Source: an optimization exercise on an open RTL-to-GDS flow (aim: small area). Production flows keep margins and buffers that such runs may drop.
Function was checked by simulation only, so behaviour that the tests miss may differ from the original.
The series may have gaps, and a smaller design here may also do less where the tests do not look.
With no activity given, the tool overestimates toggling in this design, so its power and IR-drop figures are unreliable.

==> flow/design.v <==
module fifo_sync # (
  parameter     BIT_WIDTH             = 8,           
  parameter     FIFO_DEPTH            = 8            
) (
  input wire                          clk,           
  input wire                          rst,           
  input wire                          read_en,       
  output wire   [BIT_WIDTH-1:0]       read_data,     
  input wire                          write_en,      
  input wire    [BIT_WIDTH-1:0]       write_data,    
  output wire                         fifo_empty,    
  output wire                         fifo_full,     
  output reg                          fifo_empty_next,
  output reg                          fifo_full_next
);
localparam ADDR_WIDTH = clog2(FIFO_DEPTH);
reg [BIT_WIDTH-1:0] fifo_array [FIFO_DEPTH-1:0];
reg fifo_full_reg ;
reg fifo_empty_reg ;
generate
if (FIFO_DEPTH == 1) begin: gen_depth_eq_1
always @ (posedge clk or posedge rst) begin
  if (rst) begin
    fifo_full_reg   <= 1'b0;
    fifo_empty_reg  <= 1'b1;
  end else begin
    fifo_full_reg   <= fifo_full_next;
    fifo_empty_reg  <= fifo_empty_next;
  end
end
assign fifo_empty = fifo_empty_reg;
assign fifo_full = fifo_full_reg;
always @ (posedge clk) begin
  if (write_en && ~fifo_full_reg) begin
    fifo_array[0] <= write_data;
  end
end
assign read_data = (~fifo_empty_reg) ? fifo_array[0] : 0;
always @ (*) begin
  fifo_full_next  = fifo_full_reg;
  fifo_empty_next = fifo_empty_reg;
  case({read_en, write_en})
    2'b00, 2'b11: begin
    end
    2'b01: begin
      if (~fifo_full_reg) begin
        fifo_empty_next = 1'b0;
        fifo_full_next  = 1'b1;
      end
    end
    2'b10: begin
      if (~fifo_empty_reg) begin
        fifo_empty_next = 1'b1;
        fifo_full_next  = 1'b0;
      end
    end
  endcase
end
end  
else begin: gen_depth_greater_1
reg [ADDR_WIDTH-1:0] read_ptr_reg, read_ptr_next;
reg [ADDR_WIDTH-1:0] write_ptr_reg, write_ptr_next;
wire [ADDR_WIDTH-1:0] read_ptr_incre = (read_ptr_reg == FIFO_DEPTH-1) ? 0 :
  read_ptr_reg + 1;
wire [ADDR_WIDTH-1:0] write_ptr_incre = (write_ptr_reg == FIFO_DEPTH-1) ? 0 :
  write_ptr_reg + 1;
always @ (posedge clk or posedge rst) begin
  if (rst) begin
    read_ptr_reg    <= 0;
    write_ptr_reg   <= 0;
    fifo_full_reg   <= 1'b0;
    fifo_empty_reg  <= 1'b1;
  end else begin
    read_ptr_reg    <= read_ptr_next;
    write_ptr_reg   <= write_ptr_next;
    fifo_full_reg   <= fifo_full_next;
    fifo_empty_reg  <= fifo_empty_next;
  end
end
assign fifo_empty = fifo_empty_reg;
assign fifo_full  = fifo_full_reg;
always @ (posedge clk) begin
  if (write_en && ~fifo_full_reg) begin
    fifo_array[write_ptr_reg] <= write_data;
  end
end
assign read_data = (~fifo_empty_reg) ? fifo_array[read_ptr_reg] : 0;
always @ (*) begin
  read_ptr_next   = read_ptr_reg;
  write_ptr_next  = write_ptr_reg;
  fifo_full_next  = fifo_full_reg;
  fifo_empty_next = fifo_empty_reg;
  case ({read_en, write_en})
    2'b00: begin
    end
    2'b01: begin
      if (~fifo_full_reg) begin
        write_ptr_next    = write_ptr_incre;
        fifo_empty_next   = 1'b0;
        if (write_ptr_incre == read_ptr_reg) begin
          fifo_full_next  = 1'b1;
        end
      end
    end
    2'b10: begin
      if (~fifo_empty_reg) begin
        read_ptr_next     = read_ptr_incre;
        fifo_full_next    = 1'b0;
        if (read_ptr_incre == write_ptr_reg) begin
          fifo_empty_next = 1'b1;
        end
      end
    end
    2'b11: begin
      read_ptr_next       = read_ptr_incre;
      write_ptr_next      = write_ptr_incre;
    end
  endcase
end
end  
endgenerate
function integer clog2(input integer x);
  integer i;
  begin
    clog2 = 0;
    for (i = x - 1; i > 0; i = i >> 1) begin
      clog2 = clog2 + 1;
    end
  end
endfunction
endmodule
module PriorityArbiter # (
  parameter                           N = 4        
) (
  input wire  [N-1:0]                 request,     
  input wire  [N-1:0]                 p,           
  output wire [N-1:0]                 grant        
);
genvar g;
wire [N:0] carry_0;
wire [N-1:0] grant_0;
wire [N:0] carry_1;
wire [N-1:0] grant_1;
assign carry_0[0] = 1'b0;
assign carry_1[0] = carry_0[N];
generate
for (g = 0; g < N; g = g + 1) begin: gen_priority_arbiter_0
  assign grant_0[g] = request[g] & (p[g] | carry_0[g]);
  assign carry_0[g+1] = (~request[g]) & (p[g] | carry_0[g]);
end
for (g = 0; g < N; g = g + 1) begin: gen_priority_arbiter_1
  assign grant_1[g] = request[g] & (p[g] | carry_1[g]);
  assign carry_1[g+1] = (~request[g]) & (p[g] | carry_1[g]);
end
endgenerate
assign grant = grant_0 | grant_1;
endmodule
module RoundRobinArbiter #(
  parameter                           N = 4          
) (
  input wire                          clk,           
  input wire                          rst,           
  input wire  [N-1:0]                 request,       
  output wire [N-1:0]                 grant          
);
reg [N-1:0] p;
wire [N-1:0] p_next;
always @ (posedge clk or posedge rst) begin
  if (rst) begin
    p       <= 1;
  end else begin
    p       <= p_next;
  end
end
assign p_next = (|grant) ? {grant[N-2:0], grant[N-1]} : p;
PriorityArbiter # (
  .N            (N)            
) priority_arbiter (
  .request      (request),     
  .p            (p),           
  .grant        (grant)        
);
endmodule
module InputUnitDemux (
  input wire                            clk,             
  input wire                            rst,             
  input wire                            in_data_valid,   
  input wire  [2-1:0]  fifo_read_en,    
  output reg  [2-1:0]  fifo_write_en    
);
generate
if (2 == 1) begin: gen_fifo_split_1
  always @(*) begin
    fifo_write_en = in_data_valid;
  end
end
else if (2 == 2) begin: gen_fifo_split_2
  reg [clog2(4):0] fifo_cnt_0, fifo_cnt_1;
  always @(posedge clk or posedge rst) begin
    if (rst) begin
      fifo_cnt_0      <= 0;
    end else begin
      case({fifo_read_en[0], fifo_write_en[0]})
        2'b10: begin
          fifo_cnt_0  <= fifo_cnt_0 - 1;
        end
        2'b01: begin
          fifo_cnt_0  <= fifo_cnt_0 + 1;
        end
      endcase
    end
  end
  always @ (posedge clk or posedge rst) begin
    if (rst) begin
      fifo_cnt_1      <= 0;
    end else begin
      case ({fifo_read_en[1], fifo_write_en[1]})
        2'b10: begin
          fifo_cnt_1  <= fifo_cnt_1 - 1;
        end
        2'b01: begin
          fifo_cnt_1  <= fifo_cnt_1 + 1;
        end
      endcase
    end
  end
  always @ (*) begin
    if (in_data_valid) begin
      if (fifo_cnt_1 < fifo_cnt_0) begin
        fifo_write_en = 2'b10;
      end else begin
        fifo_write_en = 2'b01;
      end
    end else begin
      fifo_write_en   = 2'b00;
    end
  end
end
else begin: gen_fifo_split_unsupported
  initial begin
    $display("[ERROR]: unsupported FIFO split");
  end
end
endgenerate
function integer clog2(input integer x);
  integer i;
  begin
    clog2 = 0;
    for (i = x - 1; i > 0; i = i >> 1) begin
      clog2 = clog2 + 1;
    end
  end
endfunction
endmodule
module InputUnitController (
  input wire                      clk,             
  input wire                      rst,             
  input wire                      fifo_write_en,   
  input wire                      fifo_empty,      
  input wire                      fifo_empty_next, 
  input wire  [(4+16+16)-1:0] fifo_data,       
  output reg                      fifo_read_en,    
  input wire  [5-1:0]    out_credit_avail,  
  output wire                     in_credit,       
  output reg [5-1:0]     out_credit_decre,  
  input wire                      rc_grant,        
  output reg                      rc_request,      
  output reg  [4-1:0]
                                  route_info,      
  output reg  [16-1:0]
                                  route_addr,      
  input wire  [5-1:0]    route_port,      
  output reg                      sa_request,      
  output reg  [4-1:0]
                                  sa_info,         
  output reg  [16-1:0]
                                  sa_addr,         
  input wire                      sa_grant,        
  output wire [(4+16+16)-1:0] st_data_in,      
  output wire [5-1:0]    st_ctrl_in       
);
localparam  STATE_IDLE              = 2'b00,
            STATE_ROUTING           = 2'b01,
            STATE_ACTIVE            = 2'b10;
reg [1:0] state_reg, state_next;
reg [5-1:0] route_reg, route_next;
reg in_credit_reg, in_credit_next;
reg [5-1:0] st_ctrl_in_reg, st_ctrl_in_next;
reg [(4+16+16)-1:0] st_data_in_reg, st_data_in_next;
reg [4-1:0] route_info_reg, route_info_next;
reg [16-1:0] route_addr_reg, route_addr_next;
always @ (posedge clk or posedge rst) begin
  if (rst) begin
    route_info_reg    <= 0;
    route_addr_reg    <= 0;
  end else begin
    route_info_reg    <= route_info_next;
    route_addr_reg    <= route_addr_next;
  end
end
always @ (posedge clk or posedge rst) begin
  if (rst) begin
    state_reg   <= STATE_IDLE;
  end else begin
    state_reg   <= state_next;
  end
end
always @ (posedge clk or posedge rst) begin
  if (rst) begin
    route_reg   <= 0;
  end else begin
    route_reg   <= route_next;
  end
end
always @ (posedge clk or posedge rst) begin
  if (rst) begin
    in_credit_reg <= 0;
  end else begin
    in_credit_reg <= in_credit_next;
  end
end
assign in_credit = in_credit_reg;
always @ (posedge clk or posedge rst) begin
  if (rst) begin
    st_ctrl_in_reg  <= 0;
    st_data_in_reg  <= 0;
  end else begin
    st_ctrl_in_reg  <= st_ctrl_in_next;
    st_data_in_reg  <= st_data_in_next;
  end
end
assign st_data_in = st_data_in_reg;
assign st_ctrl_in = st_ctrl_in_reg;
always @ (*) begin
  state_next        = state_reg;
  fifo_read_en      = 1'b0;
  in_credit_next    = 1'b0;
  out_credit_decre  = 0;
  route_next        = route_reg;
  rc_request        = 1'b0;
  route_info        = 0;
  route_addr        = 0;
  sa_request        = 1'b0;
  sa_info           = 0;
  sa_addr           = 0;
  st_ctrl_in_next   = 0;
  st_data_in_next   = 0;
  route_info_next   = route_info_reg;
  route_addr_next   = route_addr_reg;
  case (state_reg)
    STATE_IDLE: begin
      if (fifo_write_en || !fifo_empty) begin
        state_next  = STATE_ROUTING;
      end
    end
    STATE_ROUTING: begin
      rc_request    = 1'b1;
      route_info    = fifo_data[35:32];
      route_addr    = fifo_data[31:16];
      route_info_next = fifo_data[35:32];
      route_addr_next = fifo_data[31:16];
      if (rc_grant) begin
        route_next  = route_port;
        state_next  = STATE_ACTIVE;
      end
    end
    STATE_ACTIVE: begin
      sa_info           = route_info_reg;
      sa_addr           = route_addr_reg;
      if ((out_credit_avail & route_reg) == route_reg) begin
        sa_request      = 1'b1;
      end else begin
        sa_request      = 1'b0;
      end
      if (sa_grant) begin
        if (!fifo_empty_next) begin
          state_next    = STATE_ROUTING;
        end else begin
          state_next    = STATE_IDLE;
        end
        out_credit_decre= route_reg;   
        st_ctrl_in_next = route_reg;
        st_data_in_next = fifo_data;
        fifo_read_en    = 1'b1;  
        in_credit_next  = 1'b1;  
      end
    end
  endcase
end
endmodule
module InputUnitMux (
  input wire  [2-1:0]    in_credit_split,   
  input wire  [2*
                5-1:0]           out_credit_decre_split,
  output wire                             in_credit,         
  output wire [5-1:0]            out_credit_decre,  
  input wire  [2-1:0]    rc_grant_split,    
  input wire  [2*
                4-1:0]   route_info_split,  
  input wire  [2*
                16-1:0]   route_addr_split,  
  output wire                             rc_en,             
  output wire [4-1:0]    route_info,        
  output wire [16-1:0]    route_addr,        
  input wire  [2-1:0]    sa_grant_split,    
  input wire  [2*
                4-1:0]   sa_info_split,     
  input wire  [2*
                16-1:0]   sa_addr_split,     
  output wire                             sa_request,        
  output wire [4-1:0]    sa_info,           
  output wire [16-1:0]    sa_addr,           
  input wire  [2*
                (4+16+16)-1:0]        st_data_in_split,  
  input wire  [2*
                5-1:0]           st_ctrl_in_split,  
  output wire [(4+16+16)-1:0]         st_data_in,        
  output wire [5-1:0]            st_ctrl_in         
);
genvar g, h;
wire [2-1:0] out_credit_decre_split_2d [5-1:0];
assign in_credit = |in_credit_split;
generate
for (g = 0; g < 5; g = g + 1) begin: gen_out_credit_decre_2d_g
  for (h = 0; h < 2; h = h + 1) begin: gen_out_credit_decre_2d_h
    assign out_credit_decre_split_2d[g][h] =
      out_credit_decre_split[h*5+g];
  end
end
for (g = 0; g < 5; g = g + 1) begin: gen_out_credit_decre
  assign out_credit_decre[g] = |out_credit_decre_split_2d[g];
end
endgenerate
wire [2-1:0] route_info_split_mask [4-1:0];
wire [2-1:0] route_addr_split_mask [16-1:0];
assign rc_en = |rc_grant_split;
generate
for (g = 0; g < 4; g = g + 1) begin: gen_route_info_mask_g
  for (h = 0; h < 2; h = h + 1) begin: gen_route_info_mask_h
    assign route_info_split_mask[g][h] = rc_grant_split[h] &
      route_info_split[h*4+g];
  end
end
for (g = 0; g < 4; g = g + 1) begin: gen_route_info
  assign route_info[g] = |route_info_split_mask[g];
end
endgenerate
generate
for (g = 0; g < 16; g = g + 1) begin: gen_route_addr_mask_g
  for (h = 0; h < 2; h = h + 1) begin: gen_route_addr_mask_h
    assign route_addr_split_mask[g][h] = rc_grant_split[h] &
      route_addr_split[h*16+g];
  end
end
for (g = 0; g < 16; g = g + 1) begin: gen_route_addr
  assign route_addr[g] = |route_addr_split_mask[g];
end
endgenerate
wire [2-1:0] sa_info_split_mask [4-1:0];
wire [2-1:0] sa_addr_split_mask [16-1:0];
assign sa_request = |sa_grant_split;
generate
for (g = 0; g < 4; g = g + 1) begin: gen_sa_info_mask_g
  for (h = 0; h < 2; h = h + 1) begin: gen_sa_info_mask_h
    assign sa_info_split_mask[g][h] = sa_grant_split[h] &
      sa_info_split[h*4+g];
  end
end
for (g = 0; g < 4; g = g + 1) begin: gen_sa_info
  assign sa_info[g] = |sa_info_split_mask[g];
end
endgenerate
generate
for (g = 0; g < 16; g = g + 1) begin: gen_sa_addr_mask_g
  for (h = 0; h < 2; h = h + 1) begin: gen_sa_addr_mask_h
    assign sa_addr_split_mask[g][h] = sa_grant_split[h] &
      sa_addr_split[h*16+g];
  end
end
for (g = 0; g < 16; g = g + 1) begin: gen_sa_addr
  assign sa_addr[g] = |sa_addr_split_mask[g];
end
endgenerate
wire [2-1:0] st_data_in_2d [(4+16+16)-1:0];
wire [2-1:0] st_ctrl_in_2d [5-1:0];
generate
for (g = 0; g < (4+16+16); g = g + 1) begin: gen_st_data_in_2d_g
  for (h = 0; h < 2; h = h + 1) begin: gen_st_data_in_2d_h
    assign st_data_in_2d[g][h] = st_data_in_split[h*(4+16+16)+g];
  end
end
for (g = 0; g < (4+16+16); g = g + 1) begin: geb_st_data_in
  assign st_data_in[g] = |st_data_in_2d[g];
end
endgenerate
generate
for (g = 0; g < 5; g = g + 1) begin: gen_st_ctrl_in_2d_g
  for (h = 0; h < 2; h = h + 1) begin: gen_st_ctrl_in_2d_h
    assign st_ctrl_in_2d[g][h] = st_ctrl_in_split[h*5+g];
  end
end
for (g = 0; g < 5; g = g + 1) begin: gen_st_ctrl_in
  assign st_ctrl_in[g] = |st_ctrl_in_2d[g];
end
endgenerate
endmodule
module InputUnit (
  input wire                      clk,             
  input wire                      rst,             
  input wire                      in_data_valid,   
  input wire  [(4+16+16)-1:0] in_data,         
  input wire  [5-1:0]    out_credit_avail,  
  output wire                     in_credit,       
  output wire [5-1:0]    out_credit_decre,  
  output wire                     rc_en,           
  output wire [4-1:0]
                                  route_info,      
  output wire [16-1:0]
                                  route_addr,      
  input wire  [5-1:0]    route_port,      
  output wire                     sa_request,      
  output wire [4-1:0]
                                  sa_info,         
  output wire [16-1:0]
                                  sa_addr,         
  input wire                      sa_grant,        
  output wire [(4+16+16)-1:0] st_data_in,      
  output wire [5-1:0]    st_ctrl_in       
);
genvar g;
wire [2-1:0] in_credit_split;
wire [2*5-1:0] out_credit_decre_split;
wire [2-1:0] fifo_read_en;
wire [2-1:0] fifo_write_en;
wire [(4+16+16)-1:0] fifo_read_data [2-1:0];
wire fifo_empty [2-1:0];
wire fifo_full [2-1:0];
wire fifo_empty_next [2-1:0];
wire fifo_full_next [2-1:0];
wire [2-1:0] rc_request_split;
wire [2-1:0] rc_grant_split;
wire [2*4-1:0] route_info_split;
wire [2*16-1:0] route_addr_split;
wire [2-1:0] sa_request_split;
wire [2-1:0] sa_grant_split;
wire [2*4-1:0] sa_info_split;
wire [2*16-1:0] sa_addr_split;
wire [2*(4+16+16)-1:0] st_data_in_split;
wire [2*5-1:0] st_ctrl_in_split;
InputUnitDemux input_unit_demux (
  .clk              (clk),                         
  .rst              (rst),                         
  .in_data_valid    (in_data_valid),               
  .fifo_read_en     (fifo_read_en),                
  .fifo_write_en    (fifo_write_en)                
);
generate
for (g = 0; g < 2; g = g + 1) begin: gen_input_fifo
fifo_sync # (
  .BIT_WIDTH        ((4+16+16)),               
  .FIFO_DEPTH       (4)           
) input_fifo (
  .clk              (clk),                         
  .rst              (rst),                         
  .read_en          (fifo_read_en[g]),             
  .read_data        (fifo_read_data[g]),           
  .write_en         (fifo_write_en[g]),            
  .write_data       (in_data),                     
  .fifo_empty       (fifo_empty[g]),               
  .fifo_full        (fifo_full[g]),                
  .fifo_empty_next  (fifo_empty_next[g]),
  .fifo_full_next   (fifo_full_next[g])
);
end
endgenerate
generate
for (g = 0; g < 2; g = g + 1) begin: gen_input_controller
InputUnitController input_unit_controller (
  .clk              (clk),                         
  .rst              (rst),                         
  .fifo_write_en    (fifo_write_en[g]),            
  .fifo_empty       (fifo_empty[g]),               
  .fifo_empty_next  (fifo_empty_next[g]),          
  .fifo_data        (fifo_read_data[g]),           
  .fifo_read_en     (fifo_read_en[g]),             
  .out_credit_avail (out_credit_avail),            
  .in_credit        (in_credit_split[g]),          
  .out_credit_decre (out_credit_decre_split[g*5
                      +:5]),              
  .rc_grant         (rc_grant_split[g]),           
  .rc_request       (rc_request_split[g]),         
  .route_info       (route_info_split[g*4
                      +:4]),      
  .route_addr       (route_addr_split[g*16
                      +:16]),      
  .route_port       (route_port),                  
  .sa_request       (sa_request_split[g]),         
  .sa_info          (sa_info_split[g*4
                      +:4]),      
  .sa_addr          (sa_addr_split[g*16
                      +:16]),      
  .sa_grant         (sa_grant_split[g]&sa_grant),  
  .st_data_in       (st_data_in_split[g*(4+16+16)
                      +:(4+16+16)]),           
  .st_ctrl_in       (st_ctrl_in_split[g*5
                      +:5])               
);
end
endgenerate
generate
if (2 == 1) begin: gen_rc_arbiter_split_one
assign rc_grant_split = rc_request_split;
end else begin: gen_rc_arbiter_split_non_one
RoundRobinArbiter #(
  .N                (2)           
) rc_arbiter (
  .clk              (clk),                         
  .rst              (rst),                         
  .request          (rc_request_split),            
  .grant            (rc_grant_split)               
);
end
endgenerate
wire [2-1:0] sa_priority;
generate
if (2 == 1) begin: gen_sa_priority_split_1
  assign sa_priority = 1'b1;
end else if (2 == 2) begin: gen_sa_priority_split_2
  wire [4+12-1:0]  split_0_priority,
                                    split_1_priority;
  assign split_0_priority = {
    sa_info_split[4-1:0],
    sa_addr_split[11:0]
  };
  assign split_1_priority = {
    sa_info_split[2*4-1:4],
    sa_addr_split[16+11:16]
  };
  assign sa_priority = (split_0_priority < split_1_priority) ? 2'b01 : 2'b10;
end
else begin: gen_sa_priority_undef_split
  initial begin
    $display("ERROR: undefined input buffer split");
    $finish;
  end
end
endgenerate
PriorityArbiter # (
  .N                (2)           
) sa_arbiter (
  .request          (sa_request_split),            
  .p                (sa_priority),                 
  .grant            (sa_grant_split)               
);
InputUnitMux input_unit_mux (
  .in_credit_split  (in_credit_split),             
  .out_credit_decre_split
                    (out_credit_decre_split),
  .in_credit        (in_credit),                   
  .out_credit_decre (out_credit_decre),            
  .rc_grant_split   (rc_grant_split),              
  .route_info_split (route_info_split),            
  .route_addr_split (route_addr_split),            
  .rc_en            (rc_en),                       
  .route_info       (route_info),                  
  .route_addr       (route_addr),                  
  .sa_grant_split   (sa_grant_split),              
  .sa_info_split    (sa_info_split),               
  .sa_addr_split    (sa_addr_split),               
  .sa_request       (sa_request),                  
  .sa_info          (sa_info),                     
  .sa_addr          (sa_addr),                     
  .st_data_in_split (st_data_in_split),            
  .st_ctrl_in_split (st_ctrl_in_split),            
  .st_data_in       (st_data_in),                  
  .st_ctrl_in       (st_ctrl_in)                   
);
endmodule
module RoutingComputer #(
  parameter   level               = 0    
) (
  input wire  [3-1:0]    direction,       
  input wire                      rc_en,           
  input wire  [4-1:0]
                                  route_info,      
  input wire  [16-1:0]
                                  route_addr,      
  output reg  [5-1:0]    route_port       
);
generate
if (level == 0) begin: gen_root_rc
  always @ (*) begin
    route_port          = 5'b0;
    if (direction == 4) begin
      if ((rc_en && route_info == 4'd0) ||
          (rc_en && route_info == 4'd6)) begin
        case(route_addr[15:14])
          2'b00: begin
            route_port  = 5'b00001;
          end
          2'b01: begin
            route_port  = 5'b00010;
          end
          2'b10: begin
            route_port  = 5'b00100;
          end
          2'b11: begin
            route_port  = 5'b01000;
          end
        endcase
      end
      else if (rc_en && route_info == 4'd1) begin
        route_port      = 5'b01111;
      end
      else if (rc_en && route_info == 4'd4) begin
        route_port      = 5'b01111;
      end
      else if (rc_en && route_info == 4'd5) begin
        route_port      = 5'b01111;
      end
      else if (rc_en && route_info == 4'd2) begin
        route_port      = 5'b01111;
      end
    end else begin   
      if (rc_en && route_info == 4'd3) begin
        route_port      = 5'b01111;
      end
      else if (rc_en && route_info == 4'd4) begin
        route_port      = 5'b10000;
      end
      else if (rc_en && route_info == 4'd5) begin
        route_port      = 5'b10000;
      end
      else if (rc_en && route_info == 4'd6) begin
        route_port      = 5'b10000;
      end
      else if (rc_en && route_info == 4'd2) begin
        route_port      = 5'b10000;
      end
    end
  end
end
else if (level == 1) begin: gen_internal_rc
  always @ (*) begin
    route_port          = 5'b0;
    if (direction == 4) begin
      if ((rc_en && route_info == 4'd0) ||
          (rc_en && route_info == 4'd6)) begin
        case (route_addr[13:12])
          2'b00: begin
            route_port  = 5'b00001;
          end
          2'b01: begin
            route_port  = 5'b00010;
          end
          2'b10: begin
            route_port  = 5'b00100;
          end
          2'b11: begin
            route_port  = 5'b01000;
          end
        endcase
      end
      else if (rc_en && route_info == 4'd1) begin
        route_port      = 5'b01111;
      end
      else if (rc_en && route_info == 4'd3) begin
        route_port      = 5'b01111;
      end
      else if (rc_en && route_info == 4'd4) begin
        route_port      = 5'b01111;
      end
      else if (rc_en && route_info == 4'd5) begin
        route_port      = 5'b01111;
      end
      else if (rc_en && route_info == 4'd2) begin
        route_port      = 5'b01111;
      end
    end else begin     
      if (rc_en && route_info == 4'd3) begin
        route_port      = 5'b10000;
      end
      else if (rc_en && route_info == 4'd4) begin
        route_port      = 5'b10000;
      end
      else if (rc_en && route_info == 4'd5) begin
        route_port      = 5'b10000;
      end
      else if (rc_en && route_info == 4'd6) begin
        route_port      = 5'b10000;
      end
      else if (rc_en && route_info == 4'd2) begin
        route_port      = 5'b10000;
      end
    end
  end
end
else if (level == 2) begin: gen_internal_rc
  always @ (*) begin
    route_port          = 5'b0;
    if (direction == 4) begin
      if ((rc_en && route_info == 4'd0) ||
          (rc_en && route_info == 4'd6)) begin
        case (route_addr[11:10])
          2'b00: begin
            route_port  = 5'b00001;
          end
          2'b01: begin
            route_port  = 5'b00010;
          end
          2'b10: begin
            route_port  = 5'b00100;
          end
          2'b11: begin
            route_port  = 5'b01000;
          end
        endcase
      end
      else if (rc_en && route_info == 4'd1) begin
        route_port      = 5'b01111;
      end
      else if (rc_en && route_info == 4'd3) begin
        route_port      = 5'b01111;
      end
      else if (rc_en && route_info == 4'd4) begin
        route_port      = 5'b01111;
      end
      else if (rc_en && route_info == 4'd5) begin
        route_port      = 5'b01111;
      end
      else if (rc_en && route_info == 4'd2) begin
        route_port      = 5'b01111;
      end
    end else begin     
      if (rc_en && route_info == 4'd3) begin
        route_port      = 5'b10000;
      end
      else if (rc_en && route_info == 4'd4) begin
        route_port      = 5'b10000;
      end
      else if (rc_en && route_info == 4'd5) begin
        route_port      = 5'b10000;
      end
      else if (rc_en && route_info == 4'd6) begin
        route_port      = 5'b10000;
      end
      else if (rc_en && route_info == 4'd2) begin
        route_port      = 5'b10000;
      end
    end
  end
end
else begin: gen_undef
  initial begin
    $display("[ERROR]: unexpected DIR: %d", direction);
    $finish;
  end
end
endgenerate
endmodule
module SwitchAllocator (
  input wire  [5-1:0]      sa_request,            
  input wire  [5*4-1:0]
                                    sa_info,               
  input wire  [5*16-1:0]
                                    sa_addr,               
  output reg  [5-1:0]      sa_grant               
);
wire [4-1:0] sa_info_dir [5-1:0];
assign sa_info_dir[0] = sa_info[0*4 +:
                                      4];
assign sa_info_dir[1] = sa_info[1*4 +:
                                      4];
assign sa_info_dir[2] = sa_info[2*4 +:
                                      4];
assign sa_info_dir[3] = sa_info[3*4 +:
                                      4];
assign sa_info_dir[4] = sa_info[4*4 +:
                                      4];
always @ (*) begin
  sa_grant[4] = sa_request[4];
  if (sa_request[4] && sa_info_dir[4] ==
    4'd4) begin
    if ( (sa_request[0] && sa_info_dir[0] == 4'd3)
      || (sa_request[1] && sa_info_dir[1] == 4'd3)
      || (sa_request[2] && sa_info_dir[2] == 4'd3)
      || (sa_request[3] && sa_info_dir[3] == 4'd3)
      ) begin
      sa_grant[4] = 1'b0;
    end
  end
end
reg [2:0] dir_level_0_0, dir_level_0_1, dir_level_1;
wire [16-1:0] sa_addr_dir [5-2:0];
assign sa_addr_dir[0] = sa_addr[0*16 +:
                                      16];
assign sa_addr_dir[1] = sa_addr[1*16 +:
                                      16];
assign sa_addr_dir[2] = sa_addr[2*16 +:
                                      16];
assign sa_addr_dir[3] = sa_addr[3*16 +:
                                      16];
always @ (*) begin
  case (sa_request[1:0])
    2'b00: begin
      dir_level_0_0   = 5;
    end
    2'b01: begin
      dir_level_0_0   = 0;
    end
    2'b10: begin
      dir_level_0_0   = 1;
    end
    2'b11: begin
      if (sa_addr_dir[0] < sa_addr_dir[1]) begin
        dir_level_0_0 = 0;
      end else begin
        dir_level_0_0 = 1;
      end
    end
  endcase
end
always @ (*) begin
  case (sa_request[3:2])
    2'b00: begin
      dir_level_0_1   = 5;
    end
    2'b01: begin
      dir_level_0_1   = 2;
    end
    2'b10: begin
      dir_level_0_1   = 3;
    end
    2'b11: begin
      if (sa_addr_dir[2] < sa_addr_dir[3]) begin
        dir_level_0_1 = 2;
      end else begin
        dir_level_0_1 = 3;
      end
    end
  endcase
end
always @ (*) begin
  case ({dir_level_0_1, dir_level_0_0})
    {3'd5, 3'd5}: begin
      dir_level_1     = 5;
    end
    {3'd5, 3'd0}, {3'd5, 3'd1}: begin
      dir_level_1     = dir_level_0_0;
    end
    {3'd2, 3'd5}, {3'd3, 3'd5}: begin
      dir_level_1     = dir_level_0_1;
    end
    {3'd2, 3'd0}: begin
      if (sa_addr_dir[2] < sa_addr_dir[0]) begin
        dir_level_1   = 2;
      end else begin
        dir_level_1   = 0;
      end
    end
    {3'd2, 3'd1}: begin
      if (sa_addr_dir[2] < sa_addr_dir[1]) begin
        dir_level_1   = 2;
      end else begin
        dir_level_1   = 1;
      end
    end
    {3'd3, 3'd0}: begin
      if (sa_addr_dir[3] < sa_addr_dir[0]) begin
        dir_level_1   = 3;
      end else begin
        dir_level_1   = 0;
      end
    end
    {3'd3, 3'd1}: begin
      if (sa_addr_dir[3] < sa_addr_dir[1]) begin
        dir_level_1   = 3;
      end else begin
        dir_level_1   = 1;
      end
    end
    default: begin
      dir_level_1     = 5;
    end
  endcase
end
wire [3:0] sa_uv_merge;
assign sa_uv_merge[0] = (sa_info_dir[0] == 4'd2);
assign sa_uv_merge[1] = (sa_info_dir[1] == 4'd2);
assign sa_uv_merge[2] = (sa_info_dir[2] == 4'd2);
assign sa_uv_merge[3] = (sa_info_dir[3] == 4'd2);
wire sa_uv_addr_equal = (sa_addr_dir[0][6-1:0] ==
  sa_addr_dir[1][6-1:0]) && (sa_addr_dir[2][6-1:0] ==
  sa_addr_dir[3][6-1:0]) && (sa_addr_dir[0][6-1:0] ==
  sa_addr_dir[3][6-1:0]);
always @ (*) begin
  if (|sa_uv_merge) begin
    if (&sa_uv_merge && sa_uv_addr_equal) begin
      sa_grant[3:0]   = 4'b1111;
    end else begin
      sa_grant[3:0]   = 4'b0000;
    end
  end
  else if (dir_level_1 == 0) begin
    sa_grant[3:0]     = 4'b0001;
  end else if (dir_level_1 == 1) begin
    sa_grant[3:0]     = 4'b0010;
  end else if (dir_level_1 == 2) begin
    sa_grant[3:0]     = 4'b0100;
  end else if (dir_level_1 == 3) begin
    sa_grant[3:0]     = 4'b1000;
  end else begin
    sa_grant[3:0]     = 4'b0000;
  end
end
endmodule
module Switch (
  input wire  [5*(4+16+16)-1:0]  st_data_in,    
  input wire  [5*5-1:0]     st_ctrl_in,    
  output reg  [5-1:0]                out_unit_en,   
  output reg  [5*(4+16+16)-1:0]  st_data_out    
);
wire [(4+16+16)-1:0] st_data_in_2d [5-1:0];
wire [5-1:0] st_ctrl_in_2d [5-1:0];
genvar g;
generate
for (g = 0; g < 5; g = g + 1) begin: gen_in_2d
  assign st_data_in_2d[g] = st_data_in[g*(4+16+16) +: (4+16+16)];
  assign st_ctrl_in_2d[g] = st_ctrl_in[g*5 +: 5];
end
endgenerate
always @ (*) begin
  case ({st_ctrl_in_2d[0][4], st_ctrl_in_2d[1][4],
         st_ctrl_in_2d[2][4], st_ctrl_in_2d[3][4]})
    4'b1000: begin
      st_data_out[4*(4+16+16) +: (4+16+16)] =
        st_data_in_2d[0];
      out_unit_en[4] = 1'b1;
    end
    4'b0100: begin
      st_data_out[4*(4+16+16) +: (4+16+16)] =
        st_data_in_2d[1];
      out_unit_en[4] = 1'b1;
    end
    4'b0010: begin
      st_data_out[4*(4+16+16) +: (4+16+16)] =
        st_data_in_2d[2];
      out_unit_en[4] = 1'b1;
    end
    4'b0001: begin
      st_data_out[4*(4+16+16) +: (4+16+16)] =
        st_data_in_2d[3];
      out_unit_en[4] = 1'b1;
    end
    default: begin
      st_data_out[4*(4+16+16) +: (4+16+16)] =
        0;
      out_unit_en[4] = 1'b0;
    end
  endcase
end
always @ (*) begin
  case ({st_ctrl_in_2d[4][0], st_ctrl_in_2d[0][0],
         st_ctrl_in_2d[1][0], st_ctrl_in_2d[2][0],
         st_ctrl_in_2d[3][0]})
    5'b10000: begin
      st_data_out[0*(4+16+16) +: (4+16+16)] =
        st_data_in_2d[4];
      out_unit_en[0] = 1'b1;
    end
    5'b01000: begin
      st_data_out[0*(4+16+16) +: (4+16+16)] =
        st_data_in_2d[0];
      out_unit_en[0] = 1'b1;
    end
    5'b00100: begin
      st_data_out[0*(4+16+16) +: (4+16+16)] =
        st_data_in_2d[1];
      out_unit_en[0] = 1'b1;
    end
    5'b00010: begin
      st_data_out[0*(4+16+16) +: (4+16+16)] =
        st_data_in_2d[2];
      out_unit_en[0] = 1'b1;
    end
    5'b00001: begin
      st_data_out[0*(4+16+16) +: (4+16+16)] =
        st_data_in_2d[3];
      out_unit_en[0] = 1'b1;
    end
    default: begin
      st_data_out[0*(4+16+16) +: (4+16+16)] =
        0;
      out_unit_en[0] = 1'b0;
    end
  endcase
end
always @ (*) begin
  case ({st_ctrl_in_2d[4][1], st_ctrl_in_2d[0][1],
         st_ctrl_in_2d[1][1], st_ctrl_in_2d[2][1],
         st_ctrl_in_2d[3][1]})
    5'b10000: begin
      st_data_out[1*(4+16+16) +: (4+16+16)] =
        st_data_in_2d[4];
      out_unit_en[1] = 1'b1;
    end
    5'b01000: begin
      st_data_out[1*(4+16+16) +: (4+16+16)] =
        st_data_in_2d[0];
      out_unit_en[1] = 1'b1;
    end
    5'b00100: begin
      st_data_out[1*(4+16+16) +: (4+16+16)] =
        st_data_in_2d[1];
      out_unit_en[1] = 1'b1;
    end
    5'b00010: begin
      st_data_out[1*(4+16+16) +: (4+16+16)] =
        st_data_in_2d[2];
      out_unit_en[1] = 1'b1;
    end
    5'b00001: begin
      st_data_out[1*(4+16+16) +: (4+16+16)] =
        st_data_in_2d[3];
      out_unit_en[1] = 1'b1;
    end
    default: begin
      st_data_out[1*(4+16+16) +: (4+16+16)] =
        0;
      out_unit_en[1] = 1'b0;
    end
  endcase
end
always @ (*) begin
  case ({st_ctrl_in_2d[4][2], st_ctrl_in_2d[0][2],
         st_ctrl_in_2d[1][2], st_ctrl_in_2d[2][2],
         st_ctrl_in_2d[3][2]})
    5'b10000: begin
      st_data_out[2*(4+16+16) +: (4+16+16)] =
        st_data_in_2d[4];
      out_unit_en[2] = 1'b1;
    end
    5'b01000: begin
      st_data_out[2*(4+16+16) +: (4+16+16)] =
        st_data_in_2d[0];
      out_unit_en[2] = 1'b1;
    end
    5'b00100: begin
      st_data_out[2*(4+16+16) +: (4+16+16)] =
        st_data_in_2d[1];
      out_unit_en[2] = 1'b1;
    end
    5'b00010: begin
      st_data_out[2*(4+16+16) +: (4+16+16)] =
        st_data_in_2d[2];
      out_unit_en[2] = 1'b1;
    end
    5'b00001: begin
      st_data_out[2*(4+16+16) +: (4+16+16)] =
        st_data_in_2d[3];
      out_unit_en[2] = 1'b1;
    end
    default: begin
      st_data_out[2*(4+16+16) +: (4+16+16)] =
        0;
      out_unit_en[2] = 1'b0;
    end
  endcase
end
always @ (*) begin
  case ({st_ctrl_in_2d[4][3], st_ctrl_in_2d[0][3],
         st_ctrl_in_2d[1][3], st_ctrl_in_2d[2][3],
         st_ctrl_in_2d[3][3]})
    5'b10000: begin
      st_data_out[3*(4+16+16) +: (4+16+16)] =
        st_data_in_2d[4];
      out_unit_en[3] = 1'b1;
    end
    5'b01000: begin
      st_data_out[3*(4+16+16) +: (4+16+16)] =
        st_data_in_2d[0];
      out_unit_en[3] = 1'b1;
    end
    5'b00100: begin
      st_data_out[3*(4+16+16) +: (4+16+16)] =
        st_data_in_2d[1];
      out_unit_en[3] = 1'b1;
    end
    5'b00010: begin
      st_data_out[3*(4+16+16) +: (4+16+16)] =
        st_data_in_2d[2];
      out_unit_en[3] = 1'b1;
    end
    5'b00001: begin
      st_data_out[3*(4+16+16) +: (4+16+16)] =
        st_data_in_2d[3];
      out_unit_en[3] = 1'b1;
    end
    default: begin
      st_data_out[3*(4+16+16) +: (4+16+16)] =
        0;
      out_unit_en[3] = 1'b0;
    end
  endcase
end
endmodule
module RouterMerge (
  input wire    [(5-1)*(4+16+16)-1:0]
                                              st_data_in,  
  output reg                                  merge_en,    
  output reg    [(4+16+16)-1:0]           merge_data   
);
genvar g;
wire [(4+16+16)-1:0] st_data_in_2d [5-2:0];
wire [4-1:0] st_data_info [5-2:0];
wire [16-1:0] st_data_data [5-2:0];
reg [16-1:0] merge_result;
generate
for (g = 0; g < 5-1; g = g + 1) begin: gen_in_2d
  assign st_data_in_2d[g] = st_data_in[g*(4+16+16) +: (4+16+16)];
  assign st_data_info[g] = st_data_in_2d[g][35:32];
  assign st_data_data[g] = st_data_in_2d[g][15:0];
end
endgenerate
always @ (*) begin
  if (merge_en) begin
    merge_result  = st_data_data[0] + st_data_data[1] +
      st_data_data[3] + st_data_data[2];
  end else begin
    merge_result  = 0;
  end
end
always @ (*) begin
  if ((st_data_info[0] == 4'd2) &&
      (st_data_info[1] == 4'd2) &&
      (st_data_info[3] == 4'd2) &&
      (st_data_info[2] == 4'd2)) begin
    merge_en    = 1'b1;
  end else begin
    merge_en    = 1'b0;
  end
end
always @ (*) begin
  if (merge_en) begin
    merge_data[35:32] = 4'd2;
    merge_data[31:16] = st_data_in_2d[0][31:16];
    merge_data[15:0]  = merge_result;
  end else begin
    merge_data        = 0;
  end
end
endmodule
module OutputUnit #(
  parameter   level               = 0,   
  parameter   direction           = 4     
) (
  input wire                      clk,             
  input wire                      rst,             
  input wire                      credit_decre,    
  input wire                      credit_incre,    
  output wire                     credit_avail,    
  input wire                      out_unit_en,     
  input wire  [(4+16+16)-1:0] st_data_out,     
  input wire                      merge_en,        
  input wire  [(4+16+16)-1:0] merge_data,      
  output reg  [(4+16+16)-1:0] out_data,        
  output reg                      out_data_valid   
);
generate
if (direction == 4) begin: gen_output_datapath_local
always @ (posedge clk or posedge rst) begin
  if (rst) begin
    out_data_valid  <= 1'b0;
    out_data        <= 0;
  end else if (merge_en) begin
    out_data_valid  <= 1'b1;
    out_data        <= merge_data;
  end else if (out_unit_en) begin
    out_data_valid  <= 1'b1;
    out_data        <= st_data_out;
  end else begin
    out_data_valid  <= 1'b0;
    out_data        <= 0;
  end
end
end
else begin: gen_output_datapath_nonlocal
always @ (posedge clk or posedge rst) begin
  if (rst) begin
    out_data_valid  <= 1'b0;
    out_data        <= 0;
  end else if (out_unit_en) begin
    out_data_valid  <= 1'b1;
    out_data        <= st_data_out;
  end else begin
    out_data_valid  <= 1'b0;
    out_data        <= 0;
  end
end
end
endgenerate
generate
if (level == 2 && direction != 4)
begin: gen_output_unit_leaf_nonlocal
reg [4-1:0] credit_count_reg;
always @ (posedge clk or posedge rst) begin
  if (rst) begin
    credit_count_reg      <= 8;
  end else begin
    case({credit_decre, credit_incre})
      2'b00, 2'b11: begin
        credit_count_reg  <= credit_count_reg;
      end
      2'b01: begin
        credit_count_reg  <= credit_count_reg + 1;
      end
      2'b10: begin
        credit_count_reg  <= credit_count_reg - 1;
      end
    endcase
  end
end
assign credit_avail = (credit_count_reg > 0);
end  
else begin: gen_output_unit_non_leaf_nonlocal
reg [4-1:0] credit_count_reg;
always @ (posedge clk or posedge rst) begin
  if (rst) begin
    credit_count_reg      <= 4*2;
  end else begin
    case({credit_decre, credit_incre})
      2'b00, 2'b11: begin
        credit_count_reg  <= credit_count_reg;
      end
      2'b01: begin
        credit_count_reg  <= credit_count_reg + 1;
      end
      2'b10: begin
        credit_count_reg  <= credit_count_reg - 1;
      end
    endcase
  end
end
assign credit_avail = (credit_count_reg > 0);
end  
endgenerate
endmodule
module QuadtreeRouter #(
  parameter   level             = 0      
) (
  input wire                    clk,               
  input wire                    rst,               
  input wire  [5-1:0]  in_data_valid,     
  input wire  [5*(4+16+16)-1:0]
                                in_data,           
  output wire [5-1:0]  in_credit,         
  output wire [5-1:0]  out_data_valid,    
  output wire [5*(4+16+16)-1:0]
                                out_data,          
  input wire  [5-1:0]  out_credit         
);
genvar g;
wire [5-1:0] out_credit_avail;
wire [5-1:0] out_credit_decre [5-1:0];
wire [5-1:0] credit_decre;
wire [5-1:0] rc_en;
wire [4-1:0] route_info [5-1:0];
wire [16-1:0] route_addr [5-1:0];
wire [5-1:0] route_port [5-1:0];
wire [5-1:0] sa_request;
wire [5*4-1:0] sa_info;
wire [5*16-1:0] sa_addr;
wire [5-1:0] sa_grant;
wire [5*(4+16+16)-1:0] st_data_in;
wire [5*5-1:0] st_ctrl_in;
wire merge_en;
wire [(4+16+16)-1:0] merge_data;
wire [5-1:0] out_unit_en;
wire [5*(4+16+16)-1:0] st_data_out;
generate
for (g = 0; g < 5; g = g + 1) begin: gen_input_unit
InputUnit input_unit (
  .clk              (clk),                         
  .rst              (rst),                         
  .in_data_valid    (in_data_valid[g]),            
  .in_data          (in_data[g*(4+16+16)+:(4+16+16)]),
  .out_credit_avail (out_credit_avail),            
  .in_credit        (in_credit[g]),                
  .out_credit_decre (out_credit_decre[g]),         
  .rc_en            (rc_en[g]),                    
  .route_info       (route_info[g]),               
  .route_addr       (route_addr[g]),               
  .route_port       (route_port[g]),               
  .sa_request       (sa_request[g]),               
  .sa_info          (sa_info[g*4 +: 4]),
  .sa_addr          (sa_addr[g*16 +: 16]),
  .sa_grant         (sa_grant[g]),                 
  .st_data_in       (st_data_in[(4+16+16)*g +: (4+16+16)]),
  .st_ctrl_in       (st_ctrl_in[5*g +: 5])
);
end
endgenerate
generate
for (g = 0; g < 5; g = g + 1) begin: gen_rc
RoutingComputer #(
  .level            (level)                        
) rc (
  .direction        (g[2:0]),                      
  .rc_en            (rc_en[g]),                    
  .route_info       (route_info[g]),               
  .route_addr       (route_addr[g]),               
  .route_port       (route_port[g])                
);
end
endgenerate
SwitchAllocator sa (
  .sa_request       (sa_request),                  
  .sa_info          (sa_info),                     
  .sa_addr          (sa_addr),                     
  .sa_grant         (sa_grant)                     
);
Switch switch (
  .st_data_in       (st_data_in),                  
  .st_ctrl_in       (st_ctrl_in),                  
  .out_unit_en      (out_unit_en),                 
  .st_data_out      (st_data_out)                  
);
RouterMerge router_merge (
  .st_data_in       (st_data_in[(5-1)*(4+16+16)-1:0]),
  .merge_en         (merge_en),                    
  .merge_data       (merge_data)                   
);
assign credit_decre = out_credit_decre[0] | out_credit_decre[1] |
                      out_credit_decre[2] | out_credit_decre[3] |
                      out_credit_decre[4];
generate
for (g = 0; g < 5; g = g + 1) begin: gen_output_unit
OutputUnit #(
  .level            (level),                       
  .direction        (g)                            
) output_unit (
  .clk              (clk),                         
  .rst              (rst),                         
  .credit_decre     (credit_decre[g]),             
  .credit_incre     (out_credit[g]),               
  .credit_avail     (out_credit_avail[g]),         
  .out_unit_en      (out_unit_en[g]),              
  .st_data_out      (st_data_out[g*(4+16+16) +: (4+16+16)]),
  .merge_en         (merge_en),                    
  .merge_data       (merge_data),                  
  .out_data         (out_data[g*(4+16+16) +: (4+16+16)]),
  .out_data_valid   (out_data_valid[g])            
);
end
endgenerate
endmodule
module InternalNode (
  input wire                    clk,             
  input wire                    rst,             
  input wire  [5-1:0]  in_data_valid,   
  input wire  [5*(4+16+16)-1:0]
                                in_data,         
  output wire [5-1:0]  out_data_valid,  
  output wire [5*(4+16+16)-1:0]
                                out_data,        
  input wire  [5-1:0]  downstream_credit,   
  output wire [5-1:0]  upstream_credit      
);
QuadtreeRouter #(
  .level            (1)              
) internal_router (
  .clk              (clk),                         
  .rst              (rst),                         
  .in_data_valid    (in_data_valid),               
  .in_data          (in_data),                     
  .in_credit        (upstream_credit),             
  .out_data_valid   (out_data_valid),              
  .out_data         (out_data),                    
  .out_credit       (downstream_credit)            
);
endmodule
==> flow/run.sh <==
#!/bin/bash
# synth_recipe.tcl (not shown) runs the flow's synth.tcl, then flattens the netlist and writes it again
# the make line also repeats each setting of config.mk as NAME=value (left out here)
make -C /OpenROAD-flow-scripts/flow DESIGN_CONFIG=/design/flow/config.mk WORK_HOME=/design/flow/orfs CLKGATE_MAP_FILE= SYNTH_SCRIPT=/design/flow/synth_recipe.tcl finish
==> flow/config.mk <==
export PLATFORM = sky130hd
export DESIGN_NAME = InternalNode
export DESIGN_NICKNAME = InternalNode
export VERILOG_FILES = /design/flow/design.v
export SDC_FILE = /design/flow/constraint.sdc
export NUM_CORES = 4
export LEC_CHECK = 0
export CAP_MARGIN = 20
export CORE_MARGIN = 2
export CORE_UTILIZATION = 40
export SLEW_MARGIN = 20
==> flow/constraint.sdc <==
create_clock -name core_clock -period 10.0 [get_ports {clk}]
set_input_delay 2.0000 -clock core_clock [delete_from_list [all_inputs] [get_ports {clk}]]
set_output_delay 2.0000 -clock core_clock [all_outputs]
set_load 0.01 [all_outputs]
run_1/placement_by_type.png
Bar = 100 µm.
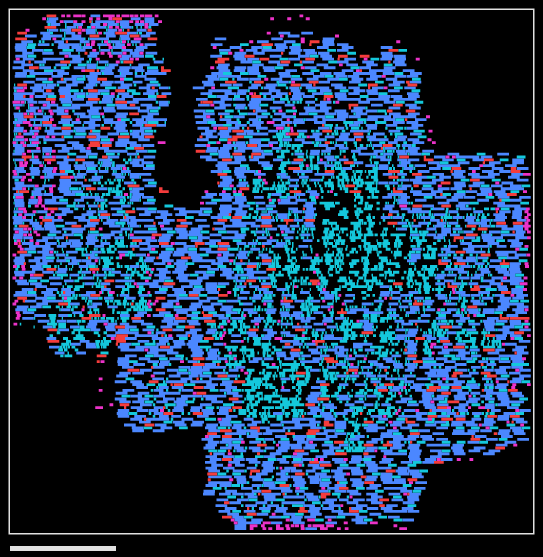
| colour | class | cells |
|---|---|---|
| red | clock drivers and dummy loads | 451 |
| blue | sequential cells | 2359 |
| cyan | combinational and other logic | 3601 |
| magenta | remaining buffers and delay cells | 493 |

run_1/chip.png
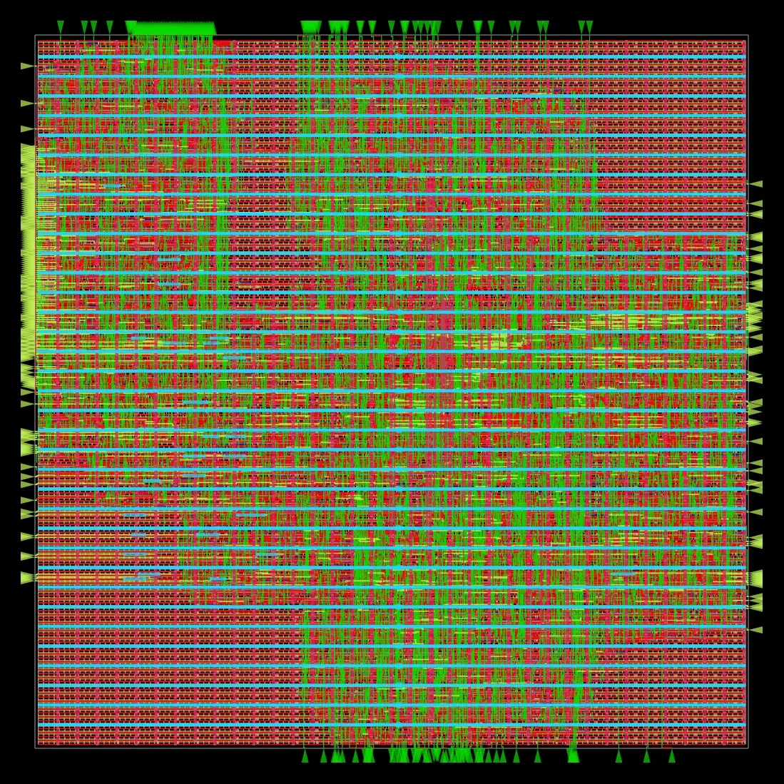
num rows: 179
fin area: 112000 µm²

run_1/metal_density.png
25 x 25 tiles, from dark blue (low) to red (high), scaled to the fullest tile. Values are wire area over tile area, all layers added.
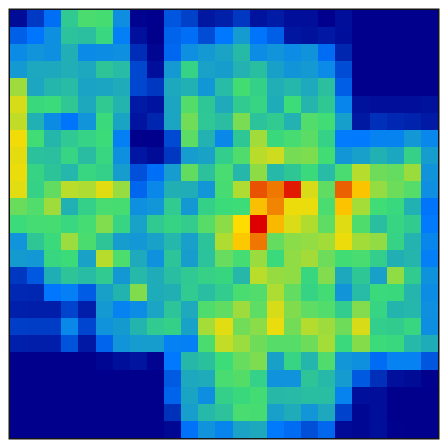
fullest tile: 0.48
tiles over half the peak: 24%
mean over tiles: 0.16

run_1/ir_drop.png
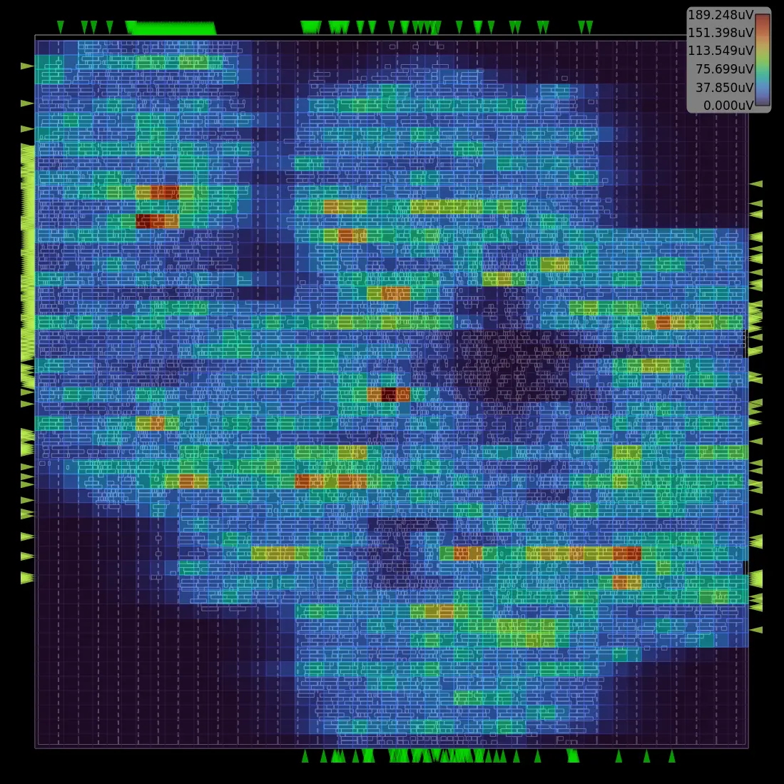

==> results.toml, run 1 <==
[hold_path]
hold_path_class = "register to register"
min_path_cells = 2

[sta]
finalSetupViolCount = 0
setup_tns_ns = 0
whs_ns = 0.472
hold_violations = 0
slew_headroom_pct = 26.3
min_period_ns = 8.52
fin_skew_ns = 0.167

[place]
routabilityCongestion = 0.910
placed_cells = 9620
placed_cell_area_um2 = 104000
pre_cts_ws_ns = 1.42

[global_routing]
grt_use_met1_pct = 27.0
grt.busiest_layer = "met2"
grt_pass1_wl_mm = 365
overflow = 0
grt_start_max_net_pins = 175

[synth]
synthCells = 6239
synth.yosys.seq_area_share_pct = 69.1
synth_common_cells = "edfxtp_1, dfrtp_1, nor2_1"
syn_area_um2 = 96000
synth_area_leader_cell = "edfxtp_1"
synthTopCellsByArea = "edfxtp_1, dfrtp_1, mux4_2"
synth-seq-cells = 2359
synthXorXnorAreaFrac_pct = 0.904
synth-adder-area-share_pct = 4.67
yosysWarnings = 16
synth_top_area_share_pct = 45.1

[cts]
max-clock-path-buffers = 3
clkLatencyLatePin_ns = 0.97
cts.sinks = 2359
cts_buffers = 236
cts_resized = 0

[detailed_routing]
drt_wl_total_mm = 247
highest-signal-layer = "met5"
vias_per_cell = 5.31
routedWlPerCell_um = 24.5
dr_total_vias = 53468
drtIter0Drc = 4169

[final_layout]
multi_input_area_share_pct = 25.1
clock_buffers = 327
seq_cell_count = 2359
fin_nets = 7214
top_area_cell_class = "flip-flops and latches"

[status]
status = "finished clean"

[floorplanning]
start_util_pct = 40.3
core_um2 = 238000

[worst_setup_path]
critPathRequiredTime_ns = 10.76
reg2regPathDepth = 27
--- run 2 (changed files replaced; the others as in run 1) ---
removed: flow/run.sh
==> flow/design.v <==
module InternalNode (
  input wire          clk,
  input wire          rst,
  input wire  [4:0]   in_data_valid,
  input wire  [179:0] in_data,
  output wire [4:0]   out_data_valid,
  output wire [179:0] out_data,
  input wire  [4:0]   downstream_credit,
  output wire [4:0]   upstream_credit
);
localparam LOC = 4;
function [4:0] route_of;
  input        local_in;
  input [3:0]  info;
  input [1:0]  sel;
  begin
    route_of = 5'b0;
    if (local_in) begin
      case (info)
        4'd0, 4'd6: route_of = 5'b00001 << sel;
        4'd1, 4'd2, 4'd3, 4'd4, 4'd5: route_of = 5'b01111;
        default: route_of = 5'b0;
      endcase
    end else begin
      case (info)
        4'd2, 4'd3, 4'd4, 4'd5, 4'd6: route_of = 5'b10000;
        default: route_of = 5'b0;
      endcase
    end
  end
endfunction
wire [10*36-1:0] head;         
wire [10*5-1:0]  hroute;       
wire [9:0]       hact;         
wire [9:0]       sreq;         
wire [9:0]       gsel;         
wire [5*36-1:0]  phead;        
wire [5*5-1:0]   proute;       
wire [4:0]       preq;         
wire [4:0]       pg;           
wire [4:0]       avail;        
wire [5*36-1:0]  pdata;        
reg  [4:0]       ucred;        
reg  [4:0]       lasthalf;     
assign upstream_credit = ucred;
genvar p, h;
generate
for (p = 0; p < 5; p = p + 1) begin: g_port
  wire [2:0] cnt0, cnt1;
  wire       wsel1 = (cnt1 < cnt0);
  wire       vin   = in_data_valid[p];
  wire [35:0] din  = in_data[36*p +: 36];
  wire [1:0] routing;
  reg        rr;               
  wire       rcg0 = routing[0] & (~rr | ~routing[1]);
  wire       rcg1 = routing[1] & ( rr | ~routing[0]);
  wire [35:0] pd0, pd1;
  always @(posedge clk or posedge rst) begin
    if (rst)       rr <= 1'b0;
    else if (rcg0) rr <= 1'b1;
    else if (rcg1) rr <= 1'b0;
  end
  for (h = 0; h < 2; h = h + 1) begin: g_half
    reg  [2:0]  cnt;
    reg  [1:0]  rp;
    reg         act;
    reg  [35:0] q0, q1, q2, q3;
    wire [1:0]  wp  = rp + cnt[1:0];
    wire        wr  = vin & (h == 1 ? wsel1 : ~wsel1);
    wire        pop = gsel[2*p+h] & pg[p];
    wire        rcg = (h == 0) ? rcg0 : rcg1;
    wire [1:0]  rpm = rp - 2'd1;
    always @(posedge clk) begin
      if (wr && wp == 2'd0) q0 <= din;
      if (wr && wp == 2'd1) q1 <= din;
      if (wr && wp == 2'd2) q2 <= din;
      if (wr && wp == 2'd3) q3 <= din;
    end
    always @(posedge clk or posedge rst) begin
      if (rst) begin
        cnt <= 3'd0;
        rp  <= 2'd0;
        act <= 1'b0;
      end else begin
        cnt <= cnt + {2'b0, wr} - {2'b0, pop};
        if (pop) rp <= rp + 2'd1;
        if (pop)      act <= 1'b0;
        else if (rcg) act <= 1'b1;
      end
    end
    wire [35:0] hd = ({36{rp == 2'd0}} & q0) | ({36{rp == 2'd1}} & q1) |
                     ({36{rp == 2'd2}} & q2) | ({36{rp == 2'd3}} & q3);
    wire [35:0] pd = ({36{rpm == 2'd0}} & q0) | ({36{rpm == 2'd1}} & q1) |
                     ({36{rpm == 2'd2}} & q2) | ({36{rpm == 2'd3}} & q3);
    if (h == 0) begin: g_h0
      assign cnt0 = cnt;
      assign pd0  = pd;
    end else begin: g_h1
      assign cnt1 = cnt;
      assign pd1  = pd;
    end
    assign routing[h] = (cnt != 3'd0) & ~act;
    assign head[36*(2*p+h) +: 36] = hd;
    assign hroute[5*(2*p+h) +: 5] = route_of(p == LOC, hd[35:32], hd[29:28]);
    assign hact[2*p+h] = act;
    assign sreq[2*p+h] = act & ((avail & hroute[5*(2*p+h) +: 5]) ==
                                hroute[5*(2*p+h) +: 5]);
  end
  wire [15:0] pri0 = {head[36*(2*p)   + 32 +: 4], head[36*(2*p)   + 16 +: 12]};
  wire [15:0] pri1 = {head[36*(2*p+1) + 32 +: 4], head[36*(2*p+1) + 16 +: 12]};
  wire        lt   = pri0 < pri1;
  assign gsel[2*p]   = sreq[2*p]   & (~sreq[2*p+1] | lt);
  assign gsel[2*p+1] = sreq[2*p+1] & (~sreq[2*p]   | ~lt);
  assign preq[p]     = sreq[2*p] | sreq[2*p+1];
  assign phead[36*p +: 36] = sreq[2*p] & (~sreq[2*p+1] | lt) ?
                             head[36*(2*p) +: 36] : head[36*(2*p+1) +: 36];
  assign proute[5*p +: 5]  = sreq[2*p] & (~sreq[2*p+1] | lt) ?
                             hroute[5*(2*p) +: 5] : hroute[5*(2*p+1) +: 5];
  assign pdata[36*p +: 36] = lasthalf[p] ? pd1 : pd0;
  always @(posedge clk) begin
    lasthalf[p] <= gsel[2*p+1];
  end
  reg  [3:0] ocnt;
  wire       dec;
  if (p == LOC) begin: g_dec_up
    assign dec = |(pg[3:0] & {proute[5*3+4], proute[5*2+4], proute[5*1+4],
                              proute[5*0+4]});
  end else begin: g_dec_down
    assign dec = pg[LOC] & proute[5*LOC + p];
  end
  always @(posedge clk or posedge rst) begin
    if (rst) ocnt <= 4'd8;
    else     ocnt <= ocnt - {3'b0, dec} + {3'b0, downstream_credit[p]};
  end
  assign avail[p] = (ocnt != 4'd0);
end
endgenerate
always @(posedge clk or posedge rst) begin
  if (rst) ucred <= 5'b0;
  else     ucred <= pg;
end
wire [3:0]  info_c [0:3];
wire [15:0] addr_c [0:3];
genvar c;
generate
for (c = 0; c < 4; c = c + 1) begin: g_child
  assign info_c[c] = phead[36*c + 32 +: 4];
  assign addr_c[c] = phead[36*c + 16 +: 16];
end
endgenerate
wire [3:0] info_l = phead[36*LOC + 32 +: 4];
wire [3:0] bc_c, uv_c;
generate
for (c = 0; c < 4; c = c + 1) begin: g_kind
  assign bc_c[c] = preq[c] & (info_c[c] == 4'd3);
  assign uv_c[c] = preq[c] & (info_c[c] == 4'd2);
end
endgenerate
assign pg[LOC] = preq[LOC] & ~((info_l == 4'd4) & (|bc_c));
wire uv_eq = (addr_c[0][5:0] == addr_c[1][5:0]) &&
             (addr_c[2][5:0] == addr_c[3][5:0]) &&
             (addr_c[0][5:0] == addr_c[3][5:0]);
wire merge = (&uv_c) & uv_eq;
wire        w0_1 = preq[1] & (~preq[0] | ~(addr_c[0] < addr_c[1]));
wire [15:0] a01  = w0_1 ? addr_c[1] : addr_c[0];
wire        v01  = preq[0] | preq[1];
wire        w1_3 = preq[3] & (~preq[2] | ~(addr_c[2] < addr_c[3]));
wire [15:0] a23  = w1_3 ? addr_c[3] : addr_c[2];
wire        v23  = preq[2] | preq[3];
wire        hi   = v23 & (~v01 | (a23 < a01));
wire [3:0]  tgrant = hi  ? (w1_3 ? 4'b1000 : 4'b0100) :
                     v01 ? (w0_1 ? 4'b0010 : 4'b0001) : 4'b0000;
assign pg[3:0] = (|uv_c) ? {4{merge}} : tgrant;
reg  [3:0]  dvalid1;            
reg         uvalid1;            
reg  [17:0] dhdr1;              
reg  [19:0] uhdr1;              
wire [3:0]  usel = merge ? 4'b0001 : tgrant;
wire [19:0] uhdr = ({20{usel[0]}} & phead[36*0 + 16 +: 20]) |
                   ({20{usel[1]}} & phead[36*1 + 16 +: 20]) |
                   ({20{usel[2]}} & phead[36*2 + 16 +: 20]) |
                   ({20{usel[3]}} & phead[36*3 + 16 +: 20]);
always @(posedge clk or posedge rst) begin
  if (rst) begin
    dvalid1 <= 4'b0;
    uvalid1 <= 1'b0;
  end else begin
    dvalid1 <= {4{pg[LOC]}} & proute[5*LOC +: 4];
    uvalid1 <= |(pg[3:0] & {proute[5*3+4], proute[5*2+4], proute[5*1+4],
                            proute[5*0+4]});
  end
end
always @(posedge clk) begin
  dhdr1 <= {phead[36*LOC + 32 +: 4], phead[36*LOC + 16 +: 14]};
  uhdr1 <= uhdr;
end
reg  [4:0]  ovalid;
reg  [35:0] odown, oup;
wire [15:0] usum = ({16{ucred[0]}} & pdata[36*0 +: 16]) +
                   ({16{ucred[1]}} & pdata[36*1 +: 16]) +
                   ({16{ucred[2]}} & pdata[36*2 +: 16]) +
                   ({16{ucred[3]}} & pdata[36*3 +: 16]);
always @(posedge clk or posedge rst) begin
  if (rst) ovalid <= 5'b0;
  else     ovalid <= {uvalid1, dvalid1};
end
always @(posedge clk) begin
  odown <= {dhdr1[17:14], pdata[36*LOC + 30 +: 2], dhdr1[13:0],
            pdata[36*LOC +: 16]};
  oup   <= {uhdr1, usum};
end
assign out_data_valid = ovalid;
assign out_data = {oup, odown, odown, odown, odown};
endmodule
==> flow/flow/run.sh <==
#!/bin/bash
# Standard ORFS layout (standard.sh) with two changes in how it is built:
# - port buffers use the smallest buffer (buf_1) instead of the resizer's pick
# - CTS uses small clock buffers and no dummy balancing loads
set -euo pipefail
export BUFFER_PORTS_ARGS="-buffer_cell sky130_fd_sc_hd__buf_1"
export CTS_ARGS="-sink_clustering_enable -repair_clock_nets -dont_use_dummy_load -buf_list {sky130_fd_sc_hd__clkbuf_4 sky130_fd_sc_hd__clkbuf_8}"
bash standard.sh > standard.log 2>&1
==> flow/standard.sh <==
#!/bin/bash
# synth_recipe.tcl (not shown) runs the flow's synth.tcl, then flattens the netlist and writes it again
# the make line also repeats each setting of config.mk as NAME=value (left out here)
make -C /OpenROAD-flow-scripts/flow DESIGN_CONFIG=/design/flow/config.mk WORK_HOME=/design/flow/orfs CLKGATE_MAP_FILE= SYNTH_SCRIPT=/design/flow/synth_recipe.tcl "${@:-finish}"
==> results.toml, run 2 <==
[synth]
synth_top_area_share_pct = 63.8
synth_common_cells = "edfxtp_1, nand2_1, a22oi_1"
synthTopCellsByArea = "edfxtp_1, ha_1, a22oi_1"
synth-adder-area-share_pct = 5.73
synth.most_common_cell = "edfxtp_1"
synth-seq-cells = 1655
syn_area_um2 = 67800
syn_nets = 4991
synth_area_leader_cell = "edfxtp_1"
synth.yosys.seq_area_share_pct = 70.9
synthXorXnorAreaFrac_pct = 1.10
yosysUniqueCellTypes = 100
yosysWarnings = 1
ys_async_sr_fraction_pct = 6.04
yosys_most_used_dff = "edfxtp_1"
synthCells = 4517

[global_routing]
grt_start_max_net_pins = 60
grt_pass1_wl_mm = 266
grt_use_total_pct = 20.7
overflow = 0
grt.busiest_layer = "met2"
grt_use_met1_pct = 27.6
grt_pass1_vias = 39968

[cts]
cts.sinks = 1655
cts_tree = "yes"
clkLatencyLatePin_ns = 1.01
cts_buffers = 293
max-clock-path-buffers = 4
cts_resized = 0

[floorplanning]
start_util_pct = 40.1
die_x_um = 416
core_um2 = 169000

[status]
status = "finished clean"

[sta]
fin_skew_ns = 0.104
finalSetupViolCount = 0
setup_tns_ns = 0
slew_headroom_pct = 26.1
fmax_mhz = 105
hold_violations = 0
min_period_ns = 9.53
whs_ns = 0.278

[final_layout]
multi_input_area_um2 = 17500
seq_cell_count = 1655
fin_util_pct = 44.9
fin_area_um2 = 75800
fin_nets = 5488
clock_buffers = 293
mostFrequentLayoutCells = "edfxtp_1, buf_1, nand2_1"
top_area_cell_class = "flip-flops and latches"
inverters = 240
multi_input_area_share_pct = 23.1
nFillCells = 14939

[detailed_routing]
routedWlPerCell_um = 25.3
met2_length_mm = 88.4
drtIter0Drc = 4252
vias_per_cell = 5.65
drt_pass1_iterations = 7
antenna_left = 0
highest-signal-layer = "met5"
dr_total_vias = 40904

[worst_setup_path]
crit_fanout = 15
cp-end-kind = "register"
reg2regPathDepth = 41
critPathRequiredTime_ns = 10.86
worst_setup_path_start_kind = "register"

[place]
placed_cells = 6932
pre_cts_ws_ns = 0.130
placed_cell_area_um2 = 71600
routabilityCongestion = 0.903

[hold_path]
hold_path_class = "register to register"
min_path_cells = 0
run_2/placement_by_type.png
Bar = 100 µm.
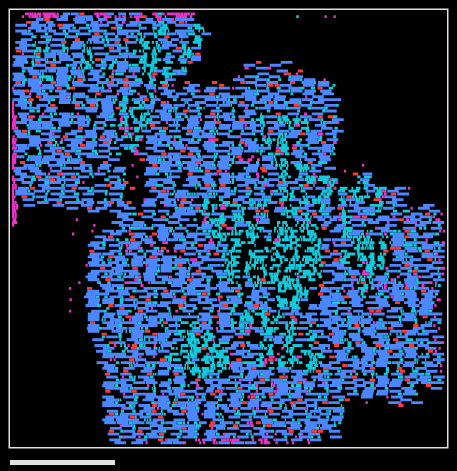
| colour | class | cells |
|---|---|---|
| magenta | remaining buffers and delay cells | 524 |
| blue | sequential cells | 1655 |
| red | clock drivers | 293 |
| cyan | combinational and other logic | 2540 |

run_2/chip.png
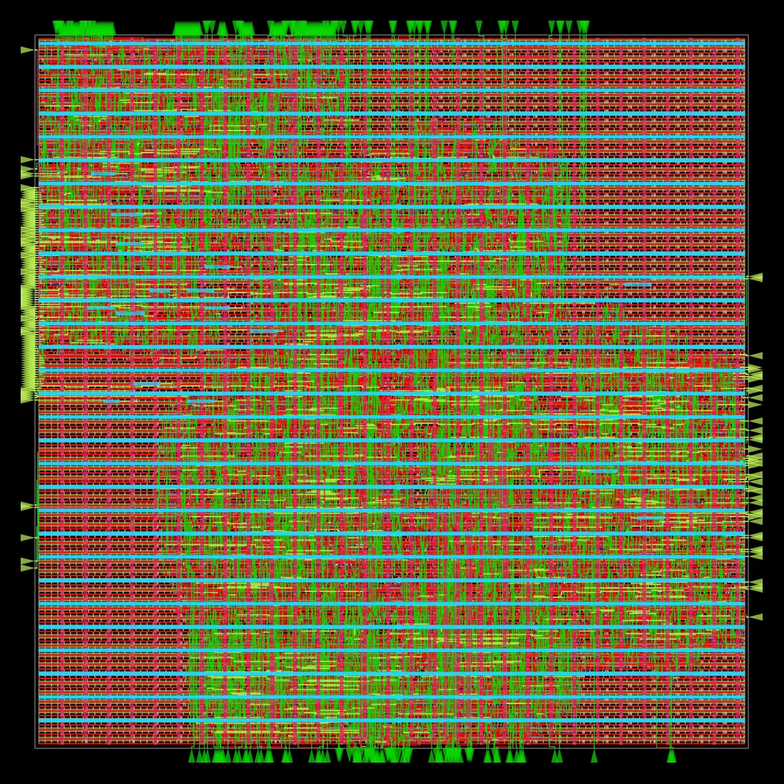
drt total wl: 184 mm
num rows: 151
Layout Cells excl Fill: 7245

run_2/detail.png
Bar = 5 µm. Region (302, 302) to (322, 322) µm. Cells in grey, sequential cells in the stronger grey; small squares are vias.
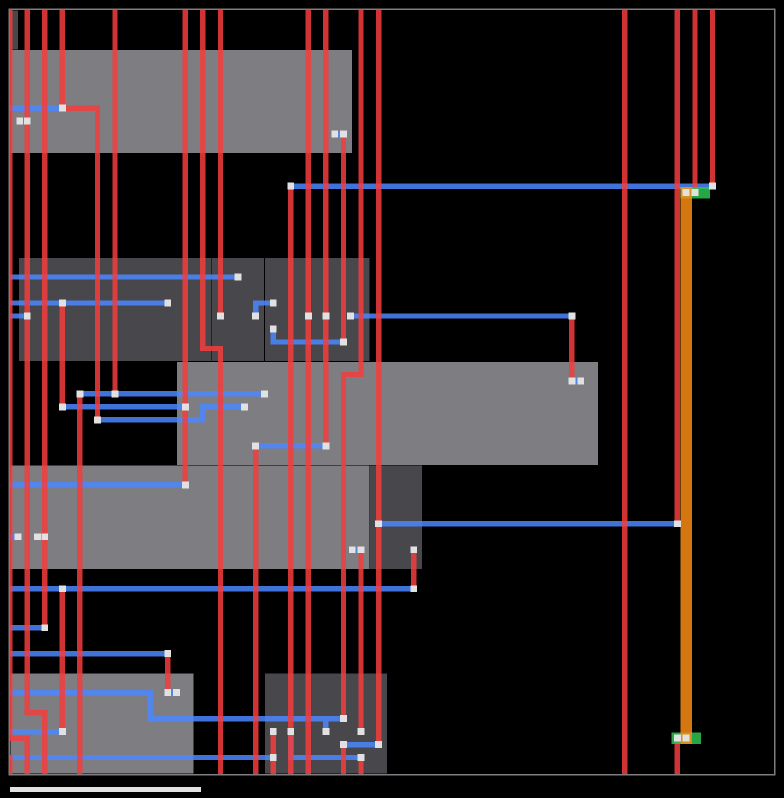
| colour | layer |
|---|---|
| red | metal 2 |
| green | metal 3 |
| orange | metal 4 |
| blue | metal 1 |
sequential cells in the window: 3
most frequent: edfxtp_1 (3)
cells with their middle in the window: 8

run_2/ir_drop.png
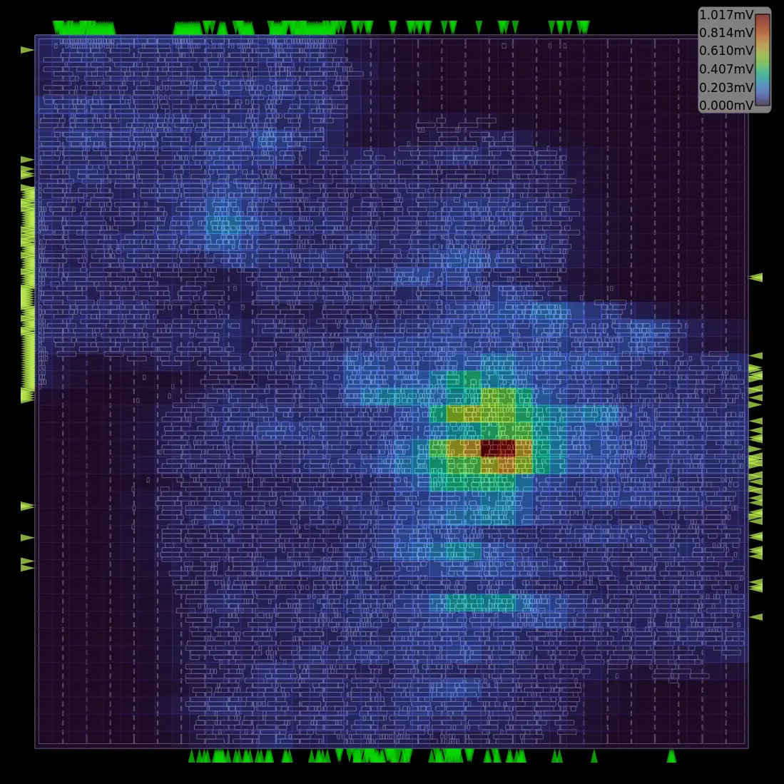

==> run 3: changes to the inputs <==
==> flow/run.sh (new file) <==
#!/bin/bash
# synth_recipe.tcl (not shown) runs the flow's synth.tcl, then flattens the netlist and writes it again
# the make line also repeats each setting of config.mk as NAME=value (left out here)
make -C /OpenROAD-flow-scripts/flow DESIGN_CONFIG=/design/flow/config.mk WORK_HOME=/design/flow/orfs CLKGATE_MAP_FILE= SYNTH_SCRIPT=/design/flow/synth_recipe.tcl finish
removed: flow/flow/run.sh
removed: flow/standard.sh
==> results.toml, run 3 <==
[worst_setup_path]
critPathRequiredTime_ns = 10.70
worst_setup_path_start_kind = "register"
reg2regPathDepth = 40
cp-end-kind = "register"
reg2reg_slack_ns = 0.64
crit_fanout = 19
path_class = "register to register"

[final_layout]
antenna_cells = 6
clock_buffers = 231
top_area_cell_class = "flip-flops and latches"
multi_input_area_um2 = 17400
seq_cell_count = 1655
nFillCells = 14525
inverters = 240
fin_area_um2 = 79800
fin_nets = 5381
seq_area_share_pct = 60.3
multi_input_area_share_pct = 21.9
mostFrequentLayoutCells = "edfxtp_1, clkdlybuf4s50_1, nand2_1"

[synth]
yosysUniqueCellTypes = 100
synth.yosys.seq_area_share_pct = 70.9
synth-adder-area-share_pct = 5.73
synthTopCellsByArea = "edfxtp_1, ha_1, a22oi_1"
avgSynthCellArea_um2 = 15.0
synth.most_common_cell = "edfxtp_1"
synthCells = 4517
yosys_most_used_dff = "edfxtp_1"
ys_async_sr_fraction_pct = 6.04
syn_nets = 4991
syn_area_um2 = 67800
synthMuxAreaShare_pct = 1.04
yosysWarnings = 1
synth-seq-cells = 1655
synthXorXnorAreaFrac_pct = 1.10
synth_common_cells = "edfxtp_1, nand2_1, a22oi_1"
synth_top_area_share_pct = 63.8
synth_area_leader_cell = "edfxtp_1"

[cts]
cts_tree = "yes"
cts.sinks = 1655
cts_resized = 0
cts_buffers = 169
clkLatencyLatePin_ns = 0.83
max-clock-path-buffers = 3

[detailed_routing]
routedWlPerCell_um = 25.2
antenna_left = 0
drtIter0Drc = 4058
vias_per_cell = 5.54
drt_pass1_iterations = 9
dr_total_vias = 40324
highest-signal-layer = "met5"
met2_length_mm = 89.4

[flow_run]
maxCapViolations = 0

[place]
pre_cts_ws_ns = 0.244
placed_cell_area_um2 = 74100
placed_cells = 6953
routabilityCongestion = 0.900

[sta]
setup_tns_ns = 0
hold_violations = 0
fin_skew_ns = 0.0500
whs_ns = 0.321
min_period_ns = 9.36
fmax_mhz = 107
finalSetupViolCount = 0
slew_headroom_pct = 23.7

[floorplanning]
nWellTaps = 2218
placementRows = 151
core_um2 = 169000
die_x_um = 416
start_util_pct = 40.1

[global_routing]
grt_use_met1_pct = 27.4
grt_start_max_net_pins = 63
grt_use_total_pct = 20.8
grt_pass1_vias = 39709
grt_pass1_wl_mm = 267
grt.busiest_layer = "met2"
overflow = 0

[status]
status = "finished clean"

[hold_path]
min_path_cells = 0
hold_path_class = "register to register"
run_3/metal_density.png
21 x 21 tiles, from dark blue (low) to red (high), scaled to the fullest tile. Values are wire area over tile area, all layers added.
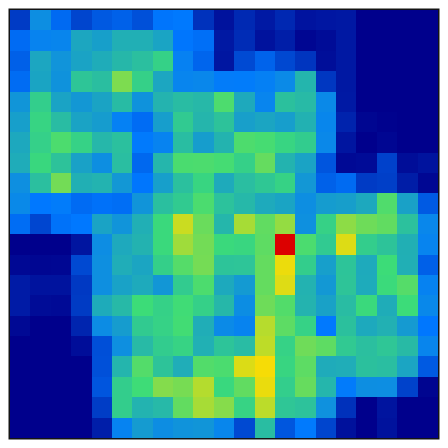
tiles over half the peak: 14%
nearly empty tiles: 15%
fullest tile: 0.57
mean over tiles: 0.17

run_3/chip.png
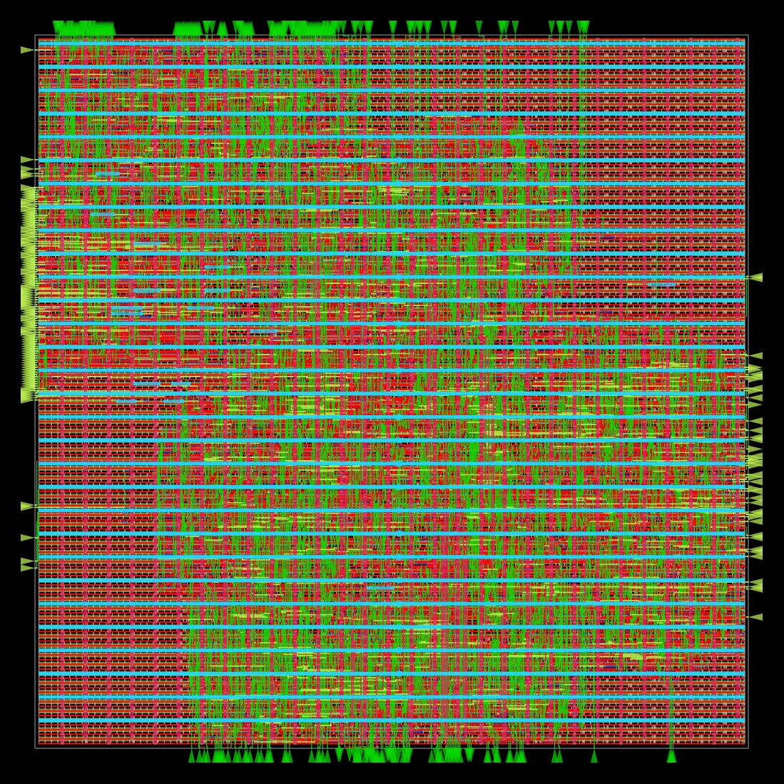
Layout Cells excl Fill: 7278
final design utilization: 47.2%
drt total wl: 183 mm
Die Span Y: 416 µm

run_3/detail.png
Bar = 5 µm. Region (302, 302) to (322, 322) µm. Cells in grey, sequential cells in the stronger grey; small squares are vias.
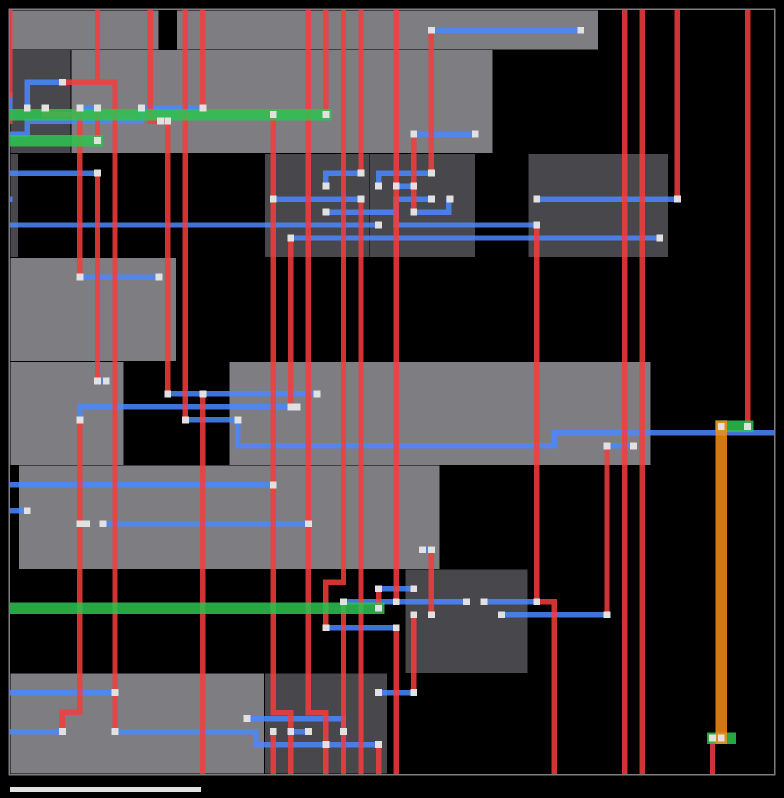
| colour | layer |
|---|---|
| blue | metal 1 |
| red | metal 2 |
| green | metal 3 |
| orange | metal 4 |
sequential cells in the window: 4
cells with their middle in the window: 10
netlist names of flops here include: g_port.g_half.q3 (2)
most frequent: edfxtp_1 (4), a22oi_1 (2)

run_3/placement_by_type.png
Bar = 100 µm.
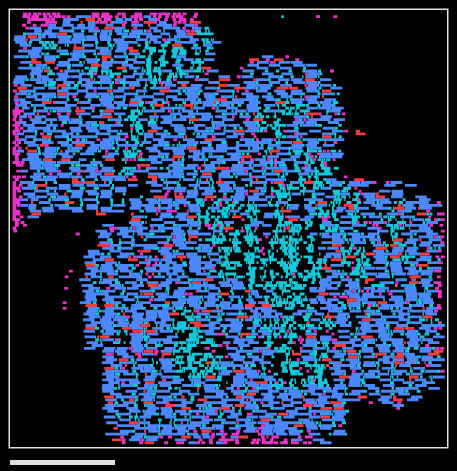
| colour | class | cells |
|---|---|---|
| blue | sequential cells | 1655 |
| red | clock drivers and dummy loads | 318 |
| magenta | remaining buffers and delay cells | 541 |
| cyan | combinational and other logic | 2540 |

==> run 4: changes to the inputs <==
--- a/flow/design.v
+++ b/flow/design.v
@@ -110,3 +110,4 @@
   wire [15:0] pri1 = {head[36*(2*p+1) + 32 +: 4], head[36*(2*p+1) + 16 +: 12]};
-  wire        lt   = pri0 < pri1;
+  reg         lt;
+  always @(posedge clk) lt <= pri0 < pri1;
   assign gsel[2*p]   = sreq[2*p]   & (~sreq[2*p+1] | lt);
@@ -131,6 +132,6 @@
   always @(posedge clk or posedge rst) begin
-    if (rst) ocnt <= 4'd8;
-    else     ocnt <= ocnt - {3'b0, dec} + {3'b0, downstream_credit[p]};
-  end
-  assign avail[p] = (ocnt != 4'd0);
+    if (rst) ocnt <= 4'd0;
+    else     ocnt <= ocnt + {3'b0, dec} - {3'b0, downstream_credit[p]};
+  end
+  assign avail[p] = ~ocnt[3];
 end
==> flow/flow/run.sh (new file) <==
#!/bin/bash
# The standard ORFS layout (standard.sh), with these changes in how it is built:
# - synthesis maps with an area-oriented ABC script (flow/abc_area.script) in place
#   of ORFS's speed script; everything else in synthesis is unchanged, so the
#   registers are the standard synthesis's
# - port buffers use the smallest buffer (buf_1) instead of the resizer's pick
# - CTS clusters up to 15 sinks per clkbuf_8 leaf buffer, without dummy loads
# Each tool's output goes to ORFS's logs under orfs/logs; make's output to *.log here.
set -euo pipefail
W=$PWD
rm -rf "$W/scripts"
cp -r "$FLOW_HOME/scripts" "$W/scripts"
cp "$W/flow/abc_area.script" "$W/scripts/abc_speed.script"
export BUFFER_PORTS_ARGS="-buffer_cell sky130_fd_sc_hd__buf_1"
export CTS_ARGS="-sink_clustering_enable -repair_clock_nets -dont_use_dummy_load -sink_clustering_size 15 -sink_clustering_max_diameter 100 -buf_list {sky130_fd_sc_hd__clkbuf_8}"
bash standard.sh SCRIPTS_DIR="$W/scripts" finish > standard.log 2>&1
==> flow/flow/abc_area.script (new file) <==
&get -n
&st
&dc2
&syn3
&dch -f
&nf -a -R 1000
&put
topo
dnsize -c
==> flow/standard.sh (new file) <==
#!/bin/bash
# synth_recipe.tcl (not shown) runs the flow's synth.tcl, then flattens the netlist and writes it again
# the make line also repeats each setting of config.mk as NAME=value (left out here)
make -C /OpenROAD-flow-scripts/flow DESIGN_CONFIG=/design/flow/config.mk WORK_HOME=/design/flow/orfs CLKGATE_MAP_FILE= SYNTH_SCRIPT=/design/flow/synth_recipe.tcl "${@:-finish}"
--- a/flow/config.mk
+++ b/flow/config.mk
@@ -9,3 +9,3 @@
 export CORE_MARGIN = 2
-export CORE_UTILIZATION = 40
+export CORE_UTILIZATION = 65
 export SLEW_MARGIN = 20
removed: flow/run.sh
==> results.toml, run 4 <==
[detailed_routing]
vias_per_cell = 6.50
drt_wl_total_mm = 163
highest-signal-layer = "met5"
met2_length_mm = 78.3
dr_total_vias = 39161
routedWlPerCell_um = 27.1
drtIter0Drc = 5361

[sta]
setup_tns_ns = 0
fmax_mhz = 110
min_period_ns = 9.11
drv_slew = 0
finalSetupViolCount = 0
slew_headroom_pct = 22.4
whs_ns = 0.332
hold_violations = 0

[cts]
cts_resized = 0
clk_pin_slew_worst_paths_ns = 0.10
cts_tree = "yes"
clkLatencyLatePin_ns = 0.83
cts.sinks = 1660
cts_buffers = 120

[floorplanning]
core_um2 = 100000
die_x_um = 321
start_util_pct = 65.4
nWellTaps = 1298
chipHeight_um = 321

[synth]
synth-adder-area-share_pct = 5.87
syn_nets = 4666
synthXorXnorAreaFrac_pct = 1.30
synthCells = 4194
avgSynthCellArea_um2 = 15.6
syn_area_um2 = 65400
synth-seq-cells = 1660
synth_area_leader_cell = "edfxtp_1"
ys_async_sr_fraction_pct = 6.02
yosysWarnings = 1
synth_top_area_share_pct = 66.1
yosys_most_used_dff = "edfxtp_1"
synth_common_cells = "edfxtp_1, nand2_1, a222oi_1"
synthTopCellsByArea = "edfxtp_1, ha_1, a222oi_1"
synth.yosys.seq_area_share_pct = 73.6
synth.most_common_cell = "edfxtp_1"
yosysUniqueCellTypes = 46
synthMuxAreaShare_pct = 0.157

[worst_setup_path]
path_class = "register to register"
worst_setup_path_start_kind = "register"
reg2reg_slack_ns = 0.89
critPathRequiredTime_ns = 10.69
cp-end-kind = "register"
reg2regPathDepth = 43

[final_layout]
multi_input_area_um2 = 16200
nMultiInputCombCells = 2264
fin_nets = 5192
antenna_cells = 10
seq_cell_count = 1660
seq_area_share_pct = 68.1
nFillCells = 6626
top_area_cell_class = "flip-flops and latches"
clock_buffers = 120
multi_input_area_share_pct = 22.9

[global_routing]
grt_pass1_wl_mm = 240
grt_use_total_pct = 31.5
grt_use_met1_pct = 44.5
grt_pass1_vias = 37689
grt_start_max_net_pins = 67
overflow = 0
grt.busiest_layer = "met2"

[status]
status = "finished clean"

[place]
routabilityCongestion = 0.912
pre_cts_ws_ns = 0.622
placed_cells = 5896
placed_cell_area_um2 = 69000

[hold_path]
hold_path_class = "register to register"
min_path_cells = 0
run_4/logic_types.png
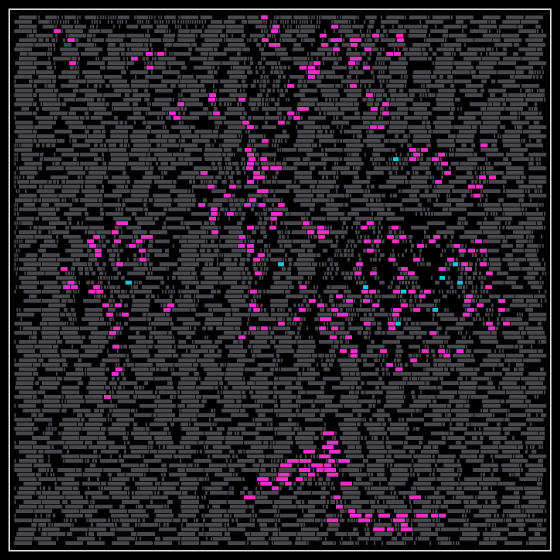
| colour | family | cells |
|---|---|---|
| magenta | fa/ha/maj cells | 280 |
| cyan | mux cells | 10 |

run_4/detail.png
Bar = 5 µm. Region (231, 231) to (251, 251) µm. Cells in grey, sequential cells in the stronger grey; small squares are vias.
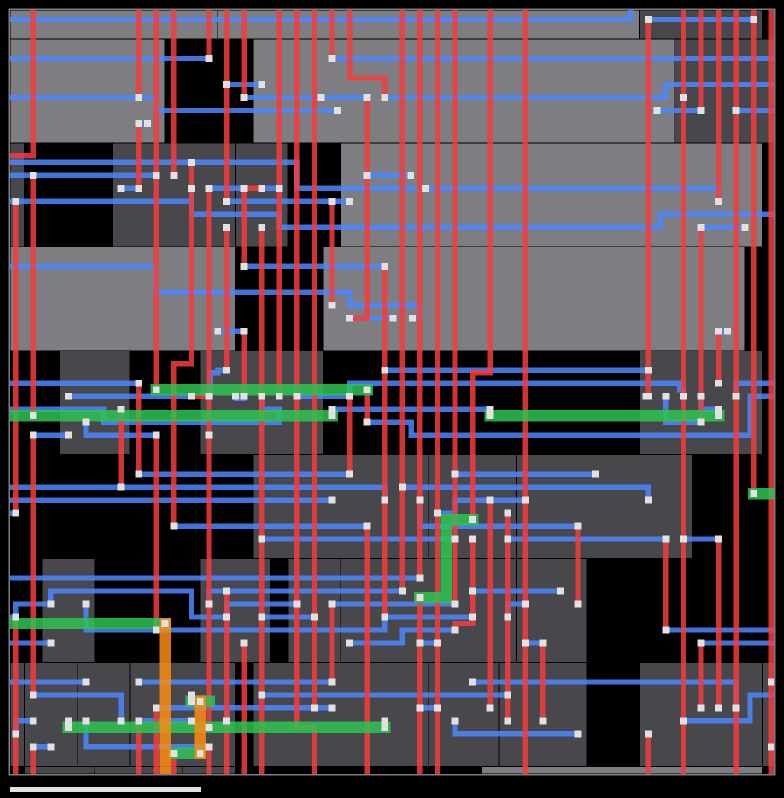
| colour | layer |
|---|---|
| green | metal 3 |
| orange | metal 4 |
| blue | metal 1 |
| red | metal 2 |
sequential cells in the window: 4
cells with their middle in the window: 25
most frequent: ha_1 (4), edfxtp_1 (4), nor2_1 (3)

run_4/metal_density.png
32 x 32 tiles, from dark blue (low) to red (high), scaled to the fullest tile. Values are wire area over tile area, all layers added.
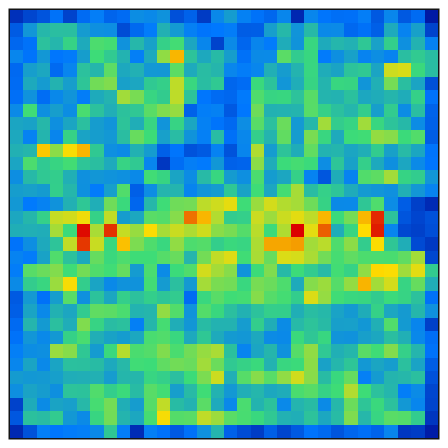
fullest tile: 0.64
tiles over half the peak: 27%
mean over tiles: 0.27

run_4/chip.png
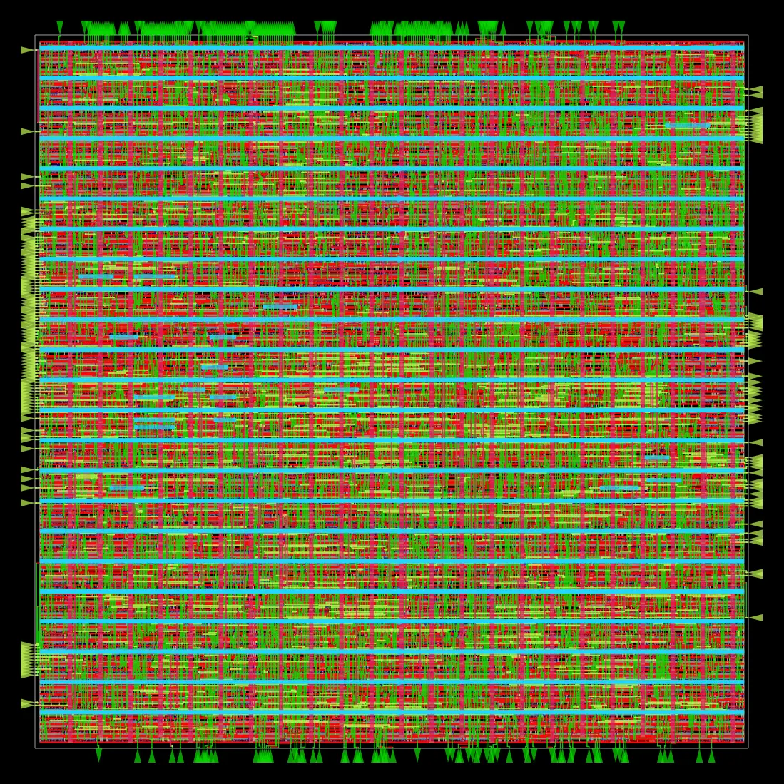
Layout Cells excl Fill: 6026
num rows: 116
fin area: 70700 µm²

==> run 5: changes to the inputs <==
--- a/flow/config.mk
+++ b/flow/config.mk
@@ -9,3 +9,3 @@
 export CORE_MARGIN = 2
-export CORE_UTILIZATION = 65
+export CORE_UTILIZATION = 40
 export SLEW_MARGIN = 20
==> results.toml, run 5 <==
[synth]
yosys_most_used_dff = "edfxtp_1"
synth_area_leader_cell = "edfxtp_1"
synthXorXnorAreaFrac_pct = 1.30
synth.most_common_cell = "edfxtp_1"
ys_async_sr_fraction_pct = 6.02
synth_edf_count = 1440
yosysWarnings = 1
synth.yosys.seq_area_share_pct = 73.6
avgSynthCellArea_um2 = 15.6
syn_area_um2 = 65400
yosysUniqueCellTypes = 46
syn_nets = 4666
synthMuxAreaShare_pct = 0.157
synth-seq-cells = 1660
synth_top_area_share_pct = 66.1
synth-adder-area-share_pct = 5.87
synthCells = 4194
synthTopCellsByArea = "edfxtp_1, ha_1, a222oi_1"
synth_common_cells = "edfxtp_1, nand2_1, a222oi_1"

[floorplanning]
ios = 382
placementRows = 148
core_um2 = 163000
chipHeight_um = 408
die_x_um = 408
start_util_pct = 40.2
nWellTaps = 2175

[cts]
cts.sinks = 1660
clkLatencyLatePin_ns = 0.93
cts_tree = "yes"
cts_resized = 0
post_cts_buffers = 0
max-clock-path-buffers = 3
clk_pin_slew_worst_paths_ns = 0.10
cts_buffers = 130

[sta]
finalSetupViolCount = 0
worstMarginPinSlew_ns = 1.03
fin_skew_ns = 0.145
min_period_ns = 9.12
drv_slew = 0
slew_headroom_pct = 31.0
hold_violations = 0
setup_tns_ns = 0
fmax_mhz = 110
whs_ns = 0.316
setup_ws_ns = 0.882

[detailed_routing]
drtIter0Drc = 4673
highest-signal-layer = "met5"
vias_per_cell = 5.63
met2_length_mm = 81.4
drt_wl_total_mm = 176
dr_total_vias = 38956
drt_pass1_iterations = 9
drc = 0
antenna_left = 0
routedWlPerCell_um = 25.4

[final_layout]
fin_util_pct = 44.3
mostFrequentLayoutCells = "edfxtp_1, nand2_1, buf_1"
multi_input_area_share_pct = 22.5
top_area_cell_class = "flip-flops and latches"
finalNonFillerCells = 6922
drive_above_1_share_pct = 6.80
nMultiInputCombCells = 2265
antenna_cells = 9
inverters = 162
seq_cell_count = 1660
multi_input_area_um2 = 16200
fin_area_um2 = 72000
seq_area_share_pct = 66.9
signal_buffers = 521
fin_nets = 5212
nFillCells = 14600
clock_buffers = 130

[worst_setup_path]
reg2reg_slack_ns = 0.88
cp-end-kind = "register"
reg2regPathDepth = 45
startpoint = "g_port[1].g_half[1].rp[0]$_DFFE_PP0P_"
worst_setup_path_start_kind = "register"
critPathRequiredTime_ns = 10.75
path_class = "register to register"
crit_fanout = 29

[global_routing]
grt_start_max_net_pins = 55
overflow = 0
grt_use_total_pct = 20.7
grt.busiest_layer = "met2"
grt_pass1_wl_mm = 256
grt_use_met1_pct = 29.0
grt_pass1_vias = 37881

[hold_path]
min_path_cells = 0
hold_path_class = "register to register"

[place]
portBuffers = 381
routabilityCongestion = 0.889
pre_cts_ws_ns = 0.118
placed_cells = 6780
placed_cell_area_um2 = 70100

[flow_run]
maxCapViolations = 0

[status]
status = "finished clean"
run_5/ir_drop.png
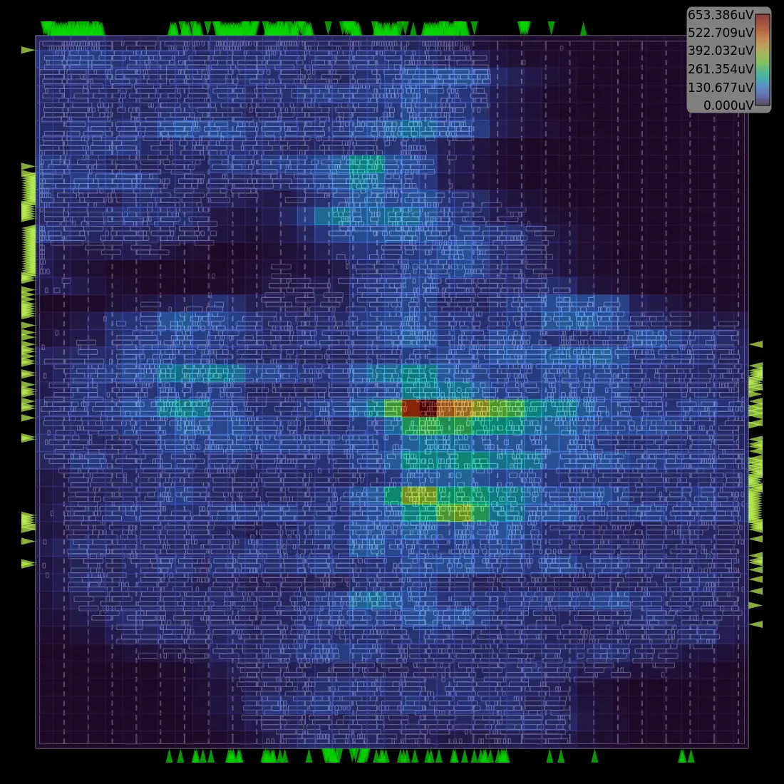

run_5/placement_by_type.png
Bar = 100 µm.
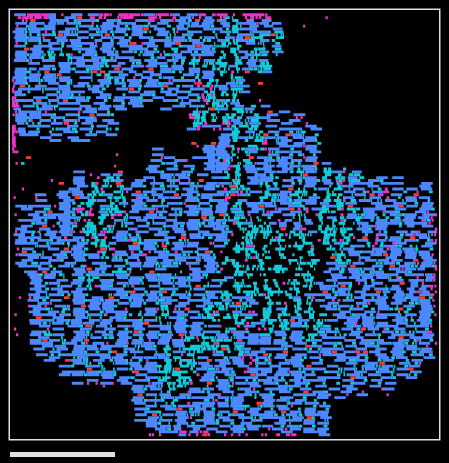
| colour | class | cells |
|---|---|---|
| red | clock drivers | 130 |
| blue | sequential cells | 1660 |
| cyan | combinational and other logic | 2427 |
| magenta | remaining buffers and delay cells | 521 |

run_5/logic_types.png
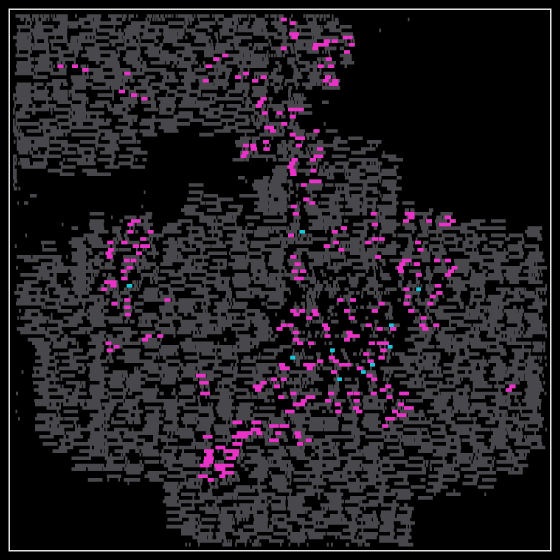
| colour | family | cells |
|---|---|---|
| cyan | mux cells | 10 |
| magenta | fa/ha/maj cells | 280 |

run_5/power_grid.png
Pins as bars on the die edge.
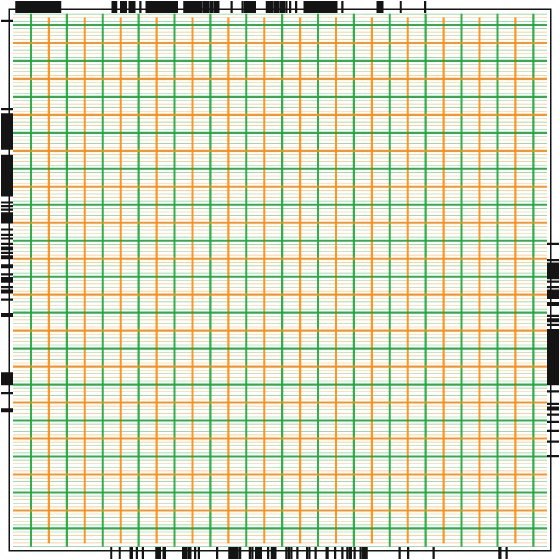
| colour | net |
|---|---|
| green | VSS |
| orange | VDD |
rows: 148
met4 straps: 29
met1 rails: 149

==> run 6: changes to the inputs <==
--- a/flow/design.v
+++ b/flow/design.v
@@ -29,2 +29,14 @@
     end
+  end
+endfunction
+function lt16;
+  input [15:0] a;
+  input [15:0] b;
+  integer i;
+  reg c;
+  begin
+    c = 1'b0;
+    for (i = 0; i < 16; i = i + 1)
+      c = (~a[i] & b[i]) | ((~a[i] | b[i]) & c);
+    lt16 = c;
   end
@@ -71,3 +83,2 @@
     wire        rcg = (h == 0) ? rcg0 : rcg1;
-    wire [1:0]  rpm = rp - 2'd1;
     always @(posedge clk) begin
@@ -90,6 +101,8 @@
     end
-    wire [35:0] hd = ({36{rp == 2'd0}} & q0) | ({36{rp == 2'd1}} & q1) |
-                     ({36{rp == 2'd2}} & q2) | ({36{rp == 2'd3}} & q3);
-    wire [35:0] pd = ({36{rpm == 2'd0}} & q0) | ({36{rpm == 2'd1}} & q1) |
-                     ({36{rpm == 2'd2}} & q2) | ({36{rpm == 2'd3}} & q3);
+    wire [3:0]  rsel = {rp == 2'd3, rp == 2'd2, rp == 2'd1, rp == 2'd0};
+    wire [3:0]  psel = {4{ucred[p] & (lasthalf[p] == h)}} & {rsel[0], rsel[3:1]};
+    wire [35:0] hd = ({36{rsel[0]}} & q0) | ({36{rsel[1]}} & q1) |
+                     ({36{rsel[2]}} & q2) | ({36{rsel[3]}} & q3);
+    wire [35:0] pd = ({36{psel[0]}} & q0) | ({36{psel[1]}} & q1) |
+                     ({36{psel[2]}} & q2) | ({36{psel[3]}} & q3);
     if (h == 0) begin: g_h0
@@ -111,3 +124,3 @@
   reg         lt;
-  always @(posedge clk) lt <= pri0 < pri1;
+  always @(posedge clk) lt <= lt16(pri0, pri1);
   assign gsel[2*p]   = sreq[2*p]   & (~sreq[2*p+1] | lt);
@@ -119,3 +132,3 @@
                              hroute[5*(2*p) +: 5] : hroute[5*(2*p+1) +: 5];
-  assign pdata[36*p +: 36] = lasthalf[p] ? pd1 : pd0;
+  assign pdata[36*p +: 36] = pd0 | pd1;
   always @(posedge clk) begin
@@ -174,4 +187,2 @@
 assign pg[3:0] = (|uv_c) ? {4{merge}} : tgrant;
-reg  [3:0]  dvalid1;            
-reg         uvalid1;            
 reg  [17:0] dhdr1;              
@@ -183,12 +194,6 @@
                    ({20{usel[3]}} & phead[36*3 + 16 +: 20]);
-always @(posedge clk or posedge rst) begin
-  if (rst) begin
-    dvalid1 <= 4'b0;
-    uvalid1 <= 1'b0;
-  end else begin
-    dvalid1 <= {4{pg[LOC]}} & proute[5*LOC +: 4];
-    uvalid1 <= |(pg[3:0] & {proute[5*3+4], proute[5*2+4], proute[5*1+4],
-                            proute[5*0+4]});
-  end
-end
+wire [4:0]  rdown = route_of(1'b1, dhdr1[17:14], dhdr1[13:12]);
+wire [4:0]  rup   = route_of(1'b0, uhdr1[19:16], 2'b00);
+wire [3:0]  dvalid1 = {4{ucred[LOC]}} & rdown[3:0];
+wire        uvalid1 = (|ucred[3:0]) & rup[4];
 always @(posedge clk) begin
@@ -199,6 +204,4 @@
 reg  [35:0] odown, oup;
-wire [15:0] usum = ({16{ucred[0]}} & pdata[36*0 +: 16]) +
-                   ({16{ucred[1]}} & pdata[36*1 +: 16]) +
-                   ({16{ucred[2]}} & pdata[36*2 +: 16]) +
-                   ({16{ucred[3]}} & pdata[36*3 +: 16]);
+wire [15:0] usum = pdata[36*0 +: 16] + pdata[36*1 +: 16] +
+                   pdata[36*2 +: 16] + pdata[36*3 +: 16];
 always @(posedge clk or posedge rst) begin
--- a/flow/config.mk
+++ b/flow/config.mk
@@ -7,5 +7,5 @@
 export LEC_CHECK = 0
-export CAP_MARGIN = 20
+export CAP_MARGIN = 0
 export CORE_MARGIN = 2
-export CORE_UTILIZATION = 40
-export SLEW_MARGIN = 20
+export CORE_UTILIZATION = 65
+export SLEW_MARGIN = 0
==> results.toml, run 6 <==
[status]
status = "finished clean"

[worst_setup_path]
critical_path_arrival_ns = 10.10
crit_fanout = 16
worst-path-buf-inv = 4
worst_setup_path_start_kind = "register"
path_class = "register to register"
cp-end-kind = "register"
startpoint = "g_port[0].g_half[0].rp[1]$_DFFE_PP0P_"
cp_num_cells = 42
reg2regPathDepth = 42
critPathRequiredTime_ns = 10.72
reg2reg_slack_ns = 0.62

[synth]
synthCells = 3966
synthXorXnorAreaFrac_pct = 1.32
syn_nets = 4363
synth_top_area_share_pct = 67.4
synthMuxAreaShare_pct = 0.234
synthTopCellsByArea = "edfxtp_1, a222oi_1, dfxtp_1"
synth-adder-area-share_pct = 4.60
synth_edf_count = 1440
ys_async_sr_fraction_pct = 5.74
synth-seq-cells = 1655
synth_common_cells = "edfxtp_1, nand2_1, a222oi_1"
avgSynthCellArea_um2 = 16.2
synth_area_leader_cell = "edfxtp_1"
yosysUniqueCellTypes = 52
synth.most_common_cell = "edfxtp_1"
yosysWarnings = 1
syn_area_um2 = 64200
synth.yosys.seq_area_share_pct = 74.8
yosys_most_used_dff = "edfxtp_1"

[detailed_routing]
drc = 0
vias_per_cell = 6.63
met2_length_mm = 78.6
dr_total_vias = 38423
drt_pass1_iterations = 10
highest-signal-layer = "met5"
routedWlPerCell_um = 28.4
antenna_left = 0

[final_layout]
multi_input_area_um2 = 15100
seq_area_share_pct = 69.2
fin_area_um2 = 69400
drive_above_1_share_pct = 6.80
finalNonFillerCells = 5797
multi_input_area_share_pct = 21.7
fin_nets = 4897
mostFrequentLayoutCells = "edfxtp_1, buf_1, nand2_1"
seq_cell_count = 1655
inverters = 144
top_area_cell_class = "flip-flops and latches"
signal_buffers = 520
nMultiInputCombCells = 2059
clock_buffers = 120
nFillCells = 6527
layout_commonest_cell = "edfxtp_1"
antenna_cells = 12

[sta]
worstMarginPinSlew_ns = 1.19
fin_skew_ns = 0.0624
whs_ns = 0.332
slew_headroom_pct = 20.3
hold_violations = 0
finalSetupViolCount = 0
fin_crit_sh_pct = 93.8
min_period_ns = 9.38
setup_ws_ns = 0.623
setup_tns_ns = 0
drv_slew = 0

[hold_path]
hold_path_class = "register to register"
min_path_cells = 0

[flow_run]
maxCapViolations = 0

[floorplanning]
start_util_pct = 65.4
nWellTaps = 1287
ios = 382
core_um2 = 98100
placementRows = 115

[place]
pre_cts_ws_ns = 0.400
placed_cells = 5665
routabilityCongestion = 0.937
placed_cell_area_um2 = 67700
portBuffers = 381

[global_routing]
grt_use_total_pct = 32.2
grt_start_max_net_pins = 62
grt_use_met1_pct = 46.6
grt_pass1_wl_mm = 241
overflow = 0
grt_pass1_vias = 36805
grt.busiest_layer = "met2"

[cts]
cts_resized = 0
clk_pin_slew_worst_paths_ns = 0.10
cts_buffers = 120
cts_tree = "yes"
clkLatencyLatePin_ns = 0.87
cts.sinks = 1655
max-clock-path-buffers = 3
post_cts_buffers = 0
run_6/chip.png
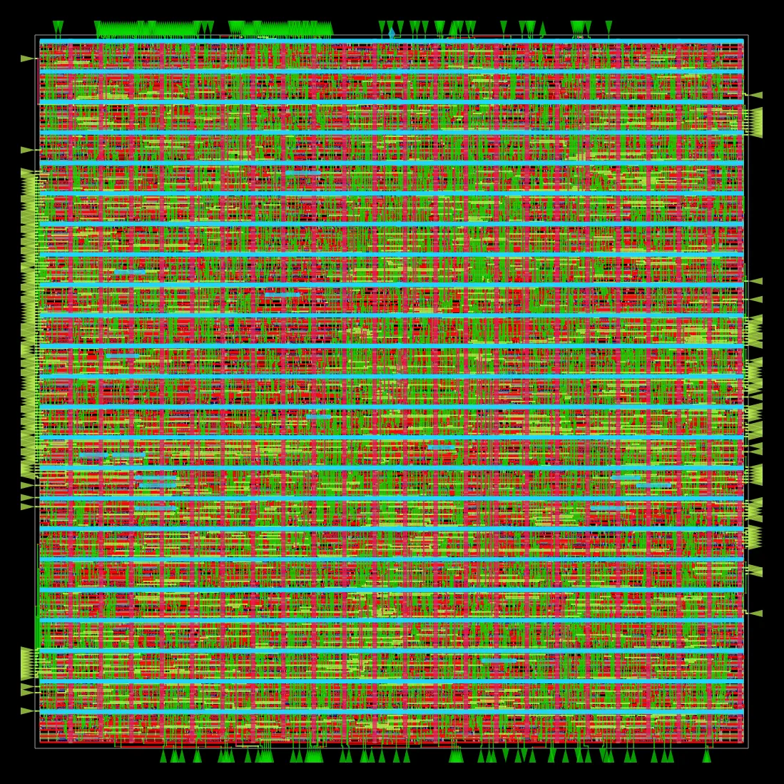
final design utilization: 70.7%
die width: 318 µm

run_6/placement_by_type.png
Bar = 100 µm.
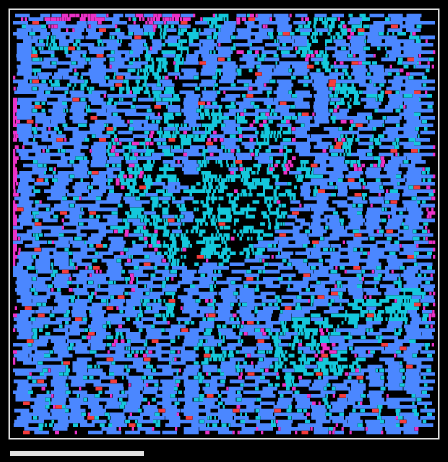
| colour | class | cells |
|---|---|---|
| magenta | remaining buffers and delay cells | 520 |
| cyan | combinational and other logic | 2203 |
| blue | sequential cells | 1655 |
| red | clock drivers | 120 |

run_6/ir_drop.png
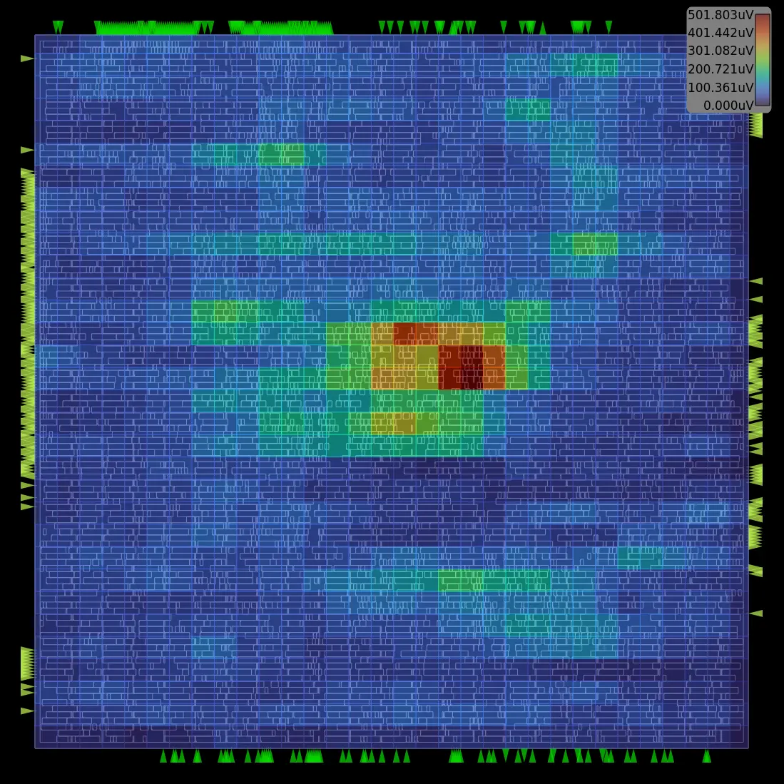

run_6/metal_density.png
32 x 32 tiles, from dark blue (low) to red (high), scaled to the fullest tile. Values are wire area over tile area, all layers added.
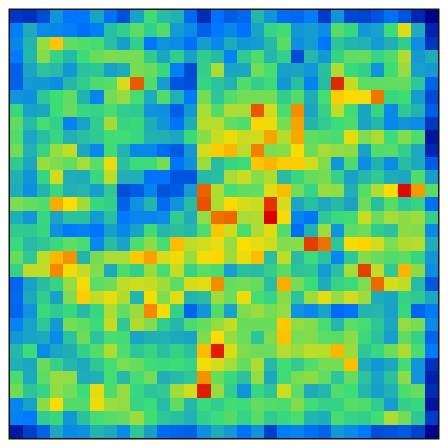
mean over tiles: 0.27
fullest tile: 0.57
densest ninth of the die: middle
tiles over half the peak: 44%
nearly empty tiles: 0.20%

==> run 7: changes to the inputs <==
--- a/flow/config.mk
+++ b/flow/config.mk
@@ -7,5 +7,5 @@
 export LEC_CHECK = 0
-export CAP_MARGIN = 0
+export CAP_MARGIN = 20
 export CORE_MARGIN = 2
-export CORE_UTILIZATION = 65
-export SLEW_MARGIN = 0
+export CORE_UTILIZATION = 40
+export SLEW_MARGIN = 20
==> results.toml, run 7 <==
[final_layout]
nFillCells = 14179
seq_area_share_pct = 68.1
layout_commonest_cell = "edfxtp_1"
fin_util_pct = 44.1
multi_input_area_share_pct = 21.4
area_growth_pct = 9.91
inverters = 144
signal_buffers = 532
clock_buffers = 121
fin_nets = 4910
nMultiInputCombCells = 2059
antenna_cells = 17
finalNonFillerCells = 6614
top_area_cell_class = "flip-flops and latches"
seq_cell_count = 1655
multi_input_area_um2 = 15100
drive_above_1_share_pct = 7.05

[synth]
ys_async_sr_fraction_pct = 5.74
syn_nets = 4363
avgSynthCellArea_um2 = 16.2
synthXorXnorAreaFrac_pct = 1.32
synth_common_cells = "edfxtp_1, nand2_1, a222oi_1"
synth.most_common_cell = "edfxtp_1"
synth.yosys.seq_area_share_pct = 74.8
synth_edf_count = 1440
synthTopCellsByArea = "edfxtp_1, a222oi_1, dfxtp_1"
synth_top_area_share_pct = 67.4
syn_area_um2 = 64200
synthCells = 3966
yosysWarnings = 1
synth-adder-area-share_pct = 4.60
synth_area_leader_cell = "edfxtp_1"
synth_compound_area_share_pct = 11.7

[floorplanning]
nWellTaps = 2086
ios = 382
chipHeight_um = 405
start_util_pct = 40.1
die_x_um = 405
core_um2 = 160000

[sta]
hold_violations = 0
fin_crit_sh_pct = 92.9
setup_tns_ns = 0
whs_ns = 0.332
drv_slew = 0
finalSetupViolCount = 0
fmax_mhz = 108
slew_headroom_pct = 30.5
fin_skew_ns = 0.103

[worst_setup_path]
worst-path-buf-inv = 6
startpoint = "g_port[3].g_half[0].rp[0]$_DFFE_PP0P_"
worst_setup_path_start_kind = "register"
critical_path_arrival_ns = 10.03
critPathRequiredTime_ns = 10.73
cp-end-kind = "register"
cp_num_cells = 44
crit_fanout = 23
reg2regPathDepth = 44
reg2reg_slack_ns = 0.71
path_class = "register to register"
critPathMaxStageDelay_ns = 0.56

[detailed_routing]
routedWlPerCell_um = 26.2
drc = 0
vias_per_cell = 5.73
drt_pass1_iterations = 9
met3RoutedLength_mm = 13.7
drt_wl_total_mm = 173
highest-signal-layer = "met5"
dr_total_vias = 37912
drtIter0Drc = 4425
met2_length_mm = 82.8
antenna_left = 0

[cts]
max-clock-path-buffers = 3
cts_tree = "yes"
post_cts_buffers = 0
clkLatencyLatePin_ns = 0.91
cts_resized = 0
clk_pin_slew_worst_paths_ns = 0.10
cts.sinks = 1655
cts_buffers = 121

[place]
placed_cells = 6476
pre_cts_ws_ns = 0.788
routabilityCongestion = 0.881
placed_cell_area_um2 = 68800
portBuffers = 381

[global_routing]
grt_use_met2_pct = 33.9
overflow = 0
grt_use_total_pct = 20.8
grt.busiest_layer = "met2"
grt_pass1_vias = 36938
grt_use_met1_pct = 28.4
grt_pass1_wl_mm = 251
grt_start_max_net_pins = 62

[hold_path]
hold_path_class = "register to register"
min_path_cells = 0

[status]
status = "finished clean"

[flow_run]
maxCapViolations = 0
run_7/placement_by_type.png
Bar = 100 µm.
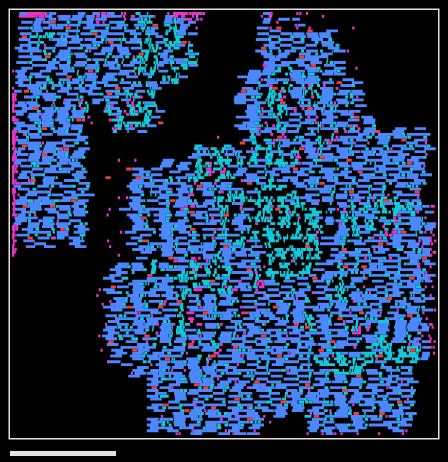
| colour | class | cells |
|---|---|---|
| blue | sequential cells | 1655 |
| magenta | remaining buffers and delay cells | 532 |
| red | clock drivers | 121 |
| cyan | combinational and other logic | 2203 |

run_7/detail.png
Bar = 5 µm. Region (293, 293) to (313, 313) µm. Cells in grey, sequential cells in the stronger grey; small squares are vias.
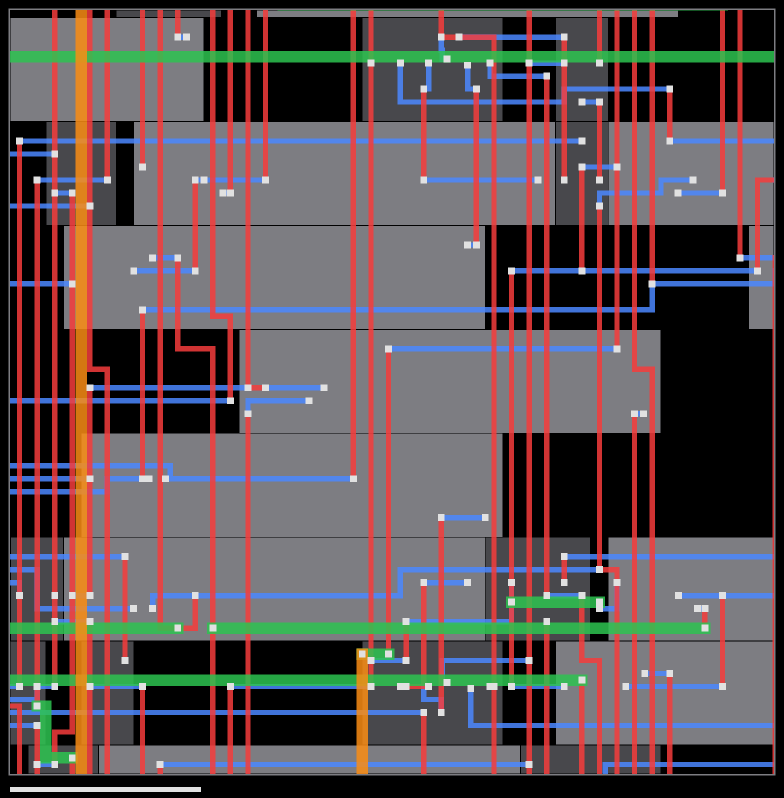
| colour | layer |
|---|---|
| red | metal 2 |
| orange | metal 4 |
| blue | metal 1 |
| green | metal 3 |
sequential cells in the window: 6
netlist names of flops here include: g_port.g_half.q0 (2), g_port.g_half.q2 (2)
most frequent: edfxtp_1 (6), nand2_1 (3), a222oi_1 (2)
cells with their middle in the window: 15

run_7/chip.png
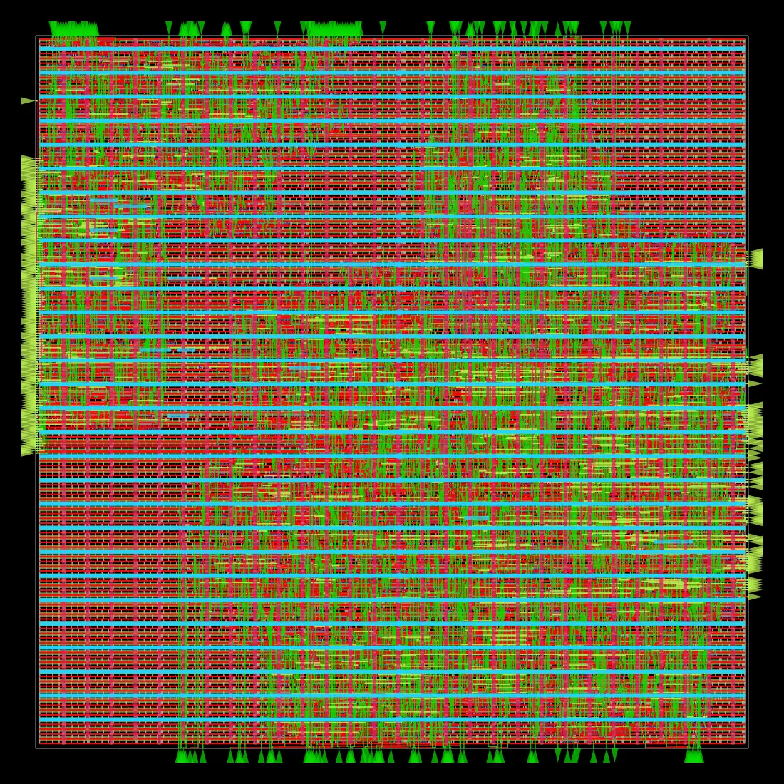
Die Footprint: 164000 µm²
num rows: 147
fin area: 70500 µm²

run_7/logic_types.png
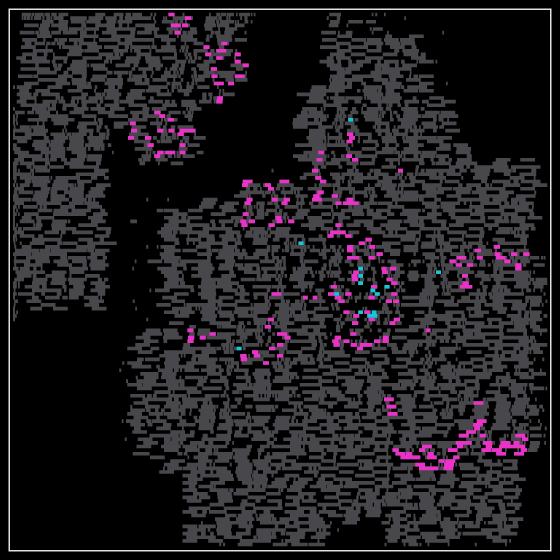
| colour | family | cells |
|---|---|---|
| cyan | mux cells | 15 |
| magenta | fa/ha/maj cells | 210 |

==> run 8: changes to the inputs <==
--- a/flow/design.v
+++ b/flow/design.v
@@ -194,6 +194,2 @@
                    ({20{usel[3]}} & phead[36*3 + 16 +: 20]);
-wire [4:0]  rdown = route_of(1'b1, dhdr1[17:14], dhdr1[13:12]);
-wire [4:0]  rup   = route_of(1'b0, uhdr1[19:16], 2'b00);
-wire [3:0]  dvalid1 = {4{ucred[LOC]}} & rdown[3:0];
-wire        uvalid1 = (|ucred[3:0]) & rup[4];
 always @(posedge clk) begin
@@ -202,3 +198,3 @@
 end
-reg  [4:0]  ovalid;
+reg         dv2, uv2;           
 reg  [35:0] odown, oup;
@@ -207,4 +203,9 @@
 always @(posedge clk or posedge rst) begin
-  if (rst) ovalid <= 5'b0;
-  else     ovalid <= {uvalid1, dvalid1};
+  if (rst) begin
+    dv2 <= 1'b0;
+    uv2 <= 1'b0;
+  end else begin
+    dv2 <= ucred[LOC];
+    uv2 <= |ucred[3:0];
+  end
 end
@@ -215,3 +216,5 @@
 end
-assign out_data_valid = ovalid;
+wire [4:0]  rdown = route_of(1'b1, odown[35:32], odown[29:28]);
+wire [4:0]  rup   = route_of(1'b0, oup[35:32], 2'b00);
+assign out_data_valid = {uv2 & rup[4], {4{dv2}} & rdown[3:0]};
 assign out_data = {oup, odown, odown, odown, odown};
--- a/flow/config.mk
+++ b/flow/config.mk
@@ -9,3 +9,4 @@
 export CORE_MARGIN = 2
-export CORE_UTILIZATION = 40
+export CORE_UTILIZATION = 65
+export GPL_TIMING_DRIVEN = 0
 export SLEW_MARGIN = 20
==> results.toml, run 8 <==
[worst_setup_path]
critical_path_arrival_ns = 10.15
worst-path-buf-inv = 7
path_class = "register to register"
worst_setup_path_start_kind = "register"
critPathRequiredTime_ns = 10.67
critPathMaxStageDelay_ns = 0.51
reg2reg_slack_ns = 0.51
reg2regPathDepth = 40
cp-end-kind = "register"
cp_num_cells = 40
crit_fanout = 34

[detailed_routing]
met2_length_mm = 77.1
vias_per_cell = 6.54
met3RoutedLength_mm = 15.6
highest-signal-layer = "met5"
routedWlPerCell_um = 27.4
dr_total_vias = 38439
met1_length_mm = 62.8
drc = 0
antenna_left = 0
drtIter0Drc = 5760
drt_pass1_iterations = 10

[final_layout]
seq_cell_count = 1652
nFillCells = 6298
fin_util_pct = 72.2
nMultiInputCombCells = 2062
finalNonFillerCells = 5874
signal_buffers = 594
drive_above_1_share_pct = 9.24
inverters = 148
multi_input_area_share_pct = 21.5
top_area_cell_class = "flip-flops and latches"
multi_input_area_um2 = 15200
mostFrequentLayoutCells = "edfxtp_1, buf_1, nand2_1"
seq_area_um2 = 47900
clock_buffers = 120
antenna_cells = 11
layout_commonest_cell = "edfxtp_1"
seq_area_share_pct = 67.7

[sta]
fmax_mhz = 105
min_period_ns = 9.49
whs_ns = 0.317
finalSetupViolCount = 0
setup_tns_ns = 0
slew_headroom_pct = 20.4
hold_violations = 0
drv_slew = 0
setup_ws_ns = 0.513
fin_skew_ns = 0.0787
worstMarginPinSlew_ns = 1.18
fin_crit_sh_pct = 94.9

[global_routing]
grt_use_total_pct = 31.4
grt_pass1_vias = 37384
grt.busiest_layer = "met2"
overflow = 0
grt_pass1_wl_mm = 235
grt_start_max_net_pins = 66
grt_use_met2_pct = 50.3
grt_use_met1_pct = 43.6

[synth]
synthXorXnorAreaFrac_pct = 1.33
synth-simple-area-share_pct = 5.17
synth-adder-area-share_pct = 4.55
avgSynthCellArea_um2 = 16.1
synth_edf_count = 1440
yosysWarnings = 1
synth_compound_area_share_pct = 11.9
synth_common_cells = "edfxtp_1, nand2_1, a222oi_1"
syn_area_um2 = 64100
syn_nets = 4365
synthMuxAreaShare_pct = 0.141
yosysUniqueCellTypes = 52
synth.most_common_cell = "edfxtp_1"
synth.yosys.seq_area_share_pct = 74.8
synth_top_area_share_pct = 67.5
ys_async_sr_fraction_pct = 5.57
synth_area_leader_cell = "edfxtp_1"
synthCells = 3968

[cts]
cts_resized = 23
post_cts_buffers = 0
clkLatencyLatePin_ns = 0.84
cts_buffers = 120
clk_pin_slew_worst_paths_ns = 0.10
cts.sinks = 1652
max-clock-path-buffers = 3
cts_tree = "yes"

[place]
routabilityCongestion = 0.913
portBuffers = 381
pre_cts_ws_ns = -0.619
dpl.hpwl_mm = 106
placed_cell_area_um2 = 68900
placed_cells = 5740

[hold_path]
hold_path_class = "register to register"
hold_start = "dhdr1[0]$_DFF_P_"
min_path_cells = 0

[floorplanning]
start_util_pct = 65.4
core_um2 = 98000
nWellTaps = 1287

[flow_run]
maxCapViolations = 0

[status]
status = "finished clean"
run_8/detail.png
Bar = 5 µm. Region (228, 228) to (248, 248) µm. Cells in grey, sequential cells in the stronger grey; small squares are vias.
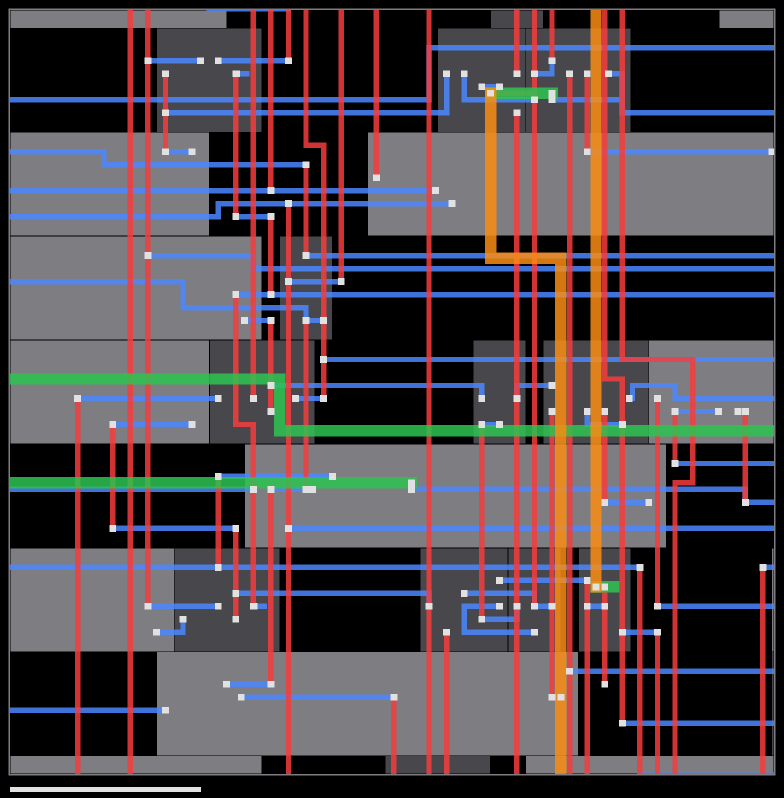
| colour | layer |
|---|---|
| orange | metal 4 |
| blue | metal 1 |
| green | metal 3 |
| red | metal 2 |
most frequent: a22oi_1 (5), edfxtp_1 (4)
cells with their middle in the window: 15
netlist names of flops here include: g_port.g_half.q0 (2)
sequential cells in the window: 4

run_8/ir_drop.png
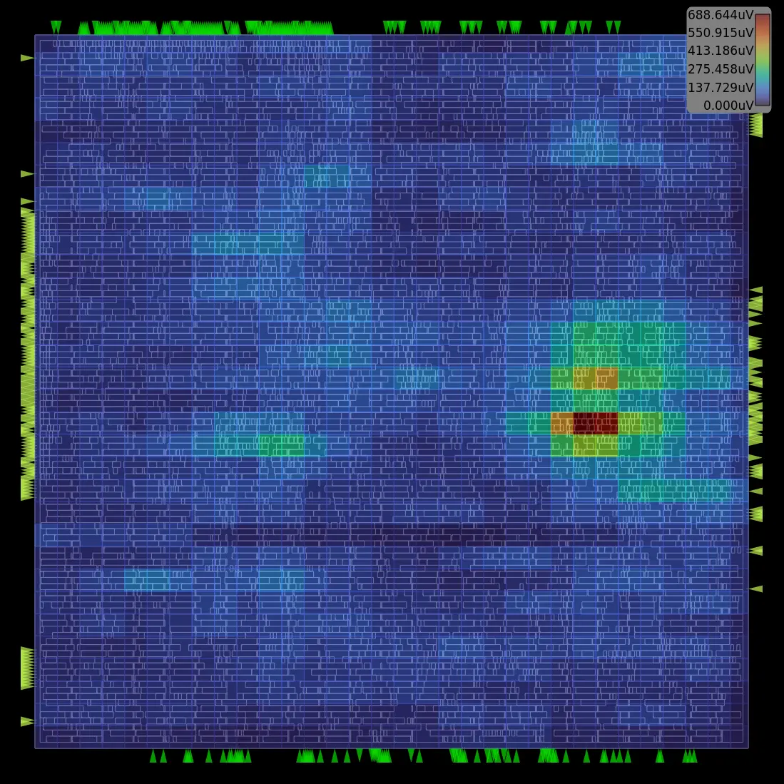

run_8/chip.png
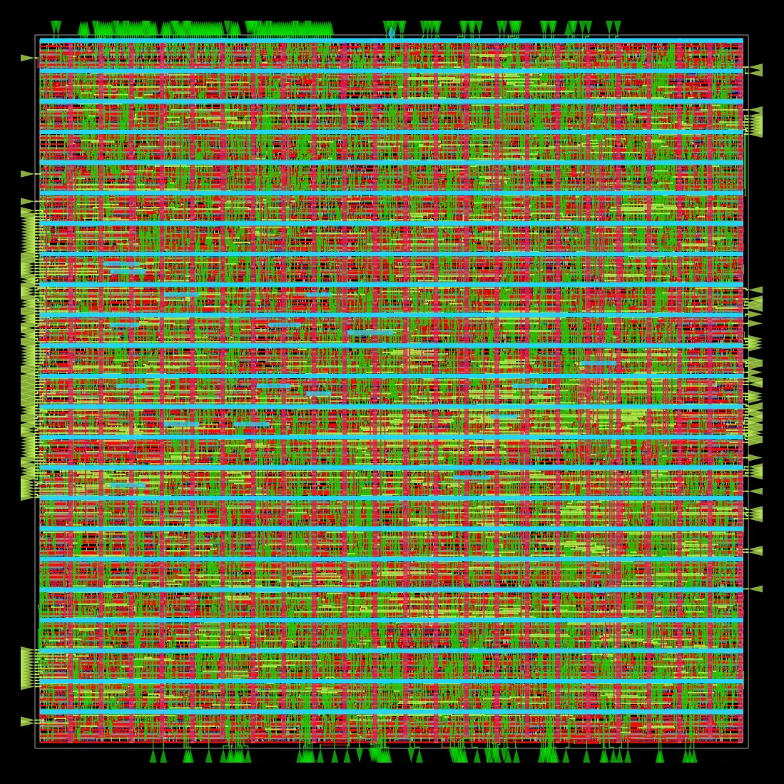
drt total wl: 161 mm
# IOs: 382
Die Footprint: 101000 µm²
num rows: 115
die width: 318 µm

run_8/logic_types.png
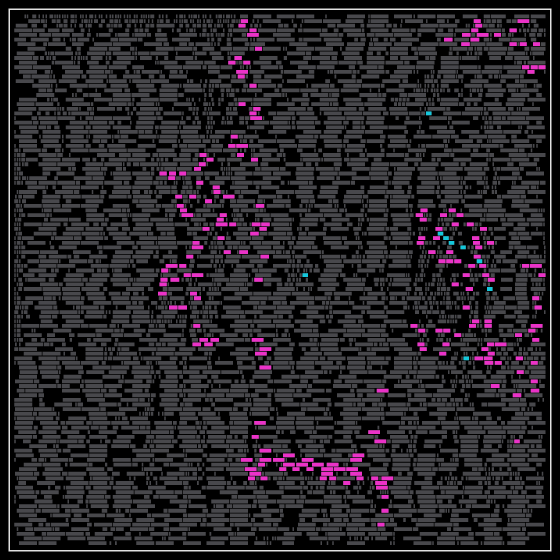
| colour | family | cells |
|---|---|---|
| magenta | fa/ha/maj cells | 206 |
| cyan | mux cells | 9 |

==> run 9: changes to the inputs <==
--- a/flow/config.mk
+++ b/flow/config.mk
@@ -10,3 +10,2 @@
 export CORE_UTILIZATION = 65
-export GPL_TIMING_DRIVEN = 0
 export SLEW_MARGIN = 20
==> results.toml, run 9 <==
[status]
status = "finished clean"

[worst_setup_path]
cp-end-kind = "register"
reg2reg_slack_ns = 0.82
crit_fanout = 25
cp_num_cells = 41
critical_path_arrival_ns = 9.84
worst-path-buf-inv = 7
reg2regPathDepth = 41
path_class = "register to register"
startpoint = "g_port[3].g_half[0].rp[0]$_DFFE_PP0P_"

[synth]
synthMuxAreaShare_pct = 0.141
synth-seq-cells = 1652
syn_area_um2 = 64100
synth_edf_count = 1440
synth_area_leader_cell = "edfxtp_1"
synth-simple-area-share_pct = 5.17
synthCells = 3968
syn_nets = 4365
yosysWarnings = 1
synthXorXnorAreaFrac_pct = 1.33
yosys_most_used_dff = "edfxtp_1"
synth_compound_area_share_pct = 11.9

[final_layout]
fin_nets = 4898
multi_input_area_um2 = 15100
drive_above_1_share_pct = 6.78
nFillCells = 6508
seq_area_um2 = 47900
fin_area_um2 = 69300
signal_buffers = 519
area_growth_pct = 8.21
clock_buffers = 120
top_area_cell_class = "flip-flops and latches"
seq_cell_count = 1652

[place]
dpl.hpwl_mm = 101
portBuffers = 381
placed_cells = 5665

[detailed_routing]
vias_per_cell = 6.54
routedWlPerCell_um = 27.4
drt_pass1_iterations = 9
highest-signal-layer = "met5"
dr_total_vias = 37944

[global_routing]
overflow = 0
grt_pass1_wl_mm = 234
grt_use_met2_pct = 50.0
grt_use_met1_pct = 43.6
grt_pass1_vias = 36701

[floorplanning]
nWellTaps = 1287
die-area_um2 = 101000

[cts]
cts.sinks = 1652
max-clock-path-buffers = 3
cts_buffers = 120
post_cts_buffers = 0

[sta]
worstMarginPinSlew_ns = 1.06
finalSetupViolCount = 0
min_period_ns = 9.18
setup_tns_ns = 0
fmax_mhz = 109

[power_and_ir_drop]
run_9/placement_by_type.png
Bar = 100 µm.
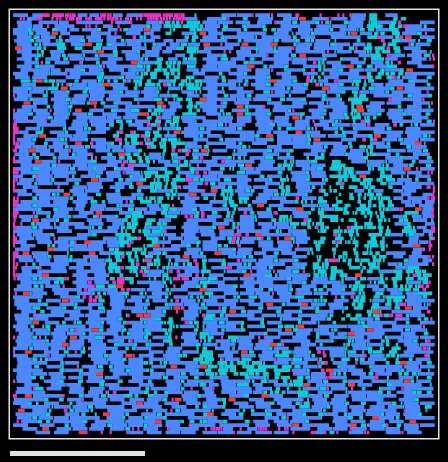
| colour | class | cells |
|---|---|---|
| cyan | combinational and other logic | 2208 |
| magenta | remaining buffers and delay cells | 519 |
| red | clock drivers | 120 |
| blue | sequential cells | 1652 |

run_9/chip.png
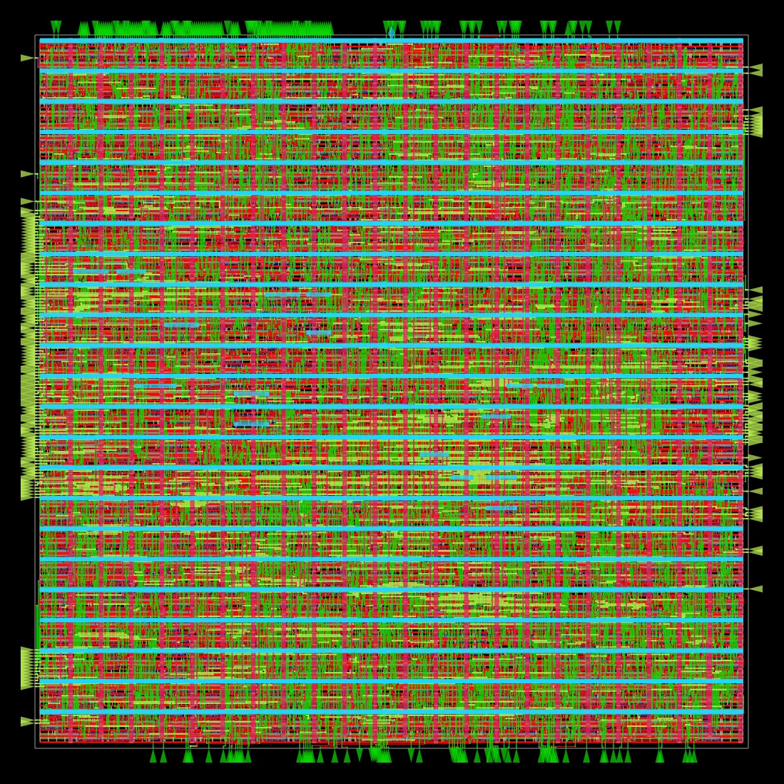
drt total wl: 159 mm
final design utilization: 70.8%

run_9/logic_types.png
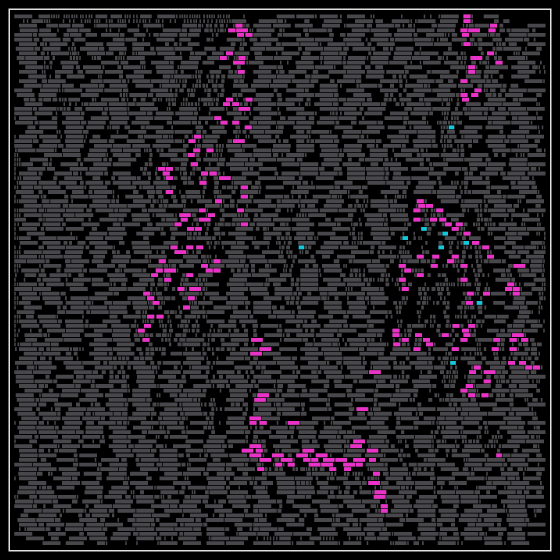
| colour | family | cells |
|---|---|---|
| cyan | mux cells | 9 |
| magenta | fa/ha/maj cells | 206 |

run_9/detail.png
Bar = 5 µm. Region (228, 228) to (248, 248) µm. Cells in grey, sequential cells in the stronger grey; small squares are vias.
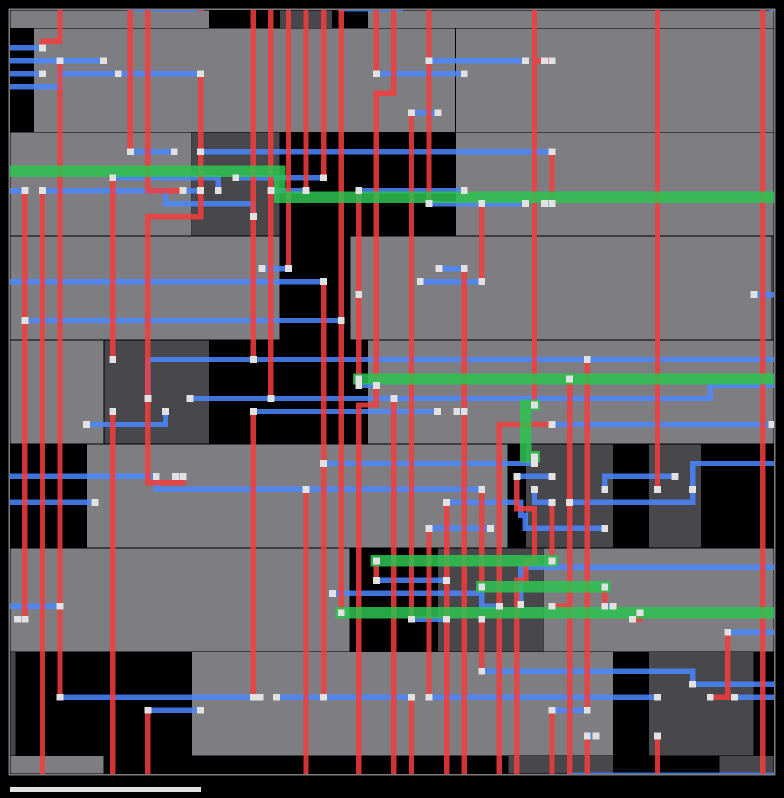
| colour | layer |
|---|---|
| red | metal 2 |
| blue | metal 1 |
| green | metal 3 |
netlist names of flops here include: g_port.g_half.q0 (3), g_port.g_half.q2 (3), g_port.g_half.q1 (2)
cells with their middle in the window: 16
most frequent: edfxtp_1 (10), a22oi_1 (3), a31oi_1 (2)
sequential cells in the window: 10

==> run 10: changes to the inputs <==
--- a/flow/config.mk
+++ b/flow/config.mk
@@ -9,3 +9,3 @@
 export CORE_MARGIN = 2
-export CORE_UTILIZATION = 65
+export CORE_UTILIZATION = 80
 export SLEW_MARGIN = 20
==> results.toml, run 10 <==
[worst_setup_path]
critical_path_arrival_ns = 10.18
critPathRequiredTime_ns = 10.63
critPathMaxStageDelay_ns = 0.67
worst-path-buf-inv = 8
startpoint = "g_port[3].g_half[0].rp[0]$_DFFE_PP0P_"
cp-end-kind = "register"

[synth]
synth-adder-area-share_pct = 4.55
synth.most_common_cell = "edfxtp_1"
yosysUniqueCellTypes = 52
synthMuxAreaShare_pct = 0.141
yosysWarnings = 1
synth_top_area_share_pct = 67.5
synthCells = 3968
synth_common_cells = "edfxtp_1, nand2_1, a222oi_1"
yosys_most_used_dff = "edfxtp_1"
synth-simple-area-share_pct = 5.17
avgSynthCellArea_um2 = 16.1
synth_area_leader_cell = "edfxtp_1"
synth_compound_area_share_pct = 11.9
ys_async_sr_fraction_pct = 5.57

[final_layout]
seq_cell_count = 1652
signal_buffers = 515
multi_input_area_um2 = 15000
seq_area_share_pct = 69.5
seq_area_um2 = 47900
fin_nets = 4894
fin_util_pct = 87.2
top_area_cell_class = "flip-flops and latches"
area_growth_pct = 7.71
nFillCells = 3321

[global_routing]
grt_use_met2_pct = 66.6
grt_start_max_net_pins = 55
grt.busiest_layer = "met2"
grt_use_met1_pct = 54.4
grt_pass1_vias = 40210
grt_pass1_wl_mm = 250

[detailed_routing]
highest-signal-layer = "met5"
met1_length_mm = 55.4
vias_per_cell = 7.34
antenna_left = 0

[sta]
min_period_ns = 9.55
drv_slew = 0
hold_violations = 0
setup_tns_ns = 0
slew_headroom_pct = 18.6

[cts]
clkLatencyLatePin_ns = 0.81
cts_resized = 0
max-clock-path-buffers = 3
cts_buffers = 120

[floorplanning]
core_um2 = 79100
ios = 382
start_util_pct = 81.0
die-area_um2 = 82400
nWellTaps = 1050

[place]
routabilityCongestion = 0.965
pre_cts_ws_ns = 0.595
portBuffers = 381
dpl.hpwl_mm = 112

[hold_path]
min_path_cells = 0

[status]
status = "finished clean"
run_10/logic_types.png
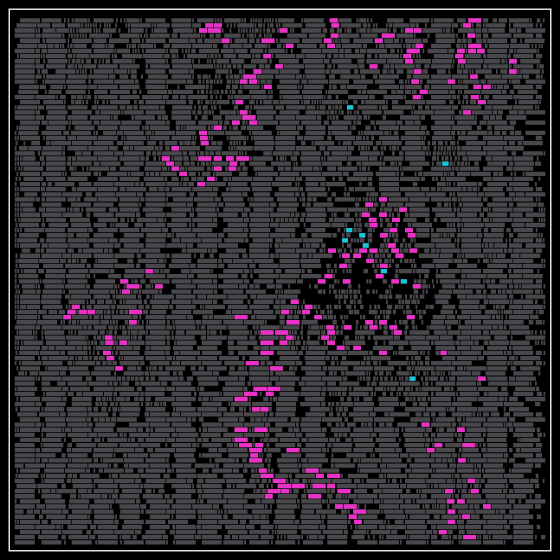
| colour | family | cells |
|---|---|---|
| cyan | mux cells | 9 |
| magenta | fa/ha/maj cells | 206 |

run_10/chip.png
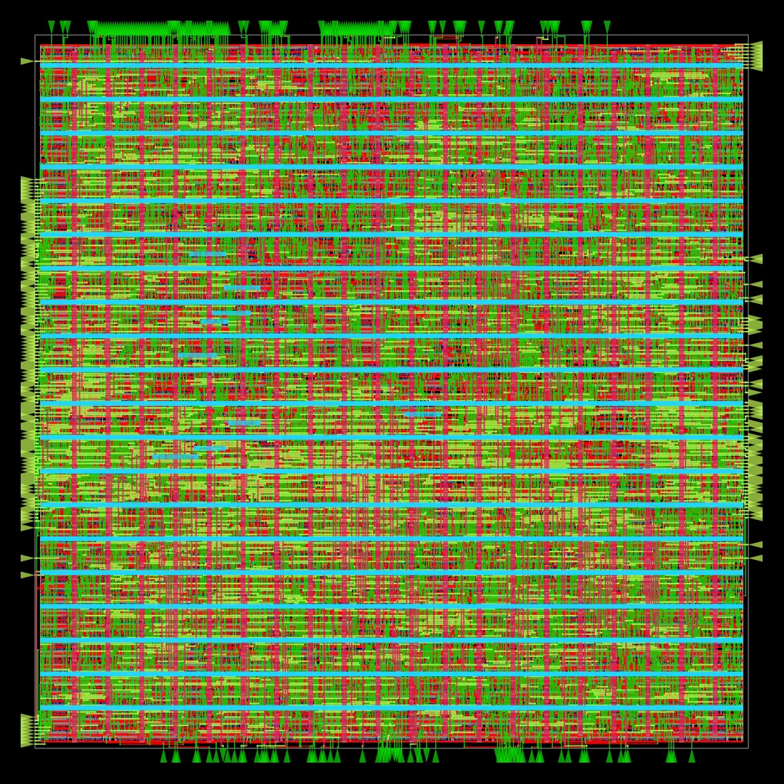
die width: 287 µm
drt total wl: 172 mm
Layout Cells excl Fill: 5567
Die Span Y: 287 µm
num rows: 103

run_10/ir_drop.png
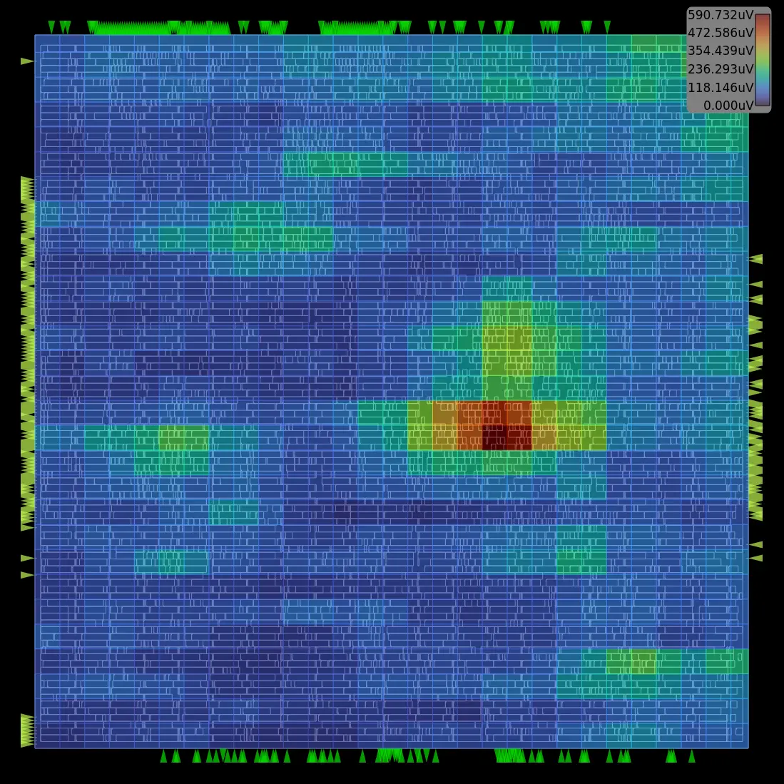

run_10/detail.png
Bar = 5 µm. Region (205, 205) to (225, 225) µm. Cells in grey, sequential cells in the stronger grey; small squares are vias.
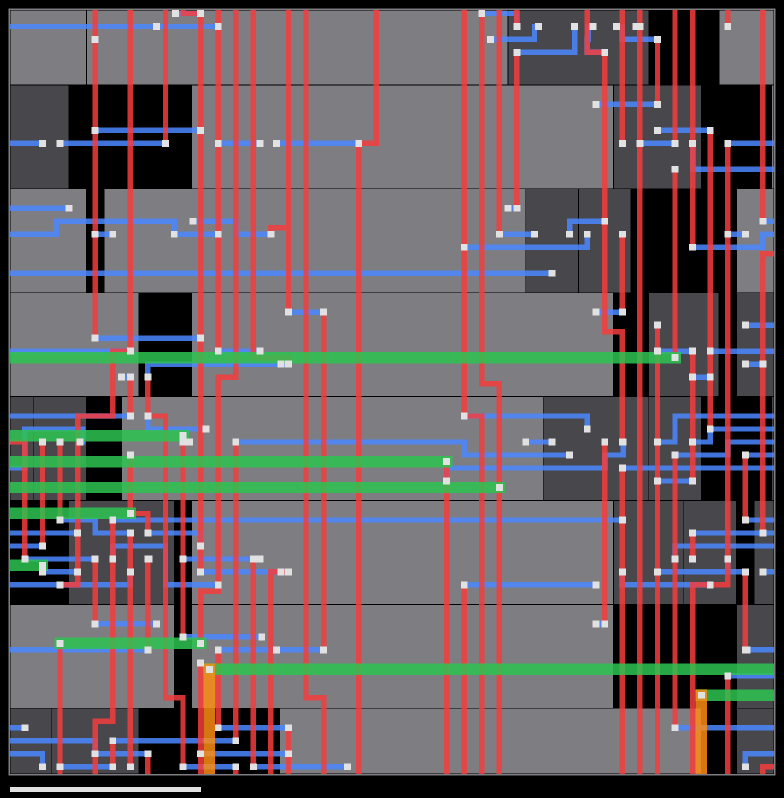
| colour | layer |
|---|---|
| orange | metal 4 |
| green | metal 3 |
| blue | metal 1 |
| red | metal 2 |
sequential cells in the window: 8
cells with their middle in the window: 23
netlist names of flops here include: g_port.g_half.q0 (2), g_port.g_half.q1 (2), g_port.g_half.q2 (2)
most frequent: edfxtp_1 (8), nor2_1 (4), nand2_1 (3)

==> run 11: changes to the inputs <==
--- a/flow/flow/run.sh
+++ b/flow/flow/run.sh
@@ -6,3 +6,3 @@
 # - port buffers use the smallest buffer (buf_1) instead of the resizer's pick
-# - CTS clusters up to 15 sinks per clkbuf_8 leaf buffer, without dummy loads
+# - CTS clusters up to 10 sinks per clkbuf_4 leaf buffer, without dummy loads
 # Each tool's output goes to ORFS's logs under orfs/logs; make's output to *.log here.
@@ -14,3 +14,3 @@
 export BUFFER_PORTS_ARGS="-buffer_cell sky130_fd_sc_hd__buf_1"
-export CTS_ARGS="-sink_clustering_enable -repair_clock_nets -dont_use_dummy_load -sink_clustering_size 15 -sink_clustering_max_diameter 100 -buf_list {sky130_fd_sc_hd__clkbuf_8}"
+export CTS_ARGS="-sink_clustering_enable -repair_clock_nets -dont_use_dummy_load -sink_clustering_size 10 -sink_clustering_max_diameter 60 -buf_list {sky130_fd_sc_hd__clkbuf_4}"
 bash standard.sh SCRIPTS_DIR="$W/scripts" finish > standard.log 2>&1
--- a/flow/config.mk
+++ b/flow/config.mk
@@ -9,3 +9,3 @@
 export CORE_MARGIN = 2
-export CORE_UTILIZATION = 80
+export CORE_UTILIZATION = 65
 export SLEW_MARGIN = 20
==> results.toml, run 11 <==
[synth]
synth.most_common_cell = "edfxtp_1"
synth-adder-area-share_pct = 4.55
synth.yosys.seq_area_share_pct = 74.8
syn_area_um2 = 64100
synth_compound_area_share_pct = 11.9
synth_common_cells = "edfxtp_1, nand2_1, a222oi_1"
synthMuxAreaShare_pct = 0.141
synthTopCellsByArea = "edfxtp_1, a222oi_1, dfxtp_1"
synth_edf_count = 1440
yosysUniqueCellTypes = 52
yosys_most_used_dff = "edfxtp_1"
synth-seq-cells = 1652
synth_area_leader_cell = "edfxtp_1"
synthCells = 3968
synthXorXnorAreaFrac_pct = 1.33
synth_top_area_share_pct = 67.5
synth-simple-area-share_pct = 5.17

[detailed_routing]
drtIter0Drc = 5121
met2_length_mm = 76.4
met1_length_mm = 61.9
vias_per_cell = 6.54
drc = 0
met3RoutedLength_mm = 16.4

[cts]
cts.sinks = 1652
clkLatencyLatePin_ns = 1.13
cts_resized = 0
max-clock-path-buffers = 3
post_cts_buffers = 0
clk_pin_slew_worst_paths_ns = 0.11
cts_tree = "yes"

[final_layout]
nFillCells = 6600
clock_buffers = 184
finalNonFillerCells = 5867
nMultiInputCombCells = 2060
inverters = 148
seq_area_um2 = 47900
top_area_cell_class = "flip-flops and latches"
seq_area_share_pct = 69.4
drive_above_1_share_pct = 8.09
multi_input_area_share_pct = 21.8
fin_area_um2 = 69100
fin_nets = 4962
mostFrequentLayoutCells = "edfxtp_1, buf_1, nand2_1"
layout_commonest_cell = "edfxtp_1"
fin_util_pct = 70.5
seq_cell_count = 1652
area_growth_pct = 7.81
signal_buffers = 519

[sta]
finalSetupViolCount = 0
fin_crit_sh_pct = 92.1
slew_headroom_pct = 27.9
fmax_mhz = 109
setup_tns_ns = 0
setup_ws_ns = 0.795
worstMarginPinSlew_ns = 1.07
hold_violations = 0
fin_skew_ns = 0.119

[global_routing]
grt_pass1_wl_mm = 236
grt_use_total_pct = 31.6
overflow = 0
grt_use_met1_pct = 44.0
grt_start_max_net_pins = 58

[place]
dpl.hpwl_mm = 101
pre_cts_ws_ns = 0.787
placed_cell_area_um2 = 67600
routabilityCongestion = 0.937
portBuffers = 381

[status]
status = "finished clean"

[floorplanning]
nWellTaps = 1287
core_um2 = 98000
die-area_um2 = 101000
ios = 382

[worst_setup_path]
worst_setup_path_start_kind = "register"
reg2reg_slack_ns = 0.79
critical_path_arrival_ns = 10.16
startpoint = "g_port[1].g_half[1].rp[0]$_DFFE_PP0P_"
reg2regPathDepth = 43
worst-path-buf-inv = 7
critPathMaxStageDelay_ns = 0.51
path_class = "register to register"

[hold_path]
hold_path_class = "register to register"
min_path_cells = 0
hold_start = "uhdr1[16]$_DFF_P_"

[flow_run]
maxCapViolations = 0
run_11/detail.png
Bar = 5 µm. Region (228, 228) to (248, 248) µm. Cells in grey, sequential cells in the stronger grey; small squares are vias.
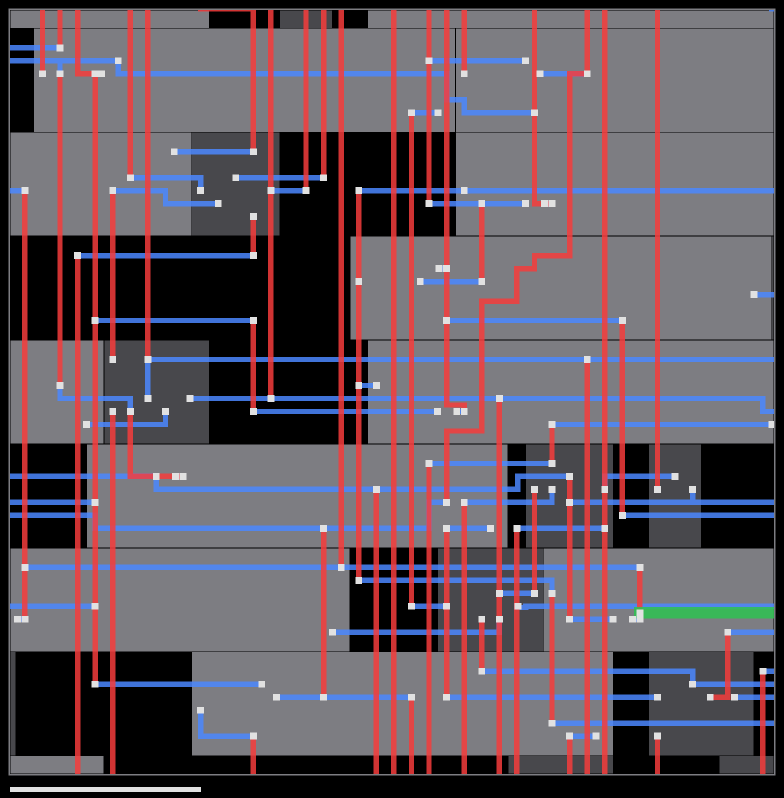
| colour | layer |
|---|---|
| green | metal 3 |
| blue | metal 1 |
| red | metal 2 |
most frequent: edfxtp_1 (9), a22oi_1 (3), a31oi_1 (2)
netlist names of flops here include: g_port.g_half.q2 (3), g_port.g_half.q0 (2), g_port.g_half.q1 (2)
sequential cells in the window: 9
cells with their middle in the window: 15

run_11/chip.png
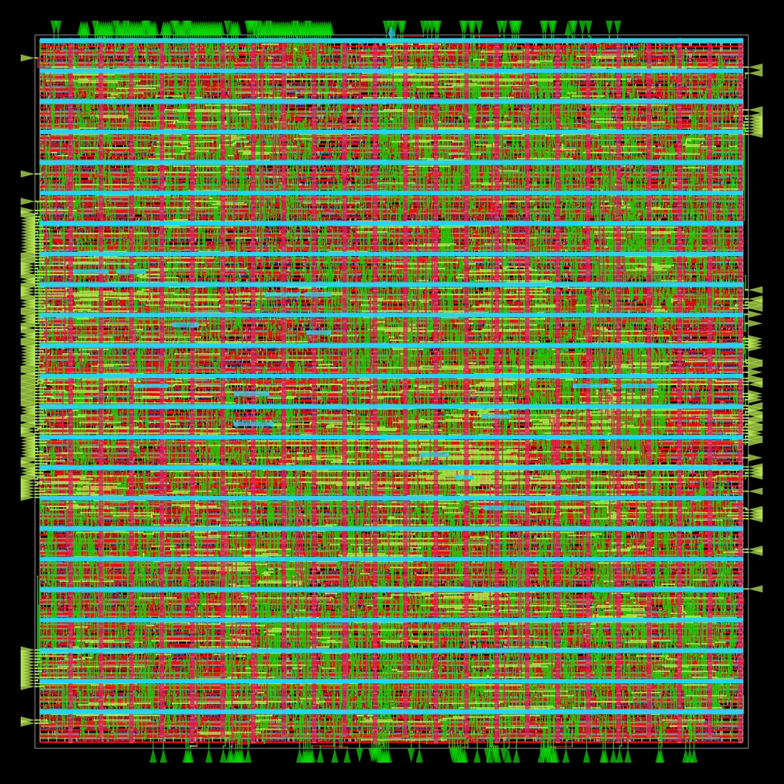
Die Span Y: 318 µm
drt total wl: 160 mm
die width: 318 µm

run_11/ir_drop.png
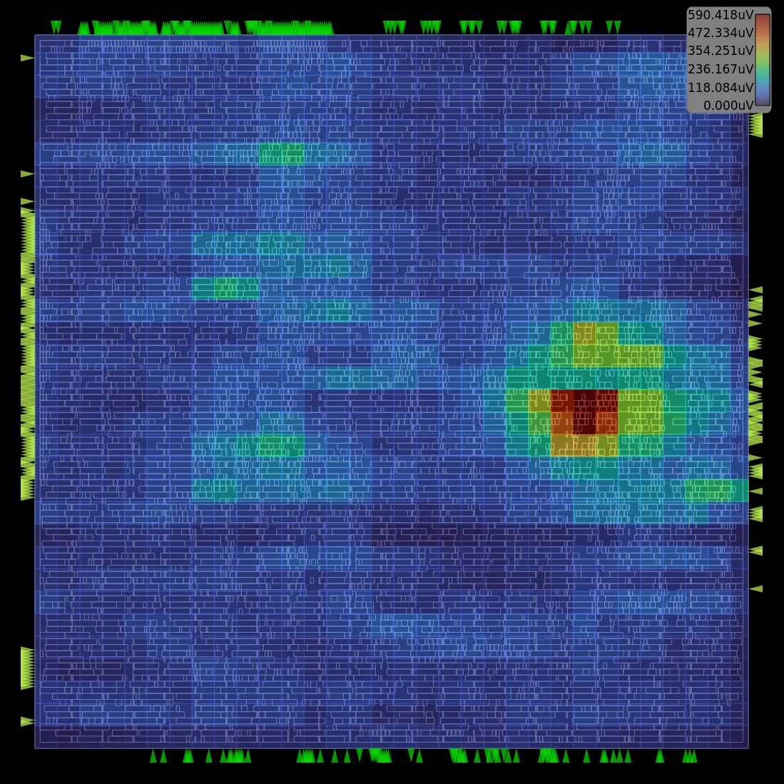

run_11/placement_by_type.png
Bar = 100 µm.
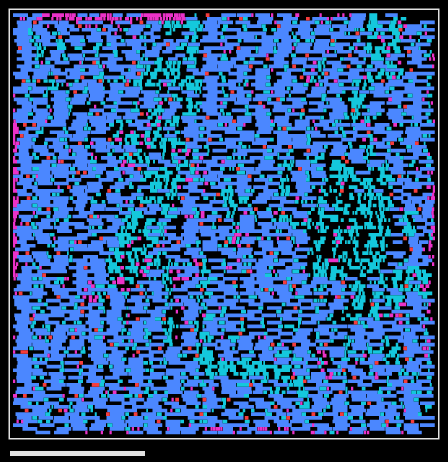
| colour | class | cells |
|---|---|---|
| magenta | remaining buffers and delay cells | 519 |
| cyan | combinational and other logic | 2208 |
| blue | sequential cells | 1652 |
| red | clock drivers | 184 |


==> screenshots <==
Wire density map.
Plate I
29 x 29 tiles, from dark blue (low) to red (high), scaled to the fullest tile. Values are wire area over tile area, all layers added.
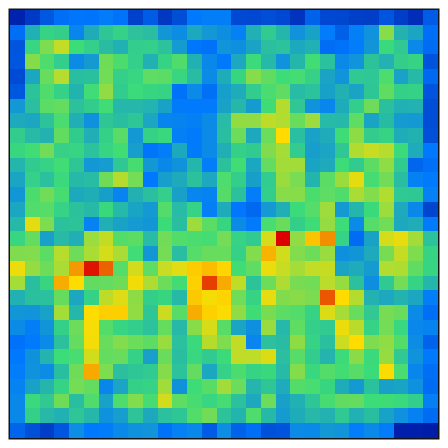
Plate II
32 x 32 tiles, from dark blue (low) to red (high), scaled to the fullest tile. Values are wire area over tile area, all layers added.
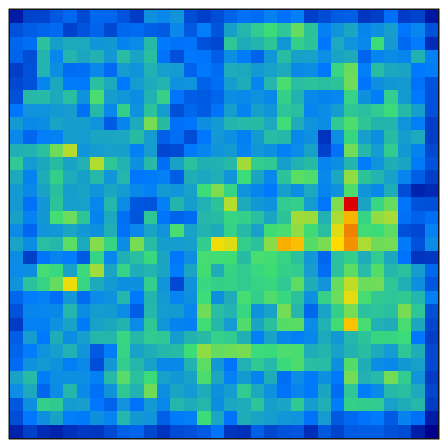
Plate III
20 x 20 tiles, from dark blue (low) to red (high), scaled to the fullest tile. Values are wire area over tile area, all layers added.
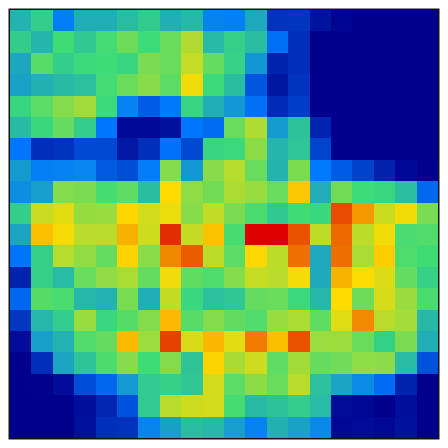
Plate IV
21 x 21 tiles, from dark blue (low) to red (high), scaled to the fullest tile. Values are wire area over tile area, all layers added.
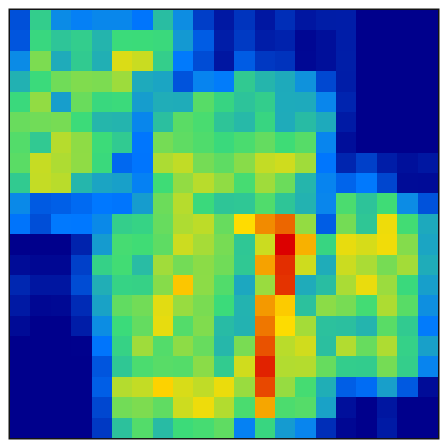
Plate V
20 x 20 tiles, from dark blue (low) to red (high), scaled to the fullest tile. Values are wire area over tile area, all layers added.
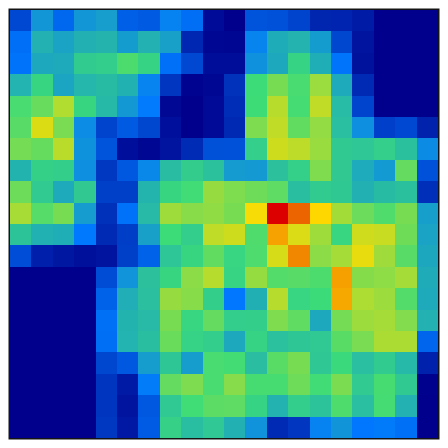
Plate VI
32 x 32 tiles, from dark blue (low) to red (high), scaled to the fullest tile. Values are wire area over tile area, all layers added.
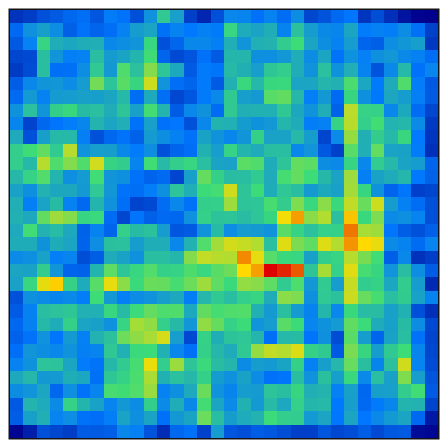
| picture | from |
|---|---|
| Plate I | run 10 |
| Plate V | run 7 |
| Plate III | run 5 |
| Plate II | run 8 |
| Plate IV | run 2 |
| Plate VI | run 9 |


==> layout pictures side by side <==
IR drop over the die.
shot_01.png
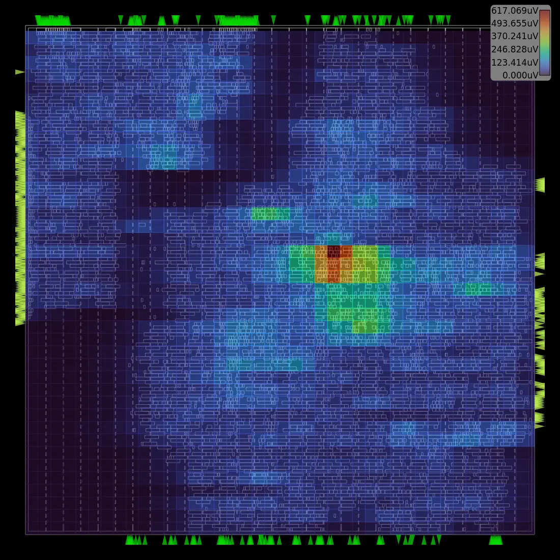
shot_02.png
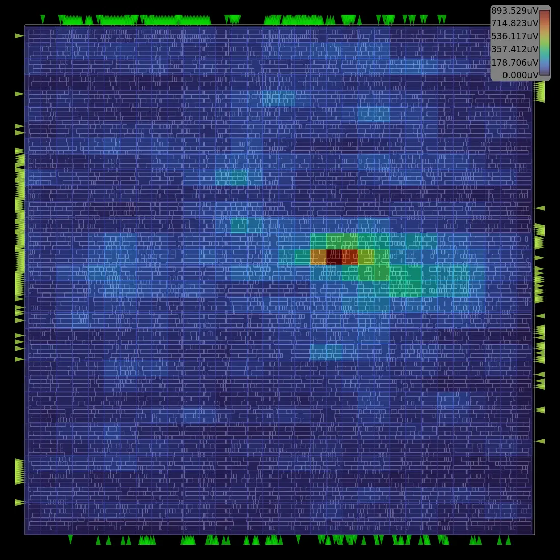
shot_03.png
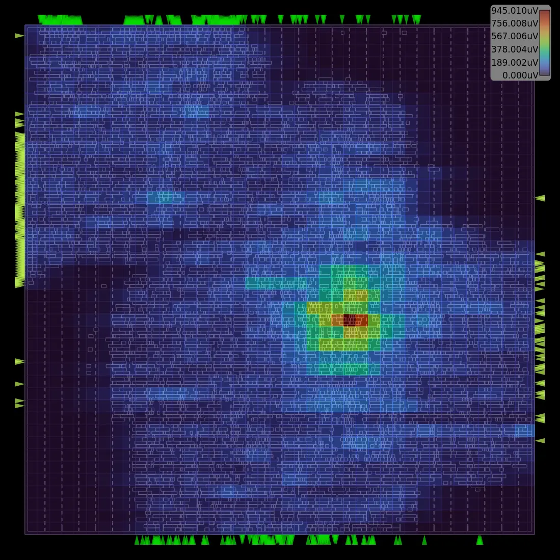
shot_04.png
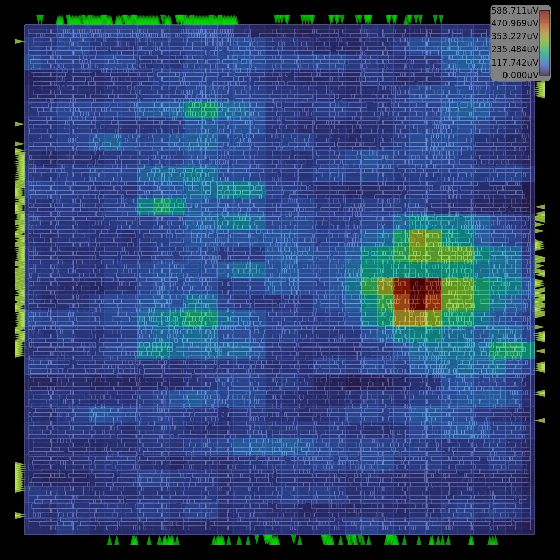
shot_04.png -> run 9
shot_02.png -> run 4
shot_01.png -> run 7
shot_03.png -> run 3

static timing again, ports no longer ideal:
In the flow no input, the clock included, has a driving cell. The finished layouts below were timed again as built, in two steps.
Step 1 assumes that a clkbuf_16 drives the clock port and a buf_2 every other input.
Step 2 times the ports against the registers' clock, not the clock port: input delays grow and output delays shrink by t, the midpoint of the rising clock arrivals with the driver on.
a / b / c = no drivers / after step 1 / after step 2; a / b = the first two.
| run | t, ns | setup slack, ns | worst hold slack (ns) | worst setup path at the end | worst data-port slew with drivers (ns) |
|---|---|---|---|---|---|
| run 1 | 0.990 | 1.482 / 1.482 / 1.482 | 0.472 / 0.472 / 0.472 | register to register | 0.20 |
| run 2 | 1.042 | 0.469 / 0.469 / 0.469 | 0.278 / 0.278 / 0.278 | register to register | 0.18 |
| run 3 | 0.887 | 0.637 / 0.637 / 0.637 | 0.321 / 0.321 / 0.321 | register to register | 0.15 |
| run 4 | 0.876 | 0.895 / 0.895 / 0.895 | 0.332 / 0.332 / 0.332 | register to register | 0.16 |
| run 5 | 0.934 | 0.882 / 0.882 / 0.882 | 0.316 / 0.316 / 0.316 | register to register | 0.21 |
| run 6 | 0.910 | 0.623 / 0.623 / 0.623 | 0.332 / 0.332 / 0.332 | register to register | 0.21 |
| run 7 | 0.947 | 0.706 / 0.706 / 0.706 | 0.332 / 0.332 / 0.332 | register to register | 0.23 |
| run 8 | 0.869 | 0.513 / 0.513 / 0.513 | 0.317 / 0.317 / 0.317 | register to register | 0.16 |
| run 9 | 0.881 | 0.817 / 0.817 / 0.817 | 0.332 / 0.332 / 0.332 | register to register | 0.18 |
| run 10 | 0.836 | 0.450 / 0.450 / 0.450 | 0.334 / 0.334 / 0.334 | register to register | 0.16 |
| run 11 | 1.140 | 0.795 / 0.795 / 0.795 | 0.286 / 0.286 / 0.286 | register to register | 0.17 |
After both steps every run listed still meets setup and hold.
